Context: an optimization exercise on an open-source flow, tuned for small area and a short achievable clock period. The choices shown serve that exercise and are no tape-out recipe.
Where RTL was checked, it was by simulation tests only, not by an equivalence proof against the original.
The series may have gaps, and a smaller design here may also do less where the tests do not look.
No functional check of the RTL was part of runs 8 to 16.
Power figures rest on the tool's default switching activity, not on a simulated workload.

**flow/constraint.sdc**
```tcl
create_clock -name core_clock -period 14.0 [get_ports {clk}]
set_input_delay 2.8000 -clock core_clock [delete_from_list [all_inputs] [get_ports {clk}]]
set_output_delay 2.8000 -clock core_clock [all_outputs]
set_load 0.01 [all_outputs]
```
**flow/flow/fixinv.py**
```python
#!/usr/bin/env python3
"""Remove inverters around full adders in a Yosys-written gate netlist.

A full adder is self-dual: FA(~a, ~b, ~c) = (~cout, ~sum).  Yosys's extract_fa
leaves many inverters between adder cells.  This script chooses a polarity for
every full-adder cell (all its pins inverted or not) and for every xor2/xnor2
cell (an xor2 is an xnor2 with its output inverted), so that as few signals as
possible are needed in both polarities, and rebuilds the netlist with one
inverter for each signal that is.  Usage: fixinv.py IN.v OUT.v"""
import re, sys, random, math

LIB = "sky130_fd_sc_hd__"
OUTPINS = {"X", "Y", "Q", "Q_N", "COUT", "SUM", "HI", "LO"}

src = open(sys.argv[1]).read()
m = re.search(r"^\s*" + LIB, src, re.M)
head, body = src[:m.start()], src[m.start():]
end = body.rindex("endmodule")
tail, body = body[end:], body[:end]

inst_re = re.compile(r"\s*(" + LIB + r"\w+)\s+(\S+)\s*\((.*?)\);\s*", re.S)
pin_re = re.compile(r"\.(\w+)\(\s*(.*?)\s*\)\s*(?:,|$)", re.S)
cells, order = {}, []
pos = 0
while pos < len(body):
    mm = inst_re.match(body, pos)
    if not mm:
        if body[pos:].strip():
            sys.exit("unparsed netlist text: " + body[pos:pos + 200])
        break
    typ, name, pins = mm.groups()
    cells[name] = [typ, {p: n.strip() for p, n in pin_re.findall(pins.strip())}]
    order.append(name)
    pos = mm.end()

ports = set()
for mo in re.finditer(r"^\s*(?:output|input)\s+(\[\d+:\d+\]\s*)?(\S+)\s*;", head, re.M):
    rng, nm = mo.groups()
    if rng:
        a, b = map(int, re.findall(r"\d+", rng))
        ports.update(f"{nm}[{i}]" for i in range(min(a, b), max(a, b) + 1))
    ports.add(nm)

def kind(c):
    t = cells[c][0][len(LIB):]
    if t.startswith("inv_") or t.startswith("clkinv_"):
        return "inv"
    if t.startswith("fa_"):
        return "fa"
    if t.startswith("xor2_") or t.startswith("xnor2_"):
        return "x2"
    return "other"

drv, lds = {}, {}
for c, (t, pm) in cells.items():
    for p, n in pm.items():
        (drv.__setitem__(n, (c, p)) if p in OUTPINS else lds.setdefault(n, []).append((c, p)))

# root of every net through inverter chains
def root(n):
    par = 0
    seen = 0
    while n in drv and kind(drv[n][0]) == "inv" and seen < 50:
        n = cells[drv[n][0]][1]["A"]
        par ^= 1
        seen += 1
    return n, par

invs = [c for c in cells if kind(c) == "inv"]
roots = {}   # root net -> {"loads": [(cell, pin, par)], "names": {par: name}}
def R(r):
    return roots.setdefault(r, {"loads": [], "names": {0: r}})
for n in set(list(drv) + list(lds)):
    if n in drv and kind(drv[n][0]) == "inv":
        r, par = root(n)
        R(r)["names"].setdefault(par, n)
for c in cells:
    if kind(c) == "inv":
        continue
    for p, n in cells[c][1].items():
        if p in OUTPINS:
            continue
        r, par = root(n)
        R(r)["loads"].append((c, p, par))
for r, d in roots.items():
    for par, name in list(d["names"].items()):
        pass
port_need = {}
for pn in ports:
    if pn in drv or pn in lds:
        r, par = root(pn)
        if r in roots or pn in drv:
            R(r)
            if roots[r]["names"].get(par) not in (None, pn):
                # two names of the same phase, one a port: keep as is by making the
                # port a separate load that needs that phase
                pass
            roots[r]["names"][par] = pn
            port_need.setdefault(r, set()).add(par)

flip = {c: 0 for c in cells if kind(c) in ("fa", "x2")}
def drvflip(r):
    d = drv.get(r)
    if d is None:
        return 0
    c = d[0]
    return flip.get(c, 0)

def loadflip(c):
    return flip.get(c, 0) if kind(c) == "fa" else 0

def cost_root(r):
    d = roots[r]
    s = drvflip(r)
    need = set()
    for c, p, par in d["loads"]:
        need.add(par ^ loadflip(c) ^ s)
    for par in port_need.get(r, ()):
        need.add(par ^ s)
    return 1 if len(need) > 1 or (need == {1}) else 0
# note: need == {1} alone means every load wants the other phase: 1 inverter

cell_roots = {}
for r, d in roots.items():
    if r in drv:
        cell_roots.setdefault(drv[r][0], set()).add(r)
    for c, p, par in d["loads"]:
        cell_roots.setdefault(c, set()).add(r)

def total():
    return sum(cost_root(r) for r in roots)

start_inv = len(invs)
best = total()
cur = best
bestflip = dict(flip)
vars_ = list(flip)
random.seed(1)
T = 1.0
N = 60000
for it in range(N):
    T = 1.0 * (1 - it / N) + 0.02
    c = random.choice(vars_)
    rs = cell_roots.get(c, ())
    before = sum(cost_root(r) for r in rs)
    flip[c] ^= 1
    after = sum(cost_root(r) for r in rs)
    dlt = after - before
    if dlt <= 0 or random.random() < math.exp(-dlt / T):
        cur += dlt
        if cur < best:
            best = cur
            bestflip = dict(flip)
    else:
        flip[c] ^= 1
flip = bestflip

# rebuild
for c in invs:
    del cells[c]
newid = [0]
new_wires = []
def fresh(base):
    newid[0] += 1
    n = f"_fixinv_{newid[0]}_"
    new_wires.append(n)
    return n
ninv = 0
for r, d in roots.items():
    s = drvflip(r)
    names = dict(d["names"])
    if r in drv:
        # driver output now carries phase s
        pass
    need = {}
    for c, p, par in d["loads"]:
        ph = par ^ loadflip(c)
        need.setdefault(ph, []).append((c, p))
    for par in port_need.get(r, ()):
        need.setdefault(par, [])
    if not need:
        continue
    # the driven net: name of phase s
    if s not in names:
        names[s] = fresh(r)
    if r in drv:
        c, p = drv[r]
        cells[c][1][p] = names[s]
    for ph, lst in need.items():
        if ph not in names:
            names[ph] = fresh(r)
        for c, p in lst:
            cells[c][1][p] = names[ph]
        if ph != s:
            newid[0] += 1
            nm = f"_fixinv_i{newid[0]}_"
            cells[nm] = [LIB + "inv_1", {"A": names[s], "Y": names[ph]}]
            order.append(nm)
            ninv += 1
for c in cells:
    if kind(c) == "fa" and flip[c]:
        pass  # pins already rewired by phase; the cell itself is unchanged

for c in list(cells):
    if kind(c) == "x2" and flip[c]:
        t = cells[c][0]
        pm = cells[c][1]
        if "xnor2_" in t:
            cells[c][0] = t.replace("xnor2_", "xor2_")
            pm["X"] = pm.pop("Y")
        else:
            cells[c][0] = t.replace("xor2_", "xnor2_")
            pm["Y"] = pm.pop("X")
out = [head]
for w in new_wires:
    out.append(f"  wire {w};\n")
for c in order:
    if c in cells:
        t, pm = cells[c]
        out.append(f"  {t} {c} (\n" + ",\n".join(f"    .{p}({n}{' ' if n.startswith(chr(92)) else ''})" for p, n in pm.items()) + "\n  );\n")
out.append(tail)
open(sys.argv[2], "w").write("".join(out))
print(f"fixinv: inverters {start_inv} -> {ninv} (model {best}); flipped {sum(flip.values())} cells",
      file=sys.stderr)
```
**flow/flow/run.sh**
```bash
#!/bin/bash
# Standard ORFS layout (standard.sh) with these changes:
#  - after the standard synthesis, flow/fixinv.py removes the inverters that
#    Yosys's full-adder extraction leaves between adder cells (it flips the
#    polarity of adder cells, which are self-dual), and the netlist is loaded
#    from the result;
#  - then flow/ksadd.py replaces the gates that add the upper result bits in
#    stage 2 (from the hs_r/hc_r propagate/generate registers and cy_r) by a
#    Kogge-Stone adder (kept only if Yosys proves the two netlists
#    equivalent);
#  - ports are buffered with buf_1 cells (the standard flow picks a larger
#    delay cell); the resizer still sizes them up where timing needs it;
set -euo pipefail
MARGIN=${MARGIN:-9.7}
SPLIT=21      # S of gen/gen.py: result bits below it come from lo_r
R=orfs/results/$FLOW_PLATFORM/float_copro/base
bash standard.sh synth > log_synth.txt 2>&1
cp $R/1_2_yosys.v $R/1_2_yosys_orig.v
python3 flow/fixinv.py $R/1_2_yosys_orig.v $R/1_2_yosys_fixinv.v > log_fixinv.txt 2>&1
python3 flow/xorbal.py $R/1_2_yosys_fixinv.v $R/1_2_yosys_xorbal.v > log_xorbal.txt 2>&1
python3 flow/ksadd.py $R/1_2_yosys_xorbal.v $R/1_2_yosys_ksadd.v $SPLIT > log_ksadd.txt 2>&1
# keep the Kogge-Stone netlist only if Yosys proves it equivalent to the one before
LIB=$FLOW_HOME/platforms/$FLOW_PLATFORM/lib/sky130_fd_sc_hd__tt_025C_1v80.lib
cat > eq_ksadd.ys <<EOT
read_liberty -overwrite -ignore_miss_func $LIB
read_verilog $R/1_2_yosys_xorbal.v
rename float_copro gold
read_verilog $R/1_2_yosys_ksadd.v
rename float_copro gate
flatten gold gate
opt_clean
equiv_make gold gate eq
hierarchy -top eq
equiv_simple -seq 1
equiv_status -assert
EOT
if $FLOW_HOME/../tools/install/yosys/bin/yosys -q -s eq_ksadd.ys > log_eq_ksadd.txt 2>&1; then
  cp $R/1_2_yosys_ksadd.v $R/1_2_yosys.v
else
  echo "ksadd netlist not proved equivalent; using the one before" >> log_eq_ksadd.txt
  cp $R/1_2_yosys_xorbal.v $R/1_2_yosys.v
fi
rm -f $R/1_synth.odb $R/1_synth.sdc
bash standard.sh synth > log_synth_odb.txt 2>&1
for step in floorplan place cts route finish; do
  bash standard.sh SETUP_SLACK_MARGIN=$MARGIN \
    "BUFFER_PORTS_ARGS=-buffer_cell sky130_fd_sc_hd__buf_1" $step > log_$step.txt 2>&1
done
```
**flow/standard.sh**
```bash
#!/bin/bash
# synth_recipe.tcl (not shown) runs the flow's synth.tcl, then flattens the netlist and writes it again
# the make line also repeats each setting of config.mk as NAME=value (left out here)
make -C /OpenROAD-flow-scripts/flow DESIGN_CONFIG=/design/flow/config.mk WORK_HOME=/design/flow/orfs CLKGATE_MAP_FILE= SYNTH_SCRIPT=/design/flow/synth_recipe.tcl "${@:-finish}"
```
**flow/flow/xorbal.py**
```python
#!/usr/bin/env python3
"""Rebalance xor trees in a gate netlist by estimated arrival time.

ABC sees the logic between full-adder cells with every input arriving at the
same time, so the parity of the top product column (an xor of many adder
outputs) often has its latest inputs at the bottom of the tree.  This pass
finds every tree of xor2/xnor2/xor3/xnor3 cells (each inner cell feeding only
the next one), estimates when each leaf signal arrives with a coarse delay
model, and rebuilds the tree from xor2 cells, always joining the two earliest
signals (an xnor2 at the root when the parity is inverted).
Usage: xorbal.py IN.v OUT.v"""
import re, sys

LIB = "sky130_fd_sc_hd__"
OUTPINS = {"X", "Y", "Q", "Q_N", "COUT", "SUM", "HI", "LO"}

src = open(sys.argv[1]).read()
m = re.search(r"^\s*" + LIB, src, re.M)
head, body = src[:m.start()], src[m.start():]
end = body.rindex("endmodule")
tail, body = body[end:], body[:end]
inst_re = re.compile(r"\s*(" + LIB + r"\w+)\s+(\S+)\s*\((.*?)\);\s*", re.S)
pin_re = re.compile(r"\.(\w+)\(\s*(.*?)\s*\)\s*(?:,|$)", re.S)
cells, order = {}, []
pos = 0
while pos < len(body):
    mm = inst_re.match(body, pos)
    if not mm:
        if body[pos:].strip():
            sys.exit("unparsed netlist text: " + body[pos:pos + 200])
        break
    typ, name, pins = mm.groups()
    cells[name] = [typ, {p: n.strip() for p, n in pin_re.findall(pins.strip())}]
    order.append(name)
    pos = mm.end()
ports = set()
for mo in re.finditer(r"^\s*(?:output|input)\s+(\[\d+:\d+\]\s*)?(\S+)\s*;", head, re.M):
    rng, nm = mo.groups()
    if rng:
        a, b = map(int, re.findall(r"\d+", rng))
        ports.update(f"{nm}[{i}]" for i in range(min(a, b), max(a, b) + 1))
    ports.add(nm)

def base(c):
    return re.sub(r"_\d+$", "", cells[c][0][len(LIB):])

XOR = {"xor2": (["A", "B"], "X", 0), "xnor2": (["A", "B"], "Y", 1),
       "xor3": (["A", "B", "C"], "X", 0), "xnor3": (["A", "B", "C"], "X", 1)}

def build():
    drv, lds = {}, {}
    for c, (t, pm) in cells.items():
        for p, n in pm.items():
            if p in OUTPINS:
                drv[n] = (c, p)
            else:
                lds.setdefault(n, []).append((c, p))
    return drv, lds
drv, lds = build()

DELAY = {"fa": {"SUM": 0.5, "COUT": 0.42}, "ha": {"SUM": 0.3, "COUT": 0.25},
         "dfxtp": {"Q": 0.4}, "xor2": 0.2, "xnor2": 0.2, "xor3": 0.35, "xnor3": 0.35,
         "inv": 0.07, "buf": 0.15, "clkbuf": 0.15}
memo = {}
def arrival(n, depth=0):
    if n in memo:
        return memo[n]
    d = drv.get(n)
    if d is None or depth > 400:
        return 0.0
    c, p = d
    b = base(c)
    dl = DELAY.get(b, 0.2)
    if isinstance(dl, dict):
        dl = dl.get(p, 0.3)
    dl += 0.02 * len(lds.get(n, []))
    if b.startswith("dfxtp") or b.startswith("dfrtp"):
        t = dl
    else:
        t = dl + max([arrival(x, depth + 1) for q, x in cells[c][1].items()
                      if q not in OUTPINS] + [0.0])
    memo[n] = t
    return t

def is_x(c):
    return c in cells and base(c) in XOR

def inner(c):
    """c is an inner node: its output feeds exactly one load, an xor cell."""
    out = cells[c][1][XOR[base(c)][1]]
    l = lds.get(out, [])
    return out not in ports and len(l) == 1 and is_x(l[0][0])

sys.setrecursionlimit(10000)
for n in list(drv):
    arrival(n)
QUANT = 0.8
roots = [c for c in order if is_x(c) and not inner(c)]
newid = [0]
new_wires = []
changed = 0
for r in roots:
    leaves, parity, members = [], 0, []
    stack = [r]
    while stack:
        c = stack.pop()
        members.append(c)
        ins, out, inv = XOR[base(c)]
        parity ^= inv
        for p in ins:
            n = cells[c][1][p]
            d = drv.get(n)
            if d and is_x(d[0]) and inner(d[0]) and d[0] not in members:
                stack.append(d[0])
            else:
                # an inverter in front of the tree only flips its parity
                while d and d[0] in cells and base(d[0]) in ("inv", "clkinv"):
                    n = cells[d[0]][1]["A"]
                    parity ^= 1
                    d = drv.get(n)
                leaves.append(n)
    if len(leaves) < 3:
        continue
    # equal leaves cancel
    cnt = {}
    for n in leaves:
        cnt[n] = cnt.get(n, 0) + 1
    leaves = [n for n in cnt for _ in range(cnt[n] % 2)]
    if len(leaves) < 2:
        continue
    # arrival estimates are coarse: quantize them so that leaves of about the
    # same arrival are joined in balanced trees rather than chains
    items = sorted((round(arrival(n) / QUANT) * QUANT, n) for n in leaves)
    rout = cells[r][1][XOR[base(r)][1]]
    for c in members:
        del cells[c]
    while len(items) > 1:
        (t0, x), (t1, y) = items[0], items[1]
        items = items[2:]
        last = not items
        newid[0] += 1
        nm = f"_xorbal_{newid[0]}_"
        if last:
            o = rout
            typ = "xnor2_1" if parity else "xor2_1"
        else:
            o = f"_xorbal_n{newid[0]}_"
            new_wires.append(o)
            typ = "xor2_1"
        cells[nm] = [LIB + typ, {"A": x, "B": y, ("Y" if typ.startswith("xnor") else "X"): o}]
        order.append(nm)
        items.append((max(t0, t1) + 0.2, o))
        items.sort()
    changed += 1

# drop inverters left without loads
while True:
    drv, lds = build()
    dead = [c for c in cells if base(c) in ("inv", "clkinv")
            and not lds.get(cells[c][1]["Y"]) and cells[c][1]["Y"] not in ports]
    if not dead:
        break
    for c in dead:
        del cells[c]

out = [head]
for w in new_wires:
    out.append(f"  wire {w};\n")
for c in order:
    if c in cells:
        t, pm = cells[c]
        out.append(f"  {t} {c} (\n" + ",\n".join(
            f"    .{p}({n}{' ' if n.startswith(chr(92)) else ''})" for p, n in pm.items()) + "\n  );\n")
out.append(tail)
open(sys.argv[2], "w").write("".join(out))
print(f"xorbal: rebuilt {changed} xor trees", file=sys.stderr)
```
**flow/design.v**
```verilog
module float_copro_dp (
   input  logic [15:0] one,
   input  logic [15:0] two,
   input  logic [15:0] neg,
   input  logic [31:0] b,
   input  logic [31:0] c,
   output logic [20:0] lo,
   output logic        lo_cy,
   output logic [10:0] hi_s,
   output logic [10:0] hi_c
   );
   wire pp0_0;
   wire pp0_1;
   wire pp0_2;
   wire pp0_3;
   wire pp0_4;
   wire pp0_5;
   wire pp0_6;
   wire pp0_7;
   wire pp0_8;
   wire pp0_9;
   wire pp0_10;
   wire pp0_11;
   wire pp0_12;
   wire pp0_13;
   wire pp0_14;
   wire pp0_15;
   wire pp0_16;
   wire pp0_17;
   wire pp0_18;
   wire pp0_19;
   wire pp0_20;
   wire pp0_21;
   wire pp0_22;
   wire pp0_23;
   wire pp0_24;
   wire pp0_25;
   wire pp0_26;
   wire pp0_27;
   wire pp0_28;
   wire pp0_29;
   wire pp0_30;
   wire pp0_31;
   wire pp1_0;
   wire pp1_1;
   wire pp1_2;
   wire pp1_3;
   wire pp1_4;
   wire pp1_5;
   wire pp1_6;
   wire pp1_7;
   wire pp1_8;
   wire pp1_9;
   wire pp1_10;
   wire pp1_11;
   wire pp1_12;
   wire pp1_13;
   wire pp1_14;
   wire pp1_15;
   wire pp1_16;
   wire pp1_17;
   wire pp1_18;
   wire pp1_19;
   wire pp1_20;
   wire pp1_21;
   wire pp1_22;
   wire pp1_23;
   wire pp1_24;
   wire pp1_25;
   wire pp1_26;
   wire pp1_27;
   wire pp1_28;
   wire pp1_29;
   wire pp2_0;
   wire pp2_1;
   wire pp2_2;
   wire pp2_3;
   wire pp2_4;
   wire pp2_5;
   wire pp2_6;
   wire pp2_7;
   wire pp2_8;
   wire pp2_9;
   wire pp2_10;
   wire pp2_11;
   wire pp2_12;
   wire pp2_13;
   wire pp2_14;
   wire pp2_15;
   wire pp2_16;
   wire pp2_17;
   wire pp2_18;
   wire pp2_19;
   wire pp2_20;
   wire pp2_21;
   wire pp2_22;
   wire pp2_23;
   wire pp2_24;
   wire pp2_25;
   wire pp2_26;
   wire pp2_27;
   wire pp3_0;
   wire pp3_1;
   wire pp3_2;
   wire pp3_3;
   wire pp3_4;
   wire pp3_5;
   wire pp3_6;
   wire pp3_7;
   wire pp3_8;
   wire pp3_9;
   wire pp3_10;
   wire pp3_11;
   wire pp3_12;
   wire pp3_13;
   wire pp3_14;
   wire pp3_15;
   wire pp3_16;
   wire pp3_17;
   wire pp3_18;
   wire pp3_19;
   wire pp3_20;
   wire pp3_21;
   wire pp3_22;
   wire pp3_23;
   wire pp3_24;
   wire pp3_25;
   wire pp4_0;
   wire pp4_1;
   wire pp4_2;
   wire pp4_3;
   wire pp4_4;
   wire pp4_5;
   wire pp4_6;
   wire pp4_7;
   wire pp4_8;
   wire pp4_9;
   wire pp4_10;
   wire pp4_11;
   wire pp4_12;
   wire pp4_13;
   wire pp4_14;
   wire pp4_15;
   wire pp4_16;
   wire pp4_17;
   wire pp4_18;
   wire pp4_19;
   wire pp4_20;
   wire pp4_21;
   wire pp4_22;
   wire pp4_23;
   wire pp5_0;
   wire pp5_1;
   wire pp5_2;
   wire pp5_3;
   wire pp5_4;
   wire pp5_5;
   wire pp5_6;
   wire pp5_7;
   wire pp5_8;
   wire pp5_9;
   wire pp5_10;
   wire pp5_11;
   wire pp5_12;
   wire pp5_13;
   wire pp5_14;
   wire pp5_15;
   wire pp5_16;
   wire pp5_17;
   wire pp5_18;
   wire pp5_19;
   wire pp5_20;
   wire pp5_21;
   wire pp6_0;
   wire pp6_1;
   wire pp6_2;
   wire pp6_3;
   wire pp6_4;
   wire pp6_5;
   wire pp6_6;
   wire pp6_7;
   wire pp6_8;
   wire pp6_9;
   wire pp6_10;
   wire pp6_11;
   wire pp6_12;
   wire pp6_13;
   wire pp6_14;
   wire pp6_15;
   wire pp6_16;
   wire pp6_17;
   wire pp6_18;
   wire pp6_19;
   wire pp7_0;
   wire pp7_1;
   wire pp7_2;
   wire pp7_3;
   wire pp7_4;
   wire pp7_5;
   wire pp7_6;
   wire pp7_7;
   wire pp7_8;
   wire pp7_9;
   wire pp7_10;
   wire pp7_11;
   wire pp7_12;
   wire pp7_13;
   wire pp7_14;
   wire pp7_15;
   wire pp7_16;
   wire pp7_17;
   wire pp8_0;
   wire pp8_1;
   wire pp8_2;
   wire pp8_3;
   wire pp8_4;
   wire pp8_5;
   wire pp8_6;
   wire pp8_7;
   wire pp8_8;
   wire pp8_9;
   wire pp8_10;
   wire pp8_11;
   wire pp8_12;
   wire pp8_13;
   wire pp8_14;
   wire pp8_15;
   wire pp9_0;
   wire pp9_1;
   wire pp9_2;
   wire pp9_3;
   wire pp9_4;
   wire pp9_5;
   wire pp9_6;
   wire pp9_7;
   wire pp9_8;
   wire pp9_9;
   wire pp9_10;
   wire pp9_11;
   wire pp9_12;
   wire pp9_13;
   wire pp10_0;
   wire pp10_1;
   wire pp10_2;
   wire pp10_3;
   wire pp10_4;
   wire pp10_5;
   wire pp10_6;
   wire pp10_7;
   wire pp10_8;
   wire pp10_9;
   wire pp10_10;
   wire pp10_11;
   wire pp11_0;
   wire pp11_1;
   wire pp11_2;
   wire pp11_3;
   wire pp11_4;
   wire pp11_5;
   wire pp11_6;
   wire pp11_7;
   wire pp11_8;
   wire pp11_9;
   wire pp12_0;
   wire pp12_1;
   wire pp12_2;
   wire pp12_3;
   wire pp12_4;
   wire pp12_5;
   wire pp12_6;
   wire pp12_7;
   wire pp13_0;
   wire pp13_1;
   wire pp13_2;
   wire pp13_3;
   wire pp13_4;
   wire pp13_5;
   wire pp14_0;
   wire pp14_1;
   wire pp14_2;
   wire pp14_3;
   wire pp15_0;
   wire pp15_1;
   wire hs0;
   wire hc0;
   wire hs1;
   wire hc1;
   wire fs0;
   wire fc0;
   wire hs2;
   wire hc2;
   wire fs1;
   wire fc1;
   wire hs3;
   wire hc3;
   wire fs2;
   wire fc2;
   wire fs3;
   wire fc3;
   wire hs4;
   wire hc4;
   wire fs4;
   wire fc4;
   wire fs5;
   wire fc5;
   wire hs5;
   wire hc5;
   wire fs6;
   wire fc6;
   wire fs7;
   wire fc7;
   wire fs8;
   wire fc8;
   wire hs6;
   wire hc6;
   wire hs7;
   wire hc7;
   wire hs8;
   wire hc8;
   wire fs9;
   wire fc9;
   wire hs9;
   wire hc9;
   wire fs10;
   wire fc10;
   wire hs10;
   wire hc10;
   wire fs11;
   wire fc11;
   wire fs12;
   wire fc12;
   wire hs11;
   wire hc11;
   wire fs13;
   wire fc13;
   wire fs14;
   wire fc14;
   wire hs12;
   wire hc12;
   wire fs15;
   wire fc15;
   wire fs16;
   wire fc16;
   wire fs17;
   wire fc17;
   wire hs13;
   wire hc13;
   wire fs18;
   wire fc18;
   wire fs19;
   wire fc19;
   wire fs20;
   wire fc20;
   wire hs14;
   wire hc14;
   wire fs21;
   wire fc21;
   wire fs22;
   wire fc22;
   wire fs23;
   wire fc23;
   wire fs24;
   wire fc24;
   wire fs25;
   wire fc25;
   wire fs26;
   wire fc26;
   wire fs27;
   wire fc27;
   wire fs28;
   wire fc28;
   wire fs29;
   wire fc29;
   wire fs30;
   wire fc30;
   wire fs31;
   wire fc31;
   wire fs32;
   wire fc32;
   wire fs33;
   wire fc33;
   wire fs34;
   wire fc34;
   wire fs35;
   wire fc35;
   wire fs36;
   wire fc36;
   wire fs37;
   wire fc37;
   wire fs38;
   wire fc38;
   wire fs39;
   wire fc39;
   wire fs40;
   wire fc40;
   wire fs41;
   wire fc41;
   wire fs42;
   wire fc42;
   wire fs43;
   wire fc43;
   wire fs44;
   wire fc44;
   wire fs45;
   wire fc45;
   wire fs46;
   wire fc46;
   wire fs47;
   wire fc47;
   wire fs48;
   wire fc48;
   wire hs15;
   wire hc15;
   wire hs16;
   wire hc16;
   wire fs49;
   wire fc49;
   wire hs17;
   wire hc17;
   wire fs50;
   wire fc50;
   wire hs18;
   wire hc18;
   wire fs51;
   wire fc51;
   wire fs52;
   wire fc52;
   wire hs19;
   wire hc19;
   wire fs53;
   wire fc53;
   wire fs54;
   wire fc54;
   wire hs20;
   wire hc20;
   wire fs55;
   wire fc55;
   wire fs56;
   wire fc56;
   wire fs57;
   wire fc57;
   wire fs58;
   wire fc58;
   wire fs59;
   wire fc59;
   wire fs60;
   wire fc60;
   wire fs61;
   wire fc61;
   wire fs62;
   wire fc62;
   wire fs63;
   wire fc63;
   wire fs64;
   wire fc64;
   wire fs65;
   wire fc65;
   wire fs66;
   wire fc66;
   wire fs67;
   wire fc67;
   wire fs68;
   wire fc68;
   wire fs69;
   wire fc69;
   wire fs70;
   wire fc70;
   wire fs71;
   wire fc71;
   wire fs72;
   wire fc72;
   wire fs73;
   wire fc73;
   wire fs74;
   wire fc74;
   wire fs75;
   wire fc75;
   wire fs76;
   wire fc76;
   wire fs77;
   wire fc77;
   wire fs78;
   wire fc78;
   wire fs79;
   wire fc79;
   wire fs80;
   wire fc80;
   wire fs81;
   wire fc81;
   wire fs82;
   wire fc82;
   wire fs83;
   wire fc83;
   wire fs84;
   wire fc84;
   wire fs85;
   wire fc85;
   wire fs86;
   wire fc86;
   wire fs87;
   wire fc87;
   wire fs88;
   wire fc88;
   wire fs89;
   wire fc89;
   wire fs90;
   wire fc90;
   wire fs91;
   wire fc91;
   wire fs92;
   wire fc92;
   wire fs93;
   wire fc93;
   wire fs94;
   wire fc94;
   wire fs95;
   wire fc95;
   wire fs96;
   wire fc96;
   wire fs97;
   wire fc97;
   wire fs98;
   wire fc98;
   wire fs99;
   wire fc99;
   wire hs21;
   wire hc21;
   wire hs22;
   wire hc22;
   wire fs100;
   wire fc100;
   wire hs23;
   wire hc23;
   wire fs101;
   wire fc101;
   wire hs24;
   wire hc24;
   wire fs102;
   wire fc102;
   wire fs103;
   wire fc103;
   wire fs104;
   wire fc104;
   wire fs105;
   wire fc105;
   wire fs106;
   wire fc106;
   wire fs107;
   wire fc107;
   wire fs108;
   wire fc108;
   wire fs109;
   wire fc109;
   wire fs110;
   wire fc110;
   wire fs111;
   wire fc111;
   wire fs112;
   wire fc112;
   wire fs113;
   wire fc113;
   wire fs114;
   wire fc114;
   wire fs115;
   wire fc115;
   wire fs116;
   wire fc116;
   wire fs117;
   wire fc117;
   wire fs118;
   wire fc118;
   wire fs119;
   wire fc119;
   wire fs120;
   wire fc120;
   wire fs121;
   wire fc121;
   wire fs122;
   wire fc122;
   wire fs123;
   wire fc123;
   wire fs124;
   wire fc124;
   wire fs125;
   wire fc125;
   wire fs126;
   wire fc126;
   wire fs127;
   wire fc127;
   wire fs128;
   wire fc128;
   wire fs129;
   wire fc129;
   wire fs130;
   wire fc130;
   wire fs131;
   wire fc131;
   wire fs132;
   wire fc132;
   wire fs133;
   wire fc133;
   wire fs134;
   wire fc134;
   wire fs135;
   wire fc135;
   wire fs136;
   wire fc136;
   wire fs137;
   wire fc137;
   wire fs138;
   wire fc138;
   wire fs139;
   wire fc139;
   wire fs140;
   wire fc140;
   wire fs141;
   wire fc141;
   wire fs142;
   wire fc142;
   wire fs143;
   wire fc143;
   wire hs25;
   wire hc25;
   wire hs26;
   wire hc26;
   wire fs144;
   wire fc144;
   wire fs145;
   wire fc145;
   wire fs146;
   wire fc146;
   wire fs147;
   wire fc147;
   wire fs148;
   wire fc148;
   wire fs149;
   wire fc149;
   wire fs150;
   wire fc150;
   wire fs151;
   wire fc151;
   wire fs152;
   wire fc152;
   wire fs153;
   wire fc153;
   wire fs154;
   wire fc154;
   wire fs155;
   wire fc155;
   wire fs156;
   wire fc156;
   wire fs157;
   wire fc157;
   wire fs158;
   wire fc158;
   wire fs159;
   wire fc159;
   wire fs160;
   wire fc160;
   wire fs161;
   wire fc161;
   wire fs162;
   wire fc162;
   wire fs163;
   wire fc163;
   wire fs164;
   wire fc164;
   wire fs165;
   wire fc165;
   wire fs166;
   wire fc166;
   wire fs167;
   wire fc167;
   wire fs168;
   wire fc168;
   wire hs27;
   wire hc27;
   wire hs28;
   wire hc28;
   wire fs169;
   wire fc169;
   wire hs29;
   wire hc29;
   wire fs170;
   wire fc170;
   wire fs171;
   wire fc171;
   wire fs172;
   wire fc172;
   wire fs173;
   wire fc173;
   wire fs174;
   wire fc174;
   wire fs175;
   wire fc175;
   wire fs176;
   wire fc176;
   wire fs177;
   wire fc177;
   wire fs178;
   wire fc178;
   wire fs179;
   wire fc179;
   wire fs180;
   wire fc180;
   wire fs181;
   wire fc181;
   wire fs182;
   wire fc182;
   wire fs183;
   wire fc183;
   wire fs184;
   wire fc184;
   wire fs185;
   wire fc185;
   wire fs186;
   wire fc186;
   wire fs187;
   wire fc187;
   wire fs188;
   wire fc188;
   wire fs189;
   wire fc189;
   wire fs190;
   wire fc190;
   wire fs191;
   wire fc191;
   wire fs192;
   wire fc192;
   wire fs193;
   wire fc193;
   wire fs194;
   wire fc194;
   wire fs195;
   wire fc195;
   wire fs196;
   wire fc196;
   wire tx0;
   wire tx1;
   wire tx2;
   wire tx3;
   wire tx4;
   wire tx5;
   wire tx6;
   wire tx7;
   wire tx8;
   wire tx9;
   wire tx10;
   wire tx11;
   wire tx12;
   wire tx13;
   wire tx14;
   wire tx15;
   wire tx16;
   wire tx17;
   wire tx18;
   wire tx19;
   wire tx20;
   wire tx21;
   wire tx22;
   wire tx23;
   wire tx24;
   wire tx25;
   wire tx26;
   wire tx27;
   wire tx28;
   wire tx29;
   assign pp0_0 = ((one[0] & b[0]) | (two[0] & 1'b0)) ^ neg[0];
   assign pp0_1 = ((one[0] & b[1]) | (two[0] & b[0])) ^ neg[0];
   assign pp0_2 = ((one[0] & b[2]) | (two[0] & b[1])) ^ neg[0];
   assign pp0_3 = ((one[0] & b[3]) | (two[0] & b[2])) ^ neg[0];
   assign pp0_4 = ((one[0] & b[4]) | (two[0] & b[3])) ^ neg[0];
   assign pp0_5 = ((one[0] & b[5]) | (two[0] & b[4])) ^ neg[0];
   assign pp0_6 = ((one[0] & b[6]) | (two[0] & b[5])) ^ neg[0];
   assign pp0_7 = ((one[0] & b[7]) | (two[0] & b[6])) ^ neg[0];
   assign pp0_8 = ((one[0] & b[8]) | (two[0] & b[7])) ^ neg[0];
   assign pp0_9 = ((one[0] & b[9]) | (two[0] & b[8])) ^ neg[0];
   assign pp0_10 = ((one[0] & b[10]) | (two[0] & b[9])) ^ neg[0];
   assign pp0_11 = ((one[0] & b[11]) | (two[0] & b[10])) ^ neg[0];
   assign pp0_12 = ((one[0] & b[12]) | (two[0] & b[11])) ^ neg[0];
   assign pp0_13 = ((one[0] & b[13]) | (two[0] & b[12])) ^ neg[0];
   assign pp0_14 = ((one[0] & b[14]) | (two[0] & b[13])) ^ neg[0];
   assign pp0_15 = ((one[0] & b[15]) | (two[0] & b[14])) ^ neg[0];
   assign pp0_16 = ((one[0] & b[16]) | (two[0] & b[15])) ^ neg[0];
   assign pp0_17 = ((one[0] & b[17]) | (two[0] & b[16])) ^ neg[0];
   assign pp0_18 = ((one[0] & b[18]) | (two[0] & b[17])) ^ neg[0];
   assign pp0_19 = ((one[0] & b[19]) | (two[0] & b[18])) ^ neg[0];
   assign pp0_20 = ((one[0] & b[20]) | (two[0] & b[19])) ^ neg[0];
   assign pp0_21 = ((one[0] & b[21]) | (two[0] & b[20])) ^ neg[0];
   assign pp0_22 = ((one[0] & b[22]) | (two[0] & b[21])) ^ neg[0];
   assign pp0_23 = ((one[0] & b[23]) | (two[0] & b[22])) ^ neg[0];
   assign pp0_24 = ((one[0] & b[24]) | (two[0] & b[23])) ^ neg[0];
   assign pp0_25 = ((one[0] & b[25]) | (two[0] & b[24])) ^ neg[0];
   assign pp0_26 = ((one[0] & b[26]) | (two[0] & b[25])) ^ neg[0];
   assign pp0_27 = ((one[0] & b[27]) | (two[0] & b[26])) ^ neg[0];
   assign pp0_28 = ((one[0] & b[28]) | (two[0] & b[27])) ^ neg[0];
   assign pp0_29 = ((one[0] & b[29]) | (two[0] & b[28])) ^ neg[0];
   assign pp0_30 = ((one[0] & b[30]) | (two[0] & b[29])) ^ neg[0];
   assign pp0_31 = ((one[0] & b[31]) | (two[0] & b[30])) ^ neg[0];
   assign pp1_0 = ((one[1] & b[0]) | (two[1] & 1'b0) | c[2]) ^ neg[1];
   assign pp1_1 = ((one[1] & b[1]) | (two[1] & b[0]) | c[3]) ^ neg[1];
   assign pp1_2 = ((one[1] & b[2]) | (two[1] & b[1]) | c[4]) ^ neg[1];
   assign pp1_3 = ((one[1] & b[3]) | (two[1] & b[2]) | c[5]) ^ neg[1];
   assign pp1_4 = ((one[1] & b[4]) | (two[1] & b[3]) | c[6]) ^ neg[1];
   assign pp1_5 = ((one[1] & b[5]) | (two[1] & b[4]) | c[7]) ^ neg[1];
   assign pp1_6 = ((one[1] & b[6]) | (two[1] & b[5]) | c[8]) ^ neg[1];
   assign pp1_7 = ((one[1] & b[7]) | (two[1] & b[6]) | c[9]) ^ neg[1];
   assign pp1_8 = ((one[1] & b[8]) | (two[1] & b[7]) | c[10]) ^ neg[1];
   assign pp1_9 = ((one[1] & b[9]) | (two[1] & b[8]) | c[11]) ^ neg[1];
   assign pp1_10 = ((one[1] & b[10]) | (two[1] & b[9]) | c[12]) ^ neg[1];
   assign pp1_11 = ((one[1] & b[11]) | (two[1] & b[10]) | c[13]) ^ neg[1];
   assign pp1_12 = ((one[1] & b[12]) | (two[1] & b[11]) | c[14]) ^ neg[1];
   assign pp1_13 = ((one[1] & b[13]) | (two[1] & b[12]) | c[15]) ^ neg[1];
   assign pp1_14 = ((one[1] & b[14]) | (two[1] & b[13]) | c[16]) ^ neg[1];
   assign pp1_15 = ((one[1] & b[15]) | (two[1] & b[14]) | c[17]) ^ neg[1];
   assign pp1_16 = ((one[1] & b[16]) | (two[1] & b[15]) | c[18]) ^ neg[1];
   assign pp1_17 = ((one[1] & b[17]) | (two[1] & b[16]) | c[19]) ^ neg[1];
   assign pp1_18 = ((one[1] & b[18]) | (two[1] & b[17]) | c[20]) ^ neg[1];
   assign pp1_19 = ((one[1] & b[19]) | (two[1] & b[18]) | c[21]) ^ neg[1];
   assign pp1_20 = ((one[1] & b[20]) | (two[1] & b[19]) | c[22]) ^ neg[1];
   assign pp1_21 = ((one[1] & b[21]) | (two[1] & b[20]) | c[23]) ^ neg[1];
   assign pp1_22 = ((one[1] & b[22]) | (two[1] & b[21]) | c[24]) ^ neg[1];
   assign pp1_23 = ((one[1] & b[23]) | (two[1] & b[22]) | c[25]) ^ neg[1];
   assign pp1_24 = ((one[1] & b[24]) | (two[1] & b[23]) | c[26]) ^ neg[1];
   assign pp1_25 = ((one[1] & b[25]) | (two[1] & b[24]) | c[27]) ^ neg[1];
   assign pp1_26 = ((one[1] & b[26]) | (two[1] & b[25]) | c[28]) ^ neg[1];
   assign pp1_27 = ((one[1] & b[27]) | (two[1] & b[26]) | c[29]) ^ neg[1];
   assign pp1_28 = ((one[1] & b[28]) | (two[1] & b[27]) | c[30]) ^ neg[1];
   assign pp1_29 = ((one[1] & b[29]) | (two[1] & b[28]) | c[31]) ^ neg[1];
   assign pp2_0 = ((one[2] & b[0]) | (two[2] & 1'b0)) ^ neg[2];
   assign pp2_1 = ((one[2] & b[1]) | (two[2] & b[0])) ^ neg[2];
   assign pp2_2 = ((one[2] & b[2]) | (two[2] & b[1])) ^ neg[2];
   assign pp2_3 = ((one[2] & b[3]) | (two[2] & b[2])) ^ neg[2];
   assign pp2_4 = ((one[2] & b[4]) | (two[2] & b[3])) ^ neg[2];
   assign pp2_5 = ((one[2] & b[5]) | (two[2] & b[4])) ^ neg[2];
   assign pp2_6 = ((one[2] & b[6]) | (two[2] & b[5])) ^ neg[2];
   assign pp2_7 = ((one[2] & b[7]) | (two[2] & b[6])) ^ neg[2];
   assign pp2_8 = ((one[2] & b[8]) | (two[2] & b[7])) ^ neg[2];
   assign pp2_9 = ((one[2] & b[9]) | (two[2] & b[8])) ^ neg[2];
   assign pp2_10 = ((one[2] & b[10]) | (two[2] & b[9])) ^ neg[2];
   assign pp2_11 = ((one[2] & b[11]) | (two[2] & b[10])) ^ neg[2];
   assign pp2_12 = ((one[2] & b[12]) | (two[2] & b[11])) ^ neg[2];
   assign pp2_13 = ((one[2] & b[13]) | (two[2] & b[12])) ^ neg[2];
   assign pp2_14 = ((one[2] & b[14]) | (two[2] & b[13])) ^ neg[2];
   assign pp2_15 = ((one[2] & b[15]) | (two[2] & b[14])) ^ neg[2];
   assign pp2_16 = ((one[2] & b[16]) | (two[2] & b[15])) ^ neg[2];
   assign pp2_17 = ((one[2] & b[17]) | (two[2] & b[16])) ^ neg[2];
   assign pp2_18 = ((one[2] & b[18]) | (two[2] & b[17])) ^ neg[2];
   assign pp2_19 = ((one[2] & b[19]) | (two[2] & b[18])) ^ neg[2];
   assign pp2_20 = ((one[2] & b[20]) | (two[2] & b[19])) ^ neg[2];
   assign pp2_21 = ((one[2] & b[21]) | (two[2] & b[20])) ^ neg[2];
   assign pp2_22 = ((one[2] & b[22]) | (two[2] & b[21])) ^ neg[2];
   assign pp2_23 = ((one[2] & b[23]) | (two[2] & b[22])) ^ neg[2];
   assign pp2_24 = ((one[2] & b[24]) | (two[2] & b[23])) ^ neg[2];
   assign pp2_25 = ((one[2] & b[25]) | (two[2] & b[24])) ^ neg[2];
   assign pp2_26 = ((one[2] & b[26]) | (two[2] & b[25])) ^ neg[2];
   assign pp2_27 = ((one[2] & b[27]) | (two[2] & b[26])) ^ neg[2];
   assign pp3_0 = ((one[3] & b[0]) | (two[3] & 1'b0)) ^ neg[3];
   assign pp3_1 = ((one[3] & b[1]) | (two[3] & b[0])) ^ neg[3];
   assign pp3_2 = ((one[3] & b[2]) | (two[3] & b[1])) ^ neg[3];
   assign pp3_3 = ((one[3] & b[3]) | (two[3] & b[2])) ^ neg[3];
   assign pp3_4 = ((one[3] & b[4]) | (two[3] & b[3])) ^ neg[3];
   assign pp3_5 = ((one[3] & b[5]) | (two[3] & b[4])) ^ neg[3];
   assign pp3_6 = ((one[3] & b[6]) | (two[3] & b[5])) ^ neg[3];
   assign pp3_7 = ((one[3] & b[7]) | (two[3] & b[6])) ^ neg[3];
   assign pp3_8 = ((one[3] & b[8]) | (two[3] & b[7])) ^ neg[3];
   assign pp3_9 = ((one[3] & b[9]) | (two[3] & b[8])) ^ neg[3];
   assign pp3_10 = ((one[3] & b[10]) | (two[3] & b[9])) ^ neg[3];
   assign pp3_11 = ((one[3] & b[11]) | (two[3] & b[10])) ^ neg[3];
   assign pp3_12 = ((one[3] & b[12]) | (two[3] & b[11])) ^ neg[3];
   assign pp3_13 = ((one[3] & b[13]) | (two[3] & b[12])) ^ neg[3];
   assign pp3_14 = ((one[3] & b[14]) | (two[3] & b[13])) ^ neg[3];
   assign pp3_15 = ((one[3] & b[15]) | (two[3] & b[14])) ^ neg[3];
   assign pp3_16 = ((one[3] & b[16]) | (two[3] & b[15])) ^ neg[3];
   assign pp3_17 = ((one[3] & b[17]) | (two[3] & b[16])) ^ neg[3];
   assign pp3_18 = ((one[3] & b[18]) | (two[3] & b[17])) ^ neg[3];
   assign pp3_19 = ((one[3] & b[19]) | (two[3] & b[18])) ^ neg[3];
   assign pp3_20 = ((one[3] & b[20]) | (two[3] & b[19])) ^ neg[3];
   assign pp3_21 = ((one[3] & b[21]) | (two[3] & b[20])) ^ neg[3];
   assign pp3_22 = ((one[3] & b[22]) | (two[3] & b[21])) ^ neg[3];
   assign pp3_23 = ((one[3] & b[23]) | (two[3] & b[22])) ^ neg[3];
   assign pp3_24 = ((one[3] & b[24]) | (two[3] & b[23])) ^ neg[3];
   assign pp3_25 = ((one[3] & b[25]) | (two[3] & b[24])) ^ neg[3];
   assign pp4_0 = ((one[4] & b[0]) | (two[4] & 1'b0)) ^ neg[4];
   assign pp4_1 = ((one[4] & b[1]) | (two[4] & b[0])) ^ neg[4];
   assign pp4_2 = ((one[4] & b[2]) | (two[4] & b[1])) ^ neg[4];
   assign pp4_3 = ((one[4] & b[3]) | (two[4] & b[2])) ^ neg[4];
   assign pp4_4 = ((one[4] & b[4]) | (two[4] & b[3])) ^ neg[4];
   assign pp4_5 = ((one[4] & b[5]) | (two[4] & b[4])) ^ neg[4];
   assign pp4_6 = ((one[4] & b[6]) | (two[4] & b[5])) ^ neg[4];
   assign pp4_7 = ((one[4] & b[7]) | (two[4] & b[6])) ^ neg[4];
   assign pp4_8 = ((one[4] & b[8]) | (two[4] & b[7])) ^ neg[4];
   assign pp4_9 = ((one[4] & b[9]) | (two[4] & b[8])) ^ neg[4];
   assign pp4_10 = ((one[4] & b[10]) | (two[4] & b[9])) ^ neg[4];
   assign pp4_11 = ((one[4] & b[11]) | (two[4] & b[10])) ^ neg[4];
   assign pp4_12 = ((one[4] & b[12]) | (two[4] & b[11])) ^ neg[4];
   assign pp4_13 = ((one[4] & b[13]) | (two[4] & b[12])) ^ neg[4];
   assign pp4_14 = ((one[4] & b[14]) | (two[4] & b[13])) ^ neg[4];
   assign pp4_15 = ((one[4] & b[15]) | (two[4] & b[14])) ^ neg[4];
   assign pp4_16 = ((one[4] & b[16]) | (two[4] & b[15])) ^ neg[4];
   assign pp4_17 = ((one[4] & b[17]) | (two[4] & b[16])) ^ neg[4];
   assign pp4_18 = ((one[4] & b[18]) | (two[4] & b[17])) ^ neg[4];
   assign pp4_19 = ((one[4] & b[19]) | (two[4] & b[18])) ^ neg[4];
   assign pp4_20 = ((one[4] & b[20]) | (two[4] & b[19])) ^ neg[4];
   assign pp4_21 = ((one[4] & b[21]) | (two[4] & b[20])) ^ neg[4];
   assign pp4_22 = ((one[4] & b[22]) | (two[4] & b[21])) ^ neg[4];
   assign pp4_23 = ((one[4] & b[23]) | (two[4] & b[22])) ^ neg[4];
   assign pp5_0 = ((one[5] & b[0]) | (two[5] & 1'b0)) ^ neg[5];
   assign pp5_1 = ((one[5] & b[1]) | (two[5] & b[0])) ^ neg[5];
   assign pp5_2 = ((one[5] & b[2]) | (two[5] & b[1])) ^ neg[5];
   assign pp5_3 = ((one[5] & b[3]) | (two[5] & b[2])) ^ neg[5];
   assign pp5_4 = ((one[5] & b[4]) | (two[5] & b[3])) ^ neg[5];
   assign pp5_5 = ((one[5] & b[5]) | (two[5] & b[4])) ^ neg[5];
   assign pp5_6 = ((one[5] & b[6]) | (two[5] & b[5])) ^ neg[5];
   assign pp5_7 = ((one[5] & b[7]) | (two[5] & b[6])) ^ neg[5];
   assign pp5_8 = ((one[5] & b[8]) | (two[5] & b[7])) ^ neg[5];
   assign pp5_9 = ((one[5] & b[9]) | (two[5] & b[8])) ^ neg[5];
   assign pp5_10 = ((one[5] & b[10]) | (two[5] & b[9])) ^ neg[5];
   assign pp5_11 = ((one[5] & b[11]) | (two[5] & b[10])) ^ neg[5];
   assign pp5_12 = ((one[5] & b[12]) | (two[5] & b[11])) ^ neg[5];
   assign pp5_13 = ((one[5] & b[13]) | (two[5] & b[12])) ^ neg[5];
   assign pp5_14 = ((one[5] & b[14]) | (two[5] & b[13])) ^ neg[5];
   assign pp5_15 = ((one[5] & b[15]) | (two[5] & b[14])) ^ neg[5];
   assign pp5_16 = ((one[5] & b[16]) | (two[5] & b[15])) ^ neg[5];
   assign pp5_17 = ((one[5] & b[17]) | (two[5] & b[16])) ^ neg[5];
   assign pp5_18 = ((one[5] & b[18]) | (two[5] & b[17])) ^ neg[5];
   assign pp5_19 = ((one[5] & b[19]) | (two[5] & b[18])) ^ neg[5];
   assign pp5_20 = ((one[5] & b[20]) | (two[5] & b[19])) ^ neg[5];
   assign pp5_21 = ((one[5] & b[21]) | (two[5] & b[20])) ^ neg[5];
   assign pp6_0 = ((one[6] & b[0]) | (two[6] & 1'b0)) ^ neg[6];
   assign pp6_1 = ((one[6] & b[1]) | (two[6] & b[0])) ^ neg[6];
   assign pp6_2 = ((one[6] & b[2]) | (two[6] & b[1])) ^ neg[6];
   assign pp6_3 = ((one[6] & b[3]) | (two[6] & b[2])) ^ neg[6];
   assign pp6_4 = ((one[6] & b[4]) | (two[6] & b[3])) ^ neg[6];
   assign pp6_5 = ((one[6] & b[5]) | (two[6] & b[4])) ^ neg[6];
   assign pp6_6 = ((one[6] & b[6]) | (two[6] & b[5])) ^ neg[6];
   assign pp6_7 = ((one[6] & b[7]) | (two[6] & b[6])) ^ neg[6];
   assign pp6_8 = ((one[6] & b[8]) | (two[6] & b[7])) ^ neg[6];
   assign pp6_9 = ((one[6] & b[9]) | (two[6] & b[8])) ^ neg[6];
   assign pp6_10 = ((one[6] & b[10]) | (two[6] & b[9])) ^ neg[6];
   assign pp6_11 = ((one[6] & b[11]) | (two[6] & b[10])) ^ neg[6];
   assign pp6_12 = ((one[6] & b[12]) | (two[6] & b[11])) ^ neg[6];
   assign pp6_13 = ((one[6] & b[13]) | (two[6] & b[12])) ^ neg[6];
   assign pp6_14 = ((one[6] & b[14]) | (two[6] & b[13])) ^ neg[6];
   assign pp6_15 = ((one[6] & b[15]) | (two[6] & b[14])) ^ neg[6];
   assign pp6_16 = ((one[6] & b[16]) | (two[6] & b[15])) ^ neg[6];
   assign pp6_17 = ((one[6] & b[17]) | (two[6] & b[16])) ^ neg[6];
   assign pp6_18 = ((one[6] & b[18]) | (two[6] & b[17])) ^ neg[6];
   assign pp6_19 = ((one[6] & b[19]) | (two[6] & b[18])) ^ neg[6];
   assign pp7_0 = ((one[7] & b[0]) | (two[7] & 1'b0)) ^ neg[7];
   assign pp7_1 = ((one[7] & b[1]) | (two[7] & b[0])) ^ neg[7];
   assign pp7_2 = ((one[7] & b[2]) | (two[7] & b[1])) ^ neg[7];
   assign pp7_3 = ((one[7] & b[3]) | (two[7] & b[2])) ^ neg[7];
   assign pp7_4 = ((one[7] & b[4]) | (two[7] & b[3])) ^ neg[7];
   assign pp7_5 = ((one[7] & b[5]) | (two[7] & b[4])) ^ neg[7];
   assign pp7_6 = ((one[7] & b[6]) | (two[7] & b[5])) ^ neg[7];
   assign pp7_7 = ((one[7] & b[7]) | (two[7] & b[6])) ^ neg[7];
   assign pp7_8 = ((one[7] & b[8]) | (two[7] & b[7])) ^ neg[7];
   assign pp7_9 = ((one[7] & b[9]) | (two[7] & b[8])) ^ neg[7];
   assign pp7_10 = ((one[7] & b[10]) | (two[7] & b[9])) ^ neg[7];
   assign pp7_11 = ((one[7] & b[11]) | (two[7] & b[10])) ^ neg[7];
   assign pp7_12 = ((one[7] & b[12]) | (two[7] & b[11])) ^ neg[7];
   assign pp7_13 = ((one[7] & b[13]) | (two[7] & b[12])) ^ neg[7];
   assign pp7_14 = ((one[7] & b[14]) | (two[7] & b[13])) ^ neg[7];
   assign pp7_15 = ((one[7] & b[15]) | (two[7] & b[14])) ^ neg[7];
   assign pp7_16 = ((one[7] & b[16]) | (two[7] & b[15])) ^ neg[7];
   assign pp7_17 = ((one[7] & b[17]) | (two[7] & b[16])) ^ neg[7];
   assign pp8_0 = ((one[8] & b[0]) | (two[8] & 1'b0)) ^ neg[8];
   assign pp8_1 = ((one[8] & b[1]) | (two[8] & b[0])) ^ neg[8];
   assign pp8_2 = ((one[8] & b[2]) | (two[8] & b[1])) ^ neg[8];
   assign pp8_3 = ((one[8] & b[3]) | (two[8] & b[2])) ^ neg[8];
   assign pp8_4 = ((one[8] & b[4]) | (two[8] & b[3])) ^ neg[8];
   assign pp8_5 = ((one[8] & b[5]) | (two[8] & b[4])) ^ neg[8];
   assign pp8_6 = ((one[8] & b[6]) | (two[8] & b[5])) ^ neg[8];
   assign pp8_7 = ((one[8] & b[7]) | (two[8] & b[6])) ^ neg[8];
   assign pp8_8 = ((one[8] & b[8]) | (two[8] & b[7])) ^ neg[8];
   assign pp8_9 = ((one[8] & b[9]) | (two[8] & b[8])) ^ neg[8];
   assign pp8_10 = ((one[8] & b[10]) | (two[8] & b[9])) ^ neg[8];
   assign pp8_11 = ((one[8] & b[11]) | (two[8] & b[10])) ^ neg[8];
   assign pp8_12 = ((one[8] & b[12]) | (two[8] & b[11])) ^ neg[8];
   assign pp8_13 = ((one[8] & b[13]) | (two[8] & b[12])) ^ neg[8];
   assign pp8_14 = ((one[8] & b[14]) | (two[8] & b[13])) ^ neg[8];
   assign pp8_15 = ((one[8] & b[15]) | (two[8] & b[14])) ^ neg[8];
   assign pp9_0 = ((one[9] & b[0]) | (two[9] & 1'b0)) ^ neg[9];
   assign pp9_1 = ((one[9] & b[1]) | (two[9] & b[0])) ^ neg[9];
   assign pp9_2 = ((one[9] & b[2]) | (two[9] & b[1])) ^ neg[9];
   assign pp9_3 = ((one[9] & b[3]) | (two[9] & b[2])) ^ neg[9];
   assign pp9_4 = ((one[9] & b[4]) | (two[9] & b[3])) ^ neg[9];
   assign pp9_5 = ((one[9] & b[5]) | (two[9] & b[4])) ^ neg[9];
   assign pp9_6 = ((one[9] & b[6]) | (two[9] & b[5])) ^ neg[9];
   assign pp9_7 = ((one[9] & b[7]) | (two[9] & b[6])) ^ neg[9];
   assign pp9_8 = ((one[9] & b[8]) | (two[9] & b[7])) ^ neg[9];
   assign pp9_9 = ((one[9] & b[9]) | (two[9] & b[8])) ^ neg[9];
   assign pp9_10 = ((one[9] & b[10]) | (two[9] & b[9])) ^ neg[9];
   assign pp9_11 = ((one[9] & b[11]) | (two[9] & b[10])) ^ neg[9];
   assign pp9_12 = ((one[9] & b[12]) | (two[9] & b[11])) ^ neg[9];
   assign pp9_13 = ((one[9] & b[13]) | (two[9] & b[12])) ^ neg[9];
   assign pp10_0 = ((one[10] & b[0]) | (two[10] & 1'b0)) ^ neg[10];
   assign pp10_1 = ((one[10] & b[1]) | (two[10] & b[0])) ^ neg[10];
   assign pp10_2 = ((one[10] & b[2]) | (two[10] & b[1])) ^ neg[10];
   assign pp10_3 = ((one[10] & b[3]) | (two[10] & b[2])) ^ neg[10];
   assign pp10_4 = ((one[10] & b[4]) | (two[10] & b[3])) ^ neg[10];
   assign pp10_5 = ((one[10] & b[5]) | (two[10] & b[4])) ^ neg[10];
   assign pp10_6 = ((one[10] & b[6]) | (two[10] & b[5])) ^ neg[10];
   assign pp10_7 = ((one[10] & b[7]) | (two[10] & b[6])) ^ neg[10];
   assign pp10_8 = ((one[10] & b[8]) | (two[10] & b[7])) ^ neg[10];
   assign pp10_9 = ((one[10] & b[9]) | (two[10] & b[8])) ^ neg[10];
   assign pp10_10 = ((one[10] & b[10]) | (two[10] & b[9])) ^ neg[10];
   assign pp10_11 = ((one[10] & b[11]) | (two[10] & b[10])) ^ neg[10];
   assign pp11_0 = ((one[11] & b[0]) | (two[11] & 1'b0)) ^ neg[11];
   assign pp11_1 = ((one[11] & b[1]) | (two[11] & b[0])) ^ neg[11];
   assign pp11_2 = ((one[11] & b[2]) | (two[11] & b[1])) ^ neg[11];
   assign pp11_3 = ((one[11] & b[3]) | (two[11] & b[2])) ^ neg[11];
   assign pp11_4 = ((one[11] & b[4]) | (two[11] & b[3])) ^ neg[11];
   assign pp11_5 = ((one[11] & b[5]) | (two[11] & b[4])) ^ neg[11];
   assign pp11_6 = ((one[11] & b[6]) | (two[11] & b[5])) ^ neg[11];
   assign pp11_7 = ((one[11] & b[7]) | (two[11] & b[6])) ^ neg[11];
   assign pp11_8 = ((one[11] & b[8]) | (two[11] & b[7])) ^ neg[11];
   assign pp11_9 = ((one[11] & b[9]) | (two[11] & b[8])) ^ neg[11];
   assign pp12_0 = ((one[12] & b[0]) | (two[12] & 1'b0)) ^ neg[12];
   assign pp12_1 = ((one[12] & b[1]) | (two[12] & b[0])) ^ neg[12];
   assign pp12_2 = ((one[12] & b[2]) | (two[12] & b[1])) ^ neg[12];
   assign pp12_3 = ((one[12] & b[3]) | (two[12] & b[2])) ^ neg[12];
   assign pp12_4 = ((one[12] & b[4]) | (two[12] & b[3])) ^ neg[12];
   assign pp12_5 = ((one[12] & b[5]) | (two[12] & b[4])) ^ neg[12];
   assign pp12_6 = ((one[12] & b[6]) | (two[12] & b[5])) ^ neg[12];
   assign pp12_7 = ((one[12] & b[7]) | (two[12] & b[6])) ^ neg[12];
   assign pp13_0 = ((one[13] & b[0]) | (two[13] & 1'b0)) ^ neg[13];
   assign pp13_1 = ((one[13] & b[1]) | (two[13] & b[0])) ^ neg[13];
   assign pp13_2 = ((one[13] & b[2]) | (two[13] & b[1])) ^ neg[13];
   assign pp13_3 = ((one[13] & b[3]) | (two[13] & b[2])) ^ neg[13];
   assign pp13_4 = ((one[13] & b[4]) | (two[13] & b[3])) ^ neg[13];
   assign pp13_5 = ((one[13] & b[5]) | (two[13] & b[4])) ^ neg[13];
   assign pp14_0 = ((one[14] & b[0]) | (two[14] & 1'b0)) ^ neg[14];
   assign pp14_1 = ((one[14] & b[1]) | (two[14] & b[0])) ^ neg[14];
   assign pp14_2 = ((one[14] & b[2]) | (two[14] & b[1])) ^ neg[14];
   assign pp14_3 = ((one[14] & b[3]) | (two[14] & b[2])) ^ neg[14];
   assign pp15_0 = ((one[15] & b[0]) | (two[15] & 1'b0)) ^ neg[15];
   assign pp15_1 = ((one[15] & b[1]) | (two[15] & b[0])) ^ neg[15];
   assign hs0 = neg[12] ^ pp0_24;
   assign hc0 = neg[12] & pp0_24;
   assign hs1 = pp0_25 ^ pp10_5;
   assign hc1 = pp0_25 & pp10_5;
   assign fs0 = neg[13] ^ pp0_26 ^ pp10_6;
   assign fc0 = (neg[13] & pp0_26) | (neg[13] & pp10_6) | (pp0_26 & pp10_6);
   assign hs2 = pp11_4 ^ pp12_2;
   assign hc2 = pp11_4 & pp12_2;
   assign fs1 = pp0_27 ^ pp10_7 ^ pp11_5;
   assign fc1 = (pp0_27 & pp10_7) | (pp0_27 & pp11_5) | (pp10_7 & pp11_5);
   assign hs3 = pp12_3 ^ pp13_1;
   assign hc3 = pp12_3 & pp13_1;
   assign fs2 = neg[14] ^ pp0_28 ^ pp10_8;
   assign fc2 = (neg[14] & pp0_28) | (neg[14] & pp10_8) | (pp0_28 & pp10_8);
   assign fs3 = pp11_6 ^ pp12_4 ^ pp13_2;
   assign fc3 = (pp11_6 & pp12_4) | (pp11_6 & pp13_2) | (pp12_4 & pp13_2);
   assign hs4 = pp14_0 ^ pp1_26;
   assign hc4 = pp14_0 & pp1_26;
   assign fs4 = pp0_29 ^ pp10_9 ^ pp11_7;
   assign fc4 = (pp0_29 & pp10_9) | (pp0_29 & pp11_7) | (pp10_9 & pp11_7);
   assign fs5 = pp12_5 ^ pp13_3 ^ pp14_1;
   assign fc5 = (pp12_5 & pp13_3) | (pp12_5 & pp14_1) | (pp13_3 & pp14_1);
   assign hs5 = pp1_27 ^ pp2_25;
   assign hc5 = pp1_27 & pp2_25;
   assign fs6 = neg[15] ^ pp0_30 ^ pp10_10;
   assign fc6 = (neg[15] & pp0_30) | (neg[15] & pp10_10) | (pp0_30 & pp10_10);
   assign fs7 = pp11_8 ^ pp12_6 ^ pp13_4;
   assign fc7 = (pp11_8 & pp12_6) | (pp11_8 & pp13_4) | (pp12_6 & pp13_4);
   assign fs8 = pp14_2 ^ pp15_0 ^ pp1_28;
   assign fc8 = (pp14_2 & pp15_0) | (pp14_2 & pp1_28) | (pp15_0 & pp1_28);
   assign hs6 = pp2_26 ^ pp3_24;
   assign hc6 = pp2_26 & pp3_24;
   assign hs7 = neg[8] ^ pp0_16;
   assign hc7 = neg[8] & pp0_16;
   assign hs8 = pp0_17 ^ pp1_15;
   assign hc8 = pp0_17 & pp1_15;
   assign fs9 = neg[9] ^ pp0_18 ^ pp1_16;
   assign fc9 = (neg[9] & pp0_18) | (neg[9] & pp1_16) | (pp0_18 & pp1_16);
   assign hs9 = pp2_14 ^ pp3_12;
   assign hc9 = pp2_14 & pp3_12;
   assign fs10 = pp0_19 ^ pp1_17 ^ pp2_15;
   assign fc10 = (pp0_19 & pp1_17) | (pp0_19 & pp2_15) | (pp1_17 & pp2_15);
   assign hs10 = pp3_13 ^ pp4_11;
   assign hc10 = pp3_13 & pp4_11;
   assign fs11 = neg[10] ^ pp0_20 ^ pp10_0;
   assign fc11 = (neg[10] & pp0_20) | (neg[10] & pp10_0) | (pp0_20 & pp10_0);
   assign fs12 = pp1_18 ^ pp2_16 ^ pp3_14;
   assign fc12 = (pp1_18 & pp2_16) | (pp1_18 & pp3_14) | (pp2_16 & pp3_14);
   assign hs11 = pp4_12 ^ pp5_10;
   assign hc11 = pp4_12 & pp5_10;
   assign fs13 = pp0_21 ^ pp10_1 ^ pp1_19;
   assign fc13 = (pp0_21 & pp10_1) | (pp0_21 & pp1_19) | (pp10_1 & pp1_19);
   assign fs14 = pp2_17 ^ pp3_15 ^ pp4_13;
   assign fc14 = (pp2_17 & pp3_15) | (pp2_17 & pp4_13) | (pp3_15 & pp4_13);
   assign hs12 = pp5_11 ^ pp6_9;
   assign hc12 = pp5_11 & pp6_9;
   assign fs15 = neg[11] ^ pp0_22 ^ pp10_2;
   assign fc15 = (neg[11] & pp0_22) | (neg[11] & pp10_2) | (pp0_22 & pp10_2);
   assign fs16 = pp11_0 ^ pp1_20 ^ pp2_18;
   assign fc16 = (pp11_0 & pp1_20) | (pp11_0 & pp2_18) | (pp1_20 & pp2_18);
   assign fs17 = pp3_16 ^ pp4_14 ^ pp5_12;
   assign fc17 = (pp3_16 & pp4_14) | (pp3_16 & pp5_12) | (pp4_14 & pp5_12);
   assign hs13 = pp6_10 ^ pp7_8;
   assign hc13 = pp6_10 & pp7_8;
   assign fs18 = pp0_23 ^ pp10_3 ^ pp11_1;
   assign fc18 = (pp0_23 & pp10_3) | (pp0_23 & pp11_1) | (pp10_3 & pp11_1);
   assign fs19 = pp1_21 ^ pp2_19 ^ pp3_17;
   assign fc19 = (pp1_21 & pp2_19) | (pp1_21 & pp3_17) | (pp2_19 & pp3_17);
   assign fs20 = pp4_15 ^ pp5_13 ^ pp6_11;
   assign fc20 = (pp4_15 & pp5_13) | (pp4_15 & pp6_11) | (pp5_13 & pp6_11);
   assign hs14 = pp7_9 ^ pp8_7;
   assign hc14 = pp7_9 & pp8_7;
   assign fs21 = pp10_4 ^ pp11_2 ^ pp12_0;
   assign fc21 = (pp10_4 & pp11_2) | (pp10_4 & pp12_0) | (pp11_2 & pp12_0);
   assign fs22 = pp1_22 ^ pp2_20 ^ pp3_18;
   assign fc22 = (pp1_22 & pp2_20) | (pp1_22 & pp3_18) | (pp2_20 & pp3_18);
   assign fs23 = pp4_16 ^ pp5_14 ^ pp6_12;
   assign fc23 = (pp4_16 & pp5_14) | (pp4_16 & pp6_12) | (pp5_14 & pp6_12);
   assign fs24 = pp7_10 ^ pp8_8 ^ pp9_6;
   assign fc24 = (pp7_10 & pp8_8) | (pp7_10 & pp9_6) | (pp8_8 & pp9_6);
   assign fs25 = pp11_3 ^ pp12_1 ^ pp1_23;
   assign fc25 = (pp11_3 & pp12_1) | (pp11_3 & pp1_23) | (pp12_1 & pp1_23);
   assign fs26 = pp2_21 ^ pp3_19 ^ pp4_17;
   assign fc26 = (pp2_21 & pp3_19) | (pp2_21 & pp4_17) | (pp3_19 & pp4_17);
   assign fs27 = pp5_15 ^ pp6_13 ^ pp7_11;
   assign fc27 = (pp5_15 & pp6_13) | (pp5_15 & pp7_11) | (pp6_13 & pp7_11);
   assign fs28 = pp8_9 ^ pp9_7 ^ hc0;
   assign fc28 = (pp8_9 & pp9_7) | (pp8_9 & hc0) | (pp9_7 & hc0);
   assign fs29 = pp13_0 ^ pp1_24 ^ pp2_22;
   assign fc29 = (pp13_0 & pp1_24) | (pp13_0 & pp2_22) | (pp1_24 & pp2_22);
   assign fs30 = pp3_20 ^ pp4_18 ^ pp5_16;
   assign fc30 = (pp3_20 & pp4_18) | (pp3_20 & pp5_16) | (pp4_18 & pp5_16);
   assign fs31 = pp6_14 ^ pp7_12 ^ pp8_10;
   assign fc31 = (pp6_14 & pp7_12) | (pp6_14 & pp8_10) | (pp7_12 & pp8_10);
   assign fs32 = pp9_8 ^ hc1 ^ hs2;
   assign fc32 = (pp9_8 & hc1) | (pp9_8 & hs2) | (hc1 & hs2);
   assign fs33 = pp1_25 ^ pp2_23 ^ pp3_21;
   assign fc33 = (pp1_25 & pp2_23) | (pp1_25 & pp3_21) | (pp2_23 & pp3_21);
   assign fs34 = pp4_19 ^ pp5_17 ^ pp6_15;
   assign fc34 = (pp4_19 & pp5_17) | (pp4_19 & pp6_15) | (pp5_17 & pp6_15);
   assign fs35 = pp7_13 ^ pp8_11 ^ pp9_9;
   assign fc35 = (pp7_13 & pp8_11) | (pp7_13 & pp9_9) | (pp8_11 & pp9_9);
   assign fs36 = hc2 ^ hs3 ^ fc0;
   assign fc36 = (hc2 & hs3) | (hc2 & fc0) | (hs3 & fc0);
   assign fs37 = pp2_24 ^ pp3_22 ^ pp4_20;
   assign fc37 = (pp2_24 & pp3_22) | (pp2_24 & pp4_20) | (pp3_22 & pp4_20);
   assign fs38 = pp5_18 ^ pp6_16 ^ pp7_14;
   assign fc38 = (pp5_18 & pp6_16) | (pp5_18 & pp7_14) | (pp6_16 & pp7_14);
   assign fs39 = pp8_12 ^ pp9_10 ^ hc3;
   assign fc39 = (pp8_12 & pp9_10) | (pp8_12 & hc3) | (pp9_10 & hc3);
   assign fs40 = hs4 ^ fc1 ^ fs2;
   assign fc40 = (hs4 & fc1) | (hs4 & fs2) | (fc1 & fs2);
   assign fs41 = pp3_23 ^ pp4_21 ^ pp5_19;
   assign fc41 = (pp3_23 & pp4_21) | (pp3_23 & pp5_19) | (pp4_21 & pp5_19);
   assign fs42 = pp6_17 ^ pp7_15 ^ pp8_13;
   assign fc42 = (pp6_17 & pp7_15) | (pp6_17 & pp8_13) | (pp7_15 & pp8_13);
   assign fs43 = pp9_11 ^ hc4 ^ hs5;
   assign fc43 = (pp9_11 & hc4) | (pp9_11 & hs5) | (hc4 & hs5);
   assign fs44 = fc2 ^ fc3 ^ fs4;
   assign fc44 = (fc2 & fc3) | (fc2 & fs4) | (fc3 & fs4);
   assign fs45 = pp4_22 ^ pp5_20 ^ pp6_18;
   assign fc45 = (pp4_22 & pp5_20) | (pp4_22 & pp6_18) | (pp5_20 & pp6_18);
   assign fs46 = pp7_16 ^ pp8_14 ^ pp9_12;
   assign fc46 = (pp7_16 & pp8_14) | (pp7_16 & pp9_12) | (pp8_14 & pp9_12);
   assign fs47 = hc5 ^ hs6 ^ fc4;
   assign fc47 = (hc5 & hs6) | (hc5 & fc4) | (hs6 & fc4);
   assign fs48 = fc5 ^ fs6 ^ fs7;
   assign fc48 = (fc5 & fs6) | (fc5 & fs7) | (fs6 & fs7);
   assign hs15 = neg[5] ^ pp0_10;
   assign hc15 = neg[5] & pp0_10;
   assign hs16 = pp0_11 ^ pp1_9;
   assign hc16 = pp0_11 & pp1_9;
   assign fs49 = neg[6] ^ pp0_12 ^ pp1_10;
   assign fc49 = (neg[6] & pp0_12) | (neg[6] & pp1_10) | (pp0_12 & pp1_10);
   assign hs17 = pp2_8 ^ pp3_6;
   assign hc17 = pp2_8 & pp3_6;
   assign fs50 = pp0_13 ^ pp1_11 ^ pp2_9;
   assign fc50 = (pp0_13 & pp1_11) | (pp0_13 & pp2_9) | (pp1_11 & pp2_9);
   assign hs18 = pp3_7 ^ pp4_5;
   assign hc18 = pp3_7 & pp4_5;
   assign fs51 = neg[7] ^ pp0_14 ^ pp1_12;
   assign fc51 = (neg[7] & pp0_14) | (neg[7] & pp1_12) | (pp0_14 & pp1_12);
   assign fs52 = pp2_10 ^ pp3_8 ^ pp4_6;
   assign fc52 = (pp2_10 & pp3_8) | (pp2_10 & pp4_6) | (pp3_8 & pp4_6);
   assign hs19 = pp5_4 ^ pp6_2;
   assign hc19 = pp5_4 & pp6_2;
   assign fs53 = pp0_15 ^ pp1_13 ^ pp2_11;
   assign fc53 = (pp0_15 & pp1_13) | (pp0_15 & pp2_11) | (pp1_13 & pp2_11);
   assign fs54 = pp3_9 ^ pp4_7 ^ pp5_5;
   assign fc54 = (pp3_9 & pp4_7) | (pp3_9 & pp5_5) | (pp4_7 & pp5_5);
   assign hs20 = pp6_3 ^ pp7_1;
   assign hc20 = pp6_3 & pp7_1;
   assign fs55 = pp1_14 ^ pp2_12 ^ pp3_10;
   assign fc55 = (pp1_14 & pp2_12) | (pp1_14 & pp3_10) | (pp2_12 & pp3_10);
   assign fs56 = pp4_8 ^ pp5_6 ^ pp6_4;
   assign fc56 = (pp4_8 & pp5_6) | (pp4_8 & pp6_4) | (pp5_6 & pp6_4);
   assign fs57 = pp7_2 ^ pp8_0 ^ hs7;
   assign fc57 = (pp7_2 & pp8_0) | (pp7_2 & hs7) | (pp8_0 & hs7);
   assign fs58 = pp2_13 ^ pp3_11 ^ pp4_9;
   assign fc58 = (pp2_13 & pp3_11) | (pp2_13 & pp4_9) | (pp3_11 & pp4_9);
   assign fs59 = pp5_7 ^ pp6_5 ^ pp7_3;
   assign fc59 = (pp5_7 & pp6_5) | (pp5_7 & pp7_3) | (pp6_5 & pp7_3);
   assign fs60 = pp8_1 ^ hc7 ^ hs8;
   assign fc60 = (pp8_1 & hc7) | (pp8_1 & hs8) | (hc7 & hs8);
   assign fs61 = pp4_10 ^ pp5_8 ^ pp6_6;
   assign fc61 = (pp4_10 & pp5_8) | (pp4_10 & pp6_6) | (pp5_8 & pp6_6);
   assign fs62 = pp7_4 ^ pp8_2 ^ pp9_0;
   assign fc62 = (pp7_4 & pp8_2) | (pp7_4 & pp9_0) | (pp8_2 & pp9_0);
   assign fs63 = hc8 ^ hs9 ^ fs9;
   assign fc63 = (hc8 & hs9) | (hc8 & fs9) | (hs9 & fs9);
   assign fs64 = pp5_9 ^ pp6_7 ^ pp7_5;
   assign fc64 = (pp5_9 & pp6_7) | (pp5_9 & pp7_5) | (pp6_7 & pp7_5);
   assign fs65 = pp8_3 ^ pp9_1 ^ hc9;
   assign fc65 = (pp8_3 & pp9_1) | (pp8_3 & hc9) | (pp9_1 & hc9);
   assign fs66 = hs10 ^ fc9 ^ fs10;
   assign fc66 = (hs10 & fc9) | (hs10 & fs10) | (fc9 & fs10);
   assign fs67 = pp6_8 ^ pp7_6 ^ pp8_4;
   assign fc67 = (pp6_8 & pp7_6) | (pp6_8 & pp8_4) | (pp7_6 & pp8_4);
   assign fs68 = pp9_2 ^ hc10 ^ hs11;
   assign fc68 = (pp9_2 & hc10) | (pp9_2 & hs11) | (hc10 & hs11);
   assign fs69 = fc10 ^ fs11 ^ fs12;
   assign fc69 = (fc10 & fs11) | (fc10 & fs12) | (fs11 & fs12);
   assign fs70 = pp7_7 ^ pp8_5 ^ pp9_3;
   assign fc70 = (pp7_7 & pp8_5) | (pp7_7 & pp9_3) | (pp8_5 & pp9_3);
   assign fs71 = hc11 ^ hs12 ^ fc11;
   assign fc71 = (hc11 & hs12) | (hc11 & fc11) | (hs12 & fc11);
   assign fs72 = fc12 ^ fs13 ^ fs14;
   assign fc72 = (fc12 & fs13) | (fc12 & fs14) | (fs13 & fs14);
   assign fs73 = pp8_6 ^ pp9_4 ^ hc12;
   assign fc73 = (pp8_6 & pp9_4) | (pp8_6 & hc12) | (pp9_4 & hc12);
   assign fs74 = hs13 ^ fc13 ^ fc14;
   assign fc74 = (hs13 & fc13) | (hs13 & fc14) | (fc13 & fc14);
   assign fs75 = fs15 ^ fs16 ^ fs17;
   assign fc75 = (fs15 & fs16) | (fs15 & fs17) | (fs16 & fs17);
   assign fs76 = pp9_5 ^ hc13 ^ hs14;
   assign fc76 = (pp9_5 & hc13) | (pp9_5 & hs14) | (hc13 & hs14);
   assign fs77 = fc15 ^ fc16 ^ fc17;
   assign fc77 = (fc15 & fc16) | (fc15 & fc17) | (fc16 & fc17);
   assign fs78 = fs18 ^ fs19 ^ fs20;
   assign fc78 = (fs18 & fs19) | (fs18 & fs20) | (fs19 & fs20);
   assign fs79 = hc14 ^ hs0 ^ fc18;
   assign fc79 = (hc14 & hs0) | (hc14 & fc18) | (hs0 & fc18);
   assign fs80 = fc19 ^ fc20 ^ fs21;
   assign fc80 = (fc19 & fc20) | (fc19 & fs21) | (fc20 & fs21);
   assign fs81 = fs22 ^ fs23 ^ fs24;
   assign fc81 = (fs22 & fs23) | (fs22 & fs24) | (fs23 & fs24);
   assign fs82 = hs1 ^ fc21 ^ fc22;
   assign fc82 = (hs1 & fc21) | (hs1 & fc22) | (fc21 & fc22);
   assign fs83 = fc23 ^ fc24 ^ fs25;
   assign fc83 = (fc23 & fc24) | (fc23 & fs25) | (fc24 & fs25);
   assign fs84 = fs26 ^ fs27 ^ fs28;
   assign fc84 = (fs26 & fs27) | (fs26 & fs28) | (fs27 & fs28);
   assign fs85 = fc25 ^ fc26 ^ fc27;
   assign fc85 = (fc25 & fc26) | (fc25 & fc27) | (fc26 & fc27);
   assign fs86 = fs0 ^ fs29 ^ fs30;
   assign fc86 = (fs0 & fs29) | (fs0 & fs30) | (fs29 & fs30);
   assign fs87 = fs31 ^ fc28 ^ fs32;
   assign fc87 = (fs31 & fc28) | (fs31 & fs32) | (fc28 & fs32);
   assign fs88 = fc29 ^ fc30 ^ fc31;
   assign fc88 = (fc29 & fc30) | (fc29 & fc31) | (fc30 & fc31);
   assign fs89 = fs1 ^ fs33 ^ fs34;
   assign fc89 = (fs1 & fs33) | (fs1 & fs34) | (fs33 & fs34);
   assign fs90 = fs35 ^ fc32 ^ fs36;
   assign fc90 = (fs35 & fc32) | (fs35 & fs36) | (fc32 & fs36);
   assign fs91 = fc33 ^ fc34 ^ fc35;
   assign fc91 = (fc33 & fc34) | (fc33 & fc35) | (fc34 & fc35);
   assign fs92 = fs3 ^ fs37 ^ fs38;
   assign fc92 = (fs3 & fs37) | (fs3 & fs38) | (fs37 & fs38);
   assign fs93 = fs39 ^ fc36 ^ fs40;
   assign fc93 = (fs39 & fc36) | (fs39 & fs40) | (fc36 & fs40);
   assign fs94 = fc37 ^ fc38 ^ fs41;
   assign fc94 = (fc37 & fc38) | (fc37 & fs41) | (fc38 & fs41);
   assign fs95 = fs42 ^ fs5 ^ fc39;
   assign fc95 = (fs42 & fs5) | (fs42 & fc39) | (fs5 & fc39);
   assign fs96 = fs43 ^ fc40 ^ fs44;
   assign fc96 = (fs43 & fc40) | (fs43 & fs44) | (fc40 & fs44);
   assign fs97 = fc41 ^ fc42 ^ fs45;
   assign fc97 = (fc41 & fc42) | (fc41 & fs45) | (fc42 & fs45);
   assign fs98 = fs46 ^ fs8 ^ fc43;
   assign fc98 = (fs46 & fs8) | (fs46 & fc43) | (fs8 & fc43);
   assign fs99 = fc44 ^ fs47 ^ fs48;
   assign fc99 = (fc44 & fs47) | (fc44 & fs48) | (fs47 & fs48);
   assign hs21 = neg[3] ^ pp0_6;
   assign hc21 = neg[3] & pp0_6;
   assign hs22 = pp0_7 ^ pp1_5;
   assign hc22 = pp0_7 & pp1_5;
   assign fs100 = neg[4] ^ pp0_8 ^ pp1_6;
   assign fc100 = (neg[4] & pp0_8) | (neg[4] & pp1_6) | (pp0_8 & pp1_6);
   assign hs23 = pp2_4 ^ pp3_2;
   assign hc23 = pp2_4 & pp3_2;
   assign fs101 = pp0_9 ^ pp1_7 ^ pp2_5;
   assign fc101 = (pp0_9 & pp1_7) | (pp0_9 & pp2_5) | (pp1_7 & pp2_5);
   assign hs24 = pp3_3 ^ pp4_1;
   assign hc24 = pp3_3 & pp4_1;
   assign fs102 = pp1_8 ^ pp2_6 ^ pp3_4;
   assign fc102 = (pp1_8 & pp2_6) | (pp1_8 & pp3_4) | (pp2_6 & pp3_4);
   assign fs103 = pp4_2 ^ pp5_0 ^ hs15;
   assign fc103 = (pp4_2 & pp5_0) | (pp4_2 & hs15) | (pp5_0 & hs15);
   assign fs104 = pp2_7 ^ pp3_5 ^ pp4_3;
   assign fc104 = (pp2_7 & pp3_5) | (pp2_7 & pp4_3) | (pp3_5 & pp4_3);
   assign fs105 = pp5_1 ^ hc15 ^ hs16;
   assign fc105 = (pp5_1 & hc15) | (pp5_1 & hs16) | (hc15 & hs16);
   assign fs106 = pp4_4 ^ pp5_2 ^ pp6_0;
   assign fc106 = (pp4_4 & pp5_2) | (pp4_4 & pp6_0) | (pp5_2 & pp6_0);
   assign fs107 = hc16 ^ hs17 ^ fs49;
   assign fc107 = (hc16 & hs17) | (hc16 & fs49) | (hs17 & fs49);
   assign fs108 = pp5_3 ^ pp6_1 ^ hc17;
   assign fc108 = (pp5_3 & pp6_1) | (pp5_3 & hc17) | (pp6_1 & hc17);
   assign fs109 = hs18 ^ fc49 ^ fs50;
   assign fc109 = (hs18 & fc49) | (hs18 & fs50) | (fc49 & fs50);
   assign fs110 = pp7_0 ^ hc18 ^ hs19;
   assign fc110 = (pp7_0 & hc18) | (pp7_0 & hs19) | (hc18 & hs19);
   assign fs111 = fc50 ^ fs51 ^ fs52;
   assign fc111 = (fc50 & fs51) | (fc50 & fs52) | (fs51 & fs52);
   assign fs112 = hc19 ^ hs20 ^ fc51;
   assign fc112 = (hc19 & hs20) | (hc19 & fc51) | (hs20 & fc51);
   assign fs113 = fc52 ^ fs53 ^ fs54;
   assign fc113 = (fc52 & fs53) | (fc52 & fs54) | (fs53 & fs54);
   assign fs114 = hc20 ^ fc53 ^ fc54;
   assign fc114 = (hc20 & fc53) | (hc20 & fc54) | (fc53 & fc54);
   assign fs115 = fs55 ^ fs56 ^ fs57;
   assign fc115 = (fs55 & fs56) | (fs55 & fs57) | (fs56 & fs57);
   assign fs116 = fc55 ^ fc56 ^ fs58;
   assign fc116 = (fc55 & fc56) | (fc55 & fs58) | (fc56 & fs58);
   assign fs117 = fs59 ^ fc57 ^ fs60;
   assign fc117 = (fs59 & fc57) | (fs59 & fs60) | (fc57 & fs60);
   assign fs118 = fc58 ^ fc59 ^ fs61;
   assign fc118 = (fc58 & fc59) | (fc58 & fs61) | (fc59 & fs61);
   assign fs119 = fs62 ^ fc60 ^ fs63;
   assign fc119 = (fs62 & fc60) | (fs62 & fs63) | (fc60 & fs63);
   assign fs120 = fc61 ^ fc62 ^ fs64;
   assign fc120 = (fc61 & fc62) | (fc61 & fs64) | (fc62 & fs64);
   assign fs121 = fs65 ^ fc63 ^ fs66;
   assign fc121 = (fs65 & fc63) | (fs65 & fs66) | (fc63 & fs66);
   assign fs122 = fc64 ^ fs67 ^ fc65;
   assign fc122 = (fc64 & fs67) | (fc64 & fc65) | (fs67 & fc65);
   assign fs123 = fs68 ^ fc66 ^ fs69;
   assign fc123 = (fs68 & fc66) | (fs68 & fs69) | (fc66 & fs69);
   assign fs124 = fc67 ^ fs70 ^ fc68;
   assign fc124 = (fc67 & fs70) | (fc67 & fc68) | (fs70 & fc68);
   assign fs125 = fc69 ^ fs71 ^ fs72;
   assign fc125 = (fc69 & fs71) | (fc69 & fs72) | (fs71 & fs72);
   assign fs126 = fc70 ^ fs73 ^ fc71;
   assign fc126 = (fc70 & fs73) | (fc70 & fc71) | (fs73 & fc71);
   assign fs127 = fc72 ^ fs74 ^ fs75;
   assign fc127 = (fc72 & fs74) | (fc72 & fs75) | (fs74 & fs75);
   assign fs128 = fc73 ^ fc74 ^ fs76;
   assign fc128 = (fc73 & fc74) | (fc73 & fs76) | (fc74 & fs76);
   assign fs129 = fc75 ^ fs77 ^ fs78;
   assign fc129 = (fc75 & fs77) | (fc75 & fs78) | (fs77 & fs78);
   assign fs130 = fc76 ^ fc77 ^ fc78;
   assign fc130 = (fc76 & fc77) | (fc76 & fc78) | (fc77 & fc78);
   assign fs131 = fs79 ^ fs80 ^ fs81;
   assign fc131 = (fs79 & fs80) | (fs79 & fs81) | (fs80 & fs81);
   assign fs132 = fc79 ^ fc80 ^ fc81;
   assign fc132 = (fc79 & fc80) | (fc79 & fc81) | (fc80 & fc81);
   assign fs133 = fs82 ^ fs83 ^ fs84;
   assign fc133 = (fs82 & fs83) | (fs82 & fs84) | (fs83 & fs84);
   assign fs134 = fc82 ^ fc83 ^ fs85;
   assign fc134 = (fc82 & fc83) | (fc82 & fs85) | (fc83 & fs85);
   assign fs135 = fs86 ^ fc84 ^ fs87;
   assign fc135 = (fs86 & fc84) | (fs86 & fs87) | (fc84 & fs87);
   assign fs136 = fc85 ^ fc86 ^ fs88;
   assign fc136 = (fc85 & fc86) | (fc85 & fs88) | (fc86 & fs88);
   assign fs137 = fs89 ^ fc87 ^ fs90;
   assign fc137 = (fs89 & fc87) | (fs89 & fs90) | (fc87 & fs90);
   assign fs138 = fc88 ^ fc89 ^ fs91;
   assign fc138 = (fc88 & fc89) | (fc88 & fs91) | (fc89 & fs91);
   assign fs139 = fs92 ^ fc90 ^ fs93;
   assign fc139 = (fs92 & fc90) | (fs92 & fs93) | (fc90 & fs93);
   assign fs140 = fc91 ^ fc92 ^ fs94;
   assign fc140 = (fc91 & fc92) | (fc91 & fs94) | (fc92 & fs94);
   assign fs141 = fs95 ^ fc93 ^ fs96;
   assign fc141 = (fs95 & fc93) | (fs95 & fs96) | (fc93 & fs96);
   assign fs142 = fc94 ^ fs97 ^ fc95;
   assign fc142 = (fc94 & fs97) | (fc94 & fc95) | (fs97 & fc95);
   assign fs143 = fs98 ^ fc96 ^ fs99;
   assign fc143 = (fs98 & fc96) | (fs98 & fs99) | (fc96 & fs99);
   assign hs25 = neg[2] ^ pp0_4;
   assign hc25 = neg[2] & pp0_4;
   assign hs26 = pp0_5 ^ pp1_3;
   assign hc26 = pp0_5 & pp1_3;
   assign fs144 = pp1_4 ^ pp2_2 ^ pp3_0;
   assign fc144 = (pp1_4 & pp2_2) | (pp1_4 & pp3_0) | (pp2_2 & pp3_0);
   assign fs145 = pp2_3 ^ pp3_1 ^ hc21;
   assign fc145 = (pp2_3 & pp3_1) | (pp2_3 & hc21) | (pp3_1 & hc21);
   assign fs146 = pp4_0 ^ hc22 ^ hs23;
   assign fc146 = (pp4_0 & hc22) | (pp4_0 & hs23) | (hc22 & hs23);
   assign fs147 = hc23 ^ hs24 ^ fc100;
   assign fc147 = (hc23 & hs24) | (hc23 & fc100) | (hs24 & fc100);
   assign fs148 = hc24 ^ fc101 ^ fs102;
   assign fc148 = (hc24 & fc101) | (hc24 & fs102) | (fc101 & fs102);
   assign fs149 = fc102 ^ fs104 ^ fc103;
   assign fc149 = (fc102 & fs104) | (fc102 & fc103) | (fs104 & fc103);
   assign fs150 = fc104 ^ fs106 ^ fc105;
   assign fc150 = (fc104 & fs106) | (fc104 & fc105) | (fs106 & fc105);
   assign fs151 = fc106 ^ fs108 ^ fc107;
   assign fc151 = (fc106 & fs108) | (fc106 & fc107) | (fs108 & fc107);
   assign fs152 = fc108 ^ fs110 ^ fc109;
   assign fc152 = (fc108 & fs110) | (fc108 & fc109) | (fs110 & fc109);
   assign fs153 = fc110 ^ fc111 ^ fs112;
   assign fc153 = (fc110 & fc111) | (fc110 & fs112) | (fc111 & fs112);
   assign fs154 = fc112 ^ fc113 ^ fs114;
   assign fc154 = (fc112 & fc113) | (fc112 & fs114) | (fc113 & fs114);
   assign fs155 = fc114 ^ fs116 ^ fc115;
   assign fc155 = (fc114 & fs116) | (fc114 & fc115) | (fs116 & fc115);
   assign fs156 = fc116 ^ fs118 ^ fc117;
   assign fc156 = (fc116 & fs118) | (fc116 & fc117) | (fs118 & fc117);
   assign fs157 = fc118 ^ fs120 ^ fc119;
   assign fc157 = (fc118 & fs120) | (fc118 & fc119) | (fs120 & fc119);
   assign fs158 = fc120 ^ fs122 ^ fc121;
   assign fc158 = (fc120 & fs122) | (fc120 & fc121) | (fs122 & fc121);
   assign fs159 = fc122 ^ fs124 ^ fc123;
   assign fc159 = (fc122 & fs124) | (fc122 & fc123) | (fs124 & fc123);
   assign fs160 = fc124 ^ fs126 ^ fc125;
   assign fc160 = (fc124 & fs126) | (fc124 & fc125) | (fs126 & fc125);
   assign fs161 = fc126 ^ fs128 ^ fc127;
   assign fc161 = (fc126 & fs128) | (fc126 & fc127) | (fs128 & fc127);
   assign fs162 = fc128 ^ fc129 ^ fs130;
   assign fc162 = (fc128 & fc129) | (fc128 & fs130) | (fc129 & fs130);
   assign fs163 = fc130 ^ fc131 ^ fs132;
   assign fc163 = (fc130 & fc131) | (fc130 & fs132) | (fc131 & fs132);
   assign fs164 = fc132 ^ fs134 ^ fc133;
   assign fc164 = (fc132 & fs134) | (fc132 & fc133) | (fs134 & fc133);
   assign fs165 = fc134 ^ fs136 ^ fc135;
   assign fc165 = (fc134 & fs136) | (fc134 & fc135) | (fs136 & fc135);
   assign fs166 = fc136 ^ fs138 ^ fc137;
   assign fc166 = (fc136 & fs138) | (fc136 & fc137) | (fs138 & fc137);
   assign fs167 = fc138 ^ fs140 ^ fc139;
   assign fc167 = (fc138 & fs140) | (fc138 & fc139) | (fs140 & fc139);
   assign fs168 = fc140 ^ fs142 ^ fc141;
   assign fc168 = (fc140 & fs142) | (fc140 & fc141) | (fs142 & fc141);
   assign hs27 = c[0] ^ neg[0];
   assign hc27 = c[0] & neg[0];
   assign hs28 = c[1] ^ pp0_1;
   assign hc28 = c[1] & pp0_1;
   assign fs169 = neg[1] ^ pp0_2 ^ pp1_0;
   assign fc169 = (neg[1] & pp0_2) | (neg[1] & pp1_0) | (pp0_2 & pp1_0);
   assign hs29 = pp0_3 ^ pp1_1;
   assign hc29 = pp0_3 & pp1_1;
   assign fs170 = pp1_2 ^ pp2_0 ^ hs25;
   assign fc170 = (pp1_2 & pp2_0) | (pp1_2 & hs25) | (pp2_0 & hs25);
   assign fs171 = pp2_1 ^ hc25 ^ hs26;
   assign fc171 = (pp2_1 & hc25) | (pp2_1 & hs26) | (hc25 & hs26);
   assign fs172 = hc26 ^ hs21 ^ fs144;
   assign fc172 = (hc26 & hs21) | (hc26 & fs144) | (hs21 & fs144);
   assign fs173 = hs22 ^ fc144 ^ fs145;
   assign fc173 = (hs22 & fc144) | (hs22 & fs145) | (fc144 & fs145);
   assign fs174 = fs100 ^ fc145 ^ fs146;
   assign fc174 = (fs100 & fc145) | (fs100 & fs146) | (fc145 & fs146);
   assign fs175 = fs101 ^ fc146 ^ fs147;
   assign fc175 = (fs101 & fc146) | (fs101 & fs147) | (fc146 & fs147);
   assign fs176 = fc147 ^ fs103 ^ fs148;
   assign fc176 = (fc147 & fs103) | (fc147 & fs148) | (fs103 & fs148);
   assign fs177 = fs105 ^ fc148 ^ fs149;
   assign fc177 = (fs105 & fc148) | (fs105 & fs149) | (fc148 & fs149);
   assign fs178 = fs107 ^ fc149 ^ fs150;
   assign fc178 = (fs107 & fc149) | (fs107 & fs150) | (fc149 & fs150);
   assign fs179 = fs109 ^ fc150 ^ fs151;
   assign fc179 = (fs109 & fc150) | (fs109 & fs151) | (fc150 & fs151);
   assign fs180 = fs111 ^ fc151 ^ fs152;
   assign fc180 = (fs111 & fc151) | (fs111 & fs152) | (fc151 & fs152);
   assign fs181 = fs113 ^ fc152 ^ fs153;
   assign fc181 = (fs113 & fc152) | (fs113 & fs153) | (fc152 & fs153);
   assign fs182 = fc153 ^ fs115 ^ fs154;
   assign fc182 = (fc153 & fs115) | (fc153 & fs154) | (fs115 & fs154);
   assign fs183 = fc154 ^ fs117 ^ fs155;
   assign fc183 = (fc154 & fs117) | (fc154 & fs155) | (fs117 & fs155);
   assign fs184 = fs119 ^ fc155 ^ fs156;
   assign fc184 = (fs119 & fc155) | (fs119 & fs156) | (fc155 & fs156);
   assign fs185 = fs121 ^ fc156 ^ fs157;
   assign fc185 = (fs121 & fc156) | (fs121 & fs157) | (fc156 & fs157);
   assign fs186 = fs123 ^ fc157 ^ fs158;
   assign fc186 = (fs123 & fc157) | (fs123 & fs158) | (fc157 & fs158);
   assign fs187 = fs125 ^ fc158 ^ fs159;
   assign fc187 = (fs125 & fc158) | (fs125 & fs159) | (fc158 & fs159);
   assign fs188 = fs127 ^ fc159 ^ fs160;
   assign fc188 = (fs127 & fc159) | (fs127 & fs160) | (fc159 & fs160);
   assign fs189 = fs129 ^ fc160 ^ fs161;
   assign fc189 = (fs129 & fc160) | (fs129 & fs161) | (fc160 & fs161);
   assign fs190 = fs131 ^ fc161 ^ fs162;
   assign fc190 = (fs131 & fc161) | (fs131 & fs162) | (fc161 & fs162);
   assign fs191 = fs133 ^ fc162 ^ fs163;
   assign fc191 = (fs133 & fc162) | (fs133 & fs163) | (fc162 & fs163);
   assign fs192 = fc163 ^ fs135 ^ fs164;
   assign fc192 = (fc163 & fs135) | (fc163 & fs164) | (fs135 & fs164);
   assign fs193 = fs137 ^ fc164 ^ fs165;
   assign fc193 = (fs137 & fc164) | (fs137 & fs165) | (fc164 & fs165);
   assign fs194 = fs139 ^ fc165 ^ fs166;
   assign fc194 = (fs139 & fc165) | (fs139 & fs166) | (fc165 & fs166);
   assign fs195 = fs141 ^ fc166 ^ fs167;
   assign fc195 = (fs141 & fc166) | (fs141 & fs167) | (fc166 & fs167);
   assign fs196 = fs143 ^ fc167 ^ fs168;
   assign fc196 = (fs143 & fc167) | (fs143 & fs168) | (fc167 & fs168);
   assign tx0 = pp0_31 ^ pp10_11;
   assign tx1 = pp11_9 ^ pp12_7;
   assign tx2 = pp13_5 ^ pp14_3;
   assign tx3 = pp15_1 ^ pp1_29;
   assign tx4 = pp2_27 ^ pp3_25;
   assign tx5 = pp4_23 ^ pp5_21;
   assign tx6 = pp6_19 ^ pp7_17;
   assign tx7 = pp8_15 ^ pp9_13;
   assign tx8 = tx0 ^ tx1;
   assign tx9 = tx2 ^ tx3;
   assign tx10 = tx4 ^ tx5;
   assign tx11 = tx6 ^ tx7;
   assign tx12 = hc6 ^ tx10;
   assign tx13 = tx11 ^ tx8;
   assign tx14 = tx9 ^ fc45;
   assign tx15 = fc46 ^ fc6;
   assign tx16 = fc7 ^ fc8;
   assign tx17 = tx12 ^ tx13;
   assign tx18 = tx14 ^ tx15;
   assign tx19 = tx16 ^ tx17;
   assign tx20 = fc47 ^ tx18;
   assign tx21 = fc48 ^ fc97;
   assign tx22 = tx19 ^ tx20;
   assign tx23 = tx21 ^ fc98;
   assign tx24 = tx22 ^ tx23;
   assign tx25 = fc99 ^ fc142;
   assign tx26 = tx24 ^ tx25;
   assign tx27 = tx26 ^ fc143;
   assign tx28 = tx27 ^ fc168;
   assign tx29 = tx28 ^ fc196;
   wire [31:0] rs = {tx29, fc195, fc194, fc193, fc192, fc191, fc190, fc189, fc188, fc187, fc186, fc185, fc184, fc183, fc182, fc181, fc180, fc179, fc178, fc177, fc176, fc175, fc174, fc173, fc172, fc171, fc170, hc29, hs29, hc28, hc27, pp0_0};
   wire [31:0] rc = {1'b0, fs196, fs195, fs194, fs193, fs192, fs191, fs190, fs189, fs188, fs187, fs186, fs185, fs184, fs183, fs182, fs181, fs180, fs179, fs178, fs177, fs176, fs175, fs174, fs173, fs172, fs171, fs170, fc169, fs169, hs28, hs27};
   float_copro_add #(.N(21), .CI(0)) lo_add (.a(rs[20:0]), .b(rc[20:0]), .ci(1'b0), .y({lo_cy, lo}));
   assign hi_s = rs[31:21] ^ rc[31:21];
   assign hi_c = rs[31:21] & rc[31:21];
endmodule
module float_copro_enc (
   input  logic [31:0] a,
   input  logic        mul,
   input  logic        addsub,
   input  logic        sub,
   output logic [15:0] one,
   output logic [15:0] two,
   output logic [15:0] neg
   );
   genvar k;
   generate
      for (k = 0; k < 16; k = k + 1) begin : enc
         wire x2 = a[2*k+1];
         wire x1 = a[2*k];
         wire x0 = (k == 0) ? 1'b0 : a[(k == 0) ? 0 : 2*k-1];
         wire e1 = x1 ^ x0;
         wire e2 = (x2 & ~x1 & ~x0) | (~x2 & x1 & x0);
         wire en = x2 & ~(x1 & x0);
         if (k == 0) begin : r0
            assign one[k] = mul ? e1 : addsub;
            assign two[k] = mul & e2;
            assign neg[k] = mul ? en : sub;
         end else begin : rk
            assign one[k] = mul & e1;
            assign two[k] = mul & e2;
            assign neg[k] = mul & en;
         end
      end
   endgenerate
endmodule
module float_copro_add #(parameter N = 8, parameter CI = 0) (
   input  logic [N-1:0] a,
   input  logic [N-1:0] b,
   input  logic         ci,
   output logic [N:0]   y
   );
   generate
      if (CI == 0) begin : c0
         assign y = {1'b0, a} + {1'b0, b};
      end else begin : c1
         wire [N+1:0] t = {1'b0, a, 1'b1} + {1'b0, b, (CI == 1) ? 1'b1 : ci};
         assign y = t[N+1:1];
      end
   endgenerate
endmodule
module float_copro
   (
    input  logic        clk,
    input  logic        copro_valid,
    input  logic        copro_accept,
    input  logic [10:0] copro_opcode,
    input  logic [31:0] copro_op0,
    input  logic [31:0] copro_op1,
    output logic        copro_complete,
    output logic [31:0] copro_result
    );
   wire mul_d    = copro_opcode[1:0] == 2'd2;
   wire addsub_d = !copro_opcode[1];
   wire sub_d    = copro_opcode[1:0] == 2'd1;
   logic        mul_r, as_r;    
   logic [3:0]  cnt;            
   logic [31:0] b_r, c_r;
   logic [15:0] one, two, neg;
   logic [15:0] one_d, two_d, neg_d;
   float_copro_enc encoder (
      .a(copro_op0), .mul(mul_d), .addsub(addsub_d), .sub(sub_d),
      .one(one_d), .two(two_d), .neg(neg_d)
   );
   logic [15:0] one_r, two_r, neg_r;
   assign one = one_r;
   assign two = two_r;
   assign neg = neg_r;
   logic [20:0] lo_d, lo_r;
   logic        cy_d, cy_r;
   logic [10:0] hs_d, hc_d, hs_r, hc_r;
   float_copro_dp datapath (
      .one(one), .two(two), .neg(neg), .b(b_r), .c(c_r),
      .lo(lo_d), .lo_cy(cy_d), .hi_s(hs_d), .hi_c(hc_d)
   );
   always_ff @(posedge clk) begin
      b_r   <= copro_op1;
      mul_r <= mul_d;
      as_r  <= addsub_d;
      one_r <= one_d;
      two_r <= two_d;
      neg_r <= neg_d;
      c_r   <= copro_op0 & {32{addsub_d}};
      lo_r  <= lo_d;
      cy_r  <= cy_d;
      hs_r  <= hs_d;
      hc_r  <= hc_d;
      if (!copro_valid || copro_accept)
         cnt <= 4'd0;
      else if (cnt != 4'd15)
         cnt <= cnt + 4'd1;
   end
   assign copro_complete = mul_r ? cnt >= 4'd2 : as_r ? cnt >= 4'd3 : cnt >= 4'd11;
   wire [11:0] carry;
   assign carry[0] = cy_r;
   genvar i;
   generate
      for (i = 0; i < 11; i = i + 1) begin : hi_carry
         assign carry[i+1] = hc_r[i] | (hs_r[i] & carry[i]);
      end
   endgenerate
   assign copro_result = {hs_r ^ carry[10:0], lo_r};
endmodule
```
**flow/flow/ksadd.py**
```python
#!/usr/bin/env python3
"""Rebuild the adder in front of the upper result bits as a Kogge-Stone adder.

In stage 2, copro_result[S+i] = p_i ^ carry_i, where p_i (register hs_r[i])
and g_i (register hc_r[i]) are the propagate/generate pairs of the upper
bits and the carry into them starts with cy_r.  ABC maps this adder as
slack permits in its own view, which ignores the output delay.  This script
removes the gates in the fan-in of those output ports and puts in a
Kogge-Stone prefix tree of alternating a21oi/o21ai and nand2/nor2 cells.
With MODE sc the registers hs_r/hc_r hold the two carry-save rows instead,
and the propagate/generate pairs are formed here first.
Usage: ksadd.py IN.v OUT.v S [pg|sc]"""
import re, sys

inp, outp, S = sys.argv[1], sys.argv[2], int(sys.argv[3])
MODE = sys.argv[4] if len(sys.argv) > 4 else "pg"
LIB = "sky130_fd_sc_hd__"
OUTPINS = {"X", "Y", "Q", "Q_N", "COUT", "SUM", "HI", "LO"}
src = open(inp).read()
m = re.search(r"^\s*" + LIB, src, re.M)
head, body = src[:m.start()], src[m.start():]
end = body.rindex("endmodule")
tail, body = body[end:], body[:end]
inst_re = re.compile(r"\s*(" + LIB + r"\w+)\s+(\S+)\s*\((.*?)\);\s*", re.S)
pin_re = re.compile(r"\.(\w+)\(\s*(.*?)\s*\)\s*(?:,|$)", re.S)
cells, order = {}, []
pos = 0
while pos < len(body):
    mm = inst_re.match(body, pos)
    if not mm:
        if body[pos:].strip():
            sys.exit("unparsed netlist text: " + body[pos:pos + 200])
        break
    typ, name, pins = mm.groups()
    cells[name] = [typ, {p: n.strip() for p, n in pin_re.findall(pins.strip())}]
    order.append(name)
    pos = mm.end()
drv, lds = {}, {}
for c, (t, pm) in cells.items():
    for p, n in pm.items():
        (drv.__setitem__(n, c) if p in OUTPINS else lds.setdefault(n, []).append(c))

def base(c):
    return cells[c][0][len(LIB):]

pq, gq, cy = {}, {}, None
for c, (t, pm) in cells.items():
    if not base(c).startswith("dfxtp"):
        continue
    nm = c.lstrip("\\")
    mo = re.match(r"hs_r\[(\d+)\]", nm)
    if mo:
        pq[int(mo.group(1))] = pm["Q"]
    mo = re.match(r"hc_r\[(\d+)\]", nm)
    if mo:
        gq[int(mo.group(1))] = pm["Q"]
    if nm.startswith("cy_r"):
        cy = pm["Q"]
H = 32 - S
assert cy and all(i in pq for i in range(H)), (cy, sorted(pq))
outs = [f"copro_result[{S + i}]" for i in range(H)]

# gates in the fan-in of the upper outputs, back to registers
cone, stack = set(), list(outs)
while stack:
    n = stack.pop()
    c = drv.get(n)
    if c is None or c in cone or base(c).startswith("df"):
        continue
    cone.add(c)
    stack += [x for p, x in cells[c][1].items() if p not in OUTPINS]
for c in cone:
    for p, n in cells[c][1].items():
        if p in OUTPINS:
            for l in lds.get(n, []):
                assert l in cone, f"{c} also feeds {l}"
for c in cone:
    del cells[c]

nid = [0]
wires = []
def net():
    nid[0] += 1
    w = f"_ksadd_n{nid[0]}_"
    wires.append(w)
    return w
def cell(typ, pins):
    nid[0] += 1
    nm = f"_ksadd_c{nid[0]}_"
    cells[nm] = [LIB + typ, pins]
    order.append(nm)
def inv(s):
    y = net()
    cell("inv_1", {"A": s, "Y": y})
    return y

# propagate/generate of every upper bit, as (net, inverted)
pbit, gbit = {}, {}
for i in range(H):
    if MODE == "pg" or i not in gq:
        pbit[i] = (pq[i], 0)
        gbit[i] = (gq[i], 0) if (MODE == "pg" and i in gq) else (None, 0)
    else:
        y = net()
        cell("xnor2_1", {"A": pq[i], "B": gq[i], "Y": y})
        pbit[i] = (y, 1)
        y = net()
        cell("nand2_1", {"A": pq[i], "B": gq[i], "Y": y})
        gbit[i] = (y, 1)
# node k: position 0 = carry in (g = cy, p = 0), position k = bit k-1
G = [(cy, 0)] + [gbit[k - 1] for k in range(1, H)]
P = [None] + [pbit[k - 1] for k in range(1, H)]
def topol(sig, want):
    s, pol = sig
    return s if pol == want else inv(s)
d = 1
while d < H:
    nG, nP = list(G), list(P)
    for k in range(d, H):
        gk, pk, gj = G[k], P[k], G[k - d]
        if pk is None or gj[0] is None:
            continue       # propagate 0 or nothing to pass on: G unchanged
        if gk[0] is None:  # generate 0: G = P_k & G_j
            pol = pk[1]
            a, b = topol(pk, pol), topol(gj, pol)
            y = net()
            cell("nand2_1" if pol == 0 else "nor2_1", {"A": a, "B": b, "Y": y})
            nG[k] = (y, 1 - pol)
        else:
            pol = gk[1]
            a1, a2, b1 = topol(pk, pol), topol(gj, pol), gk[0]
            y = net()
            cell("a21oi_1" if pol == 0 else "o21ai_1", {"A1": a1, "A2": a2, "B1": b1, "Y": y})
            nG[k] = (y, 1 - pol)
        pj = P[k - d]
        if pj is None:
            nP[k] = None
        else:
            pol = pk[1]
            a, b = topol(pk, pol), topol(pj, pol)
            y = net()
            cell("nand2_1" if pol == 0 else "nor2_1", {"A": a, "B": b, "Y": y})
            nP[k] = (y, 1 - pol)
    G, P = nG, nP
    d *= 2
for i in range(H):
    c, pol = G[i]
    pn, ppol = pbit[i]
    if c is None:
        cell("buf_1" if ppol == 0 else "inv_1", {"A": pn, ("X" if ppol == 0 else "Y"): outs[i]})
    elif pol == ppol:
        cell("xor2_1", {"A": pn, "B": c, "X": outs[i]})
    else:
        cell("xnor2_1", {"A": pn, "B": c, "Y": outs[i]})

ndrv = {}
for c, (t, pm) in cells.items():
    for p, n in pm.items():
        if p in OUTPINS:
            ndrv[n] = ndrv.get(n, 0) + 1
assert all(v == 1 for v in ndrv.values()), "a net with two drivers"
assert all(ndrv.get(o) == 1 for o in outs)

def esc(n):
    return n + " " if n.startswith("\\") else n
out = [head]
for w in wires:
    out.append(f"  wire {w};\n")
for c in order:
    if c in cells:
        t, pm = cells[c]
        out.append(f"  {t} {c} (\n" + ",\n".join(f"    .{p}({esc(n)})" for p, n in pm.items()) + "\n  );\n")
out.append(tail)
open(outp, "w").write("".join(out))
print(f"ksadd: replaced {len(cone)} gates by a {H}-bit Kogge-Stone adder", file=sys.stderr)
```
**flow/config.mk**
```make
export PLATFORM = sky130hd
export DESIGN_NAME = float_copro
export DESIGN_NICKNAME = float_copro
export VERILOG_FILES = /design/flow/design.v
export SDC_FILE = /design/flow/constraint.sdc
export NUM_CORES = 4
export LEC_CHECK = 0
export CAP_MARGIN = 20
export CORE_MARGIN = 2
export CORE_UTILIZATION = 65
export SLEW_MARGIN = 20
```
==> flow_summary.toml, run 1 <==
[status]
status = "no timing/DRC/antenna violations"

[worst_setup_path]
crit_family = "flip-flops"
worst_setup_path_start_kind = "register"
reg2regPathDepth = 13
crit_slowest_cell = "dfxtp_2"
crit_required_ns = 11.20
worst_ep_arrival_time_ns = 1.64
crit_type = "reg2out"
critical_path_buf_inv_count = 1
cp-startpoint = "hs_r[3]$_DFF_P_"
crit_path_max_fanout = 4
regToRegStartpoint = "one_r[1]$_DFF_P_"
reg2reg_slack_ns = 9.69
worstSetupEndpoint = "copro_result[30]"
cp_cell_sequence = "nand2_1, o21ai_2, a21oi_2, o21ai_2, xor2_1, buf_2"
endpoint_kind = "output pin"
rr_endpoint = "cy_r$_DFF_P_"
slowest_delay_ns = 0.38
crit_path_frequent_cell = "o21ai_2"

[clocking]
cts_sinks = 161
cts-root-buf = "clkbuf_16"
cts_tree = "yes"
cts_max_path_buffers = 2
cts_buffers = 17

[sta]
period_minus_slack_ns = 4.44
slew_violations = 0
hold_viol_final = 0
fin_setup_tns_ns = 0
holdWs_ns = 0.581
setup_viol = 0
worst_slew_pin_slew_ns = 0.726
fin_crit_sh_pct = 31.7
rsz0062_at_grt = "yes"

[power]
irDropWorstVdd_mv = 0.174
power_mw = 3.22
p_seq_share_pct = 20.4
clk-power_mw = 0.481
clkPwrFrac_pct = 15.0
power_leader = "combinational cells"
power_switching_share_pct = 44.0
internal-power_mw = 1.80
combPwrFrac_pct = 64.7
p_comb_mw = 2.08
powerDensity_nw_per_um2 = 186
p_leak_nw = 6.77
seq-power_mw = 0.655

[route]
wire_per_inst_um = 24.0
drc_errors = 0
drtAntennaViolNets = 0
met2_length_um = 20300
dr_total_vias = 12000
wl_um = 44600
top_layer_used = "met4"
drt_iter0_markers = 1436
wl_met1_um = 18300
firstDrtPassIters = 6

[final_layout]
seq_cells = 161
multi_input_gates = 1174
multi_input_area_sq_um = 12000
bufAreaShareNonClock_pct = 5.78
n_all_inverters = 18
regArea_sq_um = 3320
post-route-cell-area_sq_um = 17300
nets = 1878
multi_input_area_share_pct = 69.0
nNonClkBuffers = 154
antennaDiodeCount = 0
clock_buffers = 19
final_cell_mix = "253 x xnor2_1, 223 x a22oi_1, 194 x fa_1"
largest_cell_class = "multi-input gates"
clkCellAreaFrac_pct = 3.39
fillCellCount = 1700
layout-drive-gt1-share_pct = 15.2
area_delta_synth_final_pct = 13.3
final_common_cell = "xnor2_1"

[grt]
antenna_found_initial = 0
grt_remaining_overflow = 0
grt_max_degree = 51
grt_pass1_vias = 12000

[placed_design]
dp.cells = 1809
dp_slack_ns = 9.08
gp_congestion = 0.892
place_area_sq_um = 15800
hpwl_um = 29000

[synthesis]
yosysWarnings = 1
synthCells = 1495
synth_area_sq_um = 15300
syn_nets = 1847
syn_avg_cell_area_sq_um = 10.2

[hold_path]
min_from = "cnt[1]$_SDFFE_PP0P_"
whs_endpoint = "cnt[1]$_SDFFE_PP0P_"
min_path_type = "reg2reg"
min_path_cells = 2

[die]
design.core.area_sq_um = 23300
ios = 111
initial_core_util_pct = 65.8

[flow_run]
maxCapViolations = 0
Run 1, pin map:
Scale: 3 px per um. Pins as bars across the die edge, other pins in grey.
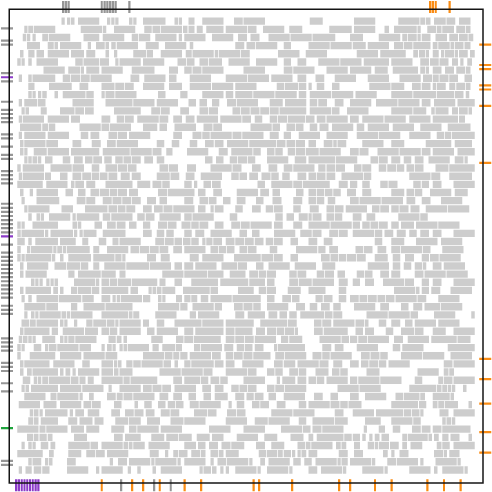
purple -> copro_opcode  # pins 11, direction input, edge 9 south, 2 west
green -> copro_complete  # pins 1, direction output, edge west
orange -> copro_result  # pins 32, direction output, edge 16 south, 12 east, 4 north
all pins by edge = 57 west, 28 south, 14 north, 12 east
Die W: 157 um
IO buf count: 101
die height: 157 um

Run 1, track usage over the die:
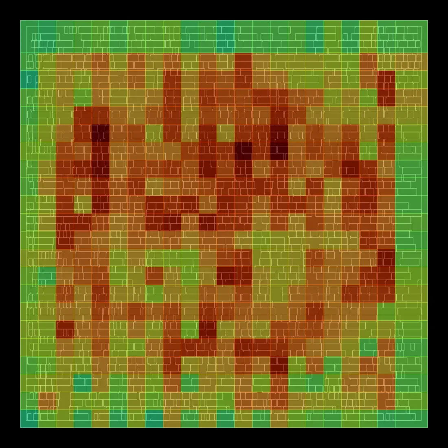
total track usage: 35.9%
GR Util met1: 50.6%
busiest grt layer: met2
met3 Use GR: 6.39%
met2 Resource Use GR: 56.4%

Run 1, clock distribution:
Scale: 4 px per um.
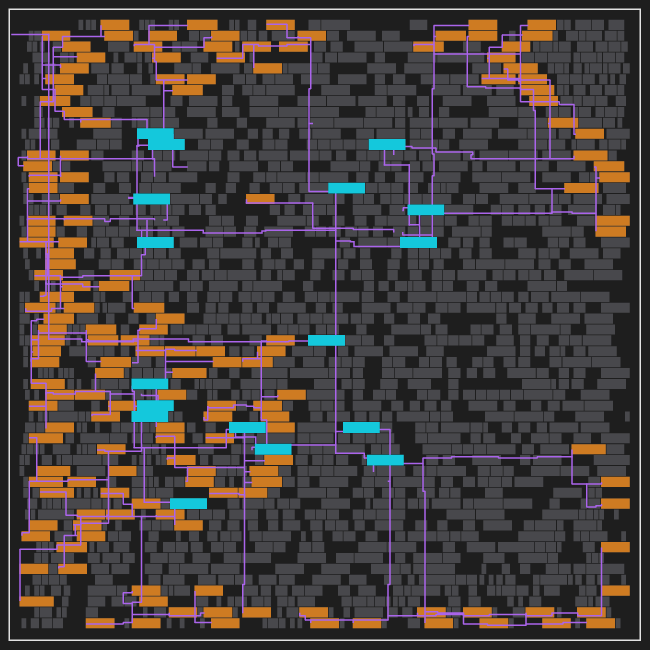
orange -> flip-flops  # count 161
cyan -> clock drivers  # count 17
purple -> clock wires  # length 2460 um
routed clock nets = 18
Clock Latency Late Sink: 0.44 ns
clock skew: 0.0186 ns

Run 1, path with the least slack:
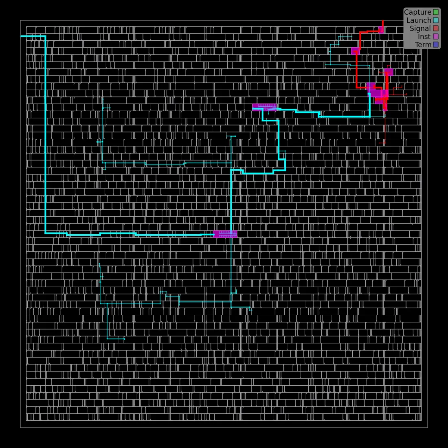
end-of-flow core utilization: 74.5%
final worst setup slack: 9.56 ns
Cell Count, Final, Fillers Out: 1858

==> run 1 -> run 2 <==
--- a/flow/flow/run.sh
+++ b/flow/flow/run.sh
@@ -11,7 +11,7 @@
 #  - ports are buffered with buf_1 cells (the standard flow picks a larger
 #    delay cell); the resizer still sizes them up where timing needs it;
 set -euo pipefail
-MARGIN=${MARGIN:-9.7}
+MARGIN=${MARGIN:-9.5}
 SPLIT=21      # S of gen/gen.py: result bits below it come from lo_r
 R=orfs/results/$FLOW_PLATFORM/float_copro/base
 bash standard.sh synth > log_synth.txt 2>&1
==> run 2 against run 1 <==
Fmax down 1.7%. Critical path depth up 4. Cell count down 0.43%. Worst setup slack worse by 0.075 ns. Critical path type is now reg2reg. Flip-flop and latch count unchanged.
==> flow_summary.toml, run 2 <==
[power]
seq-power_mw = 0.638
p_leak_nw = 6.61
internal-power_mw = 1.69
p_comb_mw = 1.90
combPwrFrac_pct = 62.7

[final_layout]
post-route-util_pct = 72.4
antennaDiodeCount = 0
layoutNonFillerInstCount = 1850
final_cell_mix = "256 x xnor2_1, 227 x a22oi_1, 195 x fa_1"
post-route-cell-area_sq_um = 16800
multi_input_area_share_pct = 68.9
bufAreaShareNonClock_pct = 5.23
fillCellCount = 1786
multi_input_area_sq_um = 11600
final_common_cell = "xnor2_1"

[worst_setup_path]
worstSetupEndpoint = "cy_r$_DFF_P_"
reg2reg_slack_ns = 9.49
cp-startpoint = "b_r[19]$_DFF_P_"
crit_slowest_cell = "dfxtp_1"
crit_family = "adder cells"
worst_ep_arrival_time_ns = 4.82

[die]
die_y_um = 157
initial_core_util_pct = 65.8

[sta]
fin_setup_tns_ns = 0
period_minus_slack_ns = 4.51
rsz0062_at_grt = "yes"
worst_slew_pin_slew_ns = 1.03
slew_violations = 0

[placed_design]
place_area_sq_um = 15800
hpwl_um = 28900
dp_slack_ns = 9.06

[hold_path]
min_from = "cnt[3]$_SDFFE_PP0P_"
min_path_cells = 2

[route]
met2_length_um = 19000
top_layer_used = "met4"
drt_iter0_markers = 1514
dr_total_vias = 11900

[status]
status = "no timing/DRC/antenna violations"

[clocking]
cts_buffers = 17

[synthesis]
syn_nets = 1847

[grt]
top_usage_layer = "met2"
grtUsageTotal_pct = 35.3
Run 2, track usage over the die:
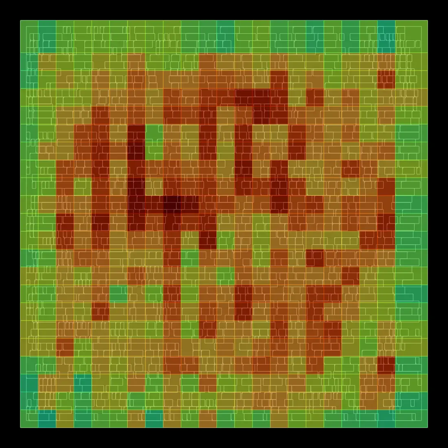
met3 Use GR: 6.36%
met2 Resource Use GR: 54.0%
GR Util met1: 51.0%

Run 2, pin map:
Scale: 3 px per um. Pins as bars across the die edge, other pins in grey.
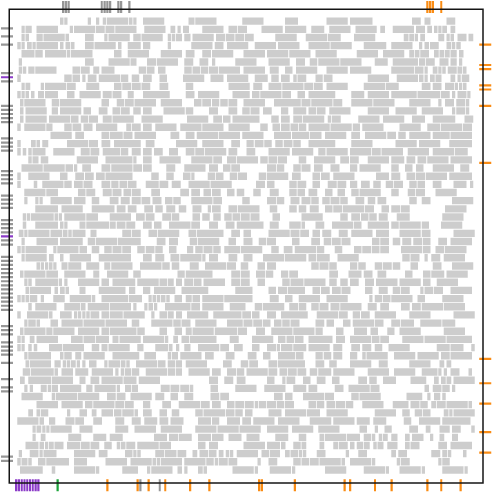
purple -> copro_opcode  # pins 11, direction input, edge 9 south, 2 west
green -> copro_complete  # pins 1, direction output, edge south
orange -> copro_result  # pins 32, direction output, edge 16 south, 12 east, 4 north
all pins by edge = 57 west, 28 south, 14 north, 12 east

Run 2, clock distribution:
Scale: 4 px per um.
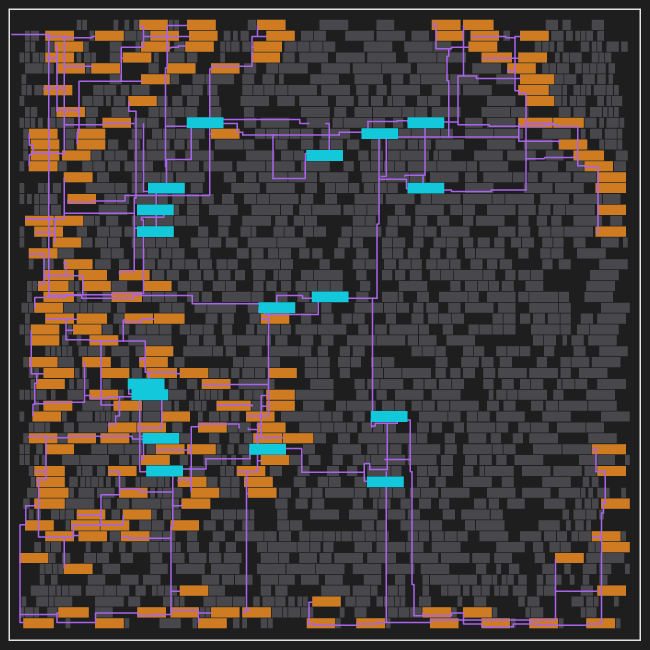
cyan -> clock drivers  # count 17
orange -> flip-flops  # count 161
purple -> clock wires  # length 2440 um
flops lie = all over the die
routed clock nets = 18
Clock Power: 0.495 mW
Clock power frac: 16.3%

==> run 2 -> run 3 <==
--- a/flow/flow/run.sh
+++ b/flow/flow/run.sh
@@ -8,6 +8,8 @@
 #    stage 2 (from the hs_r/hc_r propagate/generate registers and cy_r) by a
 #    Kogge-Stone adder (kept only if Yosys proves the two netlists
 #    equivalent);
+#  - then flow/faexp.py rebuilds the full adders of the last tree levels
+#    (depth 3 and more) from xor2 and maj3 cells, which are faster;
 #  - ports are buffered with buf_1 cells (the standard flow picks a larger
 #    delay cell); the resizer still sizes them up where timing needs it;
 set -euo pipefail
@@ -35,11 +37,12 @@
 equiv_status -assert
 EOT
 if $FLOW_HOME/../tools/install/yosys/bin/yosys -q -s eq_ksadd.ys > log_eq_ksadd.txt 2>&1; then
-  cp $R/1_2_yosys_ksadd.v $R/1_2_yosys.v
+  cp $R/1_2_yosys_ksadd.v $R/1_2_yosys_s2.v
 else
   echo "ksadd netlist not proved equivalent; using the one before" >> log_eq_ksadd.txt
-  cp $R/1_2_yosys_xorbal.v $R/1_2_yosys.v
+  cp $R/1_2_yosys_xorbal.v $R/1_2_yosys_s2.v
 fi
+python3 flow/faexp.py $R/1_2_yosys_s2.v $R/1_2_yosys.v 3 > log_faexp.txt 2>&1
 rm -f $R/1_synth.odb $R/1_synth.sdc
 bash standard.sh synth > log_synth_odb.txt 2>&1
 for step in floorplan place cts route finish; do
==> flow/flow/faexp.py (new file) <==
#!/usr/bin/env python3
"""Replace the full-adder cells of the last adder-tree levels by faster gates.

A sky130 full-adder cell is compact but slow from its inputs to SUM.  The
last levels of the product's adder tree lie on the longest paths of the
multiplier stage, so this script rebuilds each full adder whose depth (in
full adders from the registers) is at least MINDEPTH from two xor2 cells for
the sum and a maj3 cell for the carry.
Usage: faexp.py IN.v OUT.v MINDEPTH"""
import re, sys

inp, outp, mind = sys.argv[1], sys.argv[2], int(sys.argv[3])
LIB = "sky130_fd_sc_hd__"
OUTPINS = {"X", "Y", "Q", "Q_N", "COUT", "SUM", "HI", "LO"}
src = open(inp).read()
m = re.search(r"^\s*" + LIB, src, re.M)
head, body = src[:m.start()], src[m.start():]
end = body.rindex("endmodule")
tail, body = body[end:], body[:end]
inst_re = re.compile(r"\s*(" + LIB + r"\w+)\s+(\S+)\s*\((.*?)\);\s*", re.S)
pin_re = re.compile(r"\.(\w+)\(\s*(.*?)\s*\)\s*(?:,|$)", re.S)
cells, order = {}, []
pos = 0
while pos < len(body):
    mm = inst_re.match(body, pos)
    if not mm:
        if body[pos:].strip():
            sys.exit("unparsed netlist text: " + body[pos:pos + 200])
        break
    typ, name, pins = mm.groups()
    cells[name] = [typ, {p: n.strip() for p, n in pin_re.findall(pins.strip())}]
    order.append(name)
    pos = mm.end()
drv = {}
for c, (t, pm) in cells.items():
    for p, n in pm.items():
        if p in OUTPINS:
            drv[n] = c
def base(c):
    return cells[c][0][len(LIB):]
sys.setrecursionlimit(10000)
memo = {}
def depth(n):
    """full adders on the longest path from a register to net n"""
    if n in memo:
        return memo[n]
    memo[n] = 0
    c = drv.get(n)
    if c is None or base(c).startswith("df"):
        return 0
    d = max([depth(x) for p, x in cells[c][1].items() if p not in OUTPINS] + [0])
    if base(c).startswith("fa_"):
        d += 1
    memo[n] = d
    return d
fadepth = {c: depth(cells[c][1]["SUM"]) for c in order if base(c).startswith("fa_")}
nid = [0]
wires = []
count = 0
for c in list(order):
    if c not in cells or not base(c).startswith("fa_"):
        continue
    pm = cells[c][1]
    if fadepth[c] < mind:
        continue
    a, b, ci = pm["A"], pm["B"], pm["CIN"]
    nid[0] += 1
    t = f"_faexp_n{nid[0]}_"
    wires.append(t)
    del cells[c]
    cells[c + "_x1"] = [LIB + "xor2_1", {"A": a, "B": b, "X": t}]
    cells[c + "_x2"] = [LIB + "xor2_1", {"A": t, "B": ci, "X": pm["SUM"]}]
    cells[c + "_mj"] = [LIB + "maj3_1", {"A": a, "B": b, "C": ci, "X": pm["COUT"]}]
    order += [c + "_x1", c + "_x2", c + "_mj"]
    count += 1
def esc(n):
    return n + " " if n.startswith("\\") else n
def cname(n):
    return n if not n.startswith("\\") else n + " "
out = [head]
for w in wires:
    out.append(f"  wire {w};\n")
for c in order:
    if c in cells:
        t, pm = cells[c]
        out.append(f"  {t} {cname(c)} (\n" + ",\n".join(f"    .{p}({esc(n)})" for p, n in pm.items()) + "\n  );\n")
out.append(tail)
open(outp, "w").write("".join(out))
print(f"faexp: {count} full adders of depth >= {mind} rebuilt from gates", file=sys.stderr)
==> run 3 against run 2 <==
Cell count is 6.9% higher. Power is 3.8% higher. Routed wire length is 0.67% higher. Highest routed layer unchanged. Via count is 4.8% higher. Worst setup slack better by 0.10 ns. Synthesized area is 3.2% higher. Clock power hardly changed. Hold slack worse by 0.015 ns.
==> flow_summary.toml, run 3 <==
[final_layout]
n_all_inverters = 18
multi_input_gates = 1304
nets = 1928
clock_buffers = 18
post-route-util_pct = 70.7
nNonClkBuffers = 139
area_delta_synth_final_pct = 7.93
multi_input_area_share_pct = 70.6
regArea_sq_um = 3260
antennaDiodeCount = 0
clkCellAreaFrac_pct = 3.44
reg_top3 = "b_r x32, c_r x32, lo_r x21"
bufAreaShareNonClock_pct = 4.04
largest_cell_class = "multi-input gates"
layoutNonFillerInstCount = 1977
final_common_cell = "xnor2_1"
seq_cells = 161
seq_share_pct = 19.1
fillCellCount = 1942
layout-drive-gt1-share_pct = 8.17
post-route-cell-area_sq_um = 17000
final_cell_mix = "258 x xnor2_1, 227 x a22oi_1, 204 x xor2_1"
multi_input_area_sq_um = 12000

[die]
rows = 57
initial_core_util_pct = 65.5
die_y_um = 160
die_w_um = 160

[sta]
fin_crit_sh_pct = 31.5
fmax_mhz = 227
hold_viol_final = 0
holdWs_ns = 0.542
worst_slew_pin_slew_ns = 1.02
max_slew_margin_pct = 31.8
period_minus_slack_ns = 4.41
fin_setup_tns_ns = 0
setup_ws_ns = 9.59
setup_viol = 0
rsz0062_at_grt = "yes"
slew_violations = 0

[power]
p_comb_mw = 2.02
p_seq_share_pct = 20.3
p_leak_nw = 6.83
powerDensity_nw_per_um2 = 185
clk-power_mw = 0.493
seq-power_mw = 0.639
power_mw = 3.15
power_switching_share_pct = 45.1
internal-power_mw = 1.73
irDropWorstVdd_mv = 0.183
combPwrFrac_pct = 64.1

[worst_setup_path]
worst_setup_path_start_kind = "register"
endpoint_kind = "output pin"
worstSetupEndpoint = "copro_result[31]"
slowest_delay_ns = 0.41
reg2regPathDepth = 16
worst_ep_arrival_time_ns = 1.61
cp-startpoint = "cy_r$_DFF_P_"
crit_slowest_cell = "dfxtp_4"
crit_family = "flip-flops"
regToRegStartpoint = "b_r[10]$_DFF_P_"
critical_path_buf_inv_count = 3
crit_path_max_fanout = 5
reg2reg_slack_ns = 9.64
crit_type = "reg2out"
crit_cells = 6
cp_cell_sequence = "inv_1, o21ai_2, inv_1, o21ai_1, xor2_1, buf_1"

[route]
met2_length_um = 19700
dr_total_vias = 12500
wl_met1_um = 18300
wl_um = 43100
drc_errors = 0
drtAntennaViolNets = 0
top_layer_used = "met4"
wl_met3_um = 4060
drt_iter0_markers = 1130

[clocking]
postCtsResizedCells = 9
htreeDepth = 4
clkTransAtPathRegs_ns = 0.08
cts_buffers = 17
cts-root-buf = "clkbuf_16"
holdBufCountCts = 0
cts_tree = "yes"
cts_sinks = 161
cts_max_path_buffers = 2
insertion_delay_ns = 0.44
cts_setup_buffers = 0

[status]
status = "no timing/DRC/antenna violations"

[grt]
grt_pass1_vias = 12400
met3_usage_pct = 6.70
grt_remaining_overflow = 0
antenna_found_initial = 0
grt_pass1_wl_um = 68800
grt_max_degree = 51
top_usage_layer = "met2"

[placed_design]
dp_slack_ns = 9.08
portBuffers = 101
hpwl_um = 29600
place_area_sq_um = 16300
dp.cells = 1943
gp_congestion = 0.911

[synthesis]
yosysWarnings = 1
syn_avg_cell_area_sq_um = 9.71
synthCells = 1625
syn_nets = 1912
synth_area_sq_um = 15800

[hold_path]
min_path_type = "reg2reg"
whs_endpoint = "cnt[1]$_SDFFE_PP0P_"
min_path_cells = 2
min_from = "cnt[1]$_SDFFE_PP0P_"

[flow_run]
maxCapViolations = 0
Run 3, clock distribution:
Scale: 4 px per um.
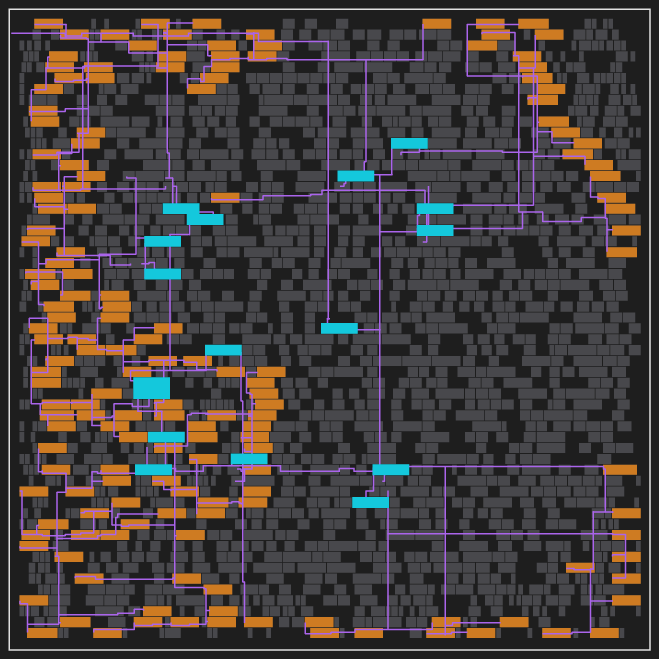
purple -> clock wires  # length 2670 um
cyan -> clock drivers  # count 17
orange -> flip-flops  # count 161
routed clock nets = 18
flops lie = all over the die
Clock power frac: 15.6%
clock skew: 0.0203 ns

Run 3, wires at chosen ports, followed through buffers:
Scale: 4 px per um.
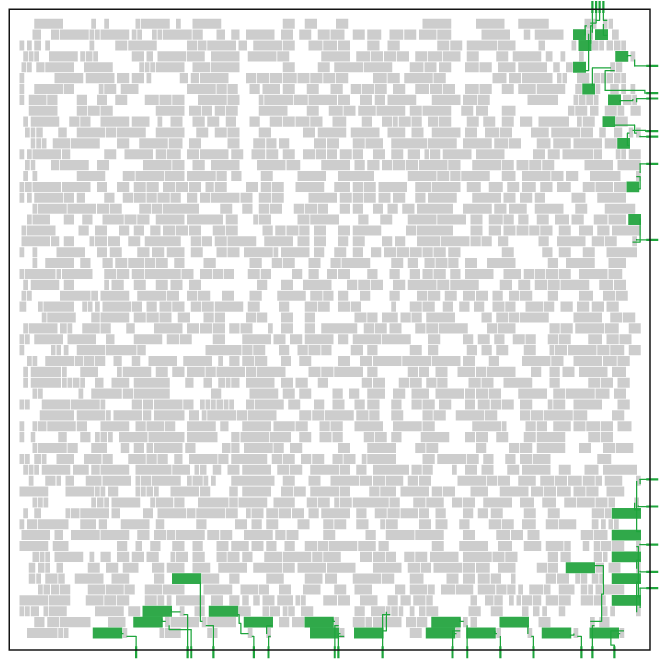
green -> copro_result  # direction output, end cells 32, buffers 32, wire 336 um
num ports: 111

Run 3, track usage over the die:
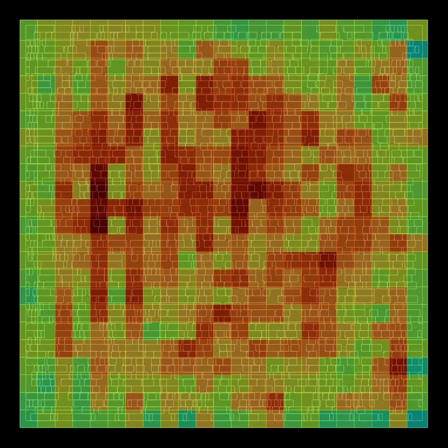
DR WL/cell: 21.8 um
met2 Resource Use GR: 54.1%
total track usage: 34.2%
GR Util met1: 47.7%

==> run 3 -> run 4 <==
--- a/flow/flow/run.sh
+++ b/flow/flow/run.sh
@@ -13,7 +13,7 @@
 #  - ports are buffered with buf_1 cells (the standard flow picks a larger
 #    delay cell); the resizer still sizes them up where timing needs it;
 set -euo pipefail
-MARGIN=${MARGIN:-9.5}
+MARGIN=${MARGIN:-9.7}
 SPLIT=21      # S of gen/gen.py: result bits below it come from lo_r
 R=orfs/results/$FLOW_PLATFORM/float_copro/base
 bash standard.sh synth > log_synth.txt 2>&1
==> run 4 against run 3 <==
Non-clock buffer count increased by 6. Routed wire length increased by 1.1%. Sequential share of layout area decreased by 0.11 points. Cell count increased by 0.35%. Largest power group unchanged. Synthesized cell count unchanged. Clock-buffer cell count unchanged. Sequential power increased by 2%. Hold slack improved by 0.021 ns. Power increased by 2.3%.
==> flow_summary.toml, run 4 <==
[sta]
holdWs_ns = 0.563
hold_viol_final = 0
rsz0062_at_grt = "yes"
max_slew_margin_pct = 43.4
fin_crit_sh_pct = 31.5
setup_ws_ns = 9.59
worst_slew_pin_slew_ns = 0.848
fin_setup_tns_ns = 0
slew_violations = 0

[final_layout]
nNonClkBuffers = 145
n_all_inverters = 18
regArea_sq_um = 3300
clkCellAreaFrac_pct = 3.48
multi_input_gates = 1304
layout-drive-gt1-share_pct = 10.8
antennaDiodeCount = 0
fillCellCount = 1930
final_cell_mix = "257 x xnor2_1, 227 x a22oi_1, 204 x xor2_1"
nets = 1934
largest_cell_class = "multi-input gates"
seq_cells = 161

[clocking]
cts_sinks = 161
cts_buffers = 17
htreeDepth = 4
cts_tree = "yes"
insertion_delay_ns = 0.44
holdBufCountCts = 0
cts_max_path_buffers = 2
clkTransAtPathRegs_ns = 0.07

[worst_setup_path]
endpoint_kind = "output pin"
cp_cell_sequence = "a21oi_4, o21ai_2, a21oi_2, o21ai_2, xor2_1, buf_2"
reg2reg_slack_ns = 9.78
crit_cells = 6
critical_path_buf_inv_count = 1
worstSetupEndpoint = "copro_result[30]"
regToRegStartpoint = "b_r[10]$_DFF_P_"
crit_type = "reg2out"
slowest_delay_ns = 0.37

[grt]
grt_use_met1_pct = 46.5
antenna_found_initial = 0
grt_pass1_vias = 12400
grtUsageTotal_pct = 34.2
grt_remaining_overflow = 0
met3_usage_pct = 7.22
grt_max_degree = 51

[route]
top_layer_used = "met4"
met2_length_um = 20100
drt_iter0_markers = 1144
wl_um = 43600
drtAntennaViolNets = 0
wl_met1_um = 18200
dr_total_vias = 12500
drc_errors = 0
wl_met3_um = 4160

[placed_design]
portBuffers = 101
gp_congestion = 0.912
dp.cells = 1944
place_area_sq_um = 16300
hpwl_um = 29800
dp_slack_ns = 9.02

[synthesis]
syn_avg_cell_area_sq_um = 9.71
synthCells = 1625
syn_nets = 1912

[power]
power_mw = 3.22
power_switching_share_pct = 45.5
p_leak_nw = 6.92
p_seq_share_pct = 20.2
combPwrFrac_pct = 64.7
internal-power_mw = 1.76

[hold_path]
whs_endpoint = "cnt[0]$_SDFFE_PP0P_"
min_path_cells = 2
min_from = "cnt[0]$_SDFFE_PP0P_"
min_path_type = "reg2reg"

[status]
status = "no timing/DRC/antenna violations"

[flow_run]
maxCapViolations = 0

[die]
die_w_um = 160
ios = 111
initial_core_util_pct = 65.5
Run 4, track usage over the die:
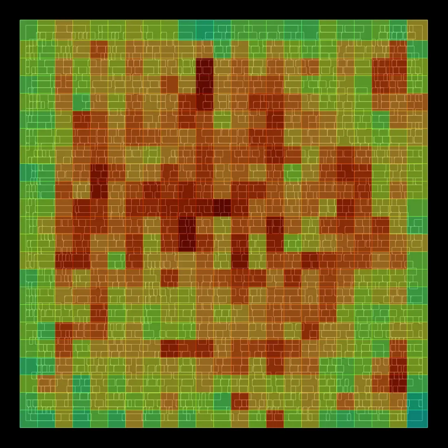
met2 Resource Use GR: 55.3%
DR WL/cell: 22.0 um

Run 4, wires at chosen ports, followed through buffers:
Scale: 4 px per um.
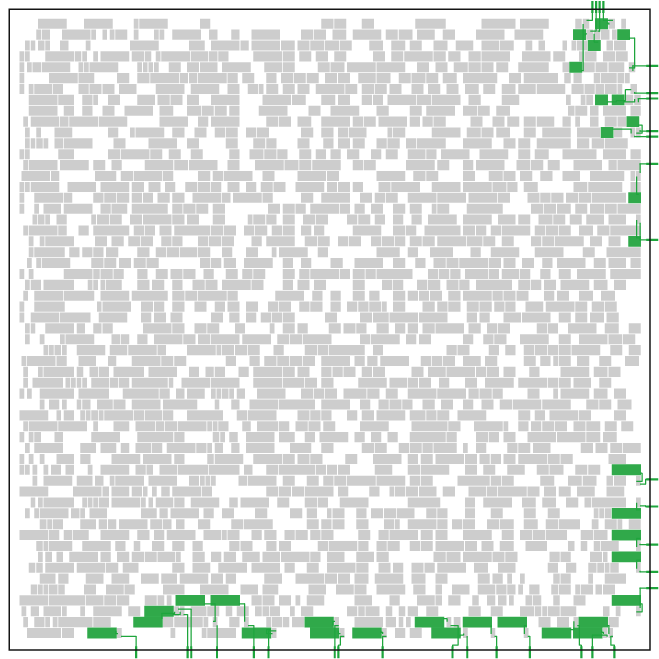
green -> copro_result  # direction output, end cells 32, buffers 32, wire 283 um

Run 4, clock distribution:
Scale: 4 px per um.
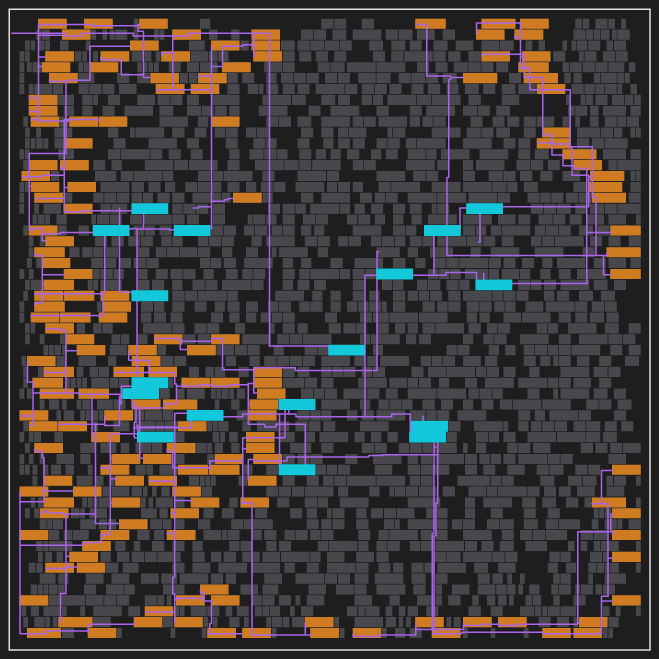
orange -> flip-flops  # count 161
cyan -> clock drivers  # count 17
purple -> clock wires  # length 2570 um
routed clock nets = 18
clock skew: 0.0171 ns
Clock power frac: 15.1%
Clock Power: 0.488 mW

==> run 4 -> run 5 <==
--- a/flow/flow/run.sh
+++ b/flow/flow/run.sh
@@ -13,7 +13,7 @@
 #  - ports are buffered with buf_1 cells (the standard flow picks a larger
 #    delay cell); the resizer still sizes them up where timing needs it;
 set -euo pipefail
-MARGIN=${MARGIN:-9.7}
+MARGIN=${MARGIN:-9.5}
 SPLIT=21      # S of gen/gen.py: result bits below it come from lo_r
 R=orfs/results/$FLOW_PLATFORM/float_copro/base
 bash standard.sh synth > log_synth.txt 2>&1
--- a/flow/config.mk
+++ b/flow/config.mk
@@ -8,4 +8,6 @@
 export CAP_MARGIN = 20
 export CORE_MARGIN = 2
 export CORE_UTILIZATION = 65
+export CTS_CLUSTER_DIAMETER = 200
+export CTS_CLUSTER_SIZE = 40
 export SLEW_MARGIN = 20
==> run 5 against run 4 <==
Cell count shrank 0.25%. Die area did not move. First-iteration DRC count up 22%. Synthesized area stayed put. Clock skew up 0.0088 ns. Fmax decreased by 0.47%. Hold slack got worse by 0.015 ns. Design area is 1.6% lower. Non-clock buffer count is 5 lower. Power is 1.7% lower. Clock-buffer cell count stayed put. Flip-flop and latch count unchanged. Still clean.
==> flow_summary.toml, run 5 <==
[status]
status = "no timing/DRC/antenna violations"

[hold_path]
min_path_type = "reg2reg"
min_path_cells = 2
whs_endpoint = "cnt[1]$_SDFFE_PP0P_"
min_from = "cnt[1]$_SDFFE_PP0P_"

[sta]
max_slew_margin_pct = 32.3
slew_violations = 0
fin_setup_tns_ns = 0
holdWs_ns = 0.548
fin_crit_sh_pct = 31.6
setup_ws_ns = 9.57
rsz0062_at_grt = "yes"
hold_viol_final = 0
worst_slew_pin_slew_ns = 1.02

[flow_run]
maxCapViolations = 0

[worst_setup_path]
reg2reg_slack_ns = 9.64
slowest_delay_ns = 0.41
critical_path_buf_inv_count = 3
cp-startpoint = "cy_r$_DFF_P_"
cp_cell_sequence = "inv_1, o21ai_2, inv_1, o21ai_1, xor2_1, clkbuf_2"
rr_endpoint = "lo_r[20]$_DFF_P_"
crit_cells = 6
crit_path_max_fanout = 4
endpoint_kind = "output pin"
regToRegStartpoint = "b_r[10]$_DFF_P_"
crit_type = "reg2out"
worstSetupEndpoint = "copro_result[31]"

[clocking]
holdBufCountCts = 0
postCtsResizedCells = 12
cts_sinks = 161
cts_buffers = 17
clkTransAtPathRegs_ns = 0.10
htreeDepth = 4
cts_max_path_buffers = 2
cts_tree = "yes"

[final_layout]
largest_cell_class = "multi-input gates"
multi_input_area_sq_um = 12000
area_delta_synth_final_pct = 8.07
n_all_inverters = 18
final_cell_mix = "258 x xnor2_1, 227 x a22oi_1, 204 x xor2_1"
multi_input_gates = 1304
nets = 1929
layout-drive-gt1-share_pct = 8.16
fillCellCount = 1999
antennaDiodeCount = 0
clkCellAreaFrac_pct = 3.54
regArea_sq_um = 3260
seq_cells = 161
nNonClkBuffers = 140

[route]
wl_met1_um = 18100
wl_um = 43600
wl_met3_um = 4220
top_layer_used = "met4"
drt_iter0_markers = 1393
wire_per_inst_um = 22.0
drtAntennaViolNets = 0
met2_length_um = 19800
dr_total_vias = 12500
drc_errors = 0

[power]
power_switching_share_pct = 45.6
p_seq_share_pct = 20.1
combPwrFrac_pct = 64.2
internal-power_mw = 1.72
power_mw = 3.17
p_leak_nw = 6.84
seq-power_mw = 0.638

[grt]
grt_max_degree = 51
met3_usage_pct = 7.14
grt_pass1_wl_um = 69400
use_met2_pct = 53.6
grt_use_met1_pct = 47.9
grt_pass1_vias = 12500
antenna_found_initial = 0
grtUsageTotal_pct = 34.6
grt_remaining_overflow = 0

[placed_design]
portBuffers = 101
gp_congestion = 0.910
place_area_sq_um = 16300
dp.cells = 1944
dp_slack_ns = 9.07
hpwl_um = 30200

[synthesis]
syn_nets = 1912
synthCells = 1625
syn_avg_cell_area_sq_um = 9.71

[die]
initial_core_util_pct = 65.5
ios = 111
Run 5, wires at chosen ports, followed through buffers:
Scale: 4 px per um.
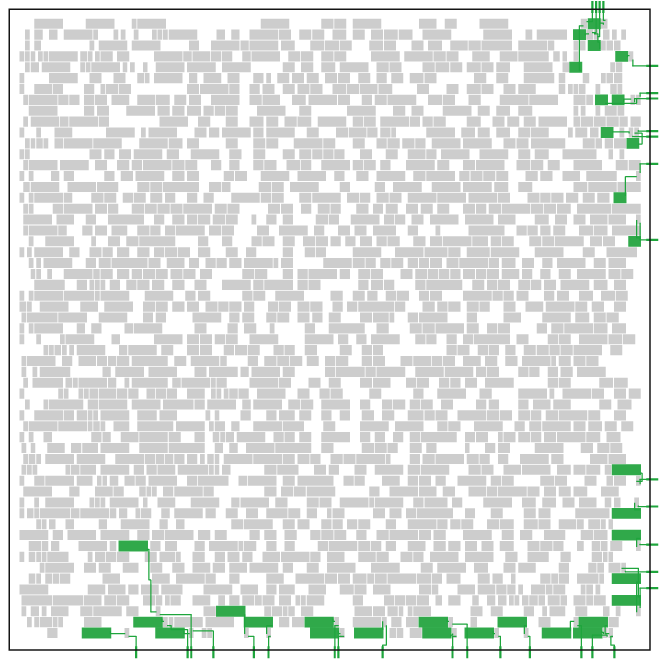
green -> copro_result  # direction output, end cells 32, buffers 32, wire 312 um

Run 5, pin map:
Scale: 3 px per um. Pins as bars across the die edge, other pins in grey.
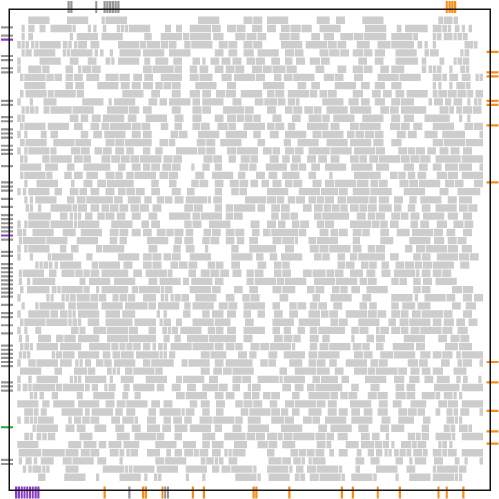
purple -> copro_opcode  # pins 11, direction input, edge 9 south, 2 west
green -> copro_complete  # pins 1, direction output, edge west
orange -> copro_result  # pins 32, direction output, edge 16 south, 12 east, 4 north
all pins by edge = 58 west, 28 south, 13 north, 12 east
die height: 160 um
Die W: 160 um

Run 5, clock distribution:
Scale: 4 px per um.
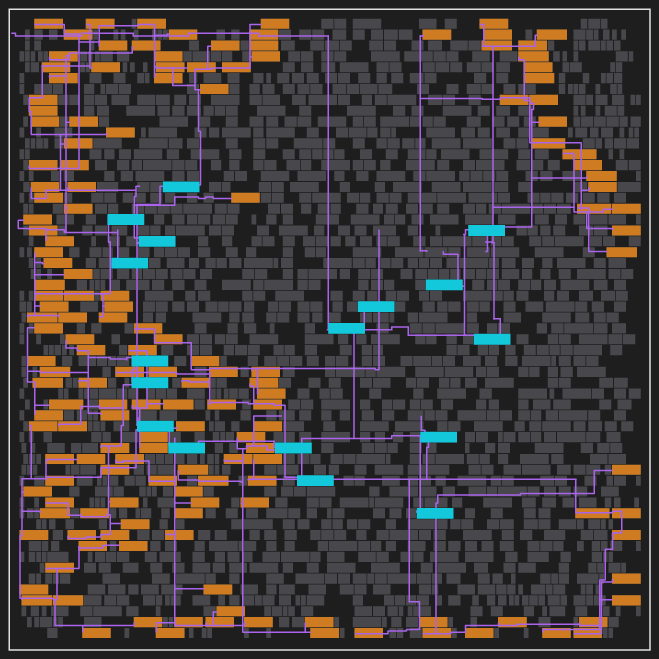
cyan -> clock drivers  # count 17
orange -> flip-flops  # count 161
purple -> clock wires  # length 2710 um
flops lie = all over the die
Clock Power: 0.496 mW
Clock Latency Late Sink: 0.45 ns
clock skew: 0.0259 ns
Clock power frac: 15.6%

==> run 5 -> run 6 <==
--- a/flow/config.mk
+++ b/flow/config.mk
@@ -8,6 +8,5 @@
 export CAP_MARGIN = 20
 export CORE_MARGIN = 2
 export CORE_UTILIZATION = 65
-export CTS_CLUSTER_DIAMETER = 200
-export CTS_CLUSTER_SIZE = 40
 export SLEW_MARGIN = 20
+export TNS_END_PERCENT = 20
==> run 6 against run 5 <==
Global-route usage decreased by 0.39 points. Cell count hardly changed. Largest power group unchanged. Clock skew fell by 0.010 ns. Highest routed layer unchanged. Power increased by 0.14%. Critical path type unchanged. Still clean. Via count increased by 0.90%. Utilization is 0.10 points lower. Worst setup slack worse by 0.038 ns. Design area decreased by 0.15%.
==> flow_summary.toml, run 6 <==
[status]
status = "no timing/DRC/antenna violations"

[final_layout]
multi_input_area_sq_um = 12000
multi_input_area_share_pct = 70.5
antennaDiodeCount = 0
nets = 1928
regArea_sq_um = 3250
layout-drive-gt1-share_pct = 7.62
seq_cells = 161
largest_cell_class = "multi-input gates"
final_cell_mix = "258 x xnor2_1, 227 x a22oi_1, 204 x xor2_1"
multi_input_gates = 1304
n_all_inverters = 18
area_delta_synth_final_pct = 7.91
nNonClkBuffers = 139
clkCellAreaFrac_pct = 3.54

[route]
dr_total_vias = 12600
met2_length_um = 19600
drc_errors = 0
wire_per_inst_um = 21.9
drt_iter0_markers = 1412
wl_um = 43400
wl_met1_um = 18000
wl_met3_um = 4330

[hold_path]
whs_endpoint = "cnt[1]$_SDFFE_PP0P_"
min_path_cells = 2
min_from = "cnt[1]$_SDFFE_PP0P_"
min_path_type = "reg2reg"

[sta]
slew_violations = 0
holdWs_ns = 0.542
max_slew_margin_pct = 33.2
fin_setup_tns_ns = 0
setup_ws_ns = 9.53
fin_crit_sh_pct = 31.9
worst_slew_pin_slew_ns = 1.00
rsz0062_at_grt = "yes"
hold_viol_final = 0

[worst_setup_path]
cp-startpoint = "cy_r$_DFF_P_"
reg2regPathDepth = 16
regToRegStartpoint = "one_r[0]$_DFF_P_"
cp_cell_sequence = "inv_1, o21ai_2, inv_1, o21ai_1, xor2_1, buf_1"
endpoint_kind = "output pin"
reg2reg_slack_ns = 9.59
crit_type = "reg2out"
rr_endpoint = "lo_r[20]$_DFF_P_"
slowest_delay_ns = 0.43
critical_path_buf_inv_count = 3
crit_path_max_fanout = 5
worstSetupEndpoint = "copro_result[31]"

[clocking]
htreeDepth = 4
cts_max_path_buffers = 2
cts_tree = "yes"
cts_buffers = 17
cts_sinks = 161
holdBufCountCts = 0
postCtsResizedCells = 8
insertion_delay_ns = 0.44

[grt]
grt_max_degree = 51
use_met2_pct = 54.7
grt_pass1_vias = 12500
grt_remaining_overflow = 0
met3_usage_pct = 6.62
grtUsageTotal_pct = 34.2
grt_use_met1_pct = 46.8
grt_pass1_wl_um = 69000
antenna_found_initial = 0

[placed_design]
dp_slack_ns = 9.06
portBuffers = 101
hpwl_um = 30000
dp.cells = 1944
place_area_sq_um = 16300
gp_congestion = 0.910

[synthesis]
synthCells = 1625
syn_avg_cell_area_sq_um = 9.71
syn_nets = 1912

[power]
irDropWorstVdd_mv = 0.178
internal-power_mw = 1.72
power_leader = "combinational cells"
seq-power_mw = 0.637
clk-power_mw = 0.492
power_mw = 3.17
p_leak_nw = 6.82
power_switching_share_pct = 45.8
combPwrFrac_pct = 64.4

[die]
die_w_um = 160
initial_core_util_pct = 65.5

[flow_run]
maxCapViolations = 0
Run 6, clock distribution:
Scale: 4 px per um.
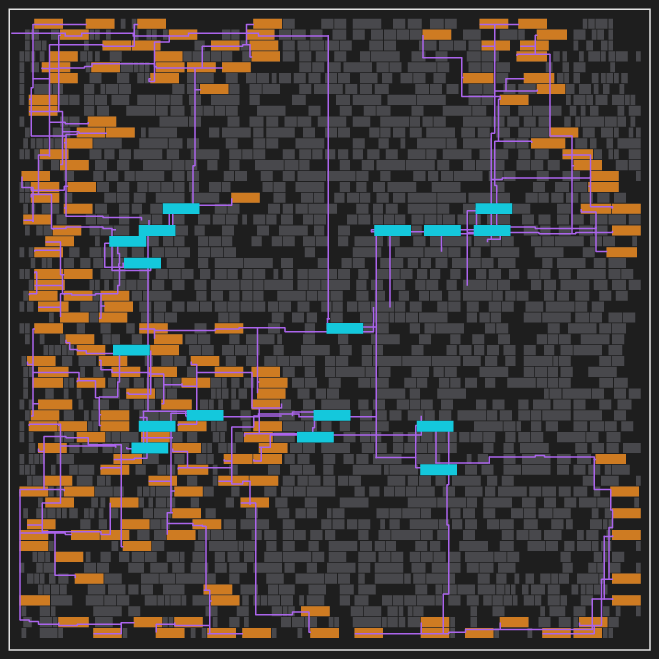
orange -> flip-flops  # count 161
purple -> clock wires  # length 2650 um
cyan -> clock drivers  # count 17
routed clock nets = 18
Clock power frac: 15.5%
clock skew: 0.0157 ns

Run 6, wires at chosen ports, followed through buffers:
Scale: 4 px per um.
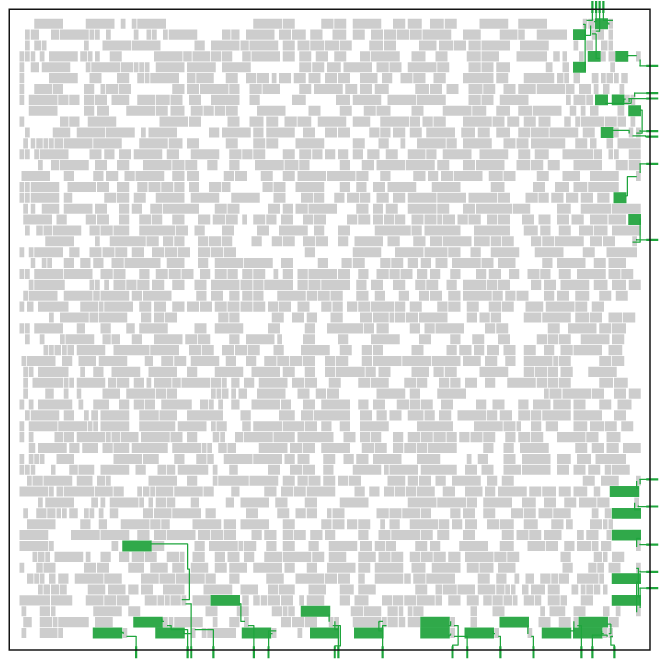
green -> copro_result  # direction output, end cells 32, buffers 32, wire 320 um

Run 6, pin map:
Scale: 3 px per um. Pins as bars across the die edge, other pins in grey.
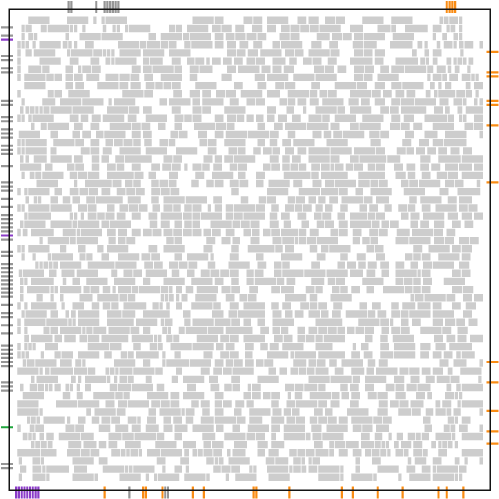
green -> copro_complete  # pins 1, direction output, edge west
orange -> copro_result  # pins 32, direction output, edge 16 south, 12 east, 4 north
purple -> copro_opcode  # pins 11, direction input, edge 9 south, 2 west
all pins by edge = 58 west, 28 south, 13 north, 12 east

==> run 6 -> run 7 <==
--- a/flow/flow/run.sh
+++ b/flow/flow/run.sh
@@ -13,7 +13,7 @@
 #  - ports are buffered with buf_1 cells (the standard flow picks a larger
 #    delay cell); the resizer still sizes them up where timing needs it;
 set -euo pipefail
-MARGIN=${MARGIN:-9.5}
+MARGIN=${MARGIN:-9.6}
 SPLIT=21      # S of gen/gen.py: result bits below it come from lo_r
 R=orfs/results/$FLOW_PLATFORM/float_copro/base
 bash standard.sh synth > log_synth.txt 2>&1
--- a/flow/config.mk
+++ b/flow/config.mk
@@ -9,4 +9,3 @@
 export CORE_MARGIN = 2
 export CORE_UTILIZATION = 65
 export SLEW_MARGIN = 20
-export TNS_END_PERCENT = 20
==> run 7 against run 6 <==
Design area rose by 1.6%. Combinational power rose by 2%. Hold slack improved by 0.022 ns. Largest cell class unchanged.
==> flow_summary.toml, run 7 <==
[grt]
use_met2_pct = 54.1
grt_remaining_overflow = 0
grt_pass1_wl_um = 69800
grtUsageTotal_pct = 34.6
top_usage_layer = "met2"
grt_pass1_vias = 12700
grt_max_degree = 51
antenna_found_initial = 0

[worst_setup_path]
reg2reg_slack_ns = 9.67
slowest_delay_ns = 0.39
worstSetupEndpoint = "copro_result[29]"
cp_cell_sequence = "a21oi_4, o21ai_2, a21oi_2, o21ai_2, xor2_1, buf_2"
regToRegStartpoint = "b_r[10]$_DFF_P_"
crit_type = "reg2out"
rr_endpoint = "lo_r[19]$_DFF_P_"
endpoint_kind = "output pin"
cp-startpoint = "hs_r[1]$_DFF_P_"
critical_path_buf_inv_count = 1
reg2regPathDepth = 15
crit_path_max_fanout = 4
worst_setup_path_start_kind = "register"

[route]
top_layer_used = "met4"
wl_met1_um = 18700
drt_iter0_markers = 1189
met2_length_um = 19800
dr_total_vias = 12500
vias_per_cell = 6.32
wl_met3_um = 4100
drc_errors = 0
wl_um = 43800

[sta]
worst_slew_pin_slew_ns = 0.915
fin_skew_ns = 0.0147
fin_crit_sh_pct = 31.8
max_slew_margin_pct = 39.0
holdWs_ns = 0.565
setup_viol = 0
setup_ws_ns = 9.55
fin_setup_tns_ns = 0
slew_violations = 0
rsz0062_at_grt = "yes"
hold_viol_final = 0

[placed_design]
hpwl_um = 30100
place_area_sq_um = 16300
gp_congestion = 0.910
portBuffers = 101
dp_slack_ns = 9.05
dp.cells = 1944

[power]
internal-power_mw = 1.78
p_seq_share_pct = 20.1
combPwrFrac_pct = 64.1
power_mw = 3.25
p_leak_nw = 6.92
p_sw_mw = 1.47
power_leader = "combinational cells"
irDropWorstVdd_mv = 0.174
seq-power_mw = 0.655
power_switching_share_pct = 45.2

[final_layout]
regArea_sq_um = 3290
largest_cell_class = "multi-input gates"
final_common_cell = "xnor2_1"
nets = 1932
antennaDiodeCount = 0
multi_input_area_sq_um = 12200
final_cell_mix = "258 x xnor2_1, 227 x a22oi_1, 204 x xor2_1"
multi_input_gates = 1304
n_all_inverters = 18
multi_input_area_share_pct = 70.3
clkCellAreaFrac_pct = 3.58
layout-drive-gt1-share_pct = 10.7
seq_share_pct = 19.0
nNonClkBuffers = 143
seq_cells = 161
area_delta_synth_final_pct = 9.67
clock_buffers = 18

[clocking]
htreeDepth = 4
cts_tree = "yes"
holdBufCountCts = 0
cts_max_path_buffers = 2
postCtsResizedCells = 37
insertion_delay_ns = 0.44
cts_sinks = 161
cts_buffers = 17

[synthesis]
synthCells = 1625
syn_nets = 1912
synth_area_sq_um = 15800
yosysWarnings = 1
syn_avg_cell_area_sq_um = 9.71

[hold_path]
whs_endpoint = "cnt[1]$_SDFFE_PP0P_"
min_from = "cnt[1]$_SDFFE_PP0P_"
min_path_type = "reg2reg"
min_path_cells = 2

[die]
rows = 57
die_w_um = 160
die-area_sq_um = 25500

[flow_run]
maxCapViolations = 0

[status]
status = "no timing/DRC/antenna violations"
Run 7, cell area per tile:
Scale: 2 px per um. 16 x 16 tiles, from black (low) to pale yellow (high), 0 to 100% covered.
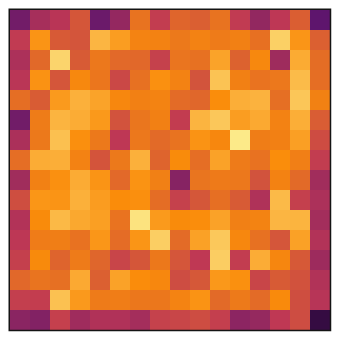
tiles over 75% full = 28%
mean over tiles = 66%
fullest tile = 96%
Initial Utilization: 65.5%
end-of-flow core utilization: 71.8%
core area: 24100 sq um

Run 7, track usage over the die:
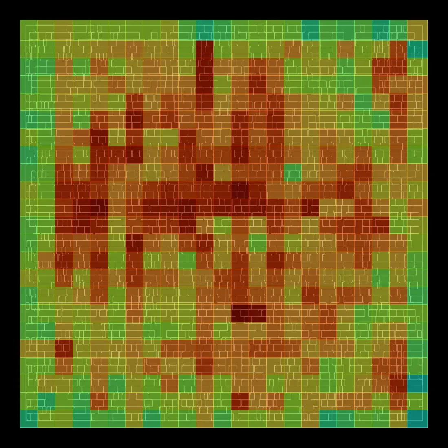
GR Util met1: 47.7%
met3 Use GR: 7.87%
DR WL/cell: 22.1 um

Run 7, clock distribution:
Scale: 4 px per um.
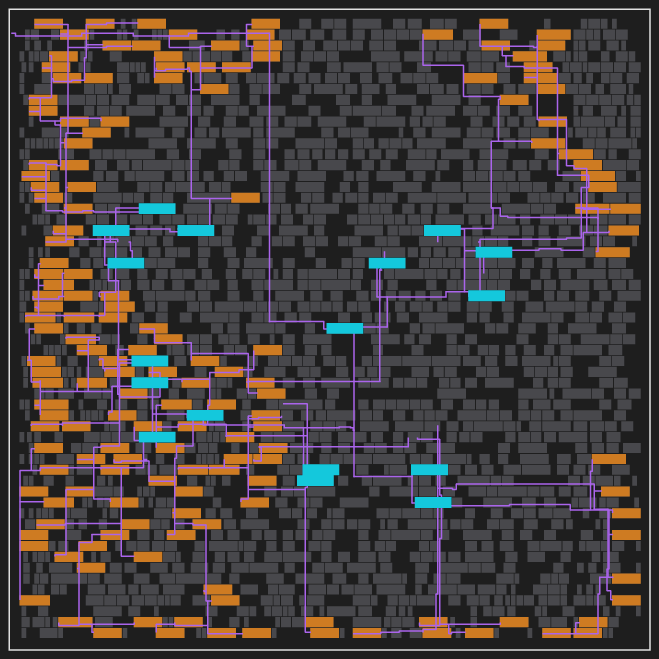
purple -> clock wires  # length 2660 um
cyan -> clock drivers  # count 17
orange -> flip-flops  # count 161
flops lie = all over the die
routed clock nets = 18
Clock power frac: 15.8%
Clock Power: 0.512 mW

==> run 7 -> run 8 <==
--- a/flow/design.v
+++ b/flow/design.v
@@ -4,10 +4,10 @@
    input  logic [15:0] neg,
    input  logic [31:0] b,
    input  logic [31:0] c,
-   output logic [20:0] lo,
+   output logic [18:0] lo,
    output logic        lo_cy,
-   output logic [10:0] hi_s,
-   output logic [10:0] hi_c
+   output logic [12:0] hi_s,
+   output logic [12:0] hi_c
    );
    wire pp0_0;
    wire pp0_1;
@@ -1523,9 +1523,9 @@
    assign tx29 = tx28 ^ fc196;
    wire [31:0] rs = {tx29, fc195, fc194, fc193, fc192, fc191, fc190, fc189, fc188, fc187, fc186, fc185, fc184, fc183, fc182, fc181, fc180, fc179, fc178, fc177, fc176, fc175, fc174, fc173, fc172, fc171, fc170, hc29, hs29, hc28, hc27, pp0_0};
    wire [31:0] rc = {1'b0, fs196, fs195, fs194, fs193, fs192, fs191, fs190, fs189, fs188, fs187, fs186, fs185, fs184, fs183, fs182, fs181, fs180, fs179, fs178, fs177, fs176, fs175, fs174, fs173, fs172, fs171, fs170, fc169, fs169, hs28, hs27};
-   float_copro_add #(.N(21), .CI(0)) lo_add (.a(rs[20:0]), .b(rc[20:0]), .ci(1'b0), .y({lo_cy, lo}));
-   assign hi_s = rs[31:21] ^ rc[31:21];
-   assign hi_c = rs[31:21] & rc[31:21];
+   float_copro_add #(.N(19), .CI(0)) lo_add (.a(rs[18:0]), .b(rc[18:0]), .ci(1'b0), .y({lo_cy, lo}));
+   assign hi_s = rs[31:19] ^ rc[31:19];
+   assign hi_c = rs[31:19] & rc[31:19];
 endmodule
 module float_copro_enc (
    input  logic [31:0] a,
@@ -1599,9 +1599,9 @@
    assign one = one_r;
    assign two = two_r;
    assign neg = neg_r;
-   logic [20:0] lo_d, lo_r;
+   logic [18:0] lo_d, lo_r;
    logic        cy_d, cy_r;
-   logic [10:0] hs_d, hc_d, hs_r, hc_r;
+   logic [12:0] hs_d, hc_d, hs_r, hc_r;
    float_copro_dp datapath (
       .one(one), .two(two), .neg(neg), .b(b_r), .c(c_r),
       .lo(lo_d), .lo_cy(cy_d), .hi_s(hs_d), .hi_c(hc_d)
@@ -1624,13 +1624,13 @@
          cnt <= cnt + 4'd1;
    end
    assign copro_complete = mul_r ? cnt >= 4'd2 : as_r ? cnt >= 4'd3 : cnt >= 4'd11;
-   wire [11:0] carry;
+   wire [13:0] carry;
    assign carry[0] = cy_r;
    genvar i;
    generate
-      for (i = 0; i < 11; i = i + 1) begin : hi_carry
+      for (i = 0; i < 13; i = i + 1) begin : hi_carry
          assign carry[i+1] = hc_r[i] | (hs_r[i] & carry[i]);
       end
    endgenerate
-   assign copro_result = {hs_r ^ carry[10:0], lo_r};
+   assign copro_result = {hs_r ^ carry[12:0], lo_r};
 endmodule
--- a/flow/flow/run.sh
+++ b/flow/flow/run.sh
@@ -13,8 +13,8 @@
 #  - ports are buffered with buf_1 cells (the standard flow picks a larger
 #    delay cell); the resizer still sizes them up where timing needs it;
 set -euo pipefail
-MARGIN=${MARGIN:-9.6}
-SPLIT=21      # S of gen/gen.py: result bits below it come from lo_r
+MARGIN=${MARGIN:-9.5}
+SPLIT=19      # S of gen/gen.py: result bits below it come from lo_r
 R=orfs/results/$FLOW_PLATFORM/float_copro/base
 bash standard.sh synth > log_synth.txt 2>&1
 cp $R/1_2_yosys.v $R/1_2_yosys_orig.v
==> run 8 against run 7 <==
Still clean on timing, DRC and antenna. Fmax down 2.1%. Global-route usage down 0.58 points. Design area down 0.52%. Clock skew up 0.0086 ns. Cell count up 0.40%. Critical endpoint is now copro_complete. Largest cell class unchanged. Largest power group unchanged.
==> flow_summary.toml, run 8 <==
[status]
status = "no timing/DRC/antenna violations"

[hold_path]
min_path_type = "reg2reg"
whs_endpoint = "cnt[2]$_SDFFE_PP0P_"
min_from = "cnt[3]$_SDFFE_PP0P_"

[final_layout]
multi_input_gates = 1316
seq_share_pct = 19.3
area_delta_synth_final_pct = 8.19
multi_input_area_share_pct = 70.5
layout-drive-gt1-share_pct = 8.76
n_all_inverters = 14
final_cell_mix = "271 x xnor2_1, 226 x a22oi_1, 191 x xor2_1"
multi_input_area_sq_um = 12100
largest_cell_class = "multi-input gates"
nNonClkBuffers = 141
regArea_sq_um = 3320
antennaDiodeCount = 0

[die]
die_w_um = 160
rows = 57
die-area_sq_um = 25800

[route]
wl_met1_um = 18500
top_layer_used = "met4"
vias_per_cell = 6.37
wl_met3_um = 3960
wire_per_inst_um = 21.9
dr_total_vias = 12700
wl_um = 43500
drt_iter0_markers = 1422

[clocking]
cts_max_path_buffers = 2
postCtsResizedCells = 26
insertion_delay_ns = 0.45
cts_buffers = 17

[sta]
holdWs_ns = 0.583
fin_setup_tns_ns = 0
worst_slew_pin_slew_ns = 0.902
hold_viol_final = 0
setup_ws_ns = 9.46
fin_crit_sh_pct = 32.4

[power]
power_leader = "combinational cells"
p_leak_nw = 6.83
p_seq_share_pct = 20.8
internal-power_mw = 1.73
power_mw = 3.15
p_sw_mw = 1.42
power_switching_share_pct = 45.1

[worst_setup_path]
cp-startpoint = "cnt[0]$_SDFFE_PP0P_"
worst_setup_path_start_kind = "register"
reg2reg_slack_ns = 9.69
cp_cell_sequence = "ha_4, or2_4, maj3_2, nor2_1, a21oi_1, buf_2"

[synthesis]
synthCells = 1637
syn_nets = 1924
synth_area_sq_um = 15900
syn_avg_cell_area_sq_um = 9.72

[grt]
antenna_found_initial = 0
grt_max_degree = 51
grt_pass1_wl_um = 68800
grt_pass1_vias = 12600

[flow_run]
maxCapViolations = 0

[placed_design]
portBuffers = 101
place_area_sq_um = 16400
dp.cells = 1951
gp_congestion = 0.887
hpwl_um = 29700
Run 8, track usage over the die:
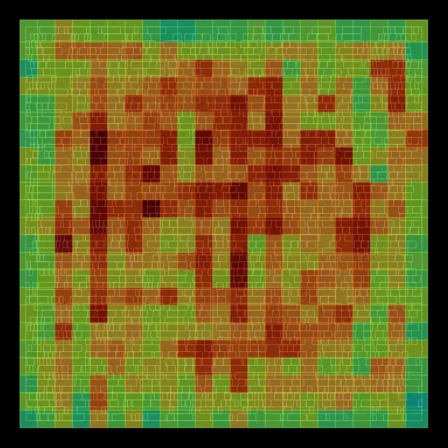
total track usage: 34.0%
met2 Resource Use GR: 53.5%

Run 8, cell area per tile:
Scale: 2 px per um. 16 x 16 tiles, from black (low) to pale yellow (high), 0 to 100% covered.
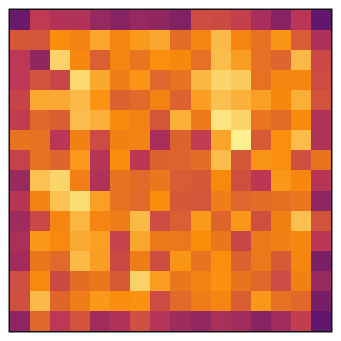
tiles over 75% full = 27%
fullest tile = 96%
mean over tiles = 65%
end-of-flow core utilization: 71.2%
core area: 24200 sq um
Initial Utilization: 65.8%

Run 8, clock distribution:
Scale: 4 px per um.
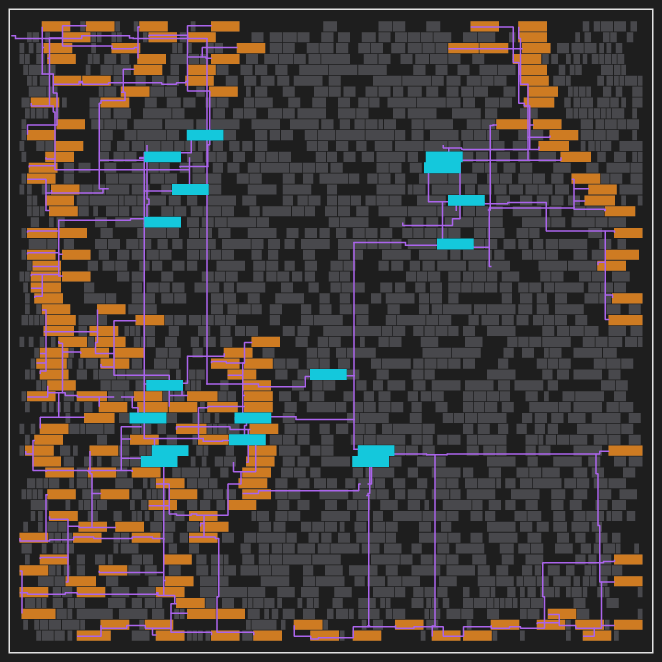
cyan -> clock drivers  # count 17
purple -> clock wires  # length 2440 um
orange -> flip-flops  # count 163
routed clock nets = 18
flops lie = all over the die
Clock power frac: 16.1%
clock skew: 0.0234 ns
Clock Power: 0.508 mW

==> run 8 -> run 9 <==
--- a/flow/design.v
+++ b/flow/design.v
@@ -4,10 +4,10 @@
    input  logic [15:0] neg,
    input  logic [31:0] b,
    input  logic [31:0] c,
-   output logic [18:0] lo,
+   output logic [23:0] lo,
    output logic        lo_cy,
-   output logic [12:0] hi_s,
-   output logic [12:0] hi_c
+   output logic [7:0] hi_s,
+   output logic [7:0] hi_c
    );
    wire pp0_0;
    wire pp0_1;
@@ -1523,9 +1523,9 @@
    assign tx29 = tx28 ^ fc196;
    wire [31:0] rs = {tx29, fc195, fc194, fc193, fc192, fc191, fc190, fc189, fc188, fc187, fc186, fc185, fc184, fc183, fc182, fc181, fc180, fc179, fc178, fc177, fc176, fc175, fc174, fc173, fc172, fc171, fc170, hc29, hs29, hc28, hc27, pp0_0};
    wire [31:0] rc = {1'b0, fs196, fs195, fs194, fs193, fs192, fs191, fs190, fs189, fs188, fs187, fs186, fs185, fs184, fs183, fs182, fs181, fs180, fs179, fs178, fs177, fs176, fs175, fs174, fs173, fs172, fs171, fs170, fc169, fs169, hs28, hs27};
-   float_copro_add #(.N(19), .CI(0)) lo_add (.a(rs[18:0]), .b(rc[18:0]), .ci(1'b0), .y({lo_cy, lo}));
-   assign hi_s = rs[31:19] ^ rc[31:19];
-   assign hi_c = rs[31:19] & rc[31:19];
+   float_copro_add #(.N(24), .CI(0)) lo_add (.a(rs[23:0]), .b(rc[23:0]), .ci(1'b0), .y({lo_cy, lo}));
+   assign hi_s = rs[31:24] ^ rc[31:24];
+   assign hi_c = rs[31:24] & rc[31:24];
 endmodule
 module float_copro_enc (
    input  logic [31:0] a,
@@ -1599,9 +1599,9 @@
    assign one = one_r;
    assign two = two_r;
    assign neg = neg_r;
-   logic [18:0] lo_d, lo_r;
+   logic [23:0] lo_d, lo_r;
    logic        cy_d, cy_r;
-   logic [12:0] hs_d, hc_d, hs_r, hc_r;
+   logic [7:0] hs_d, hc_d, hs_r, hc_r;
    float_copro_dp datapath (
       .one(one), .two(two), .neg(neg), .b(b_r), .c(c_r),
       .lo(lo_d), .lo_cy(cy_d), .hi_s(hs_d), .hi_c(hc_d)
@@ -1624,13 +1624,13 @@
          cnt <= cnt + 4'd1;
    end
    assign copro_complete = mul_r ? cnt >= 4'd2 : as_r ? cnt >= 4'd3 : cnt >= 4'd11;
-   wire [13:0] carry;
+   wire [8:0] carry;
    assign carry[0] = cy_r;
    genvar i;
    generate
-      for (i = 0; i < 13; i = i + 1) begin : hi_carry
+      for (i = 0; i < 8; i = i + 1) begin : hi_carry
          assign carry[i+1] = hc_r[i] | (hs_r[i] & carry[i]);
       end
    endgenerate
-   assign copro_result = {hs_r ^ carry[12:0], lo_r};
+   assign copro_result = {hs_r ^ carry[7:0], lo_r};
 endmodule
--- a/flow/flow/run.sh
+++ b/flow/flow/run.sh
@@ -14,7 +14,7 @@
 #    delay cell); the resizer still sizes them up where timing needs it;
 set -euo pipefail
 MARGIN=${MARGIN:-9.5}
-SPLIT=19      # S of gen/gen.py: result bits below it come from lo_r
+SPLIT=24      # S of gen/gen.py: result bits below it come from lo_r
 R=orfs/results/$FLOW_PLATFORM/float_copro/base
 bash standard.sh synth > log_synth.txt 2>&1
 cp $R/1_2_yosys.v $R/1_2_yosys_orig.v
==> run 9 against run 8 <==
Still clean on timing, DRC and antenna. Design area up 0.62%. Non-clock buffer count up 12. Clock-buffer cell count up 1. Cell count down 0.85%. Worst setup slack better by 0.11 ns. Power up 8.3%. Sequential power down 6.0%. Largest cell class unchanged.
==> flow_summary.toml, run 9 <==
[power]
p_leak_nw = 6.88
internal-power_mw = 1.88
power_leader = "combinational cells"
p_seq_share_pct = 18.1
power_mw = 3.41
power_switching_share_pct = 44.9

[flow_run]
maxCapViolations = 0

[grt]
grt_pass1_vias = 12200
grt_pass1_wl_um = 67500
grt_max_degree = 51
antenna_found_initial = 0
grtUsageTotal_pct = 33.9

[final_layout]
seq_share_pct = 18.6
n_all_inverters = 19
largest_cell_class = "multi-input gates"
area_delta_synth_final_pct = 10.8
post-route-util_pct = 73.6
multi_input_gates = 1292
antennaDiodeCount = 0
regArea_sq_um = 3210
nNonClkBuffers = 153
multi_input_area_sq_um = 12100

[clocking]
cts_buffers = 17
insertion_delay_ns = 0.45
postCtsResizedCells = 32
cts_max_path_buffers = 2

[placed_design]
dp.cells = 1928
place_area_sq_um = 16200
gp_congestion = 0.904
portBuffers = 101
hpwl_um = 29600

[synthesis]
syn_nets = 1896
synthCells = 1609
synth_area_sq_um = 15600

[route]
wl_um = 43700
vias_per_cell = 6.38
wire_per_inst_um = 22.2
drt_iter0_markers = 1252
dr_total_vias = 12600
wl_met1_um = 17900
top_layer_used = "met4"
wl_met3_um = 4740

[status]
status = "no timing/DRC/antenna violations"

[worst_setup_path]
cp-startpoint = "neg_r[10]$_DFF_P_"
cp_cell_sequence = "xnor2_1, fa_1, fa_1, maj3_1, maj3_1, xor2_1, xor2_1, ha_2, and4bb_4, a2111oi_4"
reg2reg_slack_ns = 9.57
worst_setup_path_start_kind = "register"

[hold_path]
min_path_type = "reg2reg"
min_from = "cnt[1]$_SDFFE_PP0P_"
whs_endpoint = "cnt[1]$_SDFFE_PP0P_"

[sta]
holdWs_ns = 0.541
fin_crit_sh_pct = 31.6
setup_ws_ns = 9.57
fin_setup_tns_ns = 0
worst_slew_pin_slew_ns = 0.950
hold_viol_final = 0

[die]
design.core.area_sq_um = 23500
initial_core_util_pct = 66.4
rows = 56
die-area_sq_um = 25300
Run 9, pin map:
Scale: 3 px per um. Pins as bars across the die edge, other pins in grey.
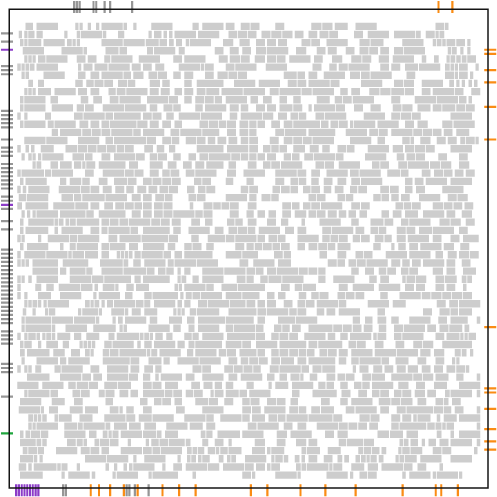
purple -> copro_opcode  # pins 11, direction input, edge 9 south, 2 west
orange -> copro_result  # pins 32, direction output, edge 17 south, 13 east, 2 north
green -> copro_complete  # pins 1, direction output, edge west
all pins by edge = 56 west, 32 south, 13 east, 10 north
Die W: 159 um
die height: 159 um

Run 9, track usage over the die:
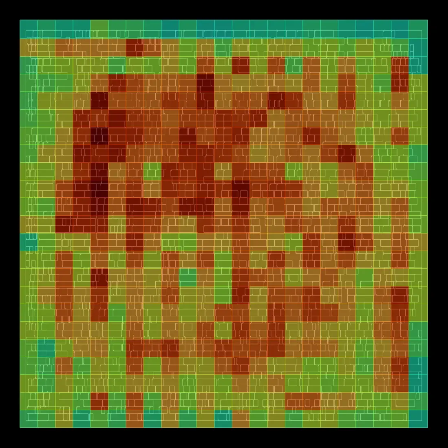
GR Util met1: 46.2%
met2 Resource Use GR: 52.8%

Run 9, clock distribution:
Scale: 4 px per um.
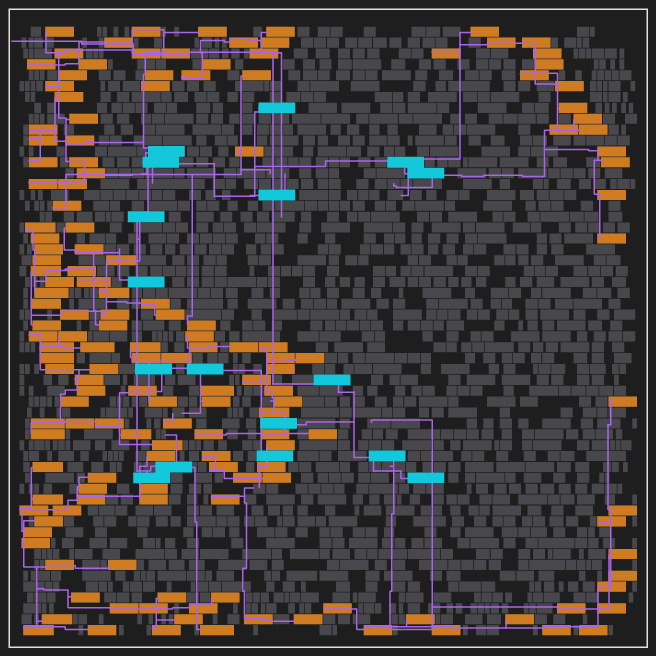
orange -> flip-flops  # count 158
cyan -> clock drivers  # count 17
purple -> clock wires  # length 2380 um
flops lie = all over the die
routed clock nets = 18
clock skew: 0.0206 ns
Clock Power: 0.484 mW
Clock power frac: 14.2%

## Run 10: large edit since run 9, in outline
flow/design.v: 1636 -> 1636 lines; modules unchanged: 2
  float_copro_dp: edited, 1529 -> 1529 lines
  float_copro: edited, 62 -> 62 lines
==> module float_copro as of run 10 <==
module float_copro
   (
    input  logic        clk,
    input  logic        copro_valid,
    input  logic        copro_accept,
    input  logic [10:0] copro_opcode,
    input  logic [31:0] copro_op0,
    input  logic [31:0] copro_op1,
    output logic        copro_complete,
    output logic [31:0] copro_result
    );
   wire mul_d    = copro_opcode[1:0] == 2'd2;
   wire addsub_d = !copro_opcode[1];
   wire sub_d    = copro_opcode[1:0] == 2'd1;
   logic        mul_r, as_r;    
   logic [3:0]  cnt;            
   logic [31:0] nb_r, c_r;     
   logic [15:0] one, two, neg;
   logic [15:0] one_d, two_d, neg_d;
   float_copro_enc encoder (
      .a(copro_op0), .mul(mul_d), .addsub(addsub_d), .sub(sub_d),
      .one(one_d), .two(two_d), .neg(neg_d)
   );
   logic [15:0] none_r, ntwo_r, neg_r;    
   assign one = ~none_r;
   assign two = ~ntwo_r;
   assign neg = neg_r;
   logic [20:0] lo_d, lo_r;
   logic        cy_d, cy_r;
   logic [10:0] hs_d, hc_d, hs_r, hc_r;
   float_copro_dp datapath (
      .none(~one), .ntwo(~two), .neg(neg), .nb(nb_r), .c(c_r),
      .lo(lo_d), .lo_cy(cy_d), .hi_s(hs_d), .hi_c(hc_d)
   );
   always_ff @(posedge clk) begin
      nb_r  <= ~copro_op1;
      mul_r <= mul_d;
      as_r  <= addsub_d;
      none_r <= ~one_d;
      ntwo_r <= ~two_d;
      neg_r <= neg_d;
      c_r   <= copro_op0 & {32{addsub_d}};
      lo_r  <= lo_d;
      cy_r  <= cy_d;
      hs_r  <= hs_d;
      hc_r  <= hc_d;
      if (!copro_valid || copro_accept)
         cnt <= 4'd0;
      else if (cnt != 4'd15)
         cnt <= cnt + 4'd1;
   end
   assign copro_complete = mul_r ? cnt >= 4'd2 : as_r ? cnt >= 4'd3 : cnt >= 4'd11;
   wire [11:0] carry;
   assign carry[0] = cy_r;
   genvar i;
   generate
      for (i = 0; i < 11; i = i + 1) begin : hi_carry
         assign carry[i+1] = hc_r[i] | (hs_r[i] & carry[i]);
      end
   endgenerate
   assign copro_result = {hs_r ^ carry[10:0], lo_r};
endmodule
--- a/flow/flow/run.sh
+++ b/flow/flow/run.sh
@@ -9,11 +9,9 @@
 #    Kogge-Stone adder (kept only if Yosys proves the two netlists
 #    equivalent);
-#  - then flow/faexp.py rebuilds the full adders of the last tree levels
-#    (depth 3 and more) from xor2 and maj3 cells, which are faster;
 #  - ports are buffered with buf_1 cells (the standard flow picks a larger
 #    delay cell); the resizer still sizes them up where timing needs it;
 set -euo pipefail
 MARGIN=${MARGIN:-9.5}
-SPLIT=24      # S of gen/gen.py: result bits below it come from lo_r
+SPLIT=21      # S of gen/gen.py: result bits below it come from lo_r
 R=orfs/results/$FLOW_PLATFORM/float_copro/base
 bash standard.sh synth > log_synth.txt 2>&1
@@ -38,10 +36,9 @@
 EOT
 if $FLOW_HOME/../tools/install/yosys/bin/yosys -q -s eq_ksadd.ys > log_eq_ksadd.txt 2>&1; then
-  cp $R/1_2_yosys_ksadd.v $R/1_2_yosys_s2.v
+  cp $R/1_2_yosys_ksadd.v $R/1_2_yosys.v
 else
   echo "ksadd netlist not proved equivalent; using the one before" >> log_eq_ksadd.txt
-  cp $R/1_2_yosys_xorbal.v $R/1_2_yosys_s2.v
+  cp $R/1_2_yosys_xorbal.v $R/1_2_yosys.v
 fi
-python3 flow/faexp.py $R/1_2_yosys_s2.v $R/1_2_yosys.v 3 > log_faexp.txt 2>&1
 rm -f $R/1_synth.odb $R/1_synth.sdc
 bash standard.sh synth > log_synth_odb.txt 2>&1
removed: flow/flow/faexp.py
==> run 10 against run 9 <==
Largest cell class unchanged. Global-route usage grew 1.2 points. Critical path depth decreased by 1. Synthesized area down 4.1%. Highest routed layer unchanged. Critical endpoint is now hs_r[8]$_DFF_P_. Clock skew fell by 0.0037 ns. Synthesized cell count is 4.2% lower. Non-clock buffer count increased by 6. Still clean on timing, DRC and antenna.
==> flow_summary.toml, run 10 <==
[power]
p_leak_nw = 8.11
internal-power_mw = 1.65
p_sw_mw = 1.28
irDropWorstVdd_mv = 0.119
p_seq_share_pct = 21.8
power_mw = 2.93
power_leader = "combinational cells"
power_switching_share_pct = 43.8

[grt]
grt_remaining_overflow = 0
grt_use_met1_pct = 49.1
grtUsageTotal_pct = 35.1
antenna_found_initial = 0
grt_pass1_vias = 11900
top_usage_layer = "met2"
use_met2_pct = 53.5
grt_max_degree = 36
met3_usage_pct = 7.06
grt_pass1_wl_um = 65200

[final_layout]
seq_cells = 161
multi_input_gates = 1192
antennaDiodeCount = 0
largest_cell_class = "multi-input gates"
final_cell_mix = "274 x xor2_1, 256 x o22ai_1, 193 x fa_1"
final_common_cell = "xor2_1"
multi_input_area_sq_um = 11200
regArea_sq_um = 3300
clock_buffers = 18
clkCellAreaFrac_pct = 3.61
area_delta_synth_final_pct = 11.4
multi_input_area_share_pct = 67.1
layout-drive-gt1-share_pct = 10.4
n_all_inverters = 50
bufAreaShareNonClock_pct = 6.19
nNonClkBuffers = 159
seq_share_pct = 19.7
layoutNonFillerInstCount = 1879

[clocking]
clkTransAtPathRegs_ns = 0.08
cts_setup_buffers = 1
cts_buffers = 17
holdBufCountCts = 0
cts_max_path_buffers = 2
postCtsResizedCells = 41

[sta]
hold_viol_final = 0
fmax_mhz = 225
holdWs_ns = 0.541
fin_setup_tns_ns = 0
rsz0062_at_grt = "yes"
max_slew_margin_pct = 39.0
worst_slew_pin_slew_ns = 0.913
slew_violations = 0
fin_crit_sh_pct = 31.7

[hold_path]
min_path_cells = 2
min_from = "cnt[1]$_SDFFE_PP0P_"
min_path_type = "reg2reg"
whs_endpoint = "cnt[1]$_SDFFE_PP0P_"

[route]
vias_per_cell = 6.44
wl_met1_um = 17400
wl_um = 42500
wire_per_inst_um = 22.6
top_layer_used = "met4"
wl_met3_um = 4740
dr_total_vias = 12100
drt_iter0_markers = 1531

[worst_setup_path]
cp-startpoint = "ntwo_r[10]$_DFF_P_"
crit_cells = 9
endpoint_kind = "register"
crit_type = "reg2reg"
worst_setup_path_start_kind = "register"
worst_ep_arrival_time_ns = 4.76
worstSetupEndpoint = "hs_r[8]$_DFF_P_"
regToRegStartpoint = "ntwo_r[10]$_DFF_P_"
crit_family = "adder cells"
reg2reg_slack_ns = 9.56
cp_cell_sequence = "o22ai_1, xor2_1, fa_1, fa_1, fa_1, fa_1, fa_1, fa_1, ha_1"

[die]
design.core.area_sq_um = 22600
initial_core_util_pct = 66.2
rows = 55
ios = 111
die-area_sq_um = 24300

[synthesis]
synth_area_sq_um = 15000
syn_avg_cell_area_sq_um = 9.73
synthCells = 1541
yosysWarnings = 1
syn_nets = 1893

[placed_design]
hpwl_um = 28000
gp_congestion = 0.908
portBuffers = 101
dp.cells = 1824
place_area_sq_um = 15500

[status]
status = "no timing/DRC/antenna violations"

[flow_run]
maxCapViolations = 0
Run 10, clock distribution:
Scale: 4 px per um.
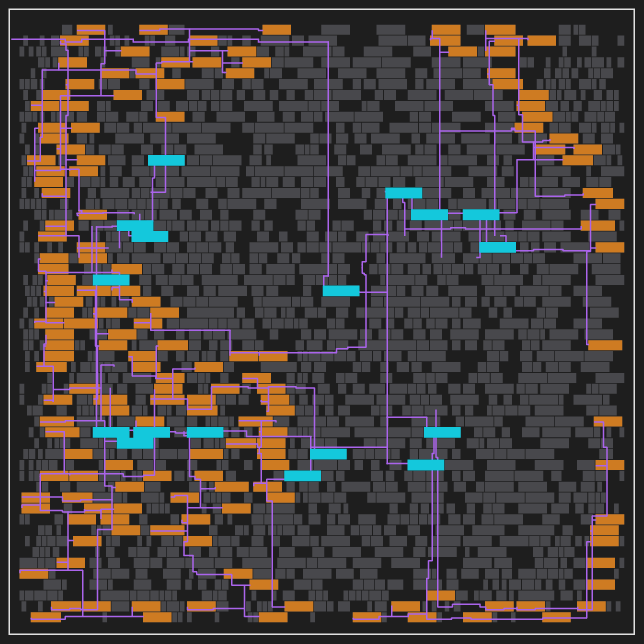
purple -> clock wires  # length 2490 um
orange -> flip-flops  # count 161
cyan -> clock drivers  # count 17
flops lie = all over the die
routed clock nets = 18
Clock Power: 0.486 mW
Clock power frac: 16.6%
Clock Latency Late Sink: 0.44 ns
clock skew: 0.0170 ns

Run 10, pin map:
Scale: 3 px per um. Pins as bars across the die edge, other pins in grey.
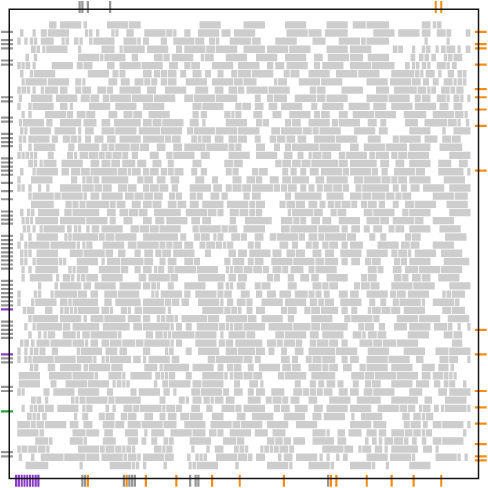
orange -> copro_result  # pins 32, direction output, edge 17 east, 13 south, 2 north
purple -> copro_opcode  # pins 11, direction input, edge 9 south, 2 west
green -> copro_complete  # pins 1, direction output, edge west
all pins by edge = 56 west, 32 south, 17 east, 6 north
die height: 156 um
Die W: 156 um

Run 10, path with the least slack:
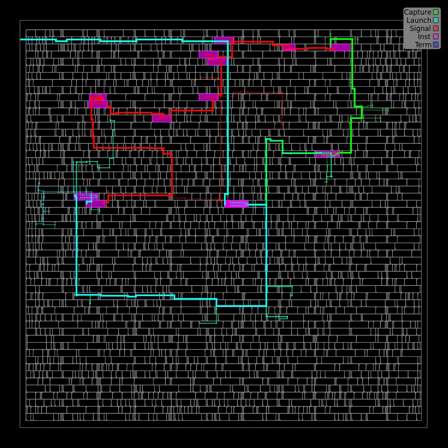
end-of-flow core utilization: 73.8%
final worst setup slack: 9.56 ns

==> run 10 -> run 11 <==
--- a/flow/flow/run.sh
+++ b/flow/flow/run.sh
@@ -11,7 +11,7 @@
 #  - ports are buffered with buf_1 cells (the standard flow picks a larger
 #    delay cell); the resizer still sizes them up where timing needs it;
 set -euo pipefail
-MARGIN=${MARGIN:-9.5}
+MARGIN=${MARGIN:-9.7}
 SPLIT=21      # S of gen/gen.py: result bits below it come from lo_r
 R=orfs/results/$FLOW_PLATFORM/float_copro/base
 bash standard.sh synth > log_synth.txt 2>&1
==> run 11 against run 10 <==
Fmax up 0.12%. Sequential share of layout area is 0.49 points lower. Clock skew down 0.00057 ns. Flip-flop and latch count unchanged. Routed wire length up 5.1%. Utilization is 3.3 points higher. Register-to-register slack improved by 0.10 ns. Critical endpoint is now copro_result[26].
==> flow_summary.toml, run 11 <==
[status]
status = "no timing/DRC/antenna violations"

[final_layout]
antennaDiodeCount = 0
multi_input_gates = 1192
clkCellAreaFrac_pct = 3.53
n_all_inverters = 50
bufAreaShareNonClock_pct = 7.52
clock_buffers = 17
nNonClkBuffers = 179
seq_share_pct = 19.3
regArea_sq_um = 3360
multi_input_area_sq_um = 11600
largest_cell_class = "multi-input gates"
area_delta_synth_final_pct = 16.3
final_common_cell = "xor2_1"
multi_input_area_share_pct = 66.5
final_cell_mix = "271 x xor2_1, 248 x o22ai_1, 186 x fa_1"

[worst_setup_path]
worstSetupEndpoint = "copro_result[26]"
rr_endpoint = "hs_r[8]$_DFF_P_"
crit_cells = 6
cp_cell_sequence = "a21oi_4, o21ai_2, buf_4, a21oi_4, xnor2_1, buf_2"
endpoint_kind = "output pin"
crit_type = "reg2out"
worst_setup_path_start_kind = "register"
crit_family = "compound AO/OA/AOI/OAI gates"
cp-startpoint = "hc_r[1]$_DFF_P_"
reg2reg_slack_ns = 9.66
worst_ep_arrival_time_ns = 1.64

[placed_design]
hpwl_um = 28200
dp.cells = 1820
place_area_sq_um = 15500
portBuffers = 101

[grt]
grt_remaining_overflow = 0
met3_usage_pct = 9.03
grt_max_degree = 36
grt_pass1_wl_um = 67400
top_usage_layer = "met2"
grt_pass1_vias = 12400

[sta]
max_slew_margin_pct = 59.4
fin_crit_sh_pct = 31.7
rsz0062_at_grt = "yes"
hold_viol_final = 0
holdWs_ns = 0.552
slew_violations = 0
worst_slew_pin_slew_ns = 0.608
fin_skew_ns = 0.0164
fmax_mhz = 225

[synthesis]
synth_area_sq_um = 15000
yosysWarnings = 1
syn_nets = 1893
syn_avg_cell_area_sq_um = 9.73
synthCells = 1541

[clocking]
holdBufCountCts = 0
postCtsResizedCells = 129
cts_setup_buffers = 25
clkTransAtPathRegs_ns = 0.09
cts-root-buf = "clkbuf_16"
cts_buffers = 17
cts_max_path_buffers = 2
insertion_delay_ns = 0.44

[hold_path]
min_from = "cnt[3]$_SDFFE_PP0P_"
min_path_type = "reg2reg"
min_path_cells = 2
whs_endpoint = "cnt[2]$_SDFFE_PP0P_"

[route]
met2_length_um = 19600
top_layer_used = "met4"
wire_per_inst_um = 23.5
vias_per_cell = 6.52
drt_iter0_markers = 1550
wl_met3_um = 5120
wl_um = 44700
dr_total_vias = 12400
wl_met1_um = 17900
drc_errors = 0

[die]
die_w_um = 156
die-area_sq_um = 24300
ios = 111
rows = 55
die_y_um = 156
tap_cells = 285

[power]
irDropWorstVdd_mv = 0.159
p_seq_share_pct = 20.5
clkPwrFrac_pct = 15.4
p_leak_nw = 8.35
power_switching_share_pct = 43.3
clk-power_mw = 0.493
power_leader = "combinational cells"
powerDensity_nw_per_um2 = 184
power_mw = 3.20
internal-power_mw = 1.82

[flow_run]
maxCapViolations = 0
Run 11, cell area per tile:
Scale: 2 px per um. 16 x 16 tiles, from black (low) to pale yellow (high), 0 to 100% covered.
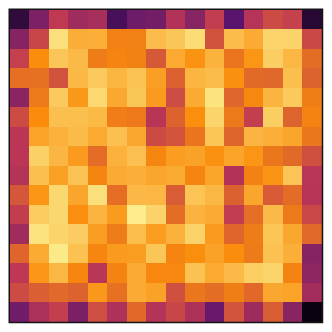
tiles over 75% full = 50%
fullest tile = 96%
mean over tiles = 70%
core area: 22600 sq um
Initial Utilization: 66.2%
end-of-flow core utilization: 77.0%

Run 11, track usage over the die:
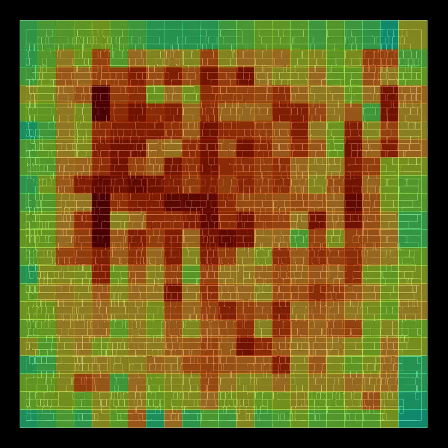
total track usage: 36.3%
met2 Resource Use GR: 55.2%

Run 11, path with the least slack:
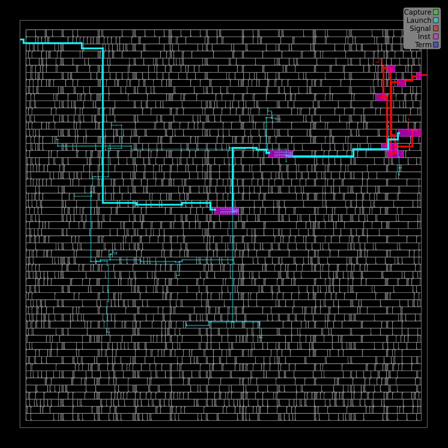
Cell Count, Final, Fillers Out: 1899
Fin Setup TNS: 0 ns
final worst setup slack: 9.56 ns

==> run 11 -> run 12 <==
--- a/flow/flow/run.sh
+++ b/flow/flow/run.sh
@@ -8,10 +8,12 @@
 #    stage 2 (from the hs_r/hc_r propagate/generate registers and cy_r) by a
 #    Kogge-Stone adder (kept only if Yosys proves the two netlists
 #    equivalent);
+#  - then flow/faexp.py rebuilds the full adders of the last tree levels
+#    (depth 3 and more) from xor2 and maj3 cells, which are faster;
 #  - ports are buffered with buf_1 cells (the standard flow picks a larger
 #    delay cell); the resizer still sizes them up where timing needs it;
 set -euo pipefail
-MARGIN=${MARGIN:-9.7}
+MARGIN=${MARGIN:-9.5}
 SPLIT=21      # S of gen/gen.py: result bits below it come from lo_r
 R=orfs/results/$FLOW_PLATFORM/float_copro/base
 bash standard.sh synth > log_synth.txt 2>&1
@@ -35,11 +37,12 @@
 equiv_status -assert
 EOT
 if $FLOW_HOME/../tools/install/yosys/bin/yosys -q -s eq_ksadd.ys > log_eq_ksadd.txt 2>&1; then
-  cp $R/1_2_yosys_ksadd.v $R/1_2_yosys.v
+  cp $R/1_2_yosys_ksadd.v $R/1_2_yosys_s2.v
 else
   echo "ksadd netlist not proved equivalent; using the one before" >> log_eq_ksadd.txt
-  cp $R/1_2_yosys_xorbal.v $R/1_2_yosys.v
+  cp $R/1_2_yosys_xorbal.v $R/1_2_yosys_s2.v
 fi
+python3 flow/faexp.py $R/1_2_yosys_s2.v $R/1_2_yosys.v 3 > log_faexp.txt 2>&1
 rm -f $R/1_synth.odb $R/1_synth.sdc
 bash standard.sh synth > log_synth_odb.txt 2>&1
 for step in floorplan place cts route finish; do
==> flow/flow/faexp.py (new file) <==
#!/usr/bin/env python3
"""Replace the full-adder cells of the last adder-tree levels by faster gates.

A sky130 full-adder cell is compact but slow from its inputs to SUM.  The
last levels of the product's adder tree lie on the longest paths of the
multiplier stage, so this script rebuilds each full adder whose depth (in
full adders from the registers) is at least MINDEPTH from two xor2 cells for
the sum and a maj3 cell for the carry.
Usage: faexp.py IN.v OUT.v MINDEPTH"""
import re, sys

inp, outp, mind = sys.argv[1], sys.argv[2], int(sys.argv[3])
LIB = "sky130_fd_sc_hd__"
OUTPINS = {"X", "Y", "Q", "Q_N", "COUT", "SUM", "HI", "LO"}
src = open(inp).read()
m = re.search(r"^\s*" + LIB, src, re.M)
head, body = src[:m.start()], src[m.start():]
end = body.rindex("endmodule")
tail, body = body[end:], body[:end]
inst_re = re.compile(r"\s*(" + LIB + r"\w+)\s+(\S+)\s*\((.*?)\);\s*", re.S)
pin_re = re.compile(r"\.(\w+)\(\s*(.*?)\s*\)\s*(?:,|$)", re.S)
cells, order = {}, []
pos = 0
while pos < len(body):
    mm = inst_re.match(body, pos)
    if not mm:
        if body[pos:].strip():
            sys.exit("unparsed netlist text: " + body[pos:pos + 200])
        break
    typ, name, pins = mm.groups()
    cells[name] = [typ, {p: n.strip() for p, n in pin_re.findall(pins.strip())}]
    order.append(name)
    pos = mm.end()
drv = {}
for c, (t, pm) in cells.items():
    for p, n in pm.items():
        if p in OUTPINS:
            drv[n] = c
def base(c):
    return cells[c][0][len(LIB):]
sys.setrecursionlimit(10000)
memo = {}
def depth(n):
    """full adders on the longest path from a register to net n"""
    if n in memo:
        return memo[n]
    memo[n] = 0
    c = drv.get(n)
    if c is None or base(c).startswith("df"):
        return 0
    d = max([depth(x) for p, x in cells[c][1].items() if p not in OUTPINS] + [0])
    if base(c).startswith("fa_"):
        d += 1
    memo[n] = d
    return d
fadepth = {c: depth(cells[c][1]["SUM"]) for c in order if base(c).startswith("fa_")}
nid = [0]
wires = []
count = 0
for c in list(order):
    if c not in cells or not base(c).startswith("fa_"):
        continue
    pm = cells[c][1]
    if fadepth[c] < mind:
        continue
    a, b, ci = pm["A"], pm["B"], pm["CIN"]
    nid[0] += 1
    t = f"_faexp_n{nid[0]}_"
    wires.append(t)
    del cells[c]
    cells[c + "_x1"] = [LIB + "xor2_1", {"A": a, "B": b, "X": t}]
    cells[c + "_x2"] = [LIB + "xor2_1", {"A": t, "B": ci, "X": pm["SUM"]}]
    cells[c + "_mj"] = [LIB + "maj3_1", {"A": a, "B": b, "C": ci, "X": pm["COUT"]}]
    order += [c + "_x1", c + "_x2", c + "_mj"]
    count += 1
def esc(n):
    return n + " " if n.startswith("\\") else n
def cname(n):
    return n if not n.startswith("\\") else n + " "
out = [head]
for w in wires:
    out.append(f"  wire {w};\n")
for c in order:
    if c in cells:
        t, pm = cells[c]
        out.append(f"  {t} {cname(c)} (\n" + ",\n".join(f"    .{p}({esc(n)})" for p, n in pm.items()) + "\n  );\n")
out.append(tail)
open(outp, "w").write("".join(out))
print(f"faexp: {count} full adders of depth >= {mind} rebuilt from gates", file=sys.stderr)
==> run 12 against run 11 <==
Sequential power shrank 3.5%. Utilization shrank 5.2 points. Critical path depth is the same. Global-route usage shrank 1.9 points. Clock power grew 4.1%. Cell count grew 6.4%.
==> flow_summary.toml, run 12 <==
[clocking]
cts-root-buf = "clkbuf_16"
cts_max_path_buffers = 2
clkTransAtPathRegs_ns = 0.08
cts_setup_buffers = 0
insertion_delay_ns = 0.44
holdBufCountCts = 0

[route]
top_layer_used = "met4"
wl_um = 41900
dr_total_vias = 12500
drc_errors = 0
wl_met3_um = 4200
vias_per_cell = 6.18
met2_length_um = 18800
drt_iter0_markers = 1299
wl_met1_um = 17800

[sta]
fin_crit_sh_pct = 31.8
max_slew_margin_pct = 44.3
rsz0062_at_grt = "yes"
fin_skew_ns = 0.0184
setup_ws_ns = 9.55
fmax_mhz = 225
slew_violations = 0
hold_viol_final = 0
worst_slew_pin_slew_ns = 0.835
fin_setup_tns_ns = 0

[status]
status = "no timing/DRC/antenna violations"

[synthesis]
synth_area_sq_um = 15500
syn_avg_cell_area_sq_um = 9.27
yosysWarnings = 1
synthCells = 1671
syn_nets = 1958

[placed_design]
place_area_sq_um = 16000
dp.cells = 1988
hpwl_um = 28900

[final_layout]
bufAreaShareNonClock_pct = 4.35
n_all_inverters = 50
multi_input_area_share_pct = 69.1
layoutNonFillerInstCount = 2021
antennaDiodeCount = 0
final_cell_mix = "404 x xor2_1, 257 x o22ai_1, 140 x dfxtp_1"
multi_input_gates = 1322
area_delta_synth_final_pct = 8.60
final_common_cell = "xor2_1"
nNonClkBuffers = 137
clkCellAreaFrac_pct = 3.73
clock_buffers = 18
multi_input_area_sq_um = 11600
largest_cell_class = "multi-input gates"

[power]
power_mw = 3.08
clkPwrFrac_pct = 16.7
power_switching_share_pct = 44.3
clk-power_mw = 0.513
p_seq_share_pct = 20.6
powerDensity_nw_per_um2 = 183
p_leak_nw = 8.26
internal-power_mw = 1.71
irDropWorstVdd_mv = 0.148
power_leader = "combinational cells"

[worst_setup_path]
worstSetupEndpoint = "copro_result[31]"
worst_setup_path_start_kind = "register"
worst_ep_arrival_time_ns = 1.65
reg2reg_slack_ns = 9.62
cp_cell_sequence = "inv_1, o21ai_2, inv_1, o21ai_1, xor2_1, clkbuf_2"
crit_cells = 6
rr_endpoint = "cy_r$_DFF_P_"

[grt]
grtUsageTotal_pct = 34.4
grt_pass1_vias = 12000
grt_pass1_wl_um = 65700
top_usage_layer = "met2"
grt_max_degree = 36
grt_remaining_overflow = 0
met3_usage_pct = 8.27

[die]
tap_cells = 319
ios = 111
design.core.area_sq_um = 23400
rows = 56

[hold_path]
min_path_type = "reg2reg"
Run 12, wires at chosen ports, followed through buffers:
Scale: 4 px per um.
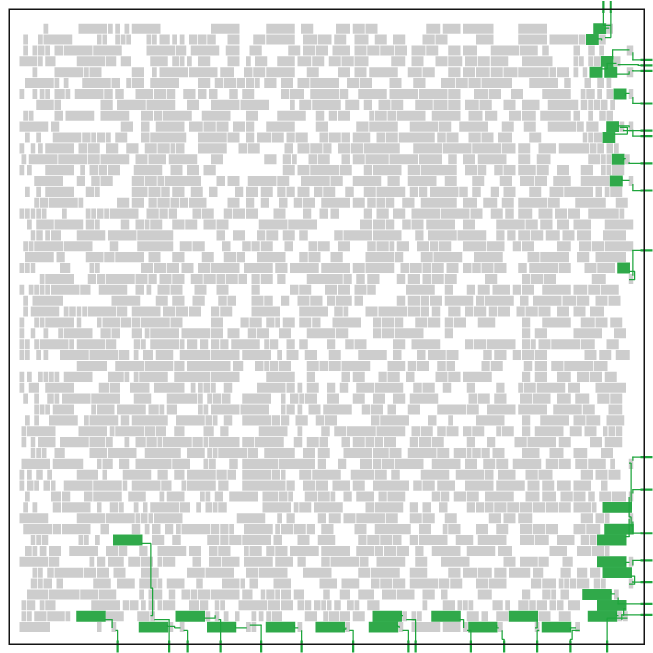
green -> copro_result  # direction output, end cells 32, buffers 32, wire 281 um

Run 12, track usage over the die:
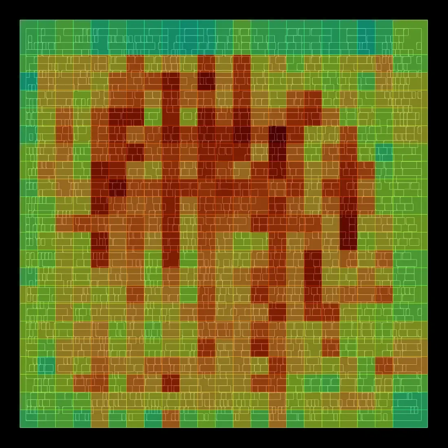
end-of-flow core utilization: 71.9%
GR Util met1: 46.8%
met2 Resource Use GR: 54.4%
DR WL/cell: 20.8 um

Run 12, pin map:
Scale: 3 px per um. Pins as bars across the die edge, other pins in grey.
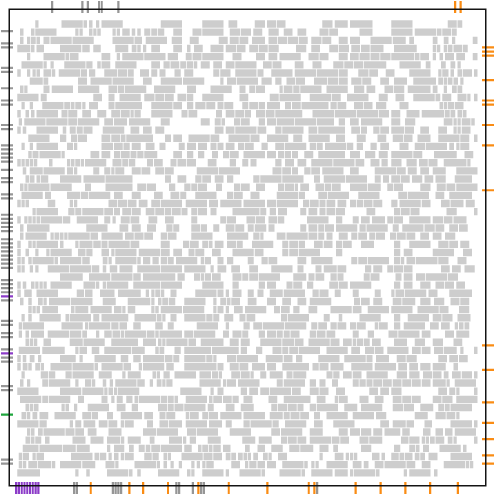
orange -> copro_result  # pins 32, direction output, edge 16 east, 14 south, 2 north
purple -> copro_opcode  # pins 11, direction input, edge 9 south, 2 west
green -> copro_complete  # pins 1, direction output, edge west
die height: 158 um
Die W: 158 um

==> run 12 -> run 13 <==
--- a/flow/flow/run.sh
+++ b/flow/flow/run.sh
@@ -13,7 +13,7 @@
 #  - ports are buffered with buf_1 cells (the standard flow picks a larger
 #    delay cell); the resizer still sizes them up where timing needs it;
 set -euo pipefail
-MARGIN=${MARGIN:-9.5}
+MARGIN=${MARGIN:-9.7}
 SPLIT=21      # S of gen/gen.py: result bits below it come from lo_r
 R=orfs/results/$FLOW_PLATFORM/float_copro/base
 bash standard.sh synth > log_synth.txt 2>&1
==> run 13 against run 12 <==
Still clean on timing, DRC and antenna. Utilization is 2.8 points higher. Cell count is 0.94% higher. Hold slack better by 0.039 ns. Routed wire length is 5.4% higher. Non-clock buffer count is 19 higher. Clock skew is 0.0035 ns lower. Die area stayed put. Synthesized area stayed put. Design area is 3.8% higher. Via count is 2.8% higher. Fmax is 0.53% lower. Power is 4.4% higher. Critical path type unchanged. Highest routed layer is now met5.
==> flow_summary.toml, run 13 <==
[power]
p_leak_nw = 8.51
power_mw = 3.21
powerDensity_nw_per_um2 = 184
p_seq_share_pct = 20.4
power_leader = "combinational cells"
irDropWorstVdd_mv = 0.163
internal-power_mw = 1.77

[final_layout]
n_all_inverters = 50
final_common_cell = "xor2_1"
multi_input_area_share_pct = 68.1
final_cell_mix = "401 x xor2_1, 255 x o22ai_1, 128 x dfxtp_1"
area_delta_synth_final_pct = 12.8
bufAreaShareNonClock_pct = 6.07
multi_input_gates = 1322
largest_cell_class = "multi-input gates"
clkCellAreaFrac_pct = 3.54

[synthesis]
yosysWarnings = 1
synthCells = 1671
syn_nets = 1958
synth_area_sq_um = 15500
syn_avg_cell_area_sq_um = 9.27

[route]
wl_met1_um = 17900
vias_per_cell = 6.30
wire_per_inst_um = 21.7
top_layer_used = "met5"

[status]
status = "no timing/DRC/antenna violations"

[sta]
fmax_mhz = 224
max_slew_margin_pct = 41.2
worst_slew_pin_slew_ns = 0.881
rsz0062_at_grt = "yes"
fin_crit_sh_pct = 31.9
fin_setup_tns_ns = 0
slew_violations = 0

[die]
ios = 111
die_w_um = 158
die_y_um = 158
rows = 56

[placed_design]
dp.cells = 1987
hpwl_um = 29400
place_area_sq_um = 16000

[grt]
top_usage_layer = "met2"
grtUsageTotal_pct = 35.3
grt_use_met1_pct = 48.0
grt_max_degree = 36
grt_remaining_overflow = 0
grt_pass1_wl_um = 67600
met3_usage_pct = 8.55
use_met2_pct = 54.6

[hold_path]
min_path_type = "reg2reg"

[clocking]
cts-root-buf = "clkbuf_16"
cts_max_path_buffers = 2
insertion_delay_ns = 0.44
clkTransAtPathRegs_ns = 0.08

[worst_setup_path]
cp_cell_sequence = "a21oi_4, o21ai_2, a21oi_2, o21ai_2, xor2_1, buf_2"
rr_endpoint = "lo_r[19]$_DFF_P_"
reg2reg_slack_ns = 9.78
worst_ep_arrival_time_ns = 1.67
worstSetupEndpoint = "copro_result[29]"
Run 13, cell area per tile:
Scale: 2 px per um. 16 x 16 tiles, from black (low) to pale yellow (high), 0 to 100% covered.
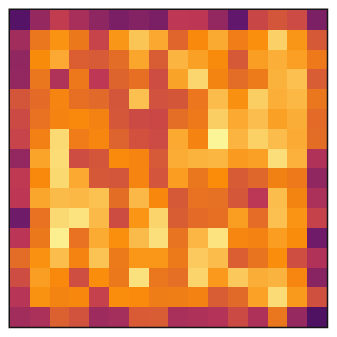
tiles over 75% full = 37%
mean over tiles = 68%
fullest tile = 98%
emptiest ninth of the die = north-west
end-of-flow core utilization: 74.6%
Initial Utilization: 66.2%
core area: 23400 sq um

Run 13, path with the least slack:
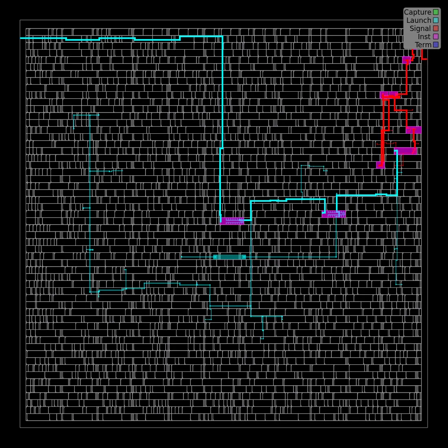
crit path time final: 4.47 ns
final worst setup slack: 9.53 ns
Cell Count, Final, Fillers Out: 2040

Run 13, clock distribution:
Scale: 4 px per um.
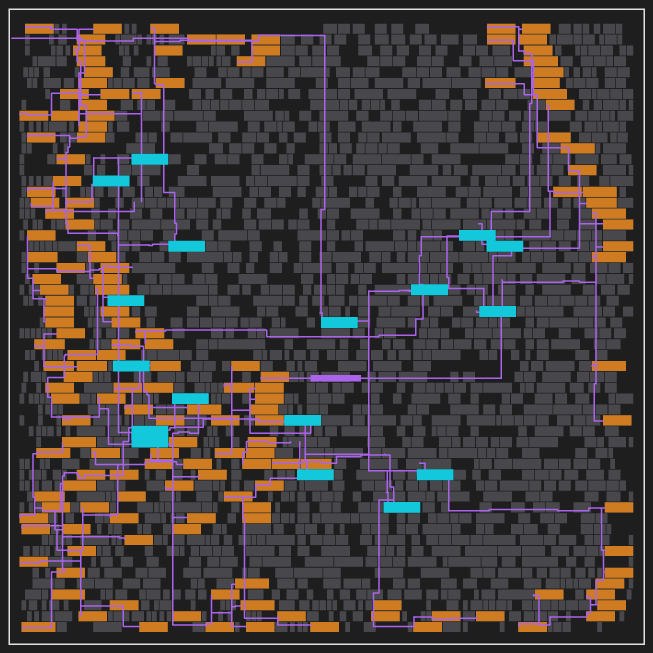
purple -> clock wires  # length 2550 um
orange -> flip-flops  # count 161
cyan -> clock drivers  # count 17
routed clock nets = 18
clock skew: 0.0149 ns
Clock Power: 0.503 mW
Clock power frac: 15.7%

==> run 13 -> run 14 <==
--- a/flow/design.v
+++ b/flow/design.v
@@ -1586,7 +1586,8 @@
    wire mul_d    = copro_opcode[1:0] == 2'd2;
    wire addsub_d = !copro_opcode[1];
    wire sub_d    = copro_opcode[1:0] == 2'd1;
-   logic        mul_r, as_r;    
+   wire done_d;
+   logic        done_r;         
    logic [3:0]  cnt;            
    logic [31:0] nb_r, c_r;     
    logic [15:0] one, two, neg;
@@ -1608,8 +1609,7 @@
    );
    always_ff @(posedge clk) begin
       nb_r  <= ~copro_op1;
-      mul_r <= mul_d;
-      as_r  <= addsub_d;
+      done_r <= done_d;
       none_r <= ~one_d;
       ntwo_r <= ~two_d;
       neg_r <= neg_d;
@@ -1623,7 +1623,10 @@
       else if (cnt != 4'd15)
          cnt <= cnt + 4'd1;
    end
-   assign copro_complete = mul_r ? cnt >= 4'd2 : as_r ? cnt >= 4'd3 : cnt >= 4'd11;
+   wire [3:0] cnt_nx = (cnt == 4'd15) ? cnt : cnt + 4'd1;
+   assign done_d = copro_valid && !copro_accept &&
+                   (mul_d ? cnt_nx >= 4'd2 : addsub_d ? cnt_nx >= 4'd3 : cnt_nx >= 4'd11);
+   assign copro_complete = done_r;
    wire [11:0] carry;
    assign carry[0] = cy_r;
    genvar i;
--- a/flow/flow/run.sh
+++ b/flow/flow/run.sh
@@ -13,7 +13,7 @@
 #  - ports are buffered with buf_1 cells (the standard flow picks a larger
 #    delay cell); the resizer still sizes them up where timing needs it;
 set -euo pipefail
-MARGIN=${MARGIN:-9.7}
+MARGIN=${MARGIN:-9.5}
 SPLIT=21      # S of gen/gen.py: result bits below it come from lo_r
 R=orfs/results/$FLOW_PLATFORM/float_copro/base
 bash standard.sh synth > log_synth.txt 2>&1
==> run 14 against run 13 <==
Clock power shrank 2%. Global-route usage decreased by 1.8 points. Clock skew is 0.0031 ns higher. Worst setup slack worse by 0.046 ns. Critical path type unchanged. Critical endpoint unchanged. Largest cell class unchanged. Highest routed layer is now met4.
==> flow_summary.toml, run 14 <==
[power]
p_seq_share_pct = 20.1
internal-power_mw = 1.72
clkPwrFrac_pct = 15.6
p_leak_nw = 8.18
powerDensity_nw_per_um2 = 184
irDropWorstVdd_mv = 0.161
power_mw = 3.15
power_leader = "combinational cells"

[sta]
rsz0062_at_grt = "yes"
fin_skew_ns = 0.0180
fin_setup_tns_ns = 0
slew_violations = 0
max_slew_margin_pct = 51.2
worst_slew_pin_slew_ns = 0.731
fin_crit_sh_pct = 32.3
fmax_mhz = 221

[route]
vias_per_cell = 6.21
drc_errors = 0
wl_met1_um = 17900
wire_per_inst_um = 20.9
top_layer_used = "met4"

[synthesis]
syn_avg_cell_area_sq_um = 9.26
syn_nets = 1968
yosysWarnings = 1
synth_area_sq_um = 15600

[grt]
grt_pass1_wl_um = 67100
grt_remaining_overflow = 0
grtUsageTotal_pct = 33.5
met3_usage_pct = 5.56
top_usage_layer = "met2"
grt_use_met1_pct = 47.2
use_met2_pct = 52.7
grt_max_degree = 39

[worst_setup_path]
worst_ep_arrival_time_ns = 1.72
rr_endpoint = "lo_r[20]$_DFF_P_"
reg2reg_slack_ns = 9.64
regToRegStartpoint = "ntwo_r[4]$_DFF_P_"
cp_cell_sequence = "a21oi_1, o21ai_1, a21oi_1, o21ai_1, xor2_1, clkbuf_2"
worstSetupEndpoint = "copro_result[29]"

[final_layout]
final_common_cell = "xor2_1"
clkCellAreaFrac_pct = 3.46
largest_cell_class = "multi-input gates"
multi_input_area_share_pct = 68.7
area_delta_synth_final_pct = 9.61
regArea_sq_um = 3270
multi_input_gates = 1332
n_all_inverters = 47
final_cell_mix = "395 x xor2_1, 254 x o22ai_1, 129 x dfxtp_1"
layoutNonFillerInstCount = 2040
bufAreaShareNonClock_pct = 5.30

[die]
ios = 111
rows = 56
die_y_um = 159
die_w_um = 159

[placed_design]
dp.cells = 1999
hpwl_um = 29500
dp_slack_ns = 9.08
place_area_sq_um = 16100

[hold_path]
min_from = "cnt[1]$_SDFFE_PN0N_"
min_path_cells = 2
min_path_type = "reg2reg"

[clocking]
htreeDepth = 4
insertion_delay_ns = 0.45
cts_max_path_buffers = 2
clkTransAtPathRegs_ns = 0.09
cts-root-buf = "clkbuf_16"

[status]
status = "no timing/DRC/antenna violations"
Run 14, cell area per tile:
Scale: 2 px per um. 16 x 16 tiles, from black (low) to pale yellow (high), 0 to 100% covered.
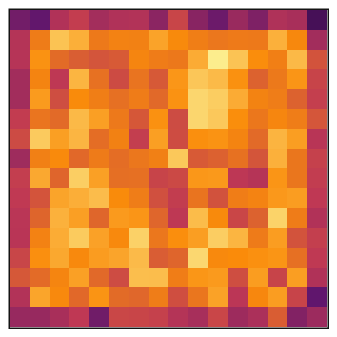
fullest tile = 96%
mean over tiles = 66%
tiles over 75% full = 32%
Initial Utilization: 66.3%
end-of-flow core utilization: 72.7%
core area: 23500 sq um

Run 14, wires at chosen ports, followed through buffers:
Scale: 4 px per um.
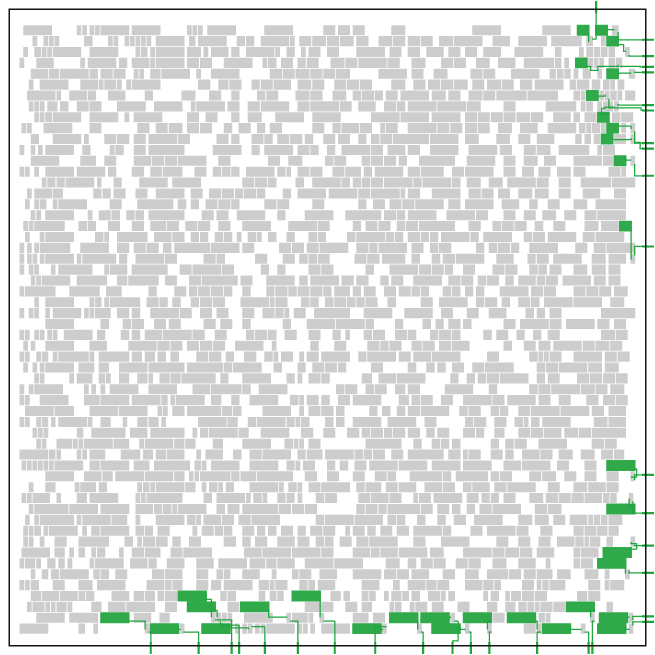
green -> copro_result  # direction output, end cells 32, buffers 32, wire 293 um

Run 14, path with the least slack:
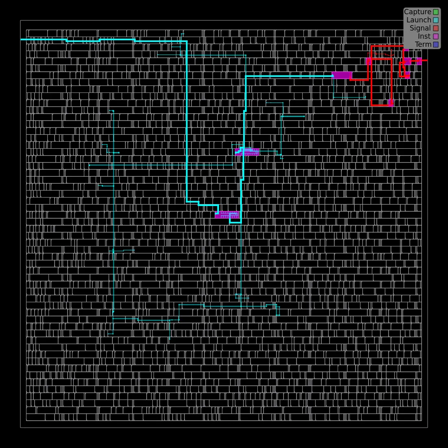
crit path time final: 4.52 ns
final worst setup slack: 9.48 ns

==> run 14 -> run 15 <==
--- a/flow/design.v
+++ b/flow/design.v
@@ -4,10 +4,10 @@
    input  logic [15:0] neg,
    input  logic [31:0] nb,      
    input  logic [31:0] c,
-   output logic [20:0] lo,
+   output logic [24:0] lo,
    output logic        lo_cy,
-   output logic [10:0] hi_s,
-   output logic [10:0] hi_c
+   output logic [6:0] hi_s,
+   output logic [6:0] hi_c
    );
    wire pp0_0;
    wire pp0_1;
@@ -1523,9 +1523,9 @@
    assign tx29 = tx28 ^ fc196;
    wire [31:0] rs = {tx29, fc195, fc194, fc193, fc192, fc191, fc190, fc189, fc188, fc187, fc186, fc185, fc184, fc183, fc182, fc181, fc180, fc179, fc178, fc177, fc176, fc175, fc174, fc173, fc172, fc171, fc170, hc29, hs29, hc28, hc27, pp0_0};
    wire [31:0] rc = {1'b0, fs196, fs195, fs194, fs193, fs192, fs191, fs190, fs189, fs188, fs187, fs186, fs185, fs184, fs183, fs182, fs181, fs180, fs179, fs178, fs177, fs176, fs175, fs174, fs173, fs172, fs171, fs170, fc169, fs169, hs28, hs27};
-   float_copro_add #(.N(21), .CI(0)) lo_add (.a(rs[20:0]), .b(rc[20:0]), .ci(1'b0), .y({lo_cy, lo}));
-   assign hi_s = rs[31:21] ^ rc[31:21];
-   assign hi_c = rs[31:21] & rc[31:21];
+   float_copro_add #(.N(25), .CI(0)) lo_add (.a(rs[24:0]), .b(rc[24:0]), .ci(1'b0), .y({lo_cy, lo}));
+   assign hi_s = rs[31:25] ^ rc[31:25];
+   assign hi_c = rs[31:25] & rc[31:25];
 endmodule
 module float_copro_enc (
    input  logic [31:0] a,
@@ -1586,8 +1586,7 @@
    wire mul_d    = copro_opcode[1:0] == 2'd2;
    wire addsub_d = !copro_opcode[1];
    wire sub_d    = copro_opcode[1:0] == 2'd1;
-   wire done_d;
-   logic        done_r;         
+   logic        mul_r, as_r;    
    logic [3:0]  cnt;            
    logic [31:0] nb_r, c_r;     
    logic [15:0] one, two, neg;
@@ -1600,16 +1599,17 @@
    assign one = ~none_r;
    assign two = ~ntwo_r;
    assign neg = neg_r;
-   logic [20:0] lo_d, lo_r;
+   logic [24:0] lo_d, lo_r;
    logic        cy_d, cy_r;
-   logic [10:0] hs_d, hc_d, hs_r, hc_r;
+   logic [6:0] hs_d, hc_d, hs_r, hc_r;
    float_copro_dp datapath (
       .none(~one), .ntwo(~two), .neg(neg), .nb(nb_r), .c(c_r),
       .lo(lo_d), .lo_cy(cy_d), .hi_s(hs_d), .hi_c(hc_d)
    );
    always_ff @(posedge clk) begin
       nb_r  <= ~copro_op1;
-      done_r <= done_d;
+      mul_r <= mul_d;
+      as_r  <= addsub_d;
       none_r <= ~one_d;
       ntwo_r <= ~two_d;
       neg_r <= neg_d;
@@ -1623,17 +1623,14 @@
       else if (cnt != 4'd15)
          cnt <= cnt + 4'd1;
    end
-   wire [3:0] cnt_nx = (cnt == 4'd15) ? cnt : cnt + 4'd1;
-   assign done_d = copro_valid && !copro_accept &&
-                   (mul_d ? cnt_nx >= 4'd2 : addsub_d ? cnt_nx >= 4'd3 : cnt_nx >= 4'd11);
-   assign copro_complete = done_r;
-   wire [11:0] carry;
+   assign copro_complete = mul_r ? cnt >= 4'd2 : as_r ? cnt >= 4'd3 : cnt >= 4'd11;
+   wire [7:0] carry;
    assign carry[0] = cy_r;
    genvar i;
    generate
-      for (i = 0; i < 11; i = i + 1) begin : hi_carry
+      for (i = 0; i < 7; i = i + 1) begin : hi_carry
          assign carry[i+1] = hc_r[i] | (hs_r[i] & carry[i]);
       end
    endgenerate
-   assign copro_result = {hs_r ^ carry[10:0], lo_r};
+   assign copro_result = {hs_r ^ carry[6:0], lo_r};
 endmodule
--- a/flow/flow/run.sh
+++ b/flow/flow/run.sh
@@ -14,7 +14,7 @@
 #    delay cell); the resizer still sizes them up where timing needs it;
 set -euo pipefail
 MARGIN=${MARGIN:-9.5}
-SPLIT=21      # S of gen/gen.py: result bits below it come from lo_r
+SPLIT=25      # S of gen/gen.py: result bits below it come from lo_r
 R=orfs/results/$FLOW_PLATFORM/float_copro/base
 bash standard.sh synth > log_synth.txt 2>&1
 cp $R/1_2_yosys.v $R/1_2_yosys_orig.v
==> run 15 against run 14 <==
Global-route usage up 1.4 points. Sequential share of layout area down 0.68 points. Flip-flop and latch count down 3. Power up 17%. Clock-buffer cell count unchanged. Register-to-register slack worse by 0.12 ns. Fmax down 0.73%. Non-clock buffer count up 5. Highest routed layer unchanged.
==> flow_summary.toml, run 15 <==
[route]
vias_per_cell = 6.37
wl_met1_um = 18400
top_layer_used = "met4"
wire_per_inst_um = 21.8
drc_errors = 0

[power]
p_seq_share_pct = 16.5
power_leader = "combinational cells"
powerDensity_nw_per_um2 = 212
power_mw = 3.68
irDropWorstVdd_mv = 0.293
internal-power_mw = 1.98
clkPwrFrac_pct = 13.1

[final_layout]
final_cell_mix = "392 x xor2_1, 253 x o22ai_1, 131 x dfxtp_1"
multi_input_area_share_pct = 68.4
multi_input_gates = 1339
regArea_sq_um = 3210
n_all_inverters = 52
largest_cell_class = "multi-input gates"
area_delta_synth_final_pct = 11.3
bufAreaShareNonClock_pct = 6.33

[placed_design]
hpwl_um = 29400
dp.cells = 2005
dp_slack_ns = 8.83
place_area_sq_um = 16100

[status]
status = "no timing/DRC/antenna violations"

[sta]
slew_violations = 0
rsz0062_at_grt = "yes"
period_minus_slack_ns = 4.55
fin_skew_ns = 0.0131
fin_setup_tns_ns = 0
fmax_mhz = 220
worst_slew_pin_slew_ns = 0.824

[synthesis]
synth_area_sq_um = 15600
yosysWarnings = 1
syn_nets = 1977
syn_avg_cell_area_sq_um = 9.23
synthCells = 1690

[grt]
use_met2_pct = 52.4
grtUsageTotal_pct = 35.0
top_usage_layer = "met2"
met3_usage_pct = 8.12
grt_use_met1_pct = 48.6
grt_max_degree = 36
grt_pass1_wl_um = 69800

[hold_path]
whs_endpoint = "cnt[2]$_SDFFE_PP0P_"
min_from = "cnt[3]$_SDFFE_PP0P_"
min_path_type = "reg2reg"
min_path_cells = 2

[worst_setup_path]
reg2reg_slack_ns = 9.52
regToRegStartpoint = "neg_r[1]$_DFF_P_"
endpoint_kind = "output pin"
crit_slowest_cell = "dfxtp_4"
worstSetupEndpoint = "copro_complete"
cp_cell_sequence = "ha_4, or2_4, maj3_2, nor2_1, a21oi_1, buf_2"
worst_ep_arrival_time_ns = 1.75

[clocking]
insertion_delay_ns = 0.44
cts_max_path_buffers = 2
clkTransAtPathRegs_ns = 0.07
cts-root-buf = "clkbuf_16"

[die]
ios = 111
Run 15, pin map:
Scale: 3 px per um. Pins as bars across the die edge, other pins in grey.
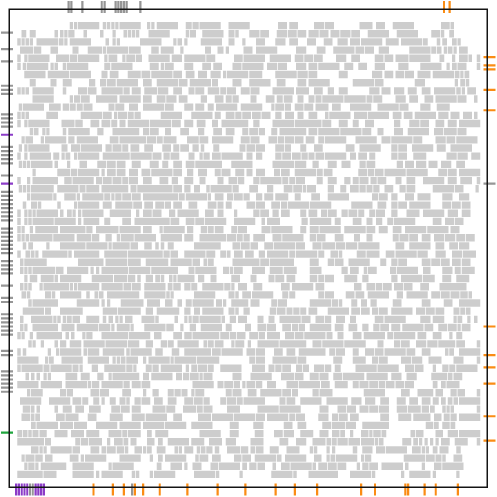
purple -> copro_opcode  # pins 11, direction input, edge 9 south, 2 west
green -> copro_complete  # pins 1, direction output, edge west
orange -> copro_result  # pins 32, direction output, edge 19 south, 11 east, 2 north
all pins by edge = 55 west, 31 south, 13 north, 12 east
Die W: 159 um
die height: 159 um

Run 15, path with the least slack:
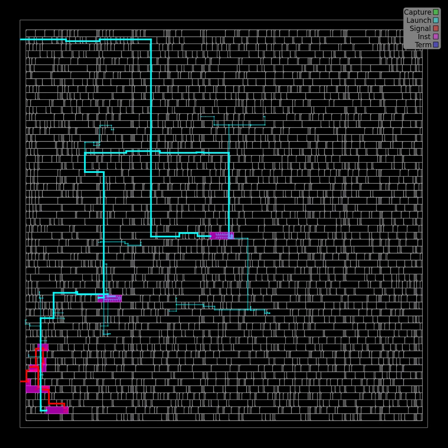
final worst setup slack: 9.45 ns
end-of-flow core utilization: 73.7%
Cell Count, Final, Fillers Out: 2054

Run 15, cell area per tile:
Scale: 2 px per um. 16 x 16 tiles, from black (low) to pale yellow (high), 0 to 100% covered.
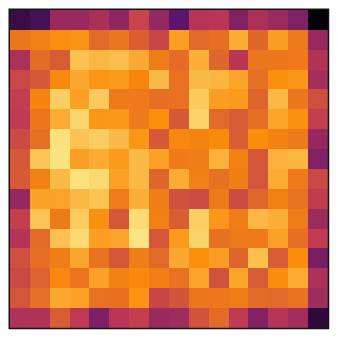
nearly empty tiles = 0.40%
mean over tiles = 67%
fullest tile = 94%
tiles over 75% full = 36%
core area: 23500 sq um
Initial Utilization: 66.2%

==> run 15 -> run 16 <==
--- a/flow/flow/run.sh
+++ b/flow/flow/run.sh
@@ -13,7 +13,7 @@
 #  - ports are buffered with buf_1 cells (the standard flow picks a larger
 #    delay cell); the resizer still sizes them up where timing needs it;
 set -euo pipefail
-MARGIN=${MARGIN:-9.5}
+MARGIN=${MARGIN:-9.7}
 SPLIT=25      # S of gen/gen.py: result bits below it come from lo_r
 R=orfs/results/$FLOW_PLATFORM/float_copro/base
 bash standard.sh synth > log_synth.txt 2>&1
==> run 16 against run 15 <==
Worst setup slack better by 0.012 ns. Synthesized area stayed put. Power increased by 9.7%. Via count up 1.9%. Critical path depth did not move. Synthesized cell count stayed put. Flip-flop and latch count stayed put. Die area is the same. Combinational power increased by 14%. Utilization grew 2.4 points. Design area rose by 3.2%. Sequential share of layout area shrank 0.36 points. Critical path type unchanged. Largest power group unchanged. Highest routed layer unchanged.
==> flow_summary.toml, run 16 <==
[die]
tap_cells = 319
ios = 111
design.core.area_sq_um = 23500
initial_core_util_pct = 66.2
rows = 56
die_y_um = 159
die-area_sq_um = 25200
die_w_um = 159

[sta]
period_minus_slack_ns = 4.54
rsz0062_at_grt = "yes"
slew_violations = 0
hold_viol_final = 0
fin_crit_sh_pct = 32.4
max_slew_margin_pct = 46.9
worst_slew_pin_slew_ns = 0.788
setup_viol = 0
fin_setup_tns_ns = 0
setup_ws_ns = 9.46
fmax_mhz = 220

[synthesis]
syn_avg_cell_area_sq_um = 9.23
synth_area_sq_um = 15600
yosysWarnings = 1
syn_nets = 1977
synthCells = 1690

[clocking]
htreeDepth = 4
cts_setup_buffers = 17
cts-root-buf = "clkbuf_16"
cts_buffers = 17
postCtsResizedCells = 108
holdBufCountCts = 0
clkTransAtPathRegs_ns = 0.08
cts_tree = "yes"
cts_max_path_buffers = 2
insertion_delay_ns = 0.45
cts_sinks = 157

[grt]
grt_pass1_vias = 13100
top_usage_layer = "met2"
grt_pass1_wl_um = 71900
grt_remaining_overflow = 0
grt_max_degree = 36

[hold_path]
min_from = "cnt[3]$_SDFFE_PP0P_"
whs_endpoint = "cnt[3]$_SDFFE_PP0P_"
min_path_cells = 1
min_path_type = "reg2reg"

[worst_setup_path]
critical_path_buf_inv_count = 1
crit_cells = 6
crit_type = "reg2out"
cp-startpoint = "cnt[1]$_SDFFE_PP0P_"
crit_family = "adder cells"
slowest_delay_ns = 0.36
worstSetupEndpoint = "copro_complete"
reg2reg_slack_ns = 9.61
crit_path_max_fanout = 2
crit_required_ns = 11.20
rr_endpoint = "lo_r[24]$_DFF_P_"
cp_cell_sequence = "ha_4, or2_4, maj3_2, nor2_1, a21oi_1, buf_2"
endpoint_kind = "output pin"
regToRegStartpoint = "ntwo_r[1]$_DFF_P_"
worst_ep_arrival_time_ns = 1.74
crit_slowest_cell = "dfxtp_4"

[final_layout]
area_delta_synth_final_pct = 14.9
post-route-cell-area_sq_um = 17900
final_common_cell = "xor2_1"
seq_share_pct = 18.1
multi_input_gates = 1339
bufAreaShareNonClock_pct = 7.42
n_all_inverters = 52
reg_top3 = "c_r x32, nb_r x32, lo_r x25"
nNonClkBuffers = 179
fillCellCount = 1754
antennaDiodeCount = 0
multi_input_area_share_pct = 68.0
layout-drive-gt1-share_pct = 14.3
multi_input_area_sq_um = 12200
layoutNonFillerInstCount = 2078
seq_cells = 157
largest_cell_class = "multi-input gates"
clock_buffers = 19
final_cell_mix = "388 x xor2_1, 251 x o22ai_1, 121 x fa_1"
nets = 2033
regArea_sq_um = 3240

[power]
p_sw_mw = 1.88
p_leak_nw = 8.58
power_mw = 4.04
p_comb_mw = 2.95
internal-power_mw = 2.16
powerDensity_nw_per_um2 = 225
power_leader = "combinational cells"
clkPwrFrac_pct = 11.6
seq-power_mw = 0.616
irDropWorstVdd_mv = 0.384
p_seq_share_pct = 15.3

[route]
wl_um = 46600
wire_per_inst_um = 22.4
drc_errors = 0
top_layer_used = "met4"
vias_per_cell = 6.42
met2_length_um = 20800
firstDrtPassIters = 6
drt_iter0_markers = 1514
drtAntennaViolNets = 0
wl_met1_um = 19100
dr_total_vias = 13300

[placed_design]
dp_slack_ns = 8.81
place_area_sq_um = 16100
gp_congestion = 0.940
hpwl_um = 29800
dp.cells = 2003

[flow_run]
maxCapViolations = 0

[status]
status = "no timing/DRC/antenna violations"
Run 16, clock distribution:
Scale: 4 px per um.
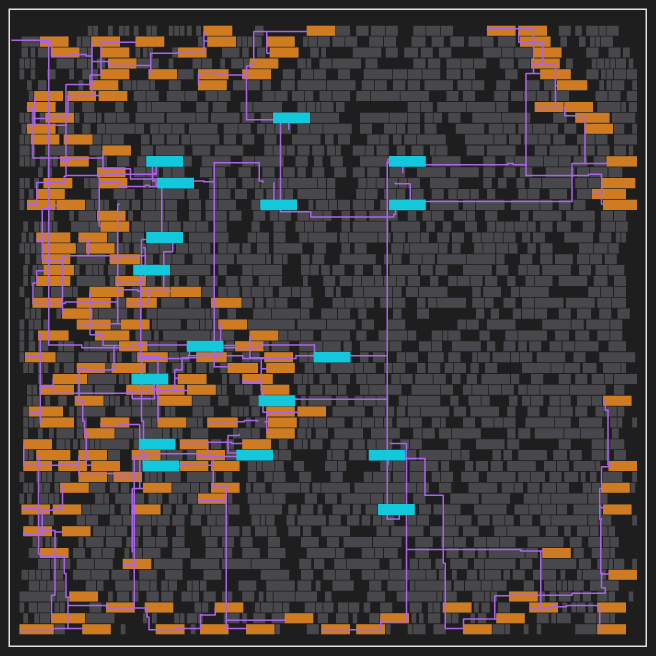
cyan -> clock drivers  # count 17
orange -> flip-flops  # count 157
purple -> clock wires  # length 2490 um
flops lie = all over the die
routed clock nets = 18
clock skew: 0.0177 ns
Clock Power: 0.470 mW

Run 16, wires at chosen ports, followed through buffers:
Scale: 4 px per um.
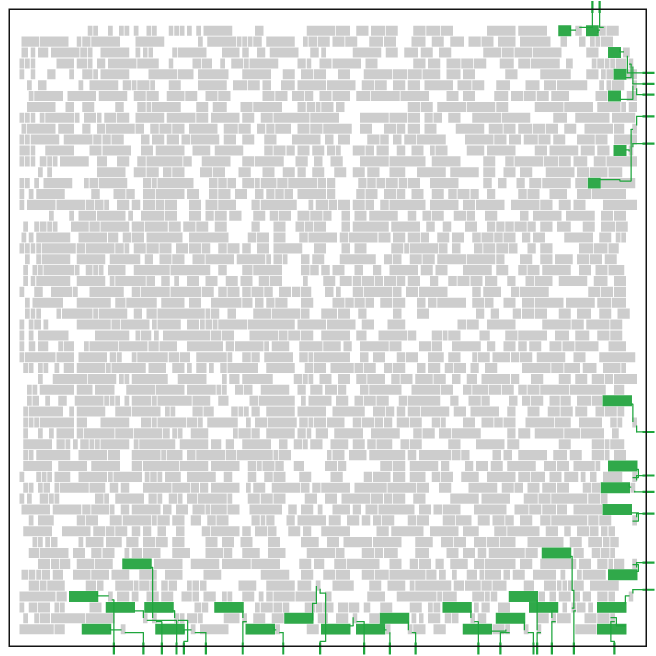
green -> copro_result  # direction output, end cells 32, buffers 32, wire 344 um

Run 16, track usage over the die:
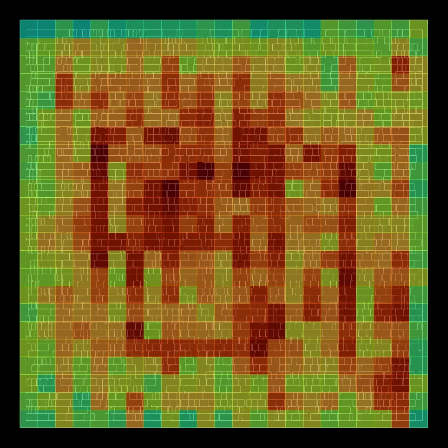
met3 Use GR: 7.03%
end-of-flow core utilization: 76.1%
total track usage: 36.0%
met2 Resource Use GR: 55.9%
GR Util met1: 49.8%

==> run 16 -> run 17 <==
--- a/flow/design.v
+++ b/flow/design.v
@@ -4,10 +4,11 @@
    input  logic [15:0] neg,
    input  logic [31:0] nb,      
    input  logic [31:0] c,
-   output logic [24:0] lo,
+   output logic [20:0] lo,
    output logic        lo_cy,
-   output logic [6:0] hi_s,
-   output logic [6:0] hi_c
+   output logic [10:0] hi_s,
+   output logic [10:0] hi_c,
+   output logic [10:0] hi_p2
    );
    wire pp0_0;
    wire pp0_1;
@@ -1523,9 +1524,12 @@
    assign tx29 = tx28 ^ fc196;
    wire [31:0] rs = {tx29, fc195, fc194, fc193, fc192, fc191, fc190, fc189, fc188, fc187, fc186, fc185, fc184, fc183, fc182, fc181, fc180, fc179, fc178, fc177, fc176, fc175, fc174, fc173, fc172, fc171, fc170, hc29, hs29, hc28, hc27, pp0_0};
    wire [31:0] rc = {1'b0, fs196, fs195, fs194, fs193, fs192, fs191, fs190, fs189, fs188, fs187, fs186, fs185, fs184, fs183, fs182, fs181, fs180, fs179, fs178, fs177, fs176, fs175, fs174, fs173, fs172, fs171, fs170, fc169, fs169, hs28, hs27};
-   float_copro_add #(.N(25), .CI(0)) lo_add (.a(rs[24:0]), .b(rc[24:0]), .ci(1'b0), .y({lo_cy, lo}));
-   assign hi_s = rs[31:25] ^ rc[31:25];
-   assign hi_c = rs[31:25] & rc[31:25];
+   float_copro_add #(.N(21), .CI(0)) lo_add (.a(rs[20:0]), .b(rc[20:0]), .ci(1'b0), .y({lo_cy, lo}));
+   wire [10:0] up = rs[31:21] ^ rc[31:21];
+   wire [10:0] ug = rs[31:21] & rc[31:21];
+   assign hi_s = up;
+   assign hi_c = {ug[10:1] | (up[10:1] & ug[9:0]), ug[0]};
+   assign hi_p2 = {up[10:1] & up[9:0], 1'b0};
 endmodule
 module float_copro_enc (
    input  logic [31:0] a,
@@ -1586,7 +1590,8 @@
    wire mul_d    = copro_opcode[1:0] == 2'd2;
    wire addsub_d = !copro_opcode[1];
    wire sub_d    = copro_opcode[1:0] == 2'd1;
-   logic        mul_r, as_r;    
+   wire done_d;
+   logic        done_r;         
    logic [3:0]  cnt;            
    logic [31:0] nb_r, c_r;     
    logic [15:0] one, two, neg;
@@ -1599,17 +1604,17 @@
    assign one = ~none_r;
    assign two = ~ntwo_r;
    assign neg = neg_r;
-   logic [24:0] lo_d, lo_r;
+   logic [20:0] lo_d, lo_r;
    logic        cy_d, cy_r;
-   logic [6:0] hs_d, hc_d, hs_r, hc_r;
+   logic [10:0] hs_d, hc_d, hs_r, hc_r;
+   logic [10:0] hp_d, hp_r;
    float_copro_dp datapath (
       .none(~one), .ntwo(~two), .neg(neg), .nb(nb_r), .c(c_r),
-      .lo(lo_d), .lo_cy(cy_d), .hi_s(hs_d), .hi_c(hc_d)
+      .lo(lo_d), .lo_cy(cy_d), .hi_s(hs_d), .hi_c(hc_d), .hi_p2(hp_d)
    );
    always_ff @(posedge clk) begin
       nb_r  <= ~copro_op1;
-      mul_r <= mul_d;
-      as_r  <= addsub_d;
+      done_r <= done_d;
       none_r <= ~one_d;
       ntwo_r <= ~two_d;
       neg_r <= neg_d;
@@ -1618,19 +1623,24 @@
       cy_r  <= cy_d;
       hs_r  <= hs_d;
       hc_r  <= hc_d;
+      hp_r  <= hp_d;
       if (!copro_valid || copro_accept)
          cnt <= 4'd0;
       else if (cnt != 4'd15)
          cnt <= cnt + 4'd1;
    end
-   assign copro_complete = mul_r ? cnt >= 4'd2 : as_r ? cnt >= 4'd3 : cnt >= 4'd11;
-   wire [7:0] carry;
+   wire [3:0] cnt_nx = (cnt == 4'd15) ? cnt : cnt + 4'd1;
+   assign done_d = copro_valid && !copro_accept &&
+                   (mul_d ? cnt_nx >= 4'd2 : addsub_d ? cnt_nx >= 4'd3 : cnt_nx >= 4'd11);
+   assign copro_complete = done_r;
+   wire [10:0] carry;
    assign carry[0] = cy_r;
+   assign carry[1] = hc_r[0] | (hs_r[0] & cy_r);
    genvar i;
    generate
-      for (i = 0; i < 7; i = i + 1) begin : hi_carry
-         assign carry[i+1] = hc_r[i] | (hs_r[i] & carry[i]);
+      for (i = 2; i < 11; i = i + 1) begin : hi_carry
+         assign carry[i] = hc_r[i-1] | (hp_r[i-1] & carry[i-2]);
       end
    endgenerate
-   assign copro_result = {hs_r ^ carry[6:0], lo_r};
+   assign copro_result = {hs_r ^ carry, lo_r};
 endmodule
--- a/flow/flow/run.sh
+++ b/flow/flow/run.sh
@@ -5,7 +5,7 @@
 #    polarity of adder cells, which are self-dual), and the netlist is loaded
 #    from the result;
 #  - then flow/ksadd.py replaces the gates that add the upper result bits in
-#    stage 2 (from the hs_r/hc_r propagate/generate registers and cy_r) by a
+#    stage 2 (from the hs_r/hc_r/hp_r propagate/generate registers and cy_r) by a
 #    Kogge-Stone adder (kept only if Yosys proves the two netlists
 #    equivalent);
 #  - then flow/faexp.py rebuilds the full adders of the last tree levels
@@ -13,14 +13,14 @@
 #  - ports are buffered with buf_1 cells (the standard flow picks a larger
 #    delay cell); the resizer still sizes them up where timing needs it;
 set -euo pipefail
-MARGIN=${MARGIN:-9.7}
-SPLIT=25      # S of gen/gen.py: result bits below it come from lo_r
+MARGIN=${MARGIN:-9.9}
+SPLIT=21      # S of gen/gen.py: result bits below it come from lo_r
 R=orfs/results/$FLOW_PLATFORM/float_copro/base
 bash standard.sh synth > log_synth.txt 2>&1
 cp $R/1_2_yosys.v $R/1_2_yosys_orig.v
 python3 flow/fixinv.py $R/1_2_yosys_orig.v $R/1_2_yosys_fixinv.v > log_fixinv.txt 2>&1
 python3 flow/xorbal.py $R/1_2_yosys_fixinv.v $R/1_2_yosys_xorbal.v > log_xorbal.txt 2>&1
-python3 flow/ksadd.py $R/1_2_yosys_xorbal.v $R/1_2_yosys_ksadd.v $SPLIT > log_ksadd.txt 2>&1
+python3 flow/ksadd.py $R/1_2_yosys_xorbal.v $R/1_2_yosys_ksadd.v $SPLIT pg2 > log_ksadd.txt 2>&1
 # keep the Kogge-Stone netlist only if Yosys proves it equivalent to the one before
 LIB=$FLOW_HOME/platforms/$FLOW_PLATFORM/lib/sky130_fd_sc_hd__tt_025C_1v80.lib
 cat > eq_ksadd.ys <<EOT
--- a/flow/flow/ksadd.py
+++ b/flow/flow/ksadd.py
@@ -9,7 +9,9 @@
 Kogge-Stone prefix tree of alternating a21oi/o21ai and nand2/nor2 cells.
 With MODE sc the registers hs_r/hc_r hold the two carry-save rows instead,
 and the propagate/generate pairs are formed here first.
-Usage: ksadd.py IN.v OUT.v S [pg|sc]"""
+With MODE pg2, hc_r[0] is the generate of bit 0 and hc_r[i], hp_r[i] (i > 0)
+are the generate and propagate of bits i and i-1 together, formed in stage 1.
+Usage: ksadd.py IN.v OUT.v S [pg|sc|pg2]"""
 import re, sys
 
 inp, outp, S = sys.argv[1], sys.argv[2], int(sys.argv[3])
@@ -43,7 +45,7 @@
 def base(c):
     return cells[c][0][len(LIB):]
 
-pq, gq, cy = {}, {}, None
+pq, gq, p2q, cy = {}, {}, {}, None
 for c, (t, pm) in cells.items():
     if not base(c).startswith("dfxtp"):
         continue
@@ -54,6 +56,9 @@
     mo = re.match(r"hc_r\[(\d+)\]", nm)
     if mo:
         gq[int(mo.group(1))] = pm["Q"]
+    mo = re.match(r"hp_r\[(\d+)\]", nm)
+    if mo:
+        p2q[int(mo.group(1))] = pm["Q"]
     if nm.startswith("cy_r"):
         cy = pm["Q"]
 H = 32 - S
@@ -94,57 +99,78 @@
     cell("inv_1", {"A": s, "Y": y})
     return y
 
-# propagate/generate of every upper bit, as (net, inverted)
-pbit, gbit = {}, {}
-for i in range(H):
-    if MODE == "pg" or i not in gq:
-        pbit[i] = (pq[i], 0)
-        gbit[i] = (gq[i], 0) if (MODE == "pg" and i in gq) else (None, 0)
-    else:
-        y = net()
-        cell("xnor2_1", {"A": pq[i], "B": gq[i], "Y": y})
-        pbit[i] = (y, 1)
-        y = net()
-        cell("nand2_1", {"A": pq[i], "B": gq[i], "Y": y})
-        gbit[i] = (y, 1)
-# node k: position 0 = carry in (g = cy, p = 0), position k = bit k-1
-G = [(cy, 0)] + [gbit[k - 1] for k in range(1, H)]
-P = [None] + [pbit[k - 1] for k in range(1, H)]
 def topol(sig, want):
     s, pol = sig
     return s if pol == want else inv(s)
-d = 1
-while d < H:
-    nG, nP = list(G), list(P)
-    for k in range(d, H):
-        gk, pk, gj = G[k], P[k], G[k - d]
-        if pk is None or gj[0] is None:
-            continue       # propagate 0 or nothing to pass on: G unchanged
-        if gk[0] is None:  # generate 0: G = P_k & G_j
-            pol = pk[1]
-            a, b = topol(pk, pol), topol(gj, pol)
+
+def prefix(G, P):
+    """Kogge-Stone prefix over nodes (G[k], P[k]); P[0] is None (position 0
+    is the carry in).  Returns the group generate of each position."""
+    G, P = list(G), list(P)
+    n = len(G)
+    d = 1
+    while d < n:
+        nG, nP = list(G), list(P)
+        for k in range(d, n):
+            gk, pk, gj = G[k], P[k], G[k - d]
+            if pk is None or gj[0] is None:
+                continue
+            if gk[0] is None:
+                pol = pk[1]
+                a, b = topol(pk, pol), topol(gj, pol)
+                y = net()
+                cell("nand2_1" if pol == 0 else "nor2_1", {"A": a, "B": b, "Y": y})
+                nG[k] = (y, 1 - pol)
+            else:
+                pol = gk[1]
+                a1, a2, b1 = topol(pk, pol), topol(gj, pol), gk[0]
+                y = net()
+                cell("a21oi_1" if pol == 0 else "o21ai_1", {"A1": a1, "A2": a2, "B1": b1, "Y": y})
+                nG[k] = (y, 1 - pol)
+            pj = P[k - d]
+            if pj is None:
+                nP[k] = None
+            else:
+                pol = pk[1]
+                a, b = topol(pk, pol), topol(pj, pol)
+                y = net()
+                cell("nand2_1" if pol == 0 else "nor2_1", {"A": a, "B": b, "Y": y})
+                nP[k] = (y, 1 - pol)
+        G, P = nG, nP
+        d *= 2
+    return G
+
+carry = {}
+pbit = {i: (pq[i], 0) for i in range(H)}
+if MODE == "pg2":
+    # hc_r[0] = g0, hc_r[i] / hp_r[i] = generate / propagate of bits i..i-1;
+    # carry[1] = g0 | p0 & cy, carry[i] = G2[i-1] | P2[i-1] & carry[i-2]
+    ev = prefix([(cy, 0)] + [(gq[k], 0) for k in range(1, H - 1, 2)],
+                [None] + [(p2q[k], 0) for k in range(1, H - 1, 2)])
+    od = prefix([(cy, 0), (gq[0], 0)] + [(gq[k], 0) for k in range(2, H - 1, 2)],
+                [None, (pq[0], 0)] + [(p2q[k], 0) for k in range(2, H - 1, 2)])
+    for j, g in enumerate(ev):
+        carry[2 * j] = g
+    for j, g in enumerate(od[1:]):
+        carry[2 * j + 1] = g
+else:
+    gbit = {}
+    for i in range(H):
+        if MODE == "pg" or i not in gq:
+            gbit[i] = (gq[i], 0) if (MODE == "pg" and i in gq) else (None, 0)
+        else:
             y = net()
-            cell("nand2_1" if pol == 0 else "nor2_1", {"A": a, "B": b, "Y": y})
-            nG[k] = (y, 1 - pol)
-        else:
-            pol = gk[1]
-            a1, a2, b1 = topol(pk, pol), topol(gj, pol), gk[0]
+            cell("xnor2_1", {"A": pq[i], "B": gq[i], "Y": y})
+            pbit[i] = (y, 1)
             y = net()
-            cell("a21oi_1" if pol == 0 else "o21ai_1", {"A1": a1, "A2": a2, "B1": b1, "Y": y})
-            nG[k] = (y, 1 - pol)
-        pj = P[k - d]
-        if pj is None:
-            nP[k] = None
-        else:
-            pol = pk[1]
-            a, b = topol(pk, pol), topol(pj, pol)
-            y = net()
-            cell("nand2_1" if pol == 0 else "nor2_1", {"A": a, "B": b, "Y": y})
-            nP[k] = (y, 1 - pol)
-    G, P = nG, nP
-    d *= 2
+            cell("nand2_1", {"A": pq[i], "B": gq[i], "Y": y})
+            gbit[i] = (y, 1)
+    G = prefix([(cy, 0)] + [gbit[k - 1] for k in range(1, H)],
+               [None] + [pbit[k - 1] for k in range(1, H)])
+    for i in range(H):
+        carry[i] = G[i]
 for i in range(H):
-    c, pol = G[i]
+    c, pol = carry[i]
     pn, ppol = pbit[i]
     if c is None:
         cell("buf_1" if ppol == 0 else "inv_1", {"A": pn, ("X" if ppol == 0 else "Y"): outs[i]})
==> run 17 against run 16 <==
Synthesized area increased by 2.5%. Clock-buffer cell count decreased by 1. Still clean on timing, DRC and antenna. Sequential power increased by 13%. Highest routed layer unchanged. Global-route usage decreased by 2.0 points. Critical path type unchanged.
==> flow_summary.toml, run 17 <==
[status]
status = "no timing/DRC/antenna violations"

[route]
dr_total_vias = 13300
wl_um = 46100
drtAntennaViolNets = 0
drc_errors = 0

[final_layout]
largest_cell_class = "multi-input gates"
seq_cells = 169
area_delta_synth_final_pct = 14.0
final_common_cell = "xor2_1"
reg_top3 = "c_r x32, nb_r x32, lo_r x21"
seq_share_pct = 19.3
multi_input_area_share_pct = 67.4
regArea_sq_um = 3510
fillCellCount = 1769
post-route-cell-area_sq_um = 18200
multi_input_area_sq_um = 12300

[die]
tap_cells = 324

[worst_setup_path]
crit_required_ns = 11.20
crit_cells = 5
crit_family = "flip-flops"
worst_ep_arrival_time_ns = 1.48
reg2reg_slack_ns = 9.81
crit_slowest_cell = "dfxtp_4"
worstSetupEndpoint = "copro_result[30]"

[sta]
max_slew_margin_pct = 54.8
rsz0062_at_grt = "yes"
setup_viol = 0
fmax_mhz = 234

[power]
clkPwrFrac_pct = 12.7
p_leak_nw = 8.74
seq-power_mw = 0.698
power_leader = "combinational cells"
powerDensity_nw_per_um2 = 211
internal-power_mw = 2.12

[synthesis]
yosysWarnings = 1
syn_avg_cell_area_sq_um = 9.33

[clocking]
postCtsResizedCells = 105
cts_sinks = 169
htreeDepth = 4
cts_setup_buffers = 8
clkTransAtPathRegs_ns = 0.08
insertion_delay_ns = 0.45
cts_buffers = 17
cts_max_path_buffers = 2

[grt]
met3_usage_pct = 8.37
top_usage_layer = "met2"

[flow_run]
maxCapViolations = 0

[placed_design]
dp.cells = 2022
gp_congestion = 0.891
dp_slack_ns = 9.18
Run 17, pin map:
Scale: 3 px per um. Pins as bars across the die edge, other pins in grey.
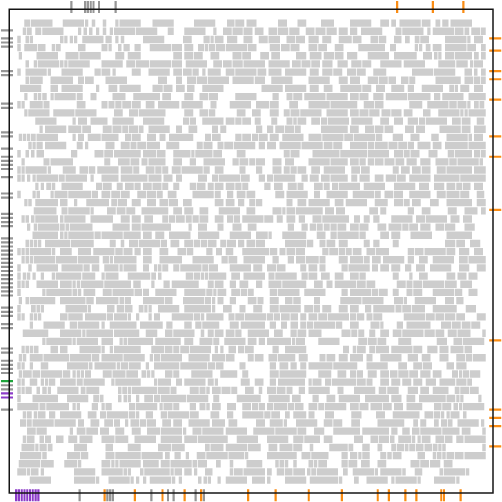
green -> copro_complete  # pins 1, direction output, edge west
purple -> copro_opcode  # pins 11, direction input, edge 9 south, 2 west
orange -> copro_result  # pins 32, direction output, edge 16 south, 13 east, 3 north
all pins by edge = 54 west, 34 south, 13 east, 10 north
die height: 161 um
Die W: 161 um

Run 17, cell area per tile:
Scale: 2 px per um. 16 x 16 tiles, from black (low) to pale yellow (high), 0 to 100% covered.
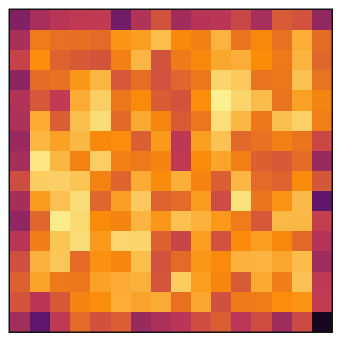
fullest tile = 97%
mean over tiles = 69%
tiles over 75% full = 38%
Initial Utilization: 65.9%
core area: 24200 sq um
end-of-flow core utilization: 75.1%

Run 17, path with the least slack:
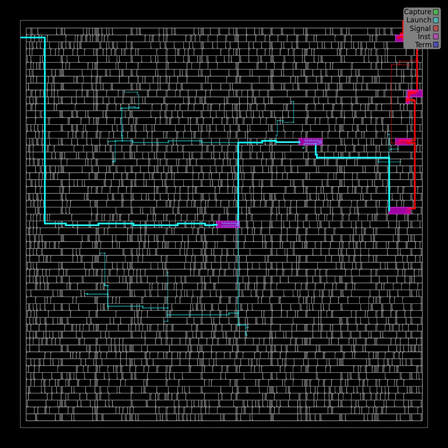
final worst setup slack: 9.72 ns
Cell Count, Final, Fillers Out: 2097
crit path time final: 4.28 ns

==> run 17 -> run 18 <==
--- a/flow/flow/run.sh
+++ b/flow/flow/run.sh
@@ -13,7 +13,7 @@
 #  - ports are buffered with buf_1 cells (the standard flow picks a larger
 #    delay cell); the resizer still sizes them up where timing needs it;
 set -euo pipefail
-MARGIN=${MARGIN:-9.9}
+MARGIN=${MARGIN:-9.5}
 SPLIT=21      # S of gen/gen.py: result bits below it come from lo_r
 R=orfs/results/$FLOW_PLATFORM/float_copro/base
 bash standard.sh synth > log_synth.txt 2>&1
==> run 18 against run 17 <==
First-iteration DRC count is 3.5% higher. Hold slack better by 0.0090 ns. Synthesized area unchanged. Critical path type is now reg2reg. Sequential power decreased by 2%. Synthesized cell count stayed put. Routed wire length shrank 5.1%. Utilization down 4.2 points. Design area decreased by 5.5%. Clock power is 4% higher. Still clean on timing, DRC and antenna. Register-to-register slack got worse by 0.23 ns. Critical path depth rose by 12. Critical endpoint is now lo_r[19]$_DFF_P_. Die area stayed put.
==> flow_summary.toml, run 18 <==
[status]
status = "no timing/DRC/antenna violations"

[final_layout]
regArea_sq_um = 3420
seq_cells = 169
multi_input_area_share_pct = 68.9
post-route-cell-area_sq_um = 17200
reg_top3 = "c_r x32, nb_r x32, lo_r x21"
multi_input_area_sq_um = 11900
area_delta_synth_final_pct = 7.68

[clocking]
cts_max_path_buffers = 2
cts_setup_buffers = 3
htreeDepth = 4
insertion_delay_ns = 0.45
cts_buffers = 17
postCtsResizedCells = 9

[power]
powerDensity_nw_per_um2 = 208
p_leak_nw = 8.34
seq-power_mw = 0.686
internal-power_mw = 1.96
power_leader = "combinational cells"

[worst_setup_path]
reg2reg_slack_ns = 9.58
worstSetupEndpoint = "lo_r[19]$_DFF_P_"
crit_family = "adder cells"
crit_required_ns = 14.39
crit_cells = 17
worst_ep_arrival_time_ns = 4.81

[die]
tap_cells = 324
initial_core_util_pct = 65.9
die_w_um = 161

[synthesis]
yosysWarnings = 1
syn_avg_cell_area_sq_um = 9.33

[sta]
fmax_mhz = 226
setup_viol = 0
rsz0062_at_grt = "yes"

[route]
wl_um = 43700
drtAntennaViolNets = 0
dr_total_vias = 13000
drc_errors = 0

[flow_run]
maxCapViolations = 0

[grt]
top_usage_layer = "met2"
met3_usage_pct = 7.15

[hold_path]
min_path_cells = 2

[placed_design]
dp.cells = 2024
gp_congestion = 0.899
Run 18, path with the least slack:
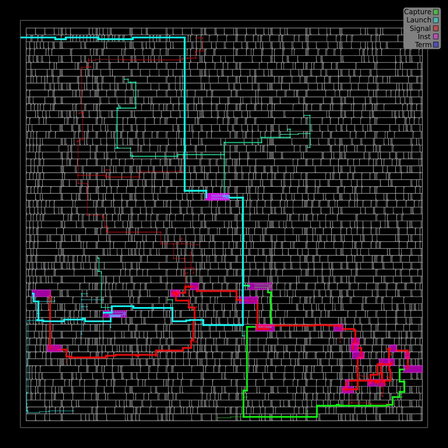
end-of-flow core utilization: 70.9%
crit path time final: 4.42 ns
Cell Count, Final, Fillers Out: 2061
final worst setup slack: 9.58 ns

Run 18, track usage over the die:
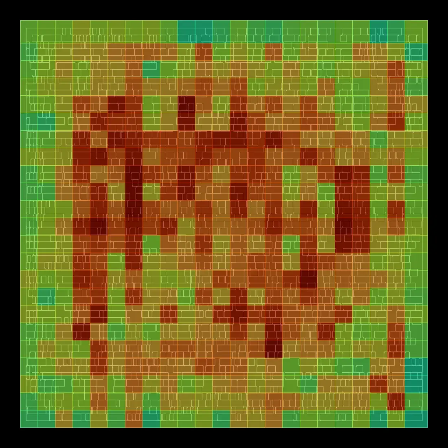
met2 Resource Use GR: 52.7%
DR WL/cell: 21.2 um

Run 18, pin map:
Scale: 3 px per um. Pins as bars across the die edge, other pins in grey.
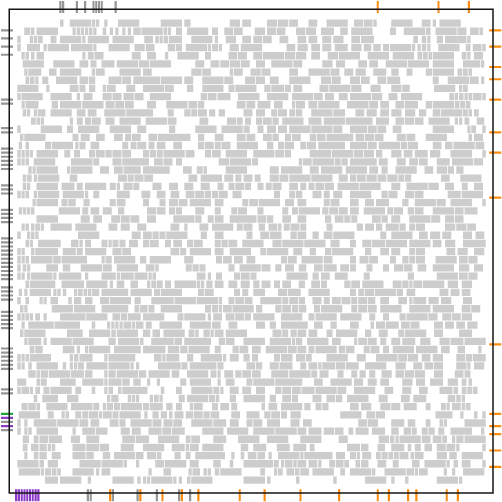
orange -> copro_result  # pins 32, direction output, edge 15 south, 14 east, 3 north
purple -> copro_opcode  # pins 11, direction input, edge 9 south, 2 west
green -> copro_complete  # pins 1, direction output, edge west

==> run 18 -> run 19 <==
--- a/flow/flow/run.sh
+++ b/flow/flow/run.sh
@@ -13,7 +13,7 @@
 #  - ports are buffered with buf_1 cells (the standard flow picks a larger
 #    delay cell); the resizer still sizes them up where timing needs it;
 set -euo pipefail
-MARGIN=${MARGIN:-9.5}
+MARGIN=${MARGIN:-9.7}
 SPLIT=21      # S of gen/gen.py: result bits below it come from lo_r
 R=orfs/results/$FLOW_PLATFORM/float_copro/base
 bash standard.sh synth > log_synth.txt 2>&1
==> run 19 against run 18 <==
Sequential share of layout area decreased by 0.18 points. Flip-flop and latch count unchanged. Utilization increased by 1.3 points. Hold slack worse by 0.0013 ns. Critical path depth decreased by 12. Worst setup slack better by 0.14 ns. Power increased by 3.3%. Largest power group unchanged. Highest routed layer unchanged.
==> flow_summary.toml, run 19 <==
[status]
status = "no timing/DRC/antenna violations"

[worst_setup_path]
crit_required_ns = 11.20
reg2reg_slack_ns = 9.81
crit_family = "flip-flops"
cp-startpoint = "cy_r$_DFF_P_"
worst_ep_arrival_time_ns = 1.48
worstSetupEndpoint = "copro_result[30]"
crit_slowest_cell = "dfxtp_4"
crit_cells = 5

[die]
initial_core_util_pct = 65.9
die_w_um = 161
tap_cells = 324

[clocking]
insertion_delay_ns = 0.44
cts_buffers = 17
htreeDepth = 4
cts_max_path_buffers = 2
postCtsResizedCells = 45

[placed_design]
gp_congestion = 0.901
dp.cells = 2024

[sta]
setup_ws_ns = 9.72
setup_viol = 0
rsz0062_at_grt = "yes"
fmax_mhz = 234
period_minus_slack_ns = 4.28

[route]
drc_errors = 0
wl_um = 44500
wire_per_inst_um = 21.5
drtAntennaViolNets = 0

[flow_run]
maxCapViolations = 0

[power]
power_leader = "combinational cells"
internal-power_mw = 2.03
seq-power_mw = 0.691
p_leak_nw = 8.46

[final_layout]
multi_input_area_sq_um = 12000
post-route-cell-area_sq_um = 17500
area_delta_synth_final_pct = 9.59
layoutNonFillerInstCount = 2072
reg_top3 = "c_r x32, nb_r x32, lo_r x21"
seq_cells = 169
multi_input_area_share_pct = 68.4

[synthesis]
yosysWarnings = 1
syn_avg_cell_area_sq_um = 9.33

[grt]
use_met2_pct = 54.1
top_usage_layer = "met2"
met3_usage_pct = 6.74

[hold_path]
min_path_cells = 2
Run 19, pin map:
Scale: 3 px per um. Pins as bars across the die edge, other pins in grey.
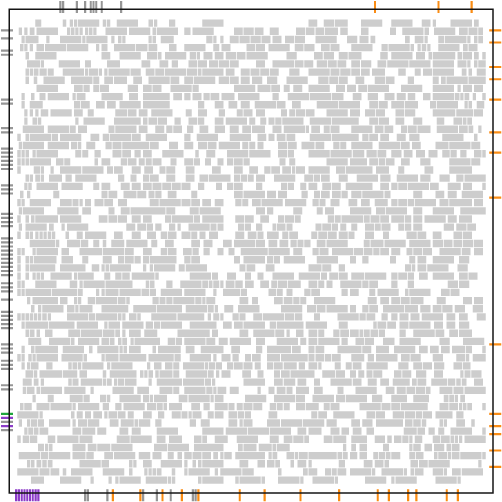
orange -> copro_result  # pins 32, direction output, edge 15 south, 14 east, 3 north
green -> copro_complete  # pins 1, direction output, edge west
purple -> copro_opcode  # pins 11, direction input, edge 9 south, 2 west
all pins by edge = 53 west, 32 south, 14 east, 12 north

Run 19, clock distribution:
Scale: 4 px per um.
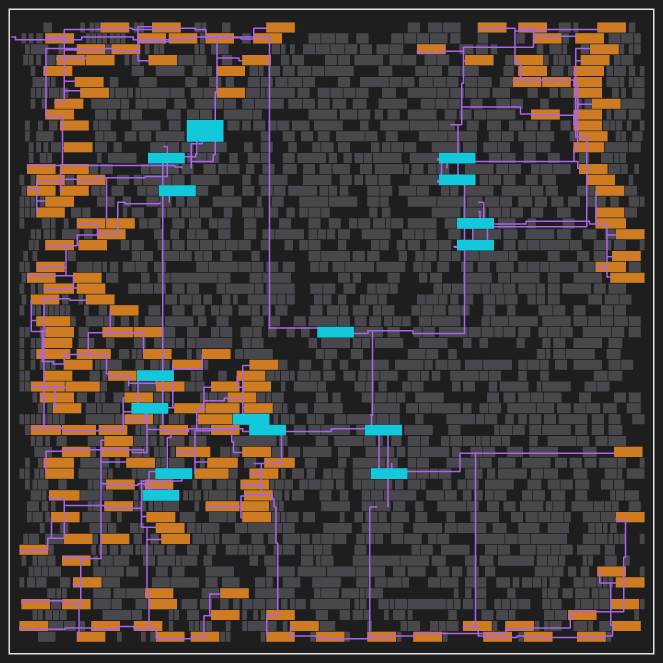
orange -> flip-flops  # count 169
cyan -> clock drivers  # count 17
purple -> clock wires  # length 2430 um
routed clock nets = 18
Clock Power: 0.484 mW
clock skew: 0.0182 ns

Run 19, cell area per tile:
Scale: 2 px per um. 16 x 16 tiles, from black (low) to pale yellow (high), 0 to 100% covered.
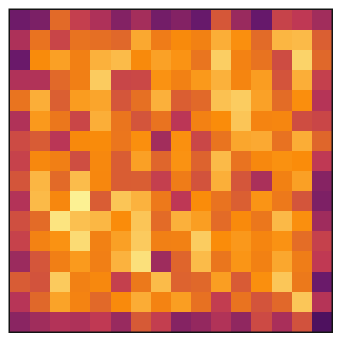
fullest tile = 97%
mean over tiles = 66%
tiles over 75% full = 31%
end-of-flow core utilization: 72.2%


==> notes/layouts.md <==
Pictures saved along the way, in no particular order.

Pin map.
Scale: 3 px per um. Pins as bars across the die edge, other pins in grey.
picture 1
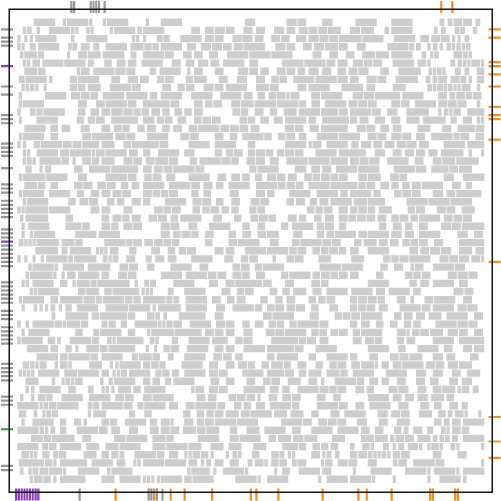
picture 2
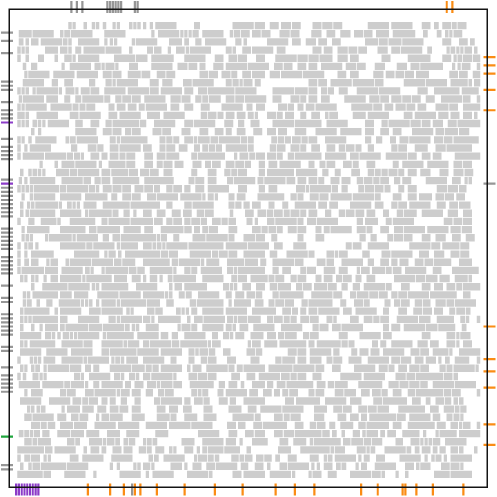
picture 2 -> run 16
picture 1 -> run 8

Key to picture 1:
orange -> copro_result  # pins 32, direction output, edge 16 south, 14 east, 2 north
green -> copro_complete  # pins 1, direction output, edge west
purple -> copro_opcode  # pins 11, direction input, edge 9 south, 2 west
all pins by edge = 58 west, 30 south, 14 east, 9 north

## re-timing with driven ports
No port has a modelled driver above. Below, the same layouts with a new extraction and two added sets of constraints.
Step 1 sets driving cells, clkbuf_16 on the clock port and buf_2 on the other inputs (assumed; they add their load-dependent delay and slew).
Step 2 times the ports against the registers' clock, not the clock port: input delays grow and output delays shrink by t, the midpoint of the rising clock arrivals with the driver on.
Three values: no drivers, after step 1, after step 2; two values: the first two.
| run | t, ns | setup WS [ns] | worst register clock-pin slew, ns | worst slew at a driven data input, ns | cell pins on the clock port's net |
|---|---|---|---|---|---|
| run 1 | 0.483 | 9.562 / 9.512 / 9.526 | 0.08 / 0.08 | 0.05 | 1 |
| run 2 | 0.487 | 9.487 / 9.487 / 9.487 | 0.08 / 0.08 | 0.05 | 1 |
| run 3 | 0.485 | 9.589 / 9.536 / 9.188 | 0.08 / 0.08 | 0.05 | 1 |
| run 4 | 0.482 | 9.591 / 9.538 / 9.603 | 0.09 / 0.09 | 0.06 | 1 |
| run 5 | 0.487 | 9.570 / 9.519 / 9.252 | 0.10 / 0.10 | 0.04 | 1 |
| run 6 | 0.479 | 9.532 / 9.481 / 9.209 | 0.09 / 0.09 | 0.05 | 1 |
| run 7 | 0.483 | 9.552 / 9.501 / 9.279 | 0.09 / 0.09 | 0.06 | 1 |
| run 8 | 0.488 | 9.459 / 9.406 / 9.261 | 0.09 / 0.09 | 0.05 | 1 |
| run 9 | 0.488 | 9.574 / 9.535 / 9.574 | 0.08 / 0.08 | 0.05 | 1 |
| run 10 | 0.484 | 9.558 / 9.542 / 9.555 | 0.08 / 0.08 | 0.04 | 1 |
| run 11 | 0.481 | 9.563 / 9.512 / 9.504 | 0.09 / 0.09 | 0.05 | 1 |
| run 12 | 0.479 | 9.553 / 9.505 / 9.191 | 0.09 / 0.09 | 0.05 | 1 |
| run 13 | 0.482 | 9.529 / 9.479 / 9.535 | 0.08 / 0.08 | 0.05 | 1 |
| run 14 | 0.492 | 9.483 / 9.432 / 9.642 | 0.09 / 0.09 | 0.04 | 1 |
| run 15 | 0.489 | 9.450 / 9.398 / 9.459 | 0.08 / 0.08 | 0.04 | 1 |
| run 16 | 0.491 | 9.462 / 9.412 / 9.428 | 0.08 / 0.08 | 0.06 | 1 |
| run 17 | 0.489 | 9.723 / 9.672 / 9.714 | 0.09 / 0.09 | 0.05 | 1 |
| run 18 | 0.486 | 9.579 / 9.572 / 9.579 | 0.09 / 0.09 | 0.05 | 1 |
| run 19 | 0.482 | 9.720 / 9.668 / 9.664 | 0.08 / 0.08 | 0.05 | 1 |
After both steps every run listed still meets setup and hold. The setup slack of run 3, which loses most, moves by -0.053 ns with the drivers and by -0.401 ns with both steps.
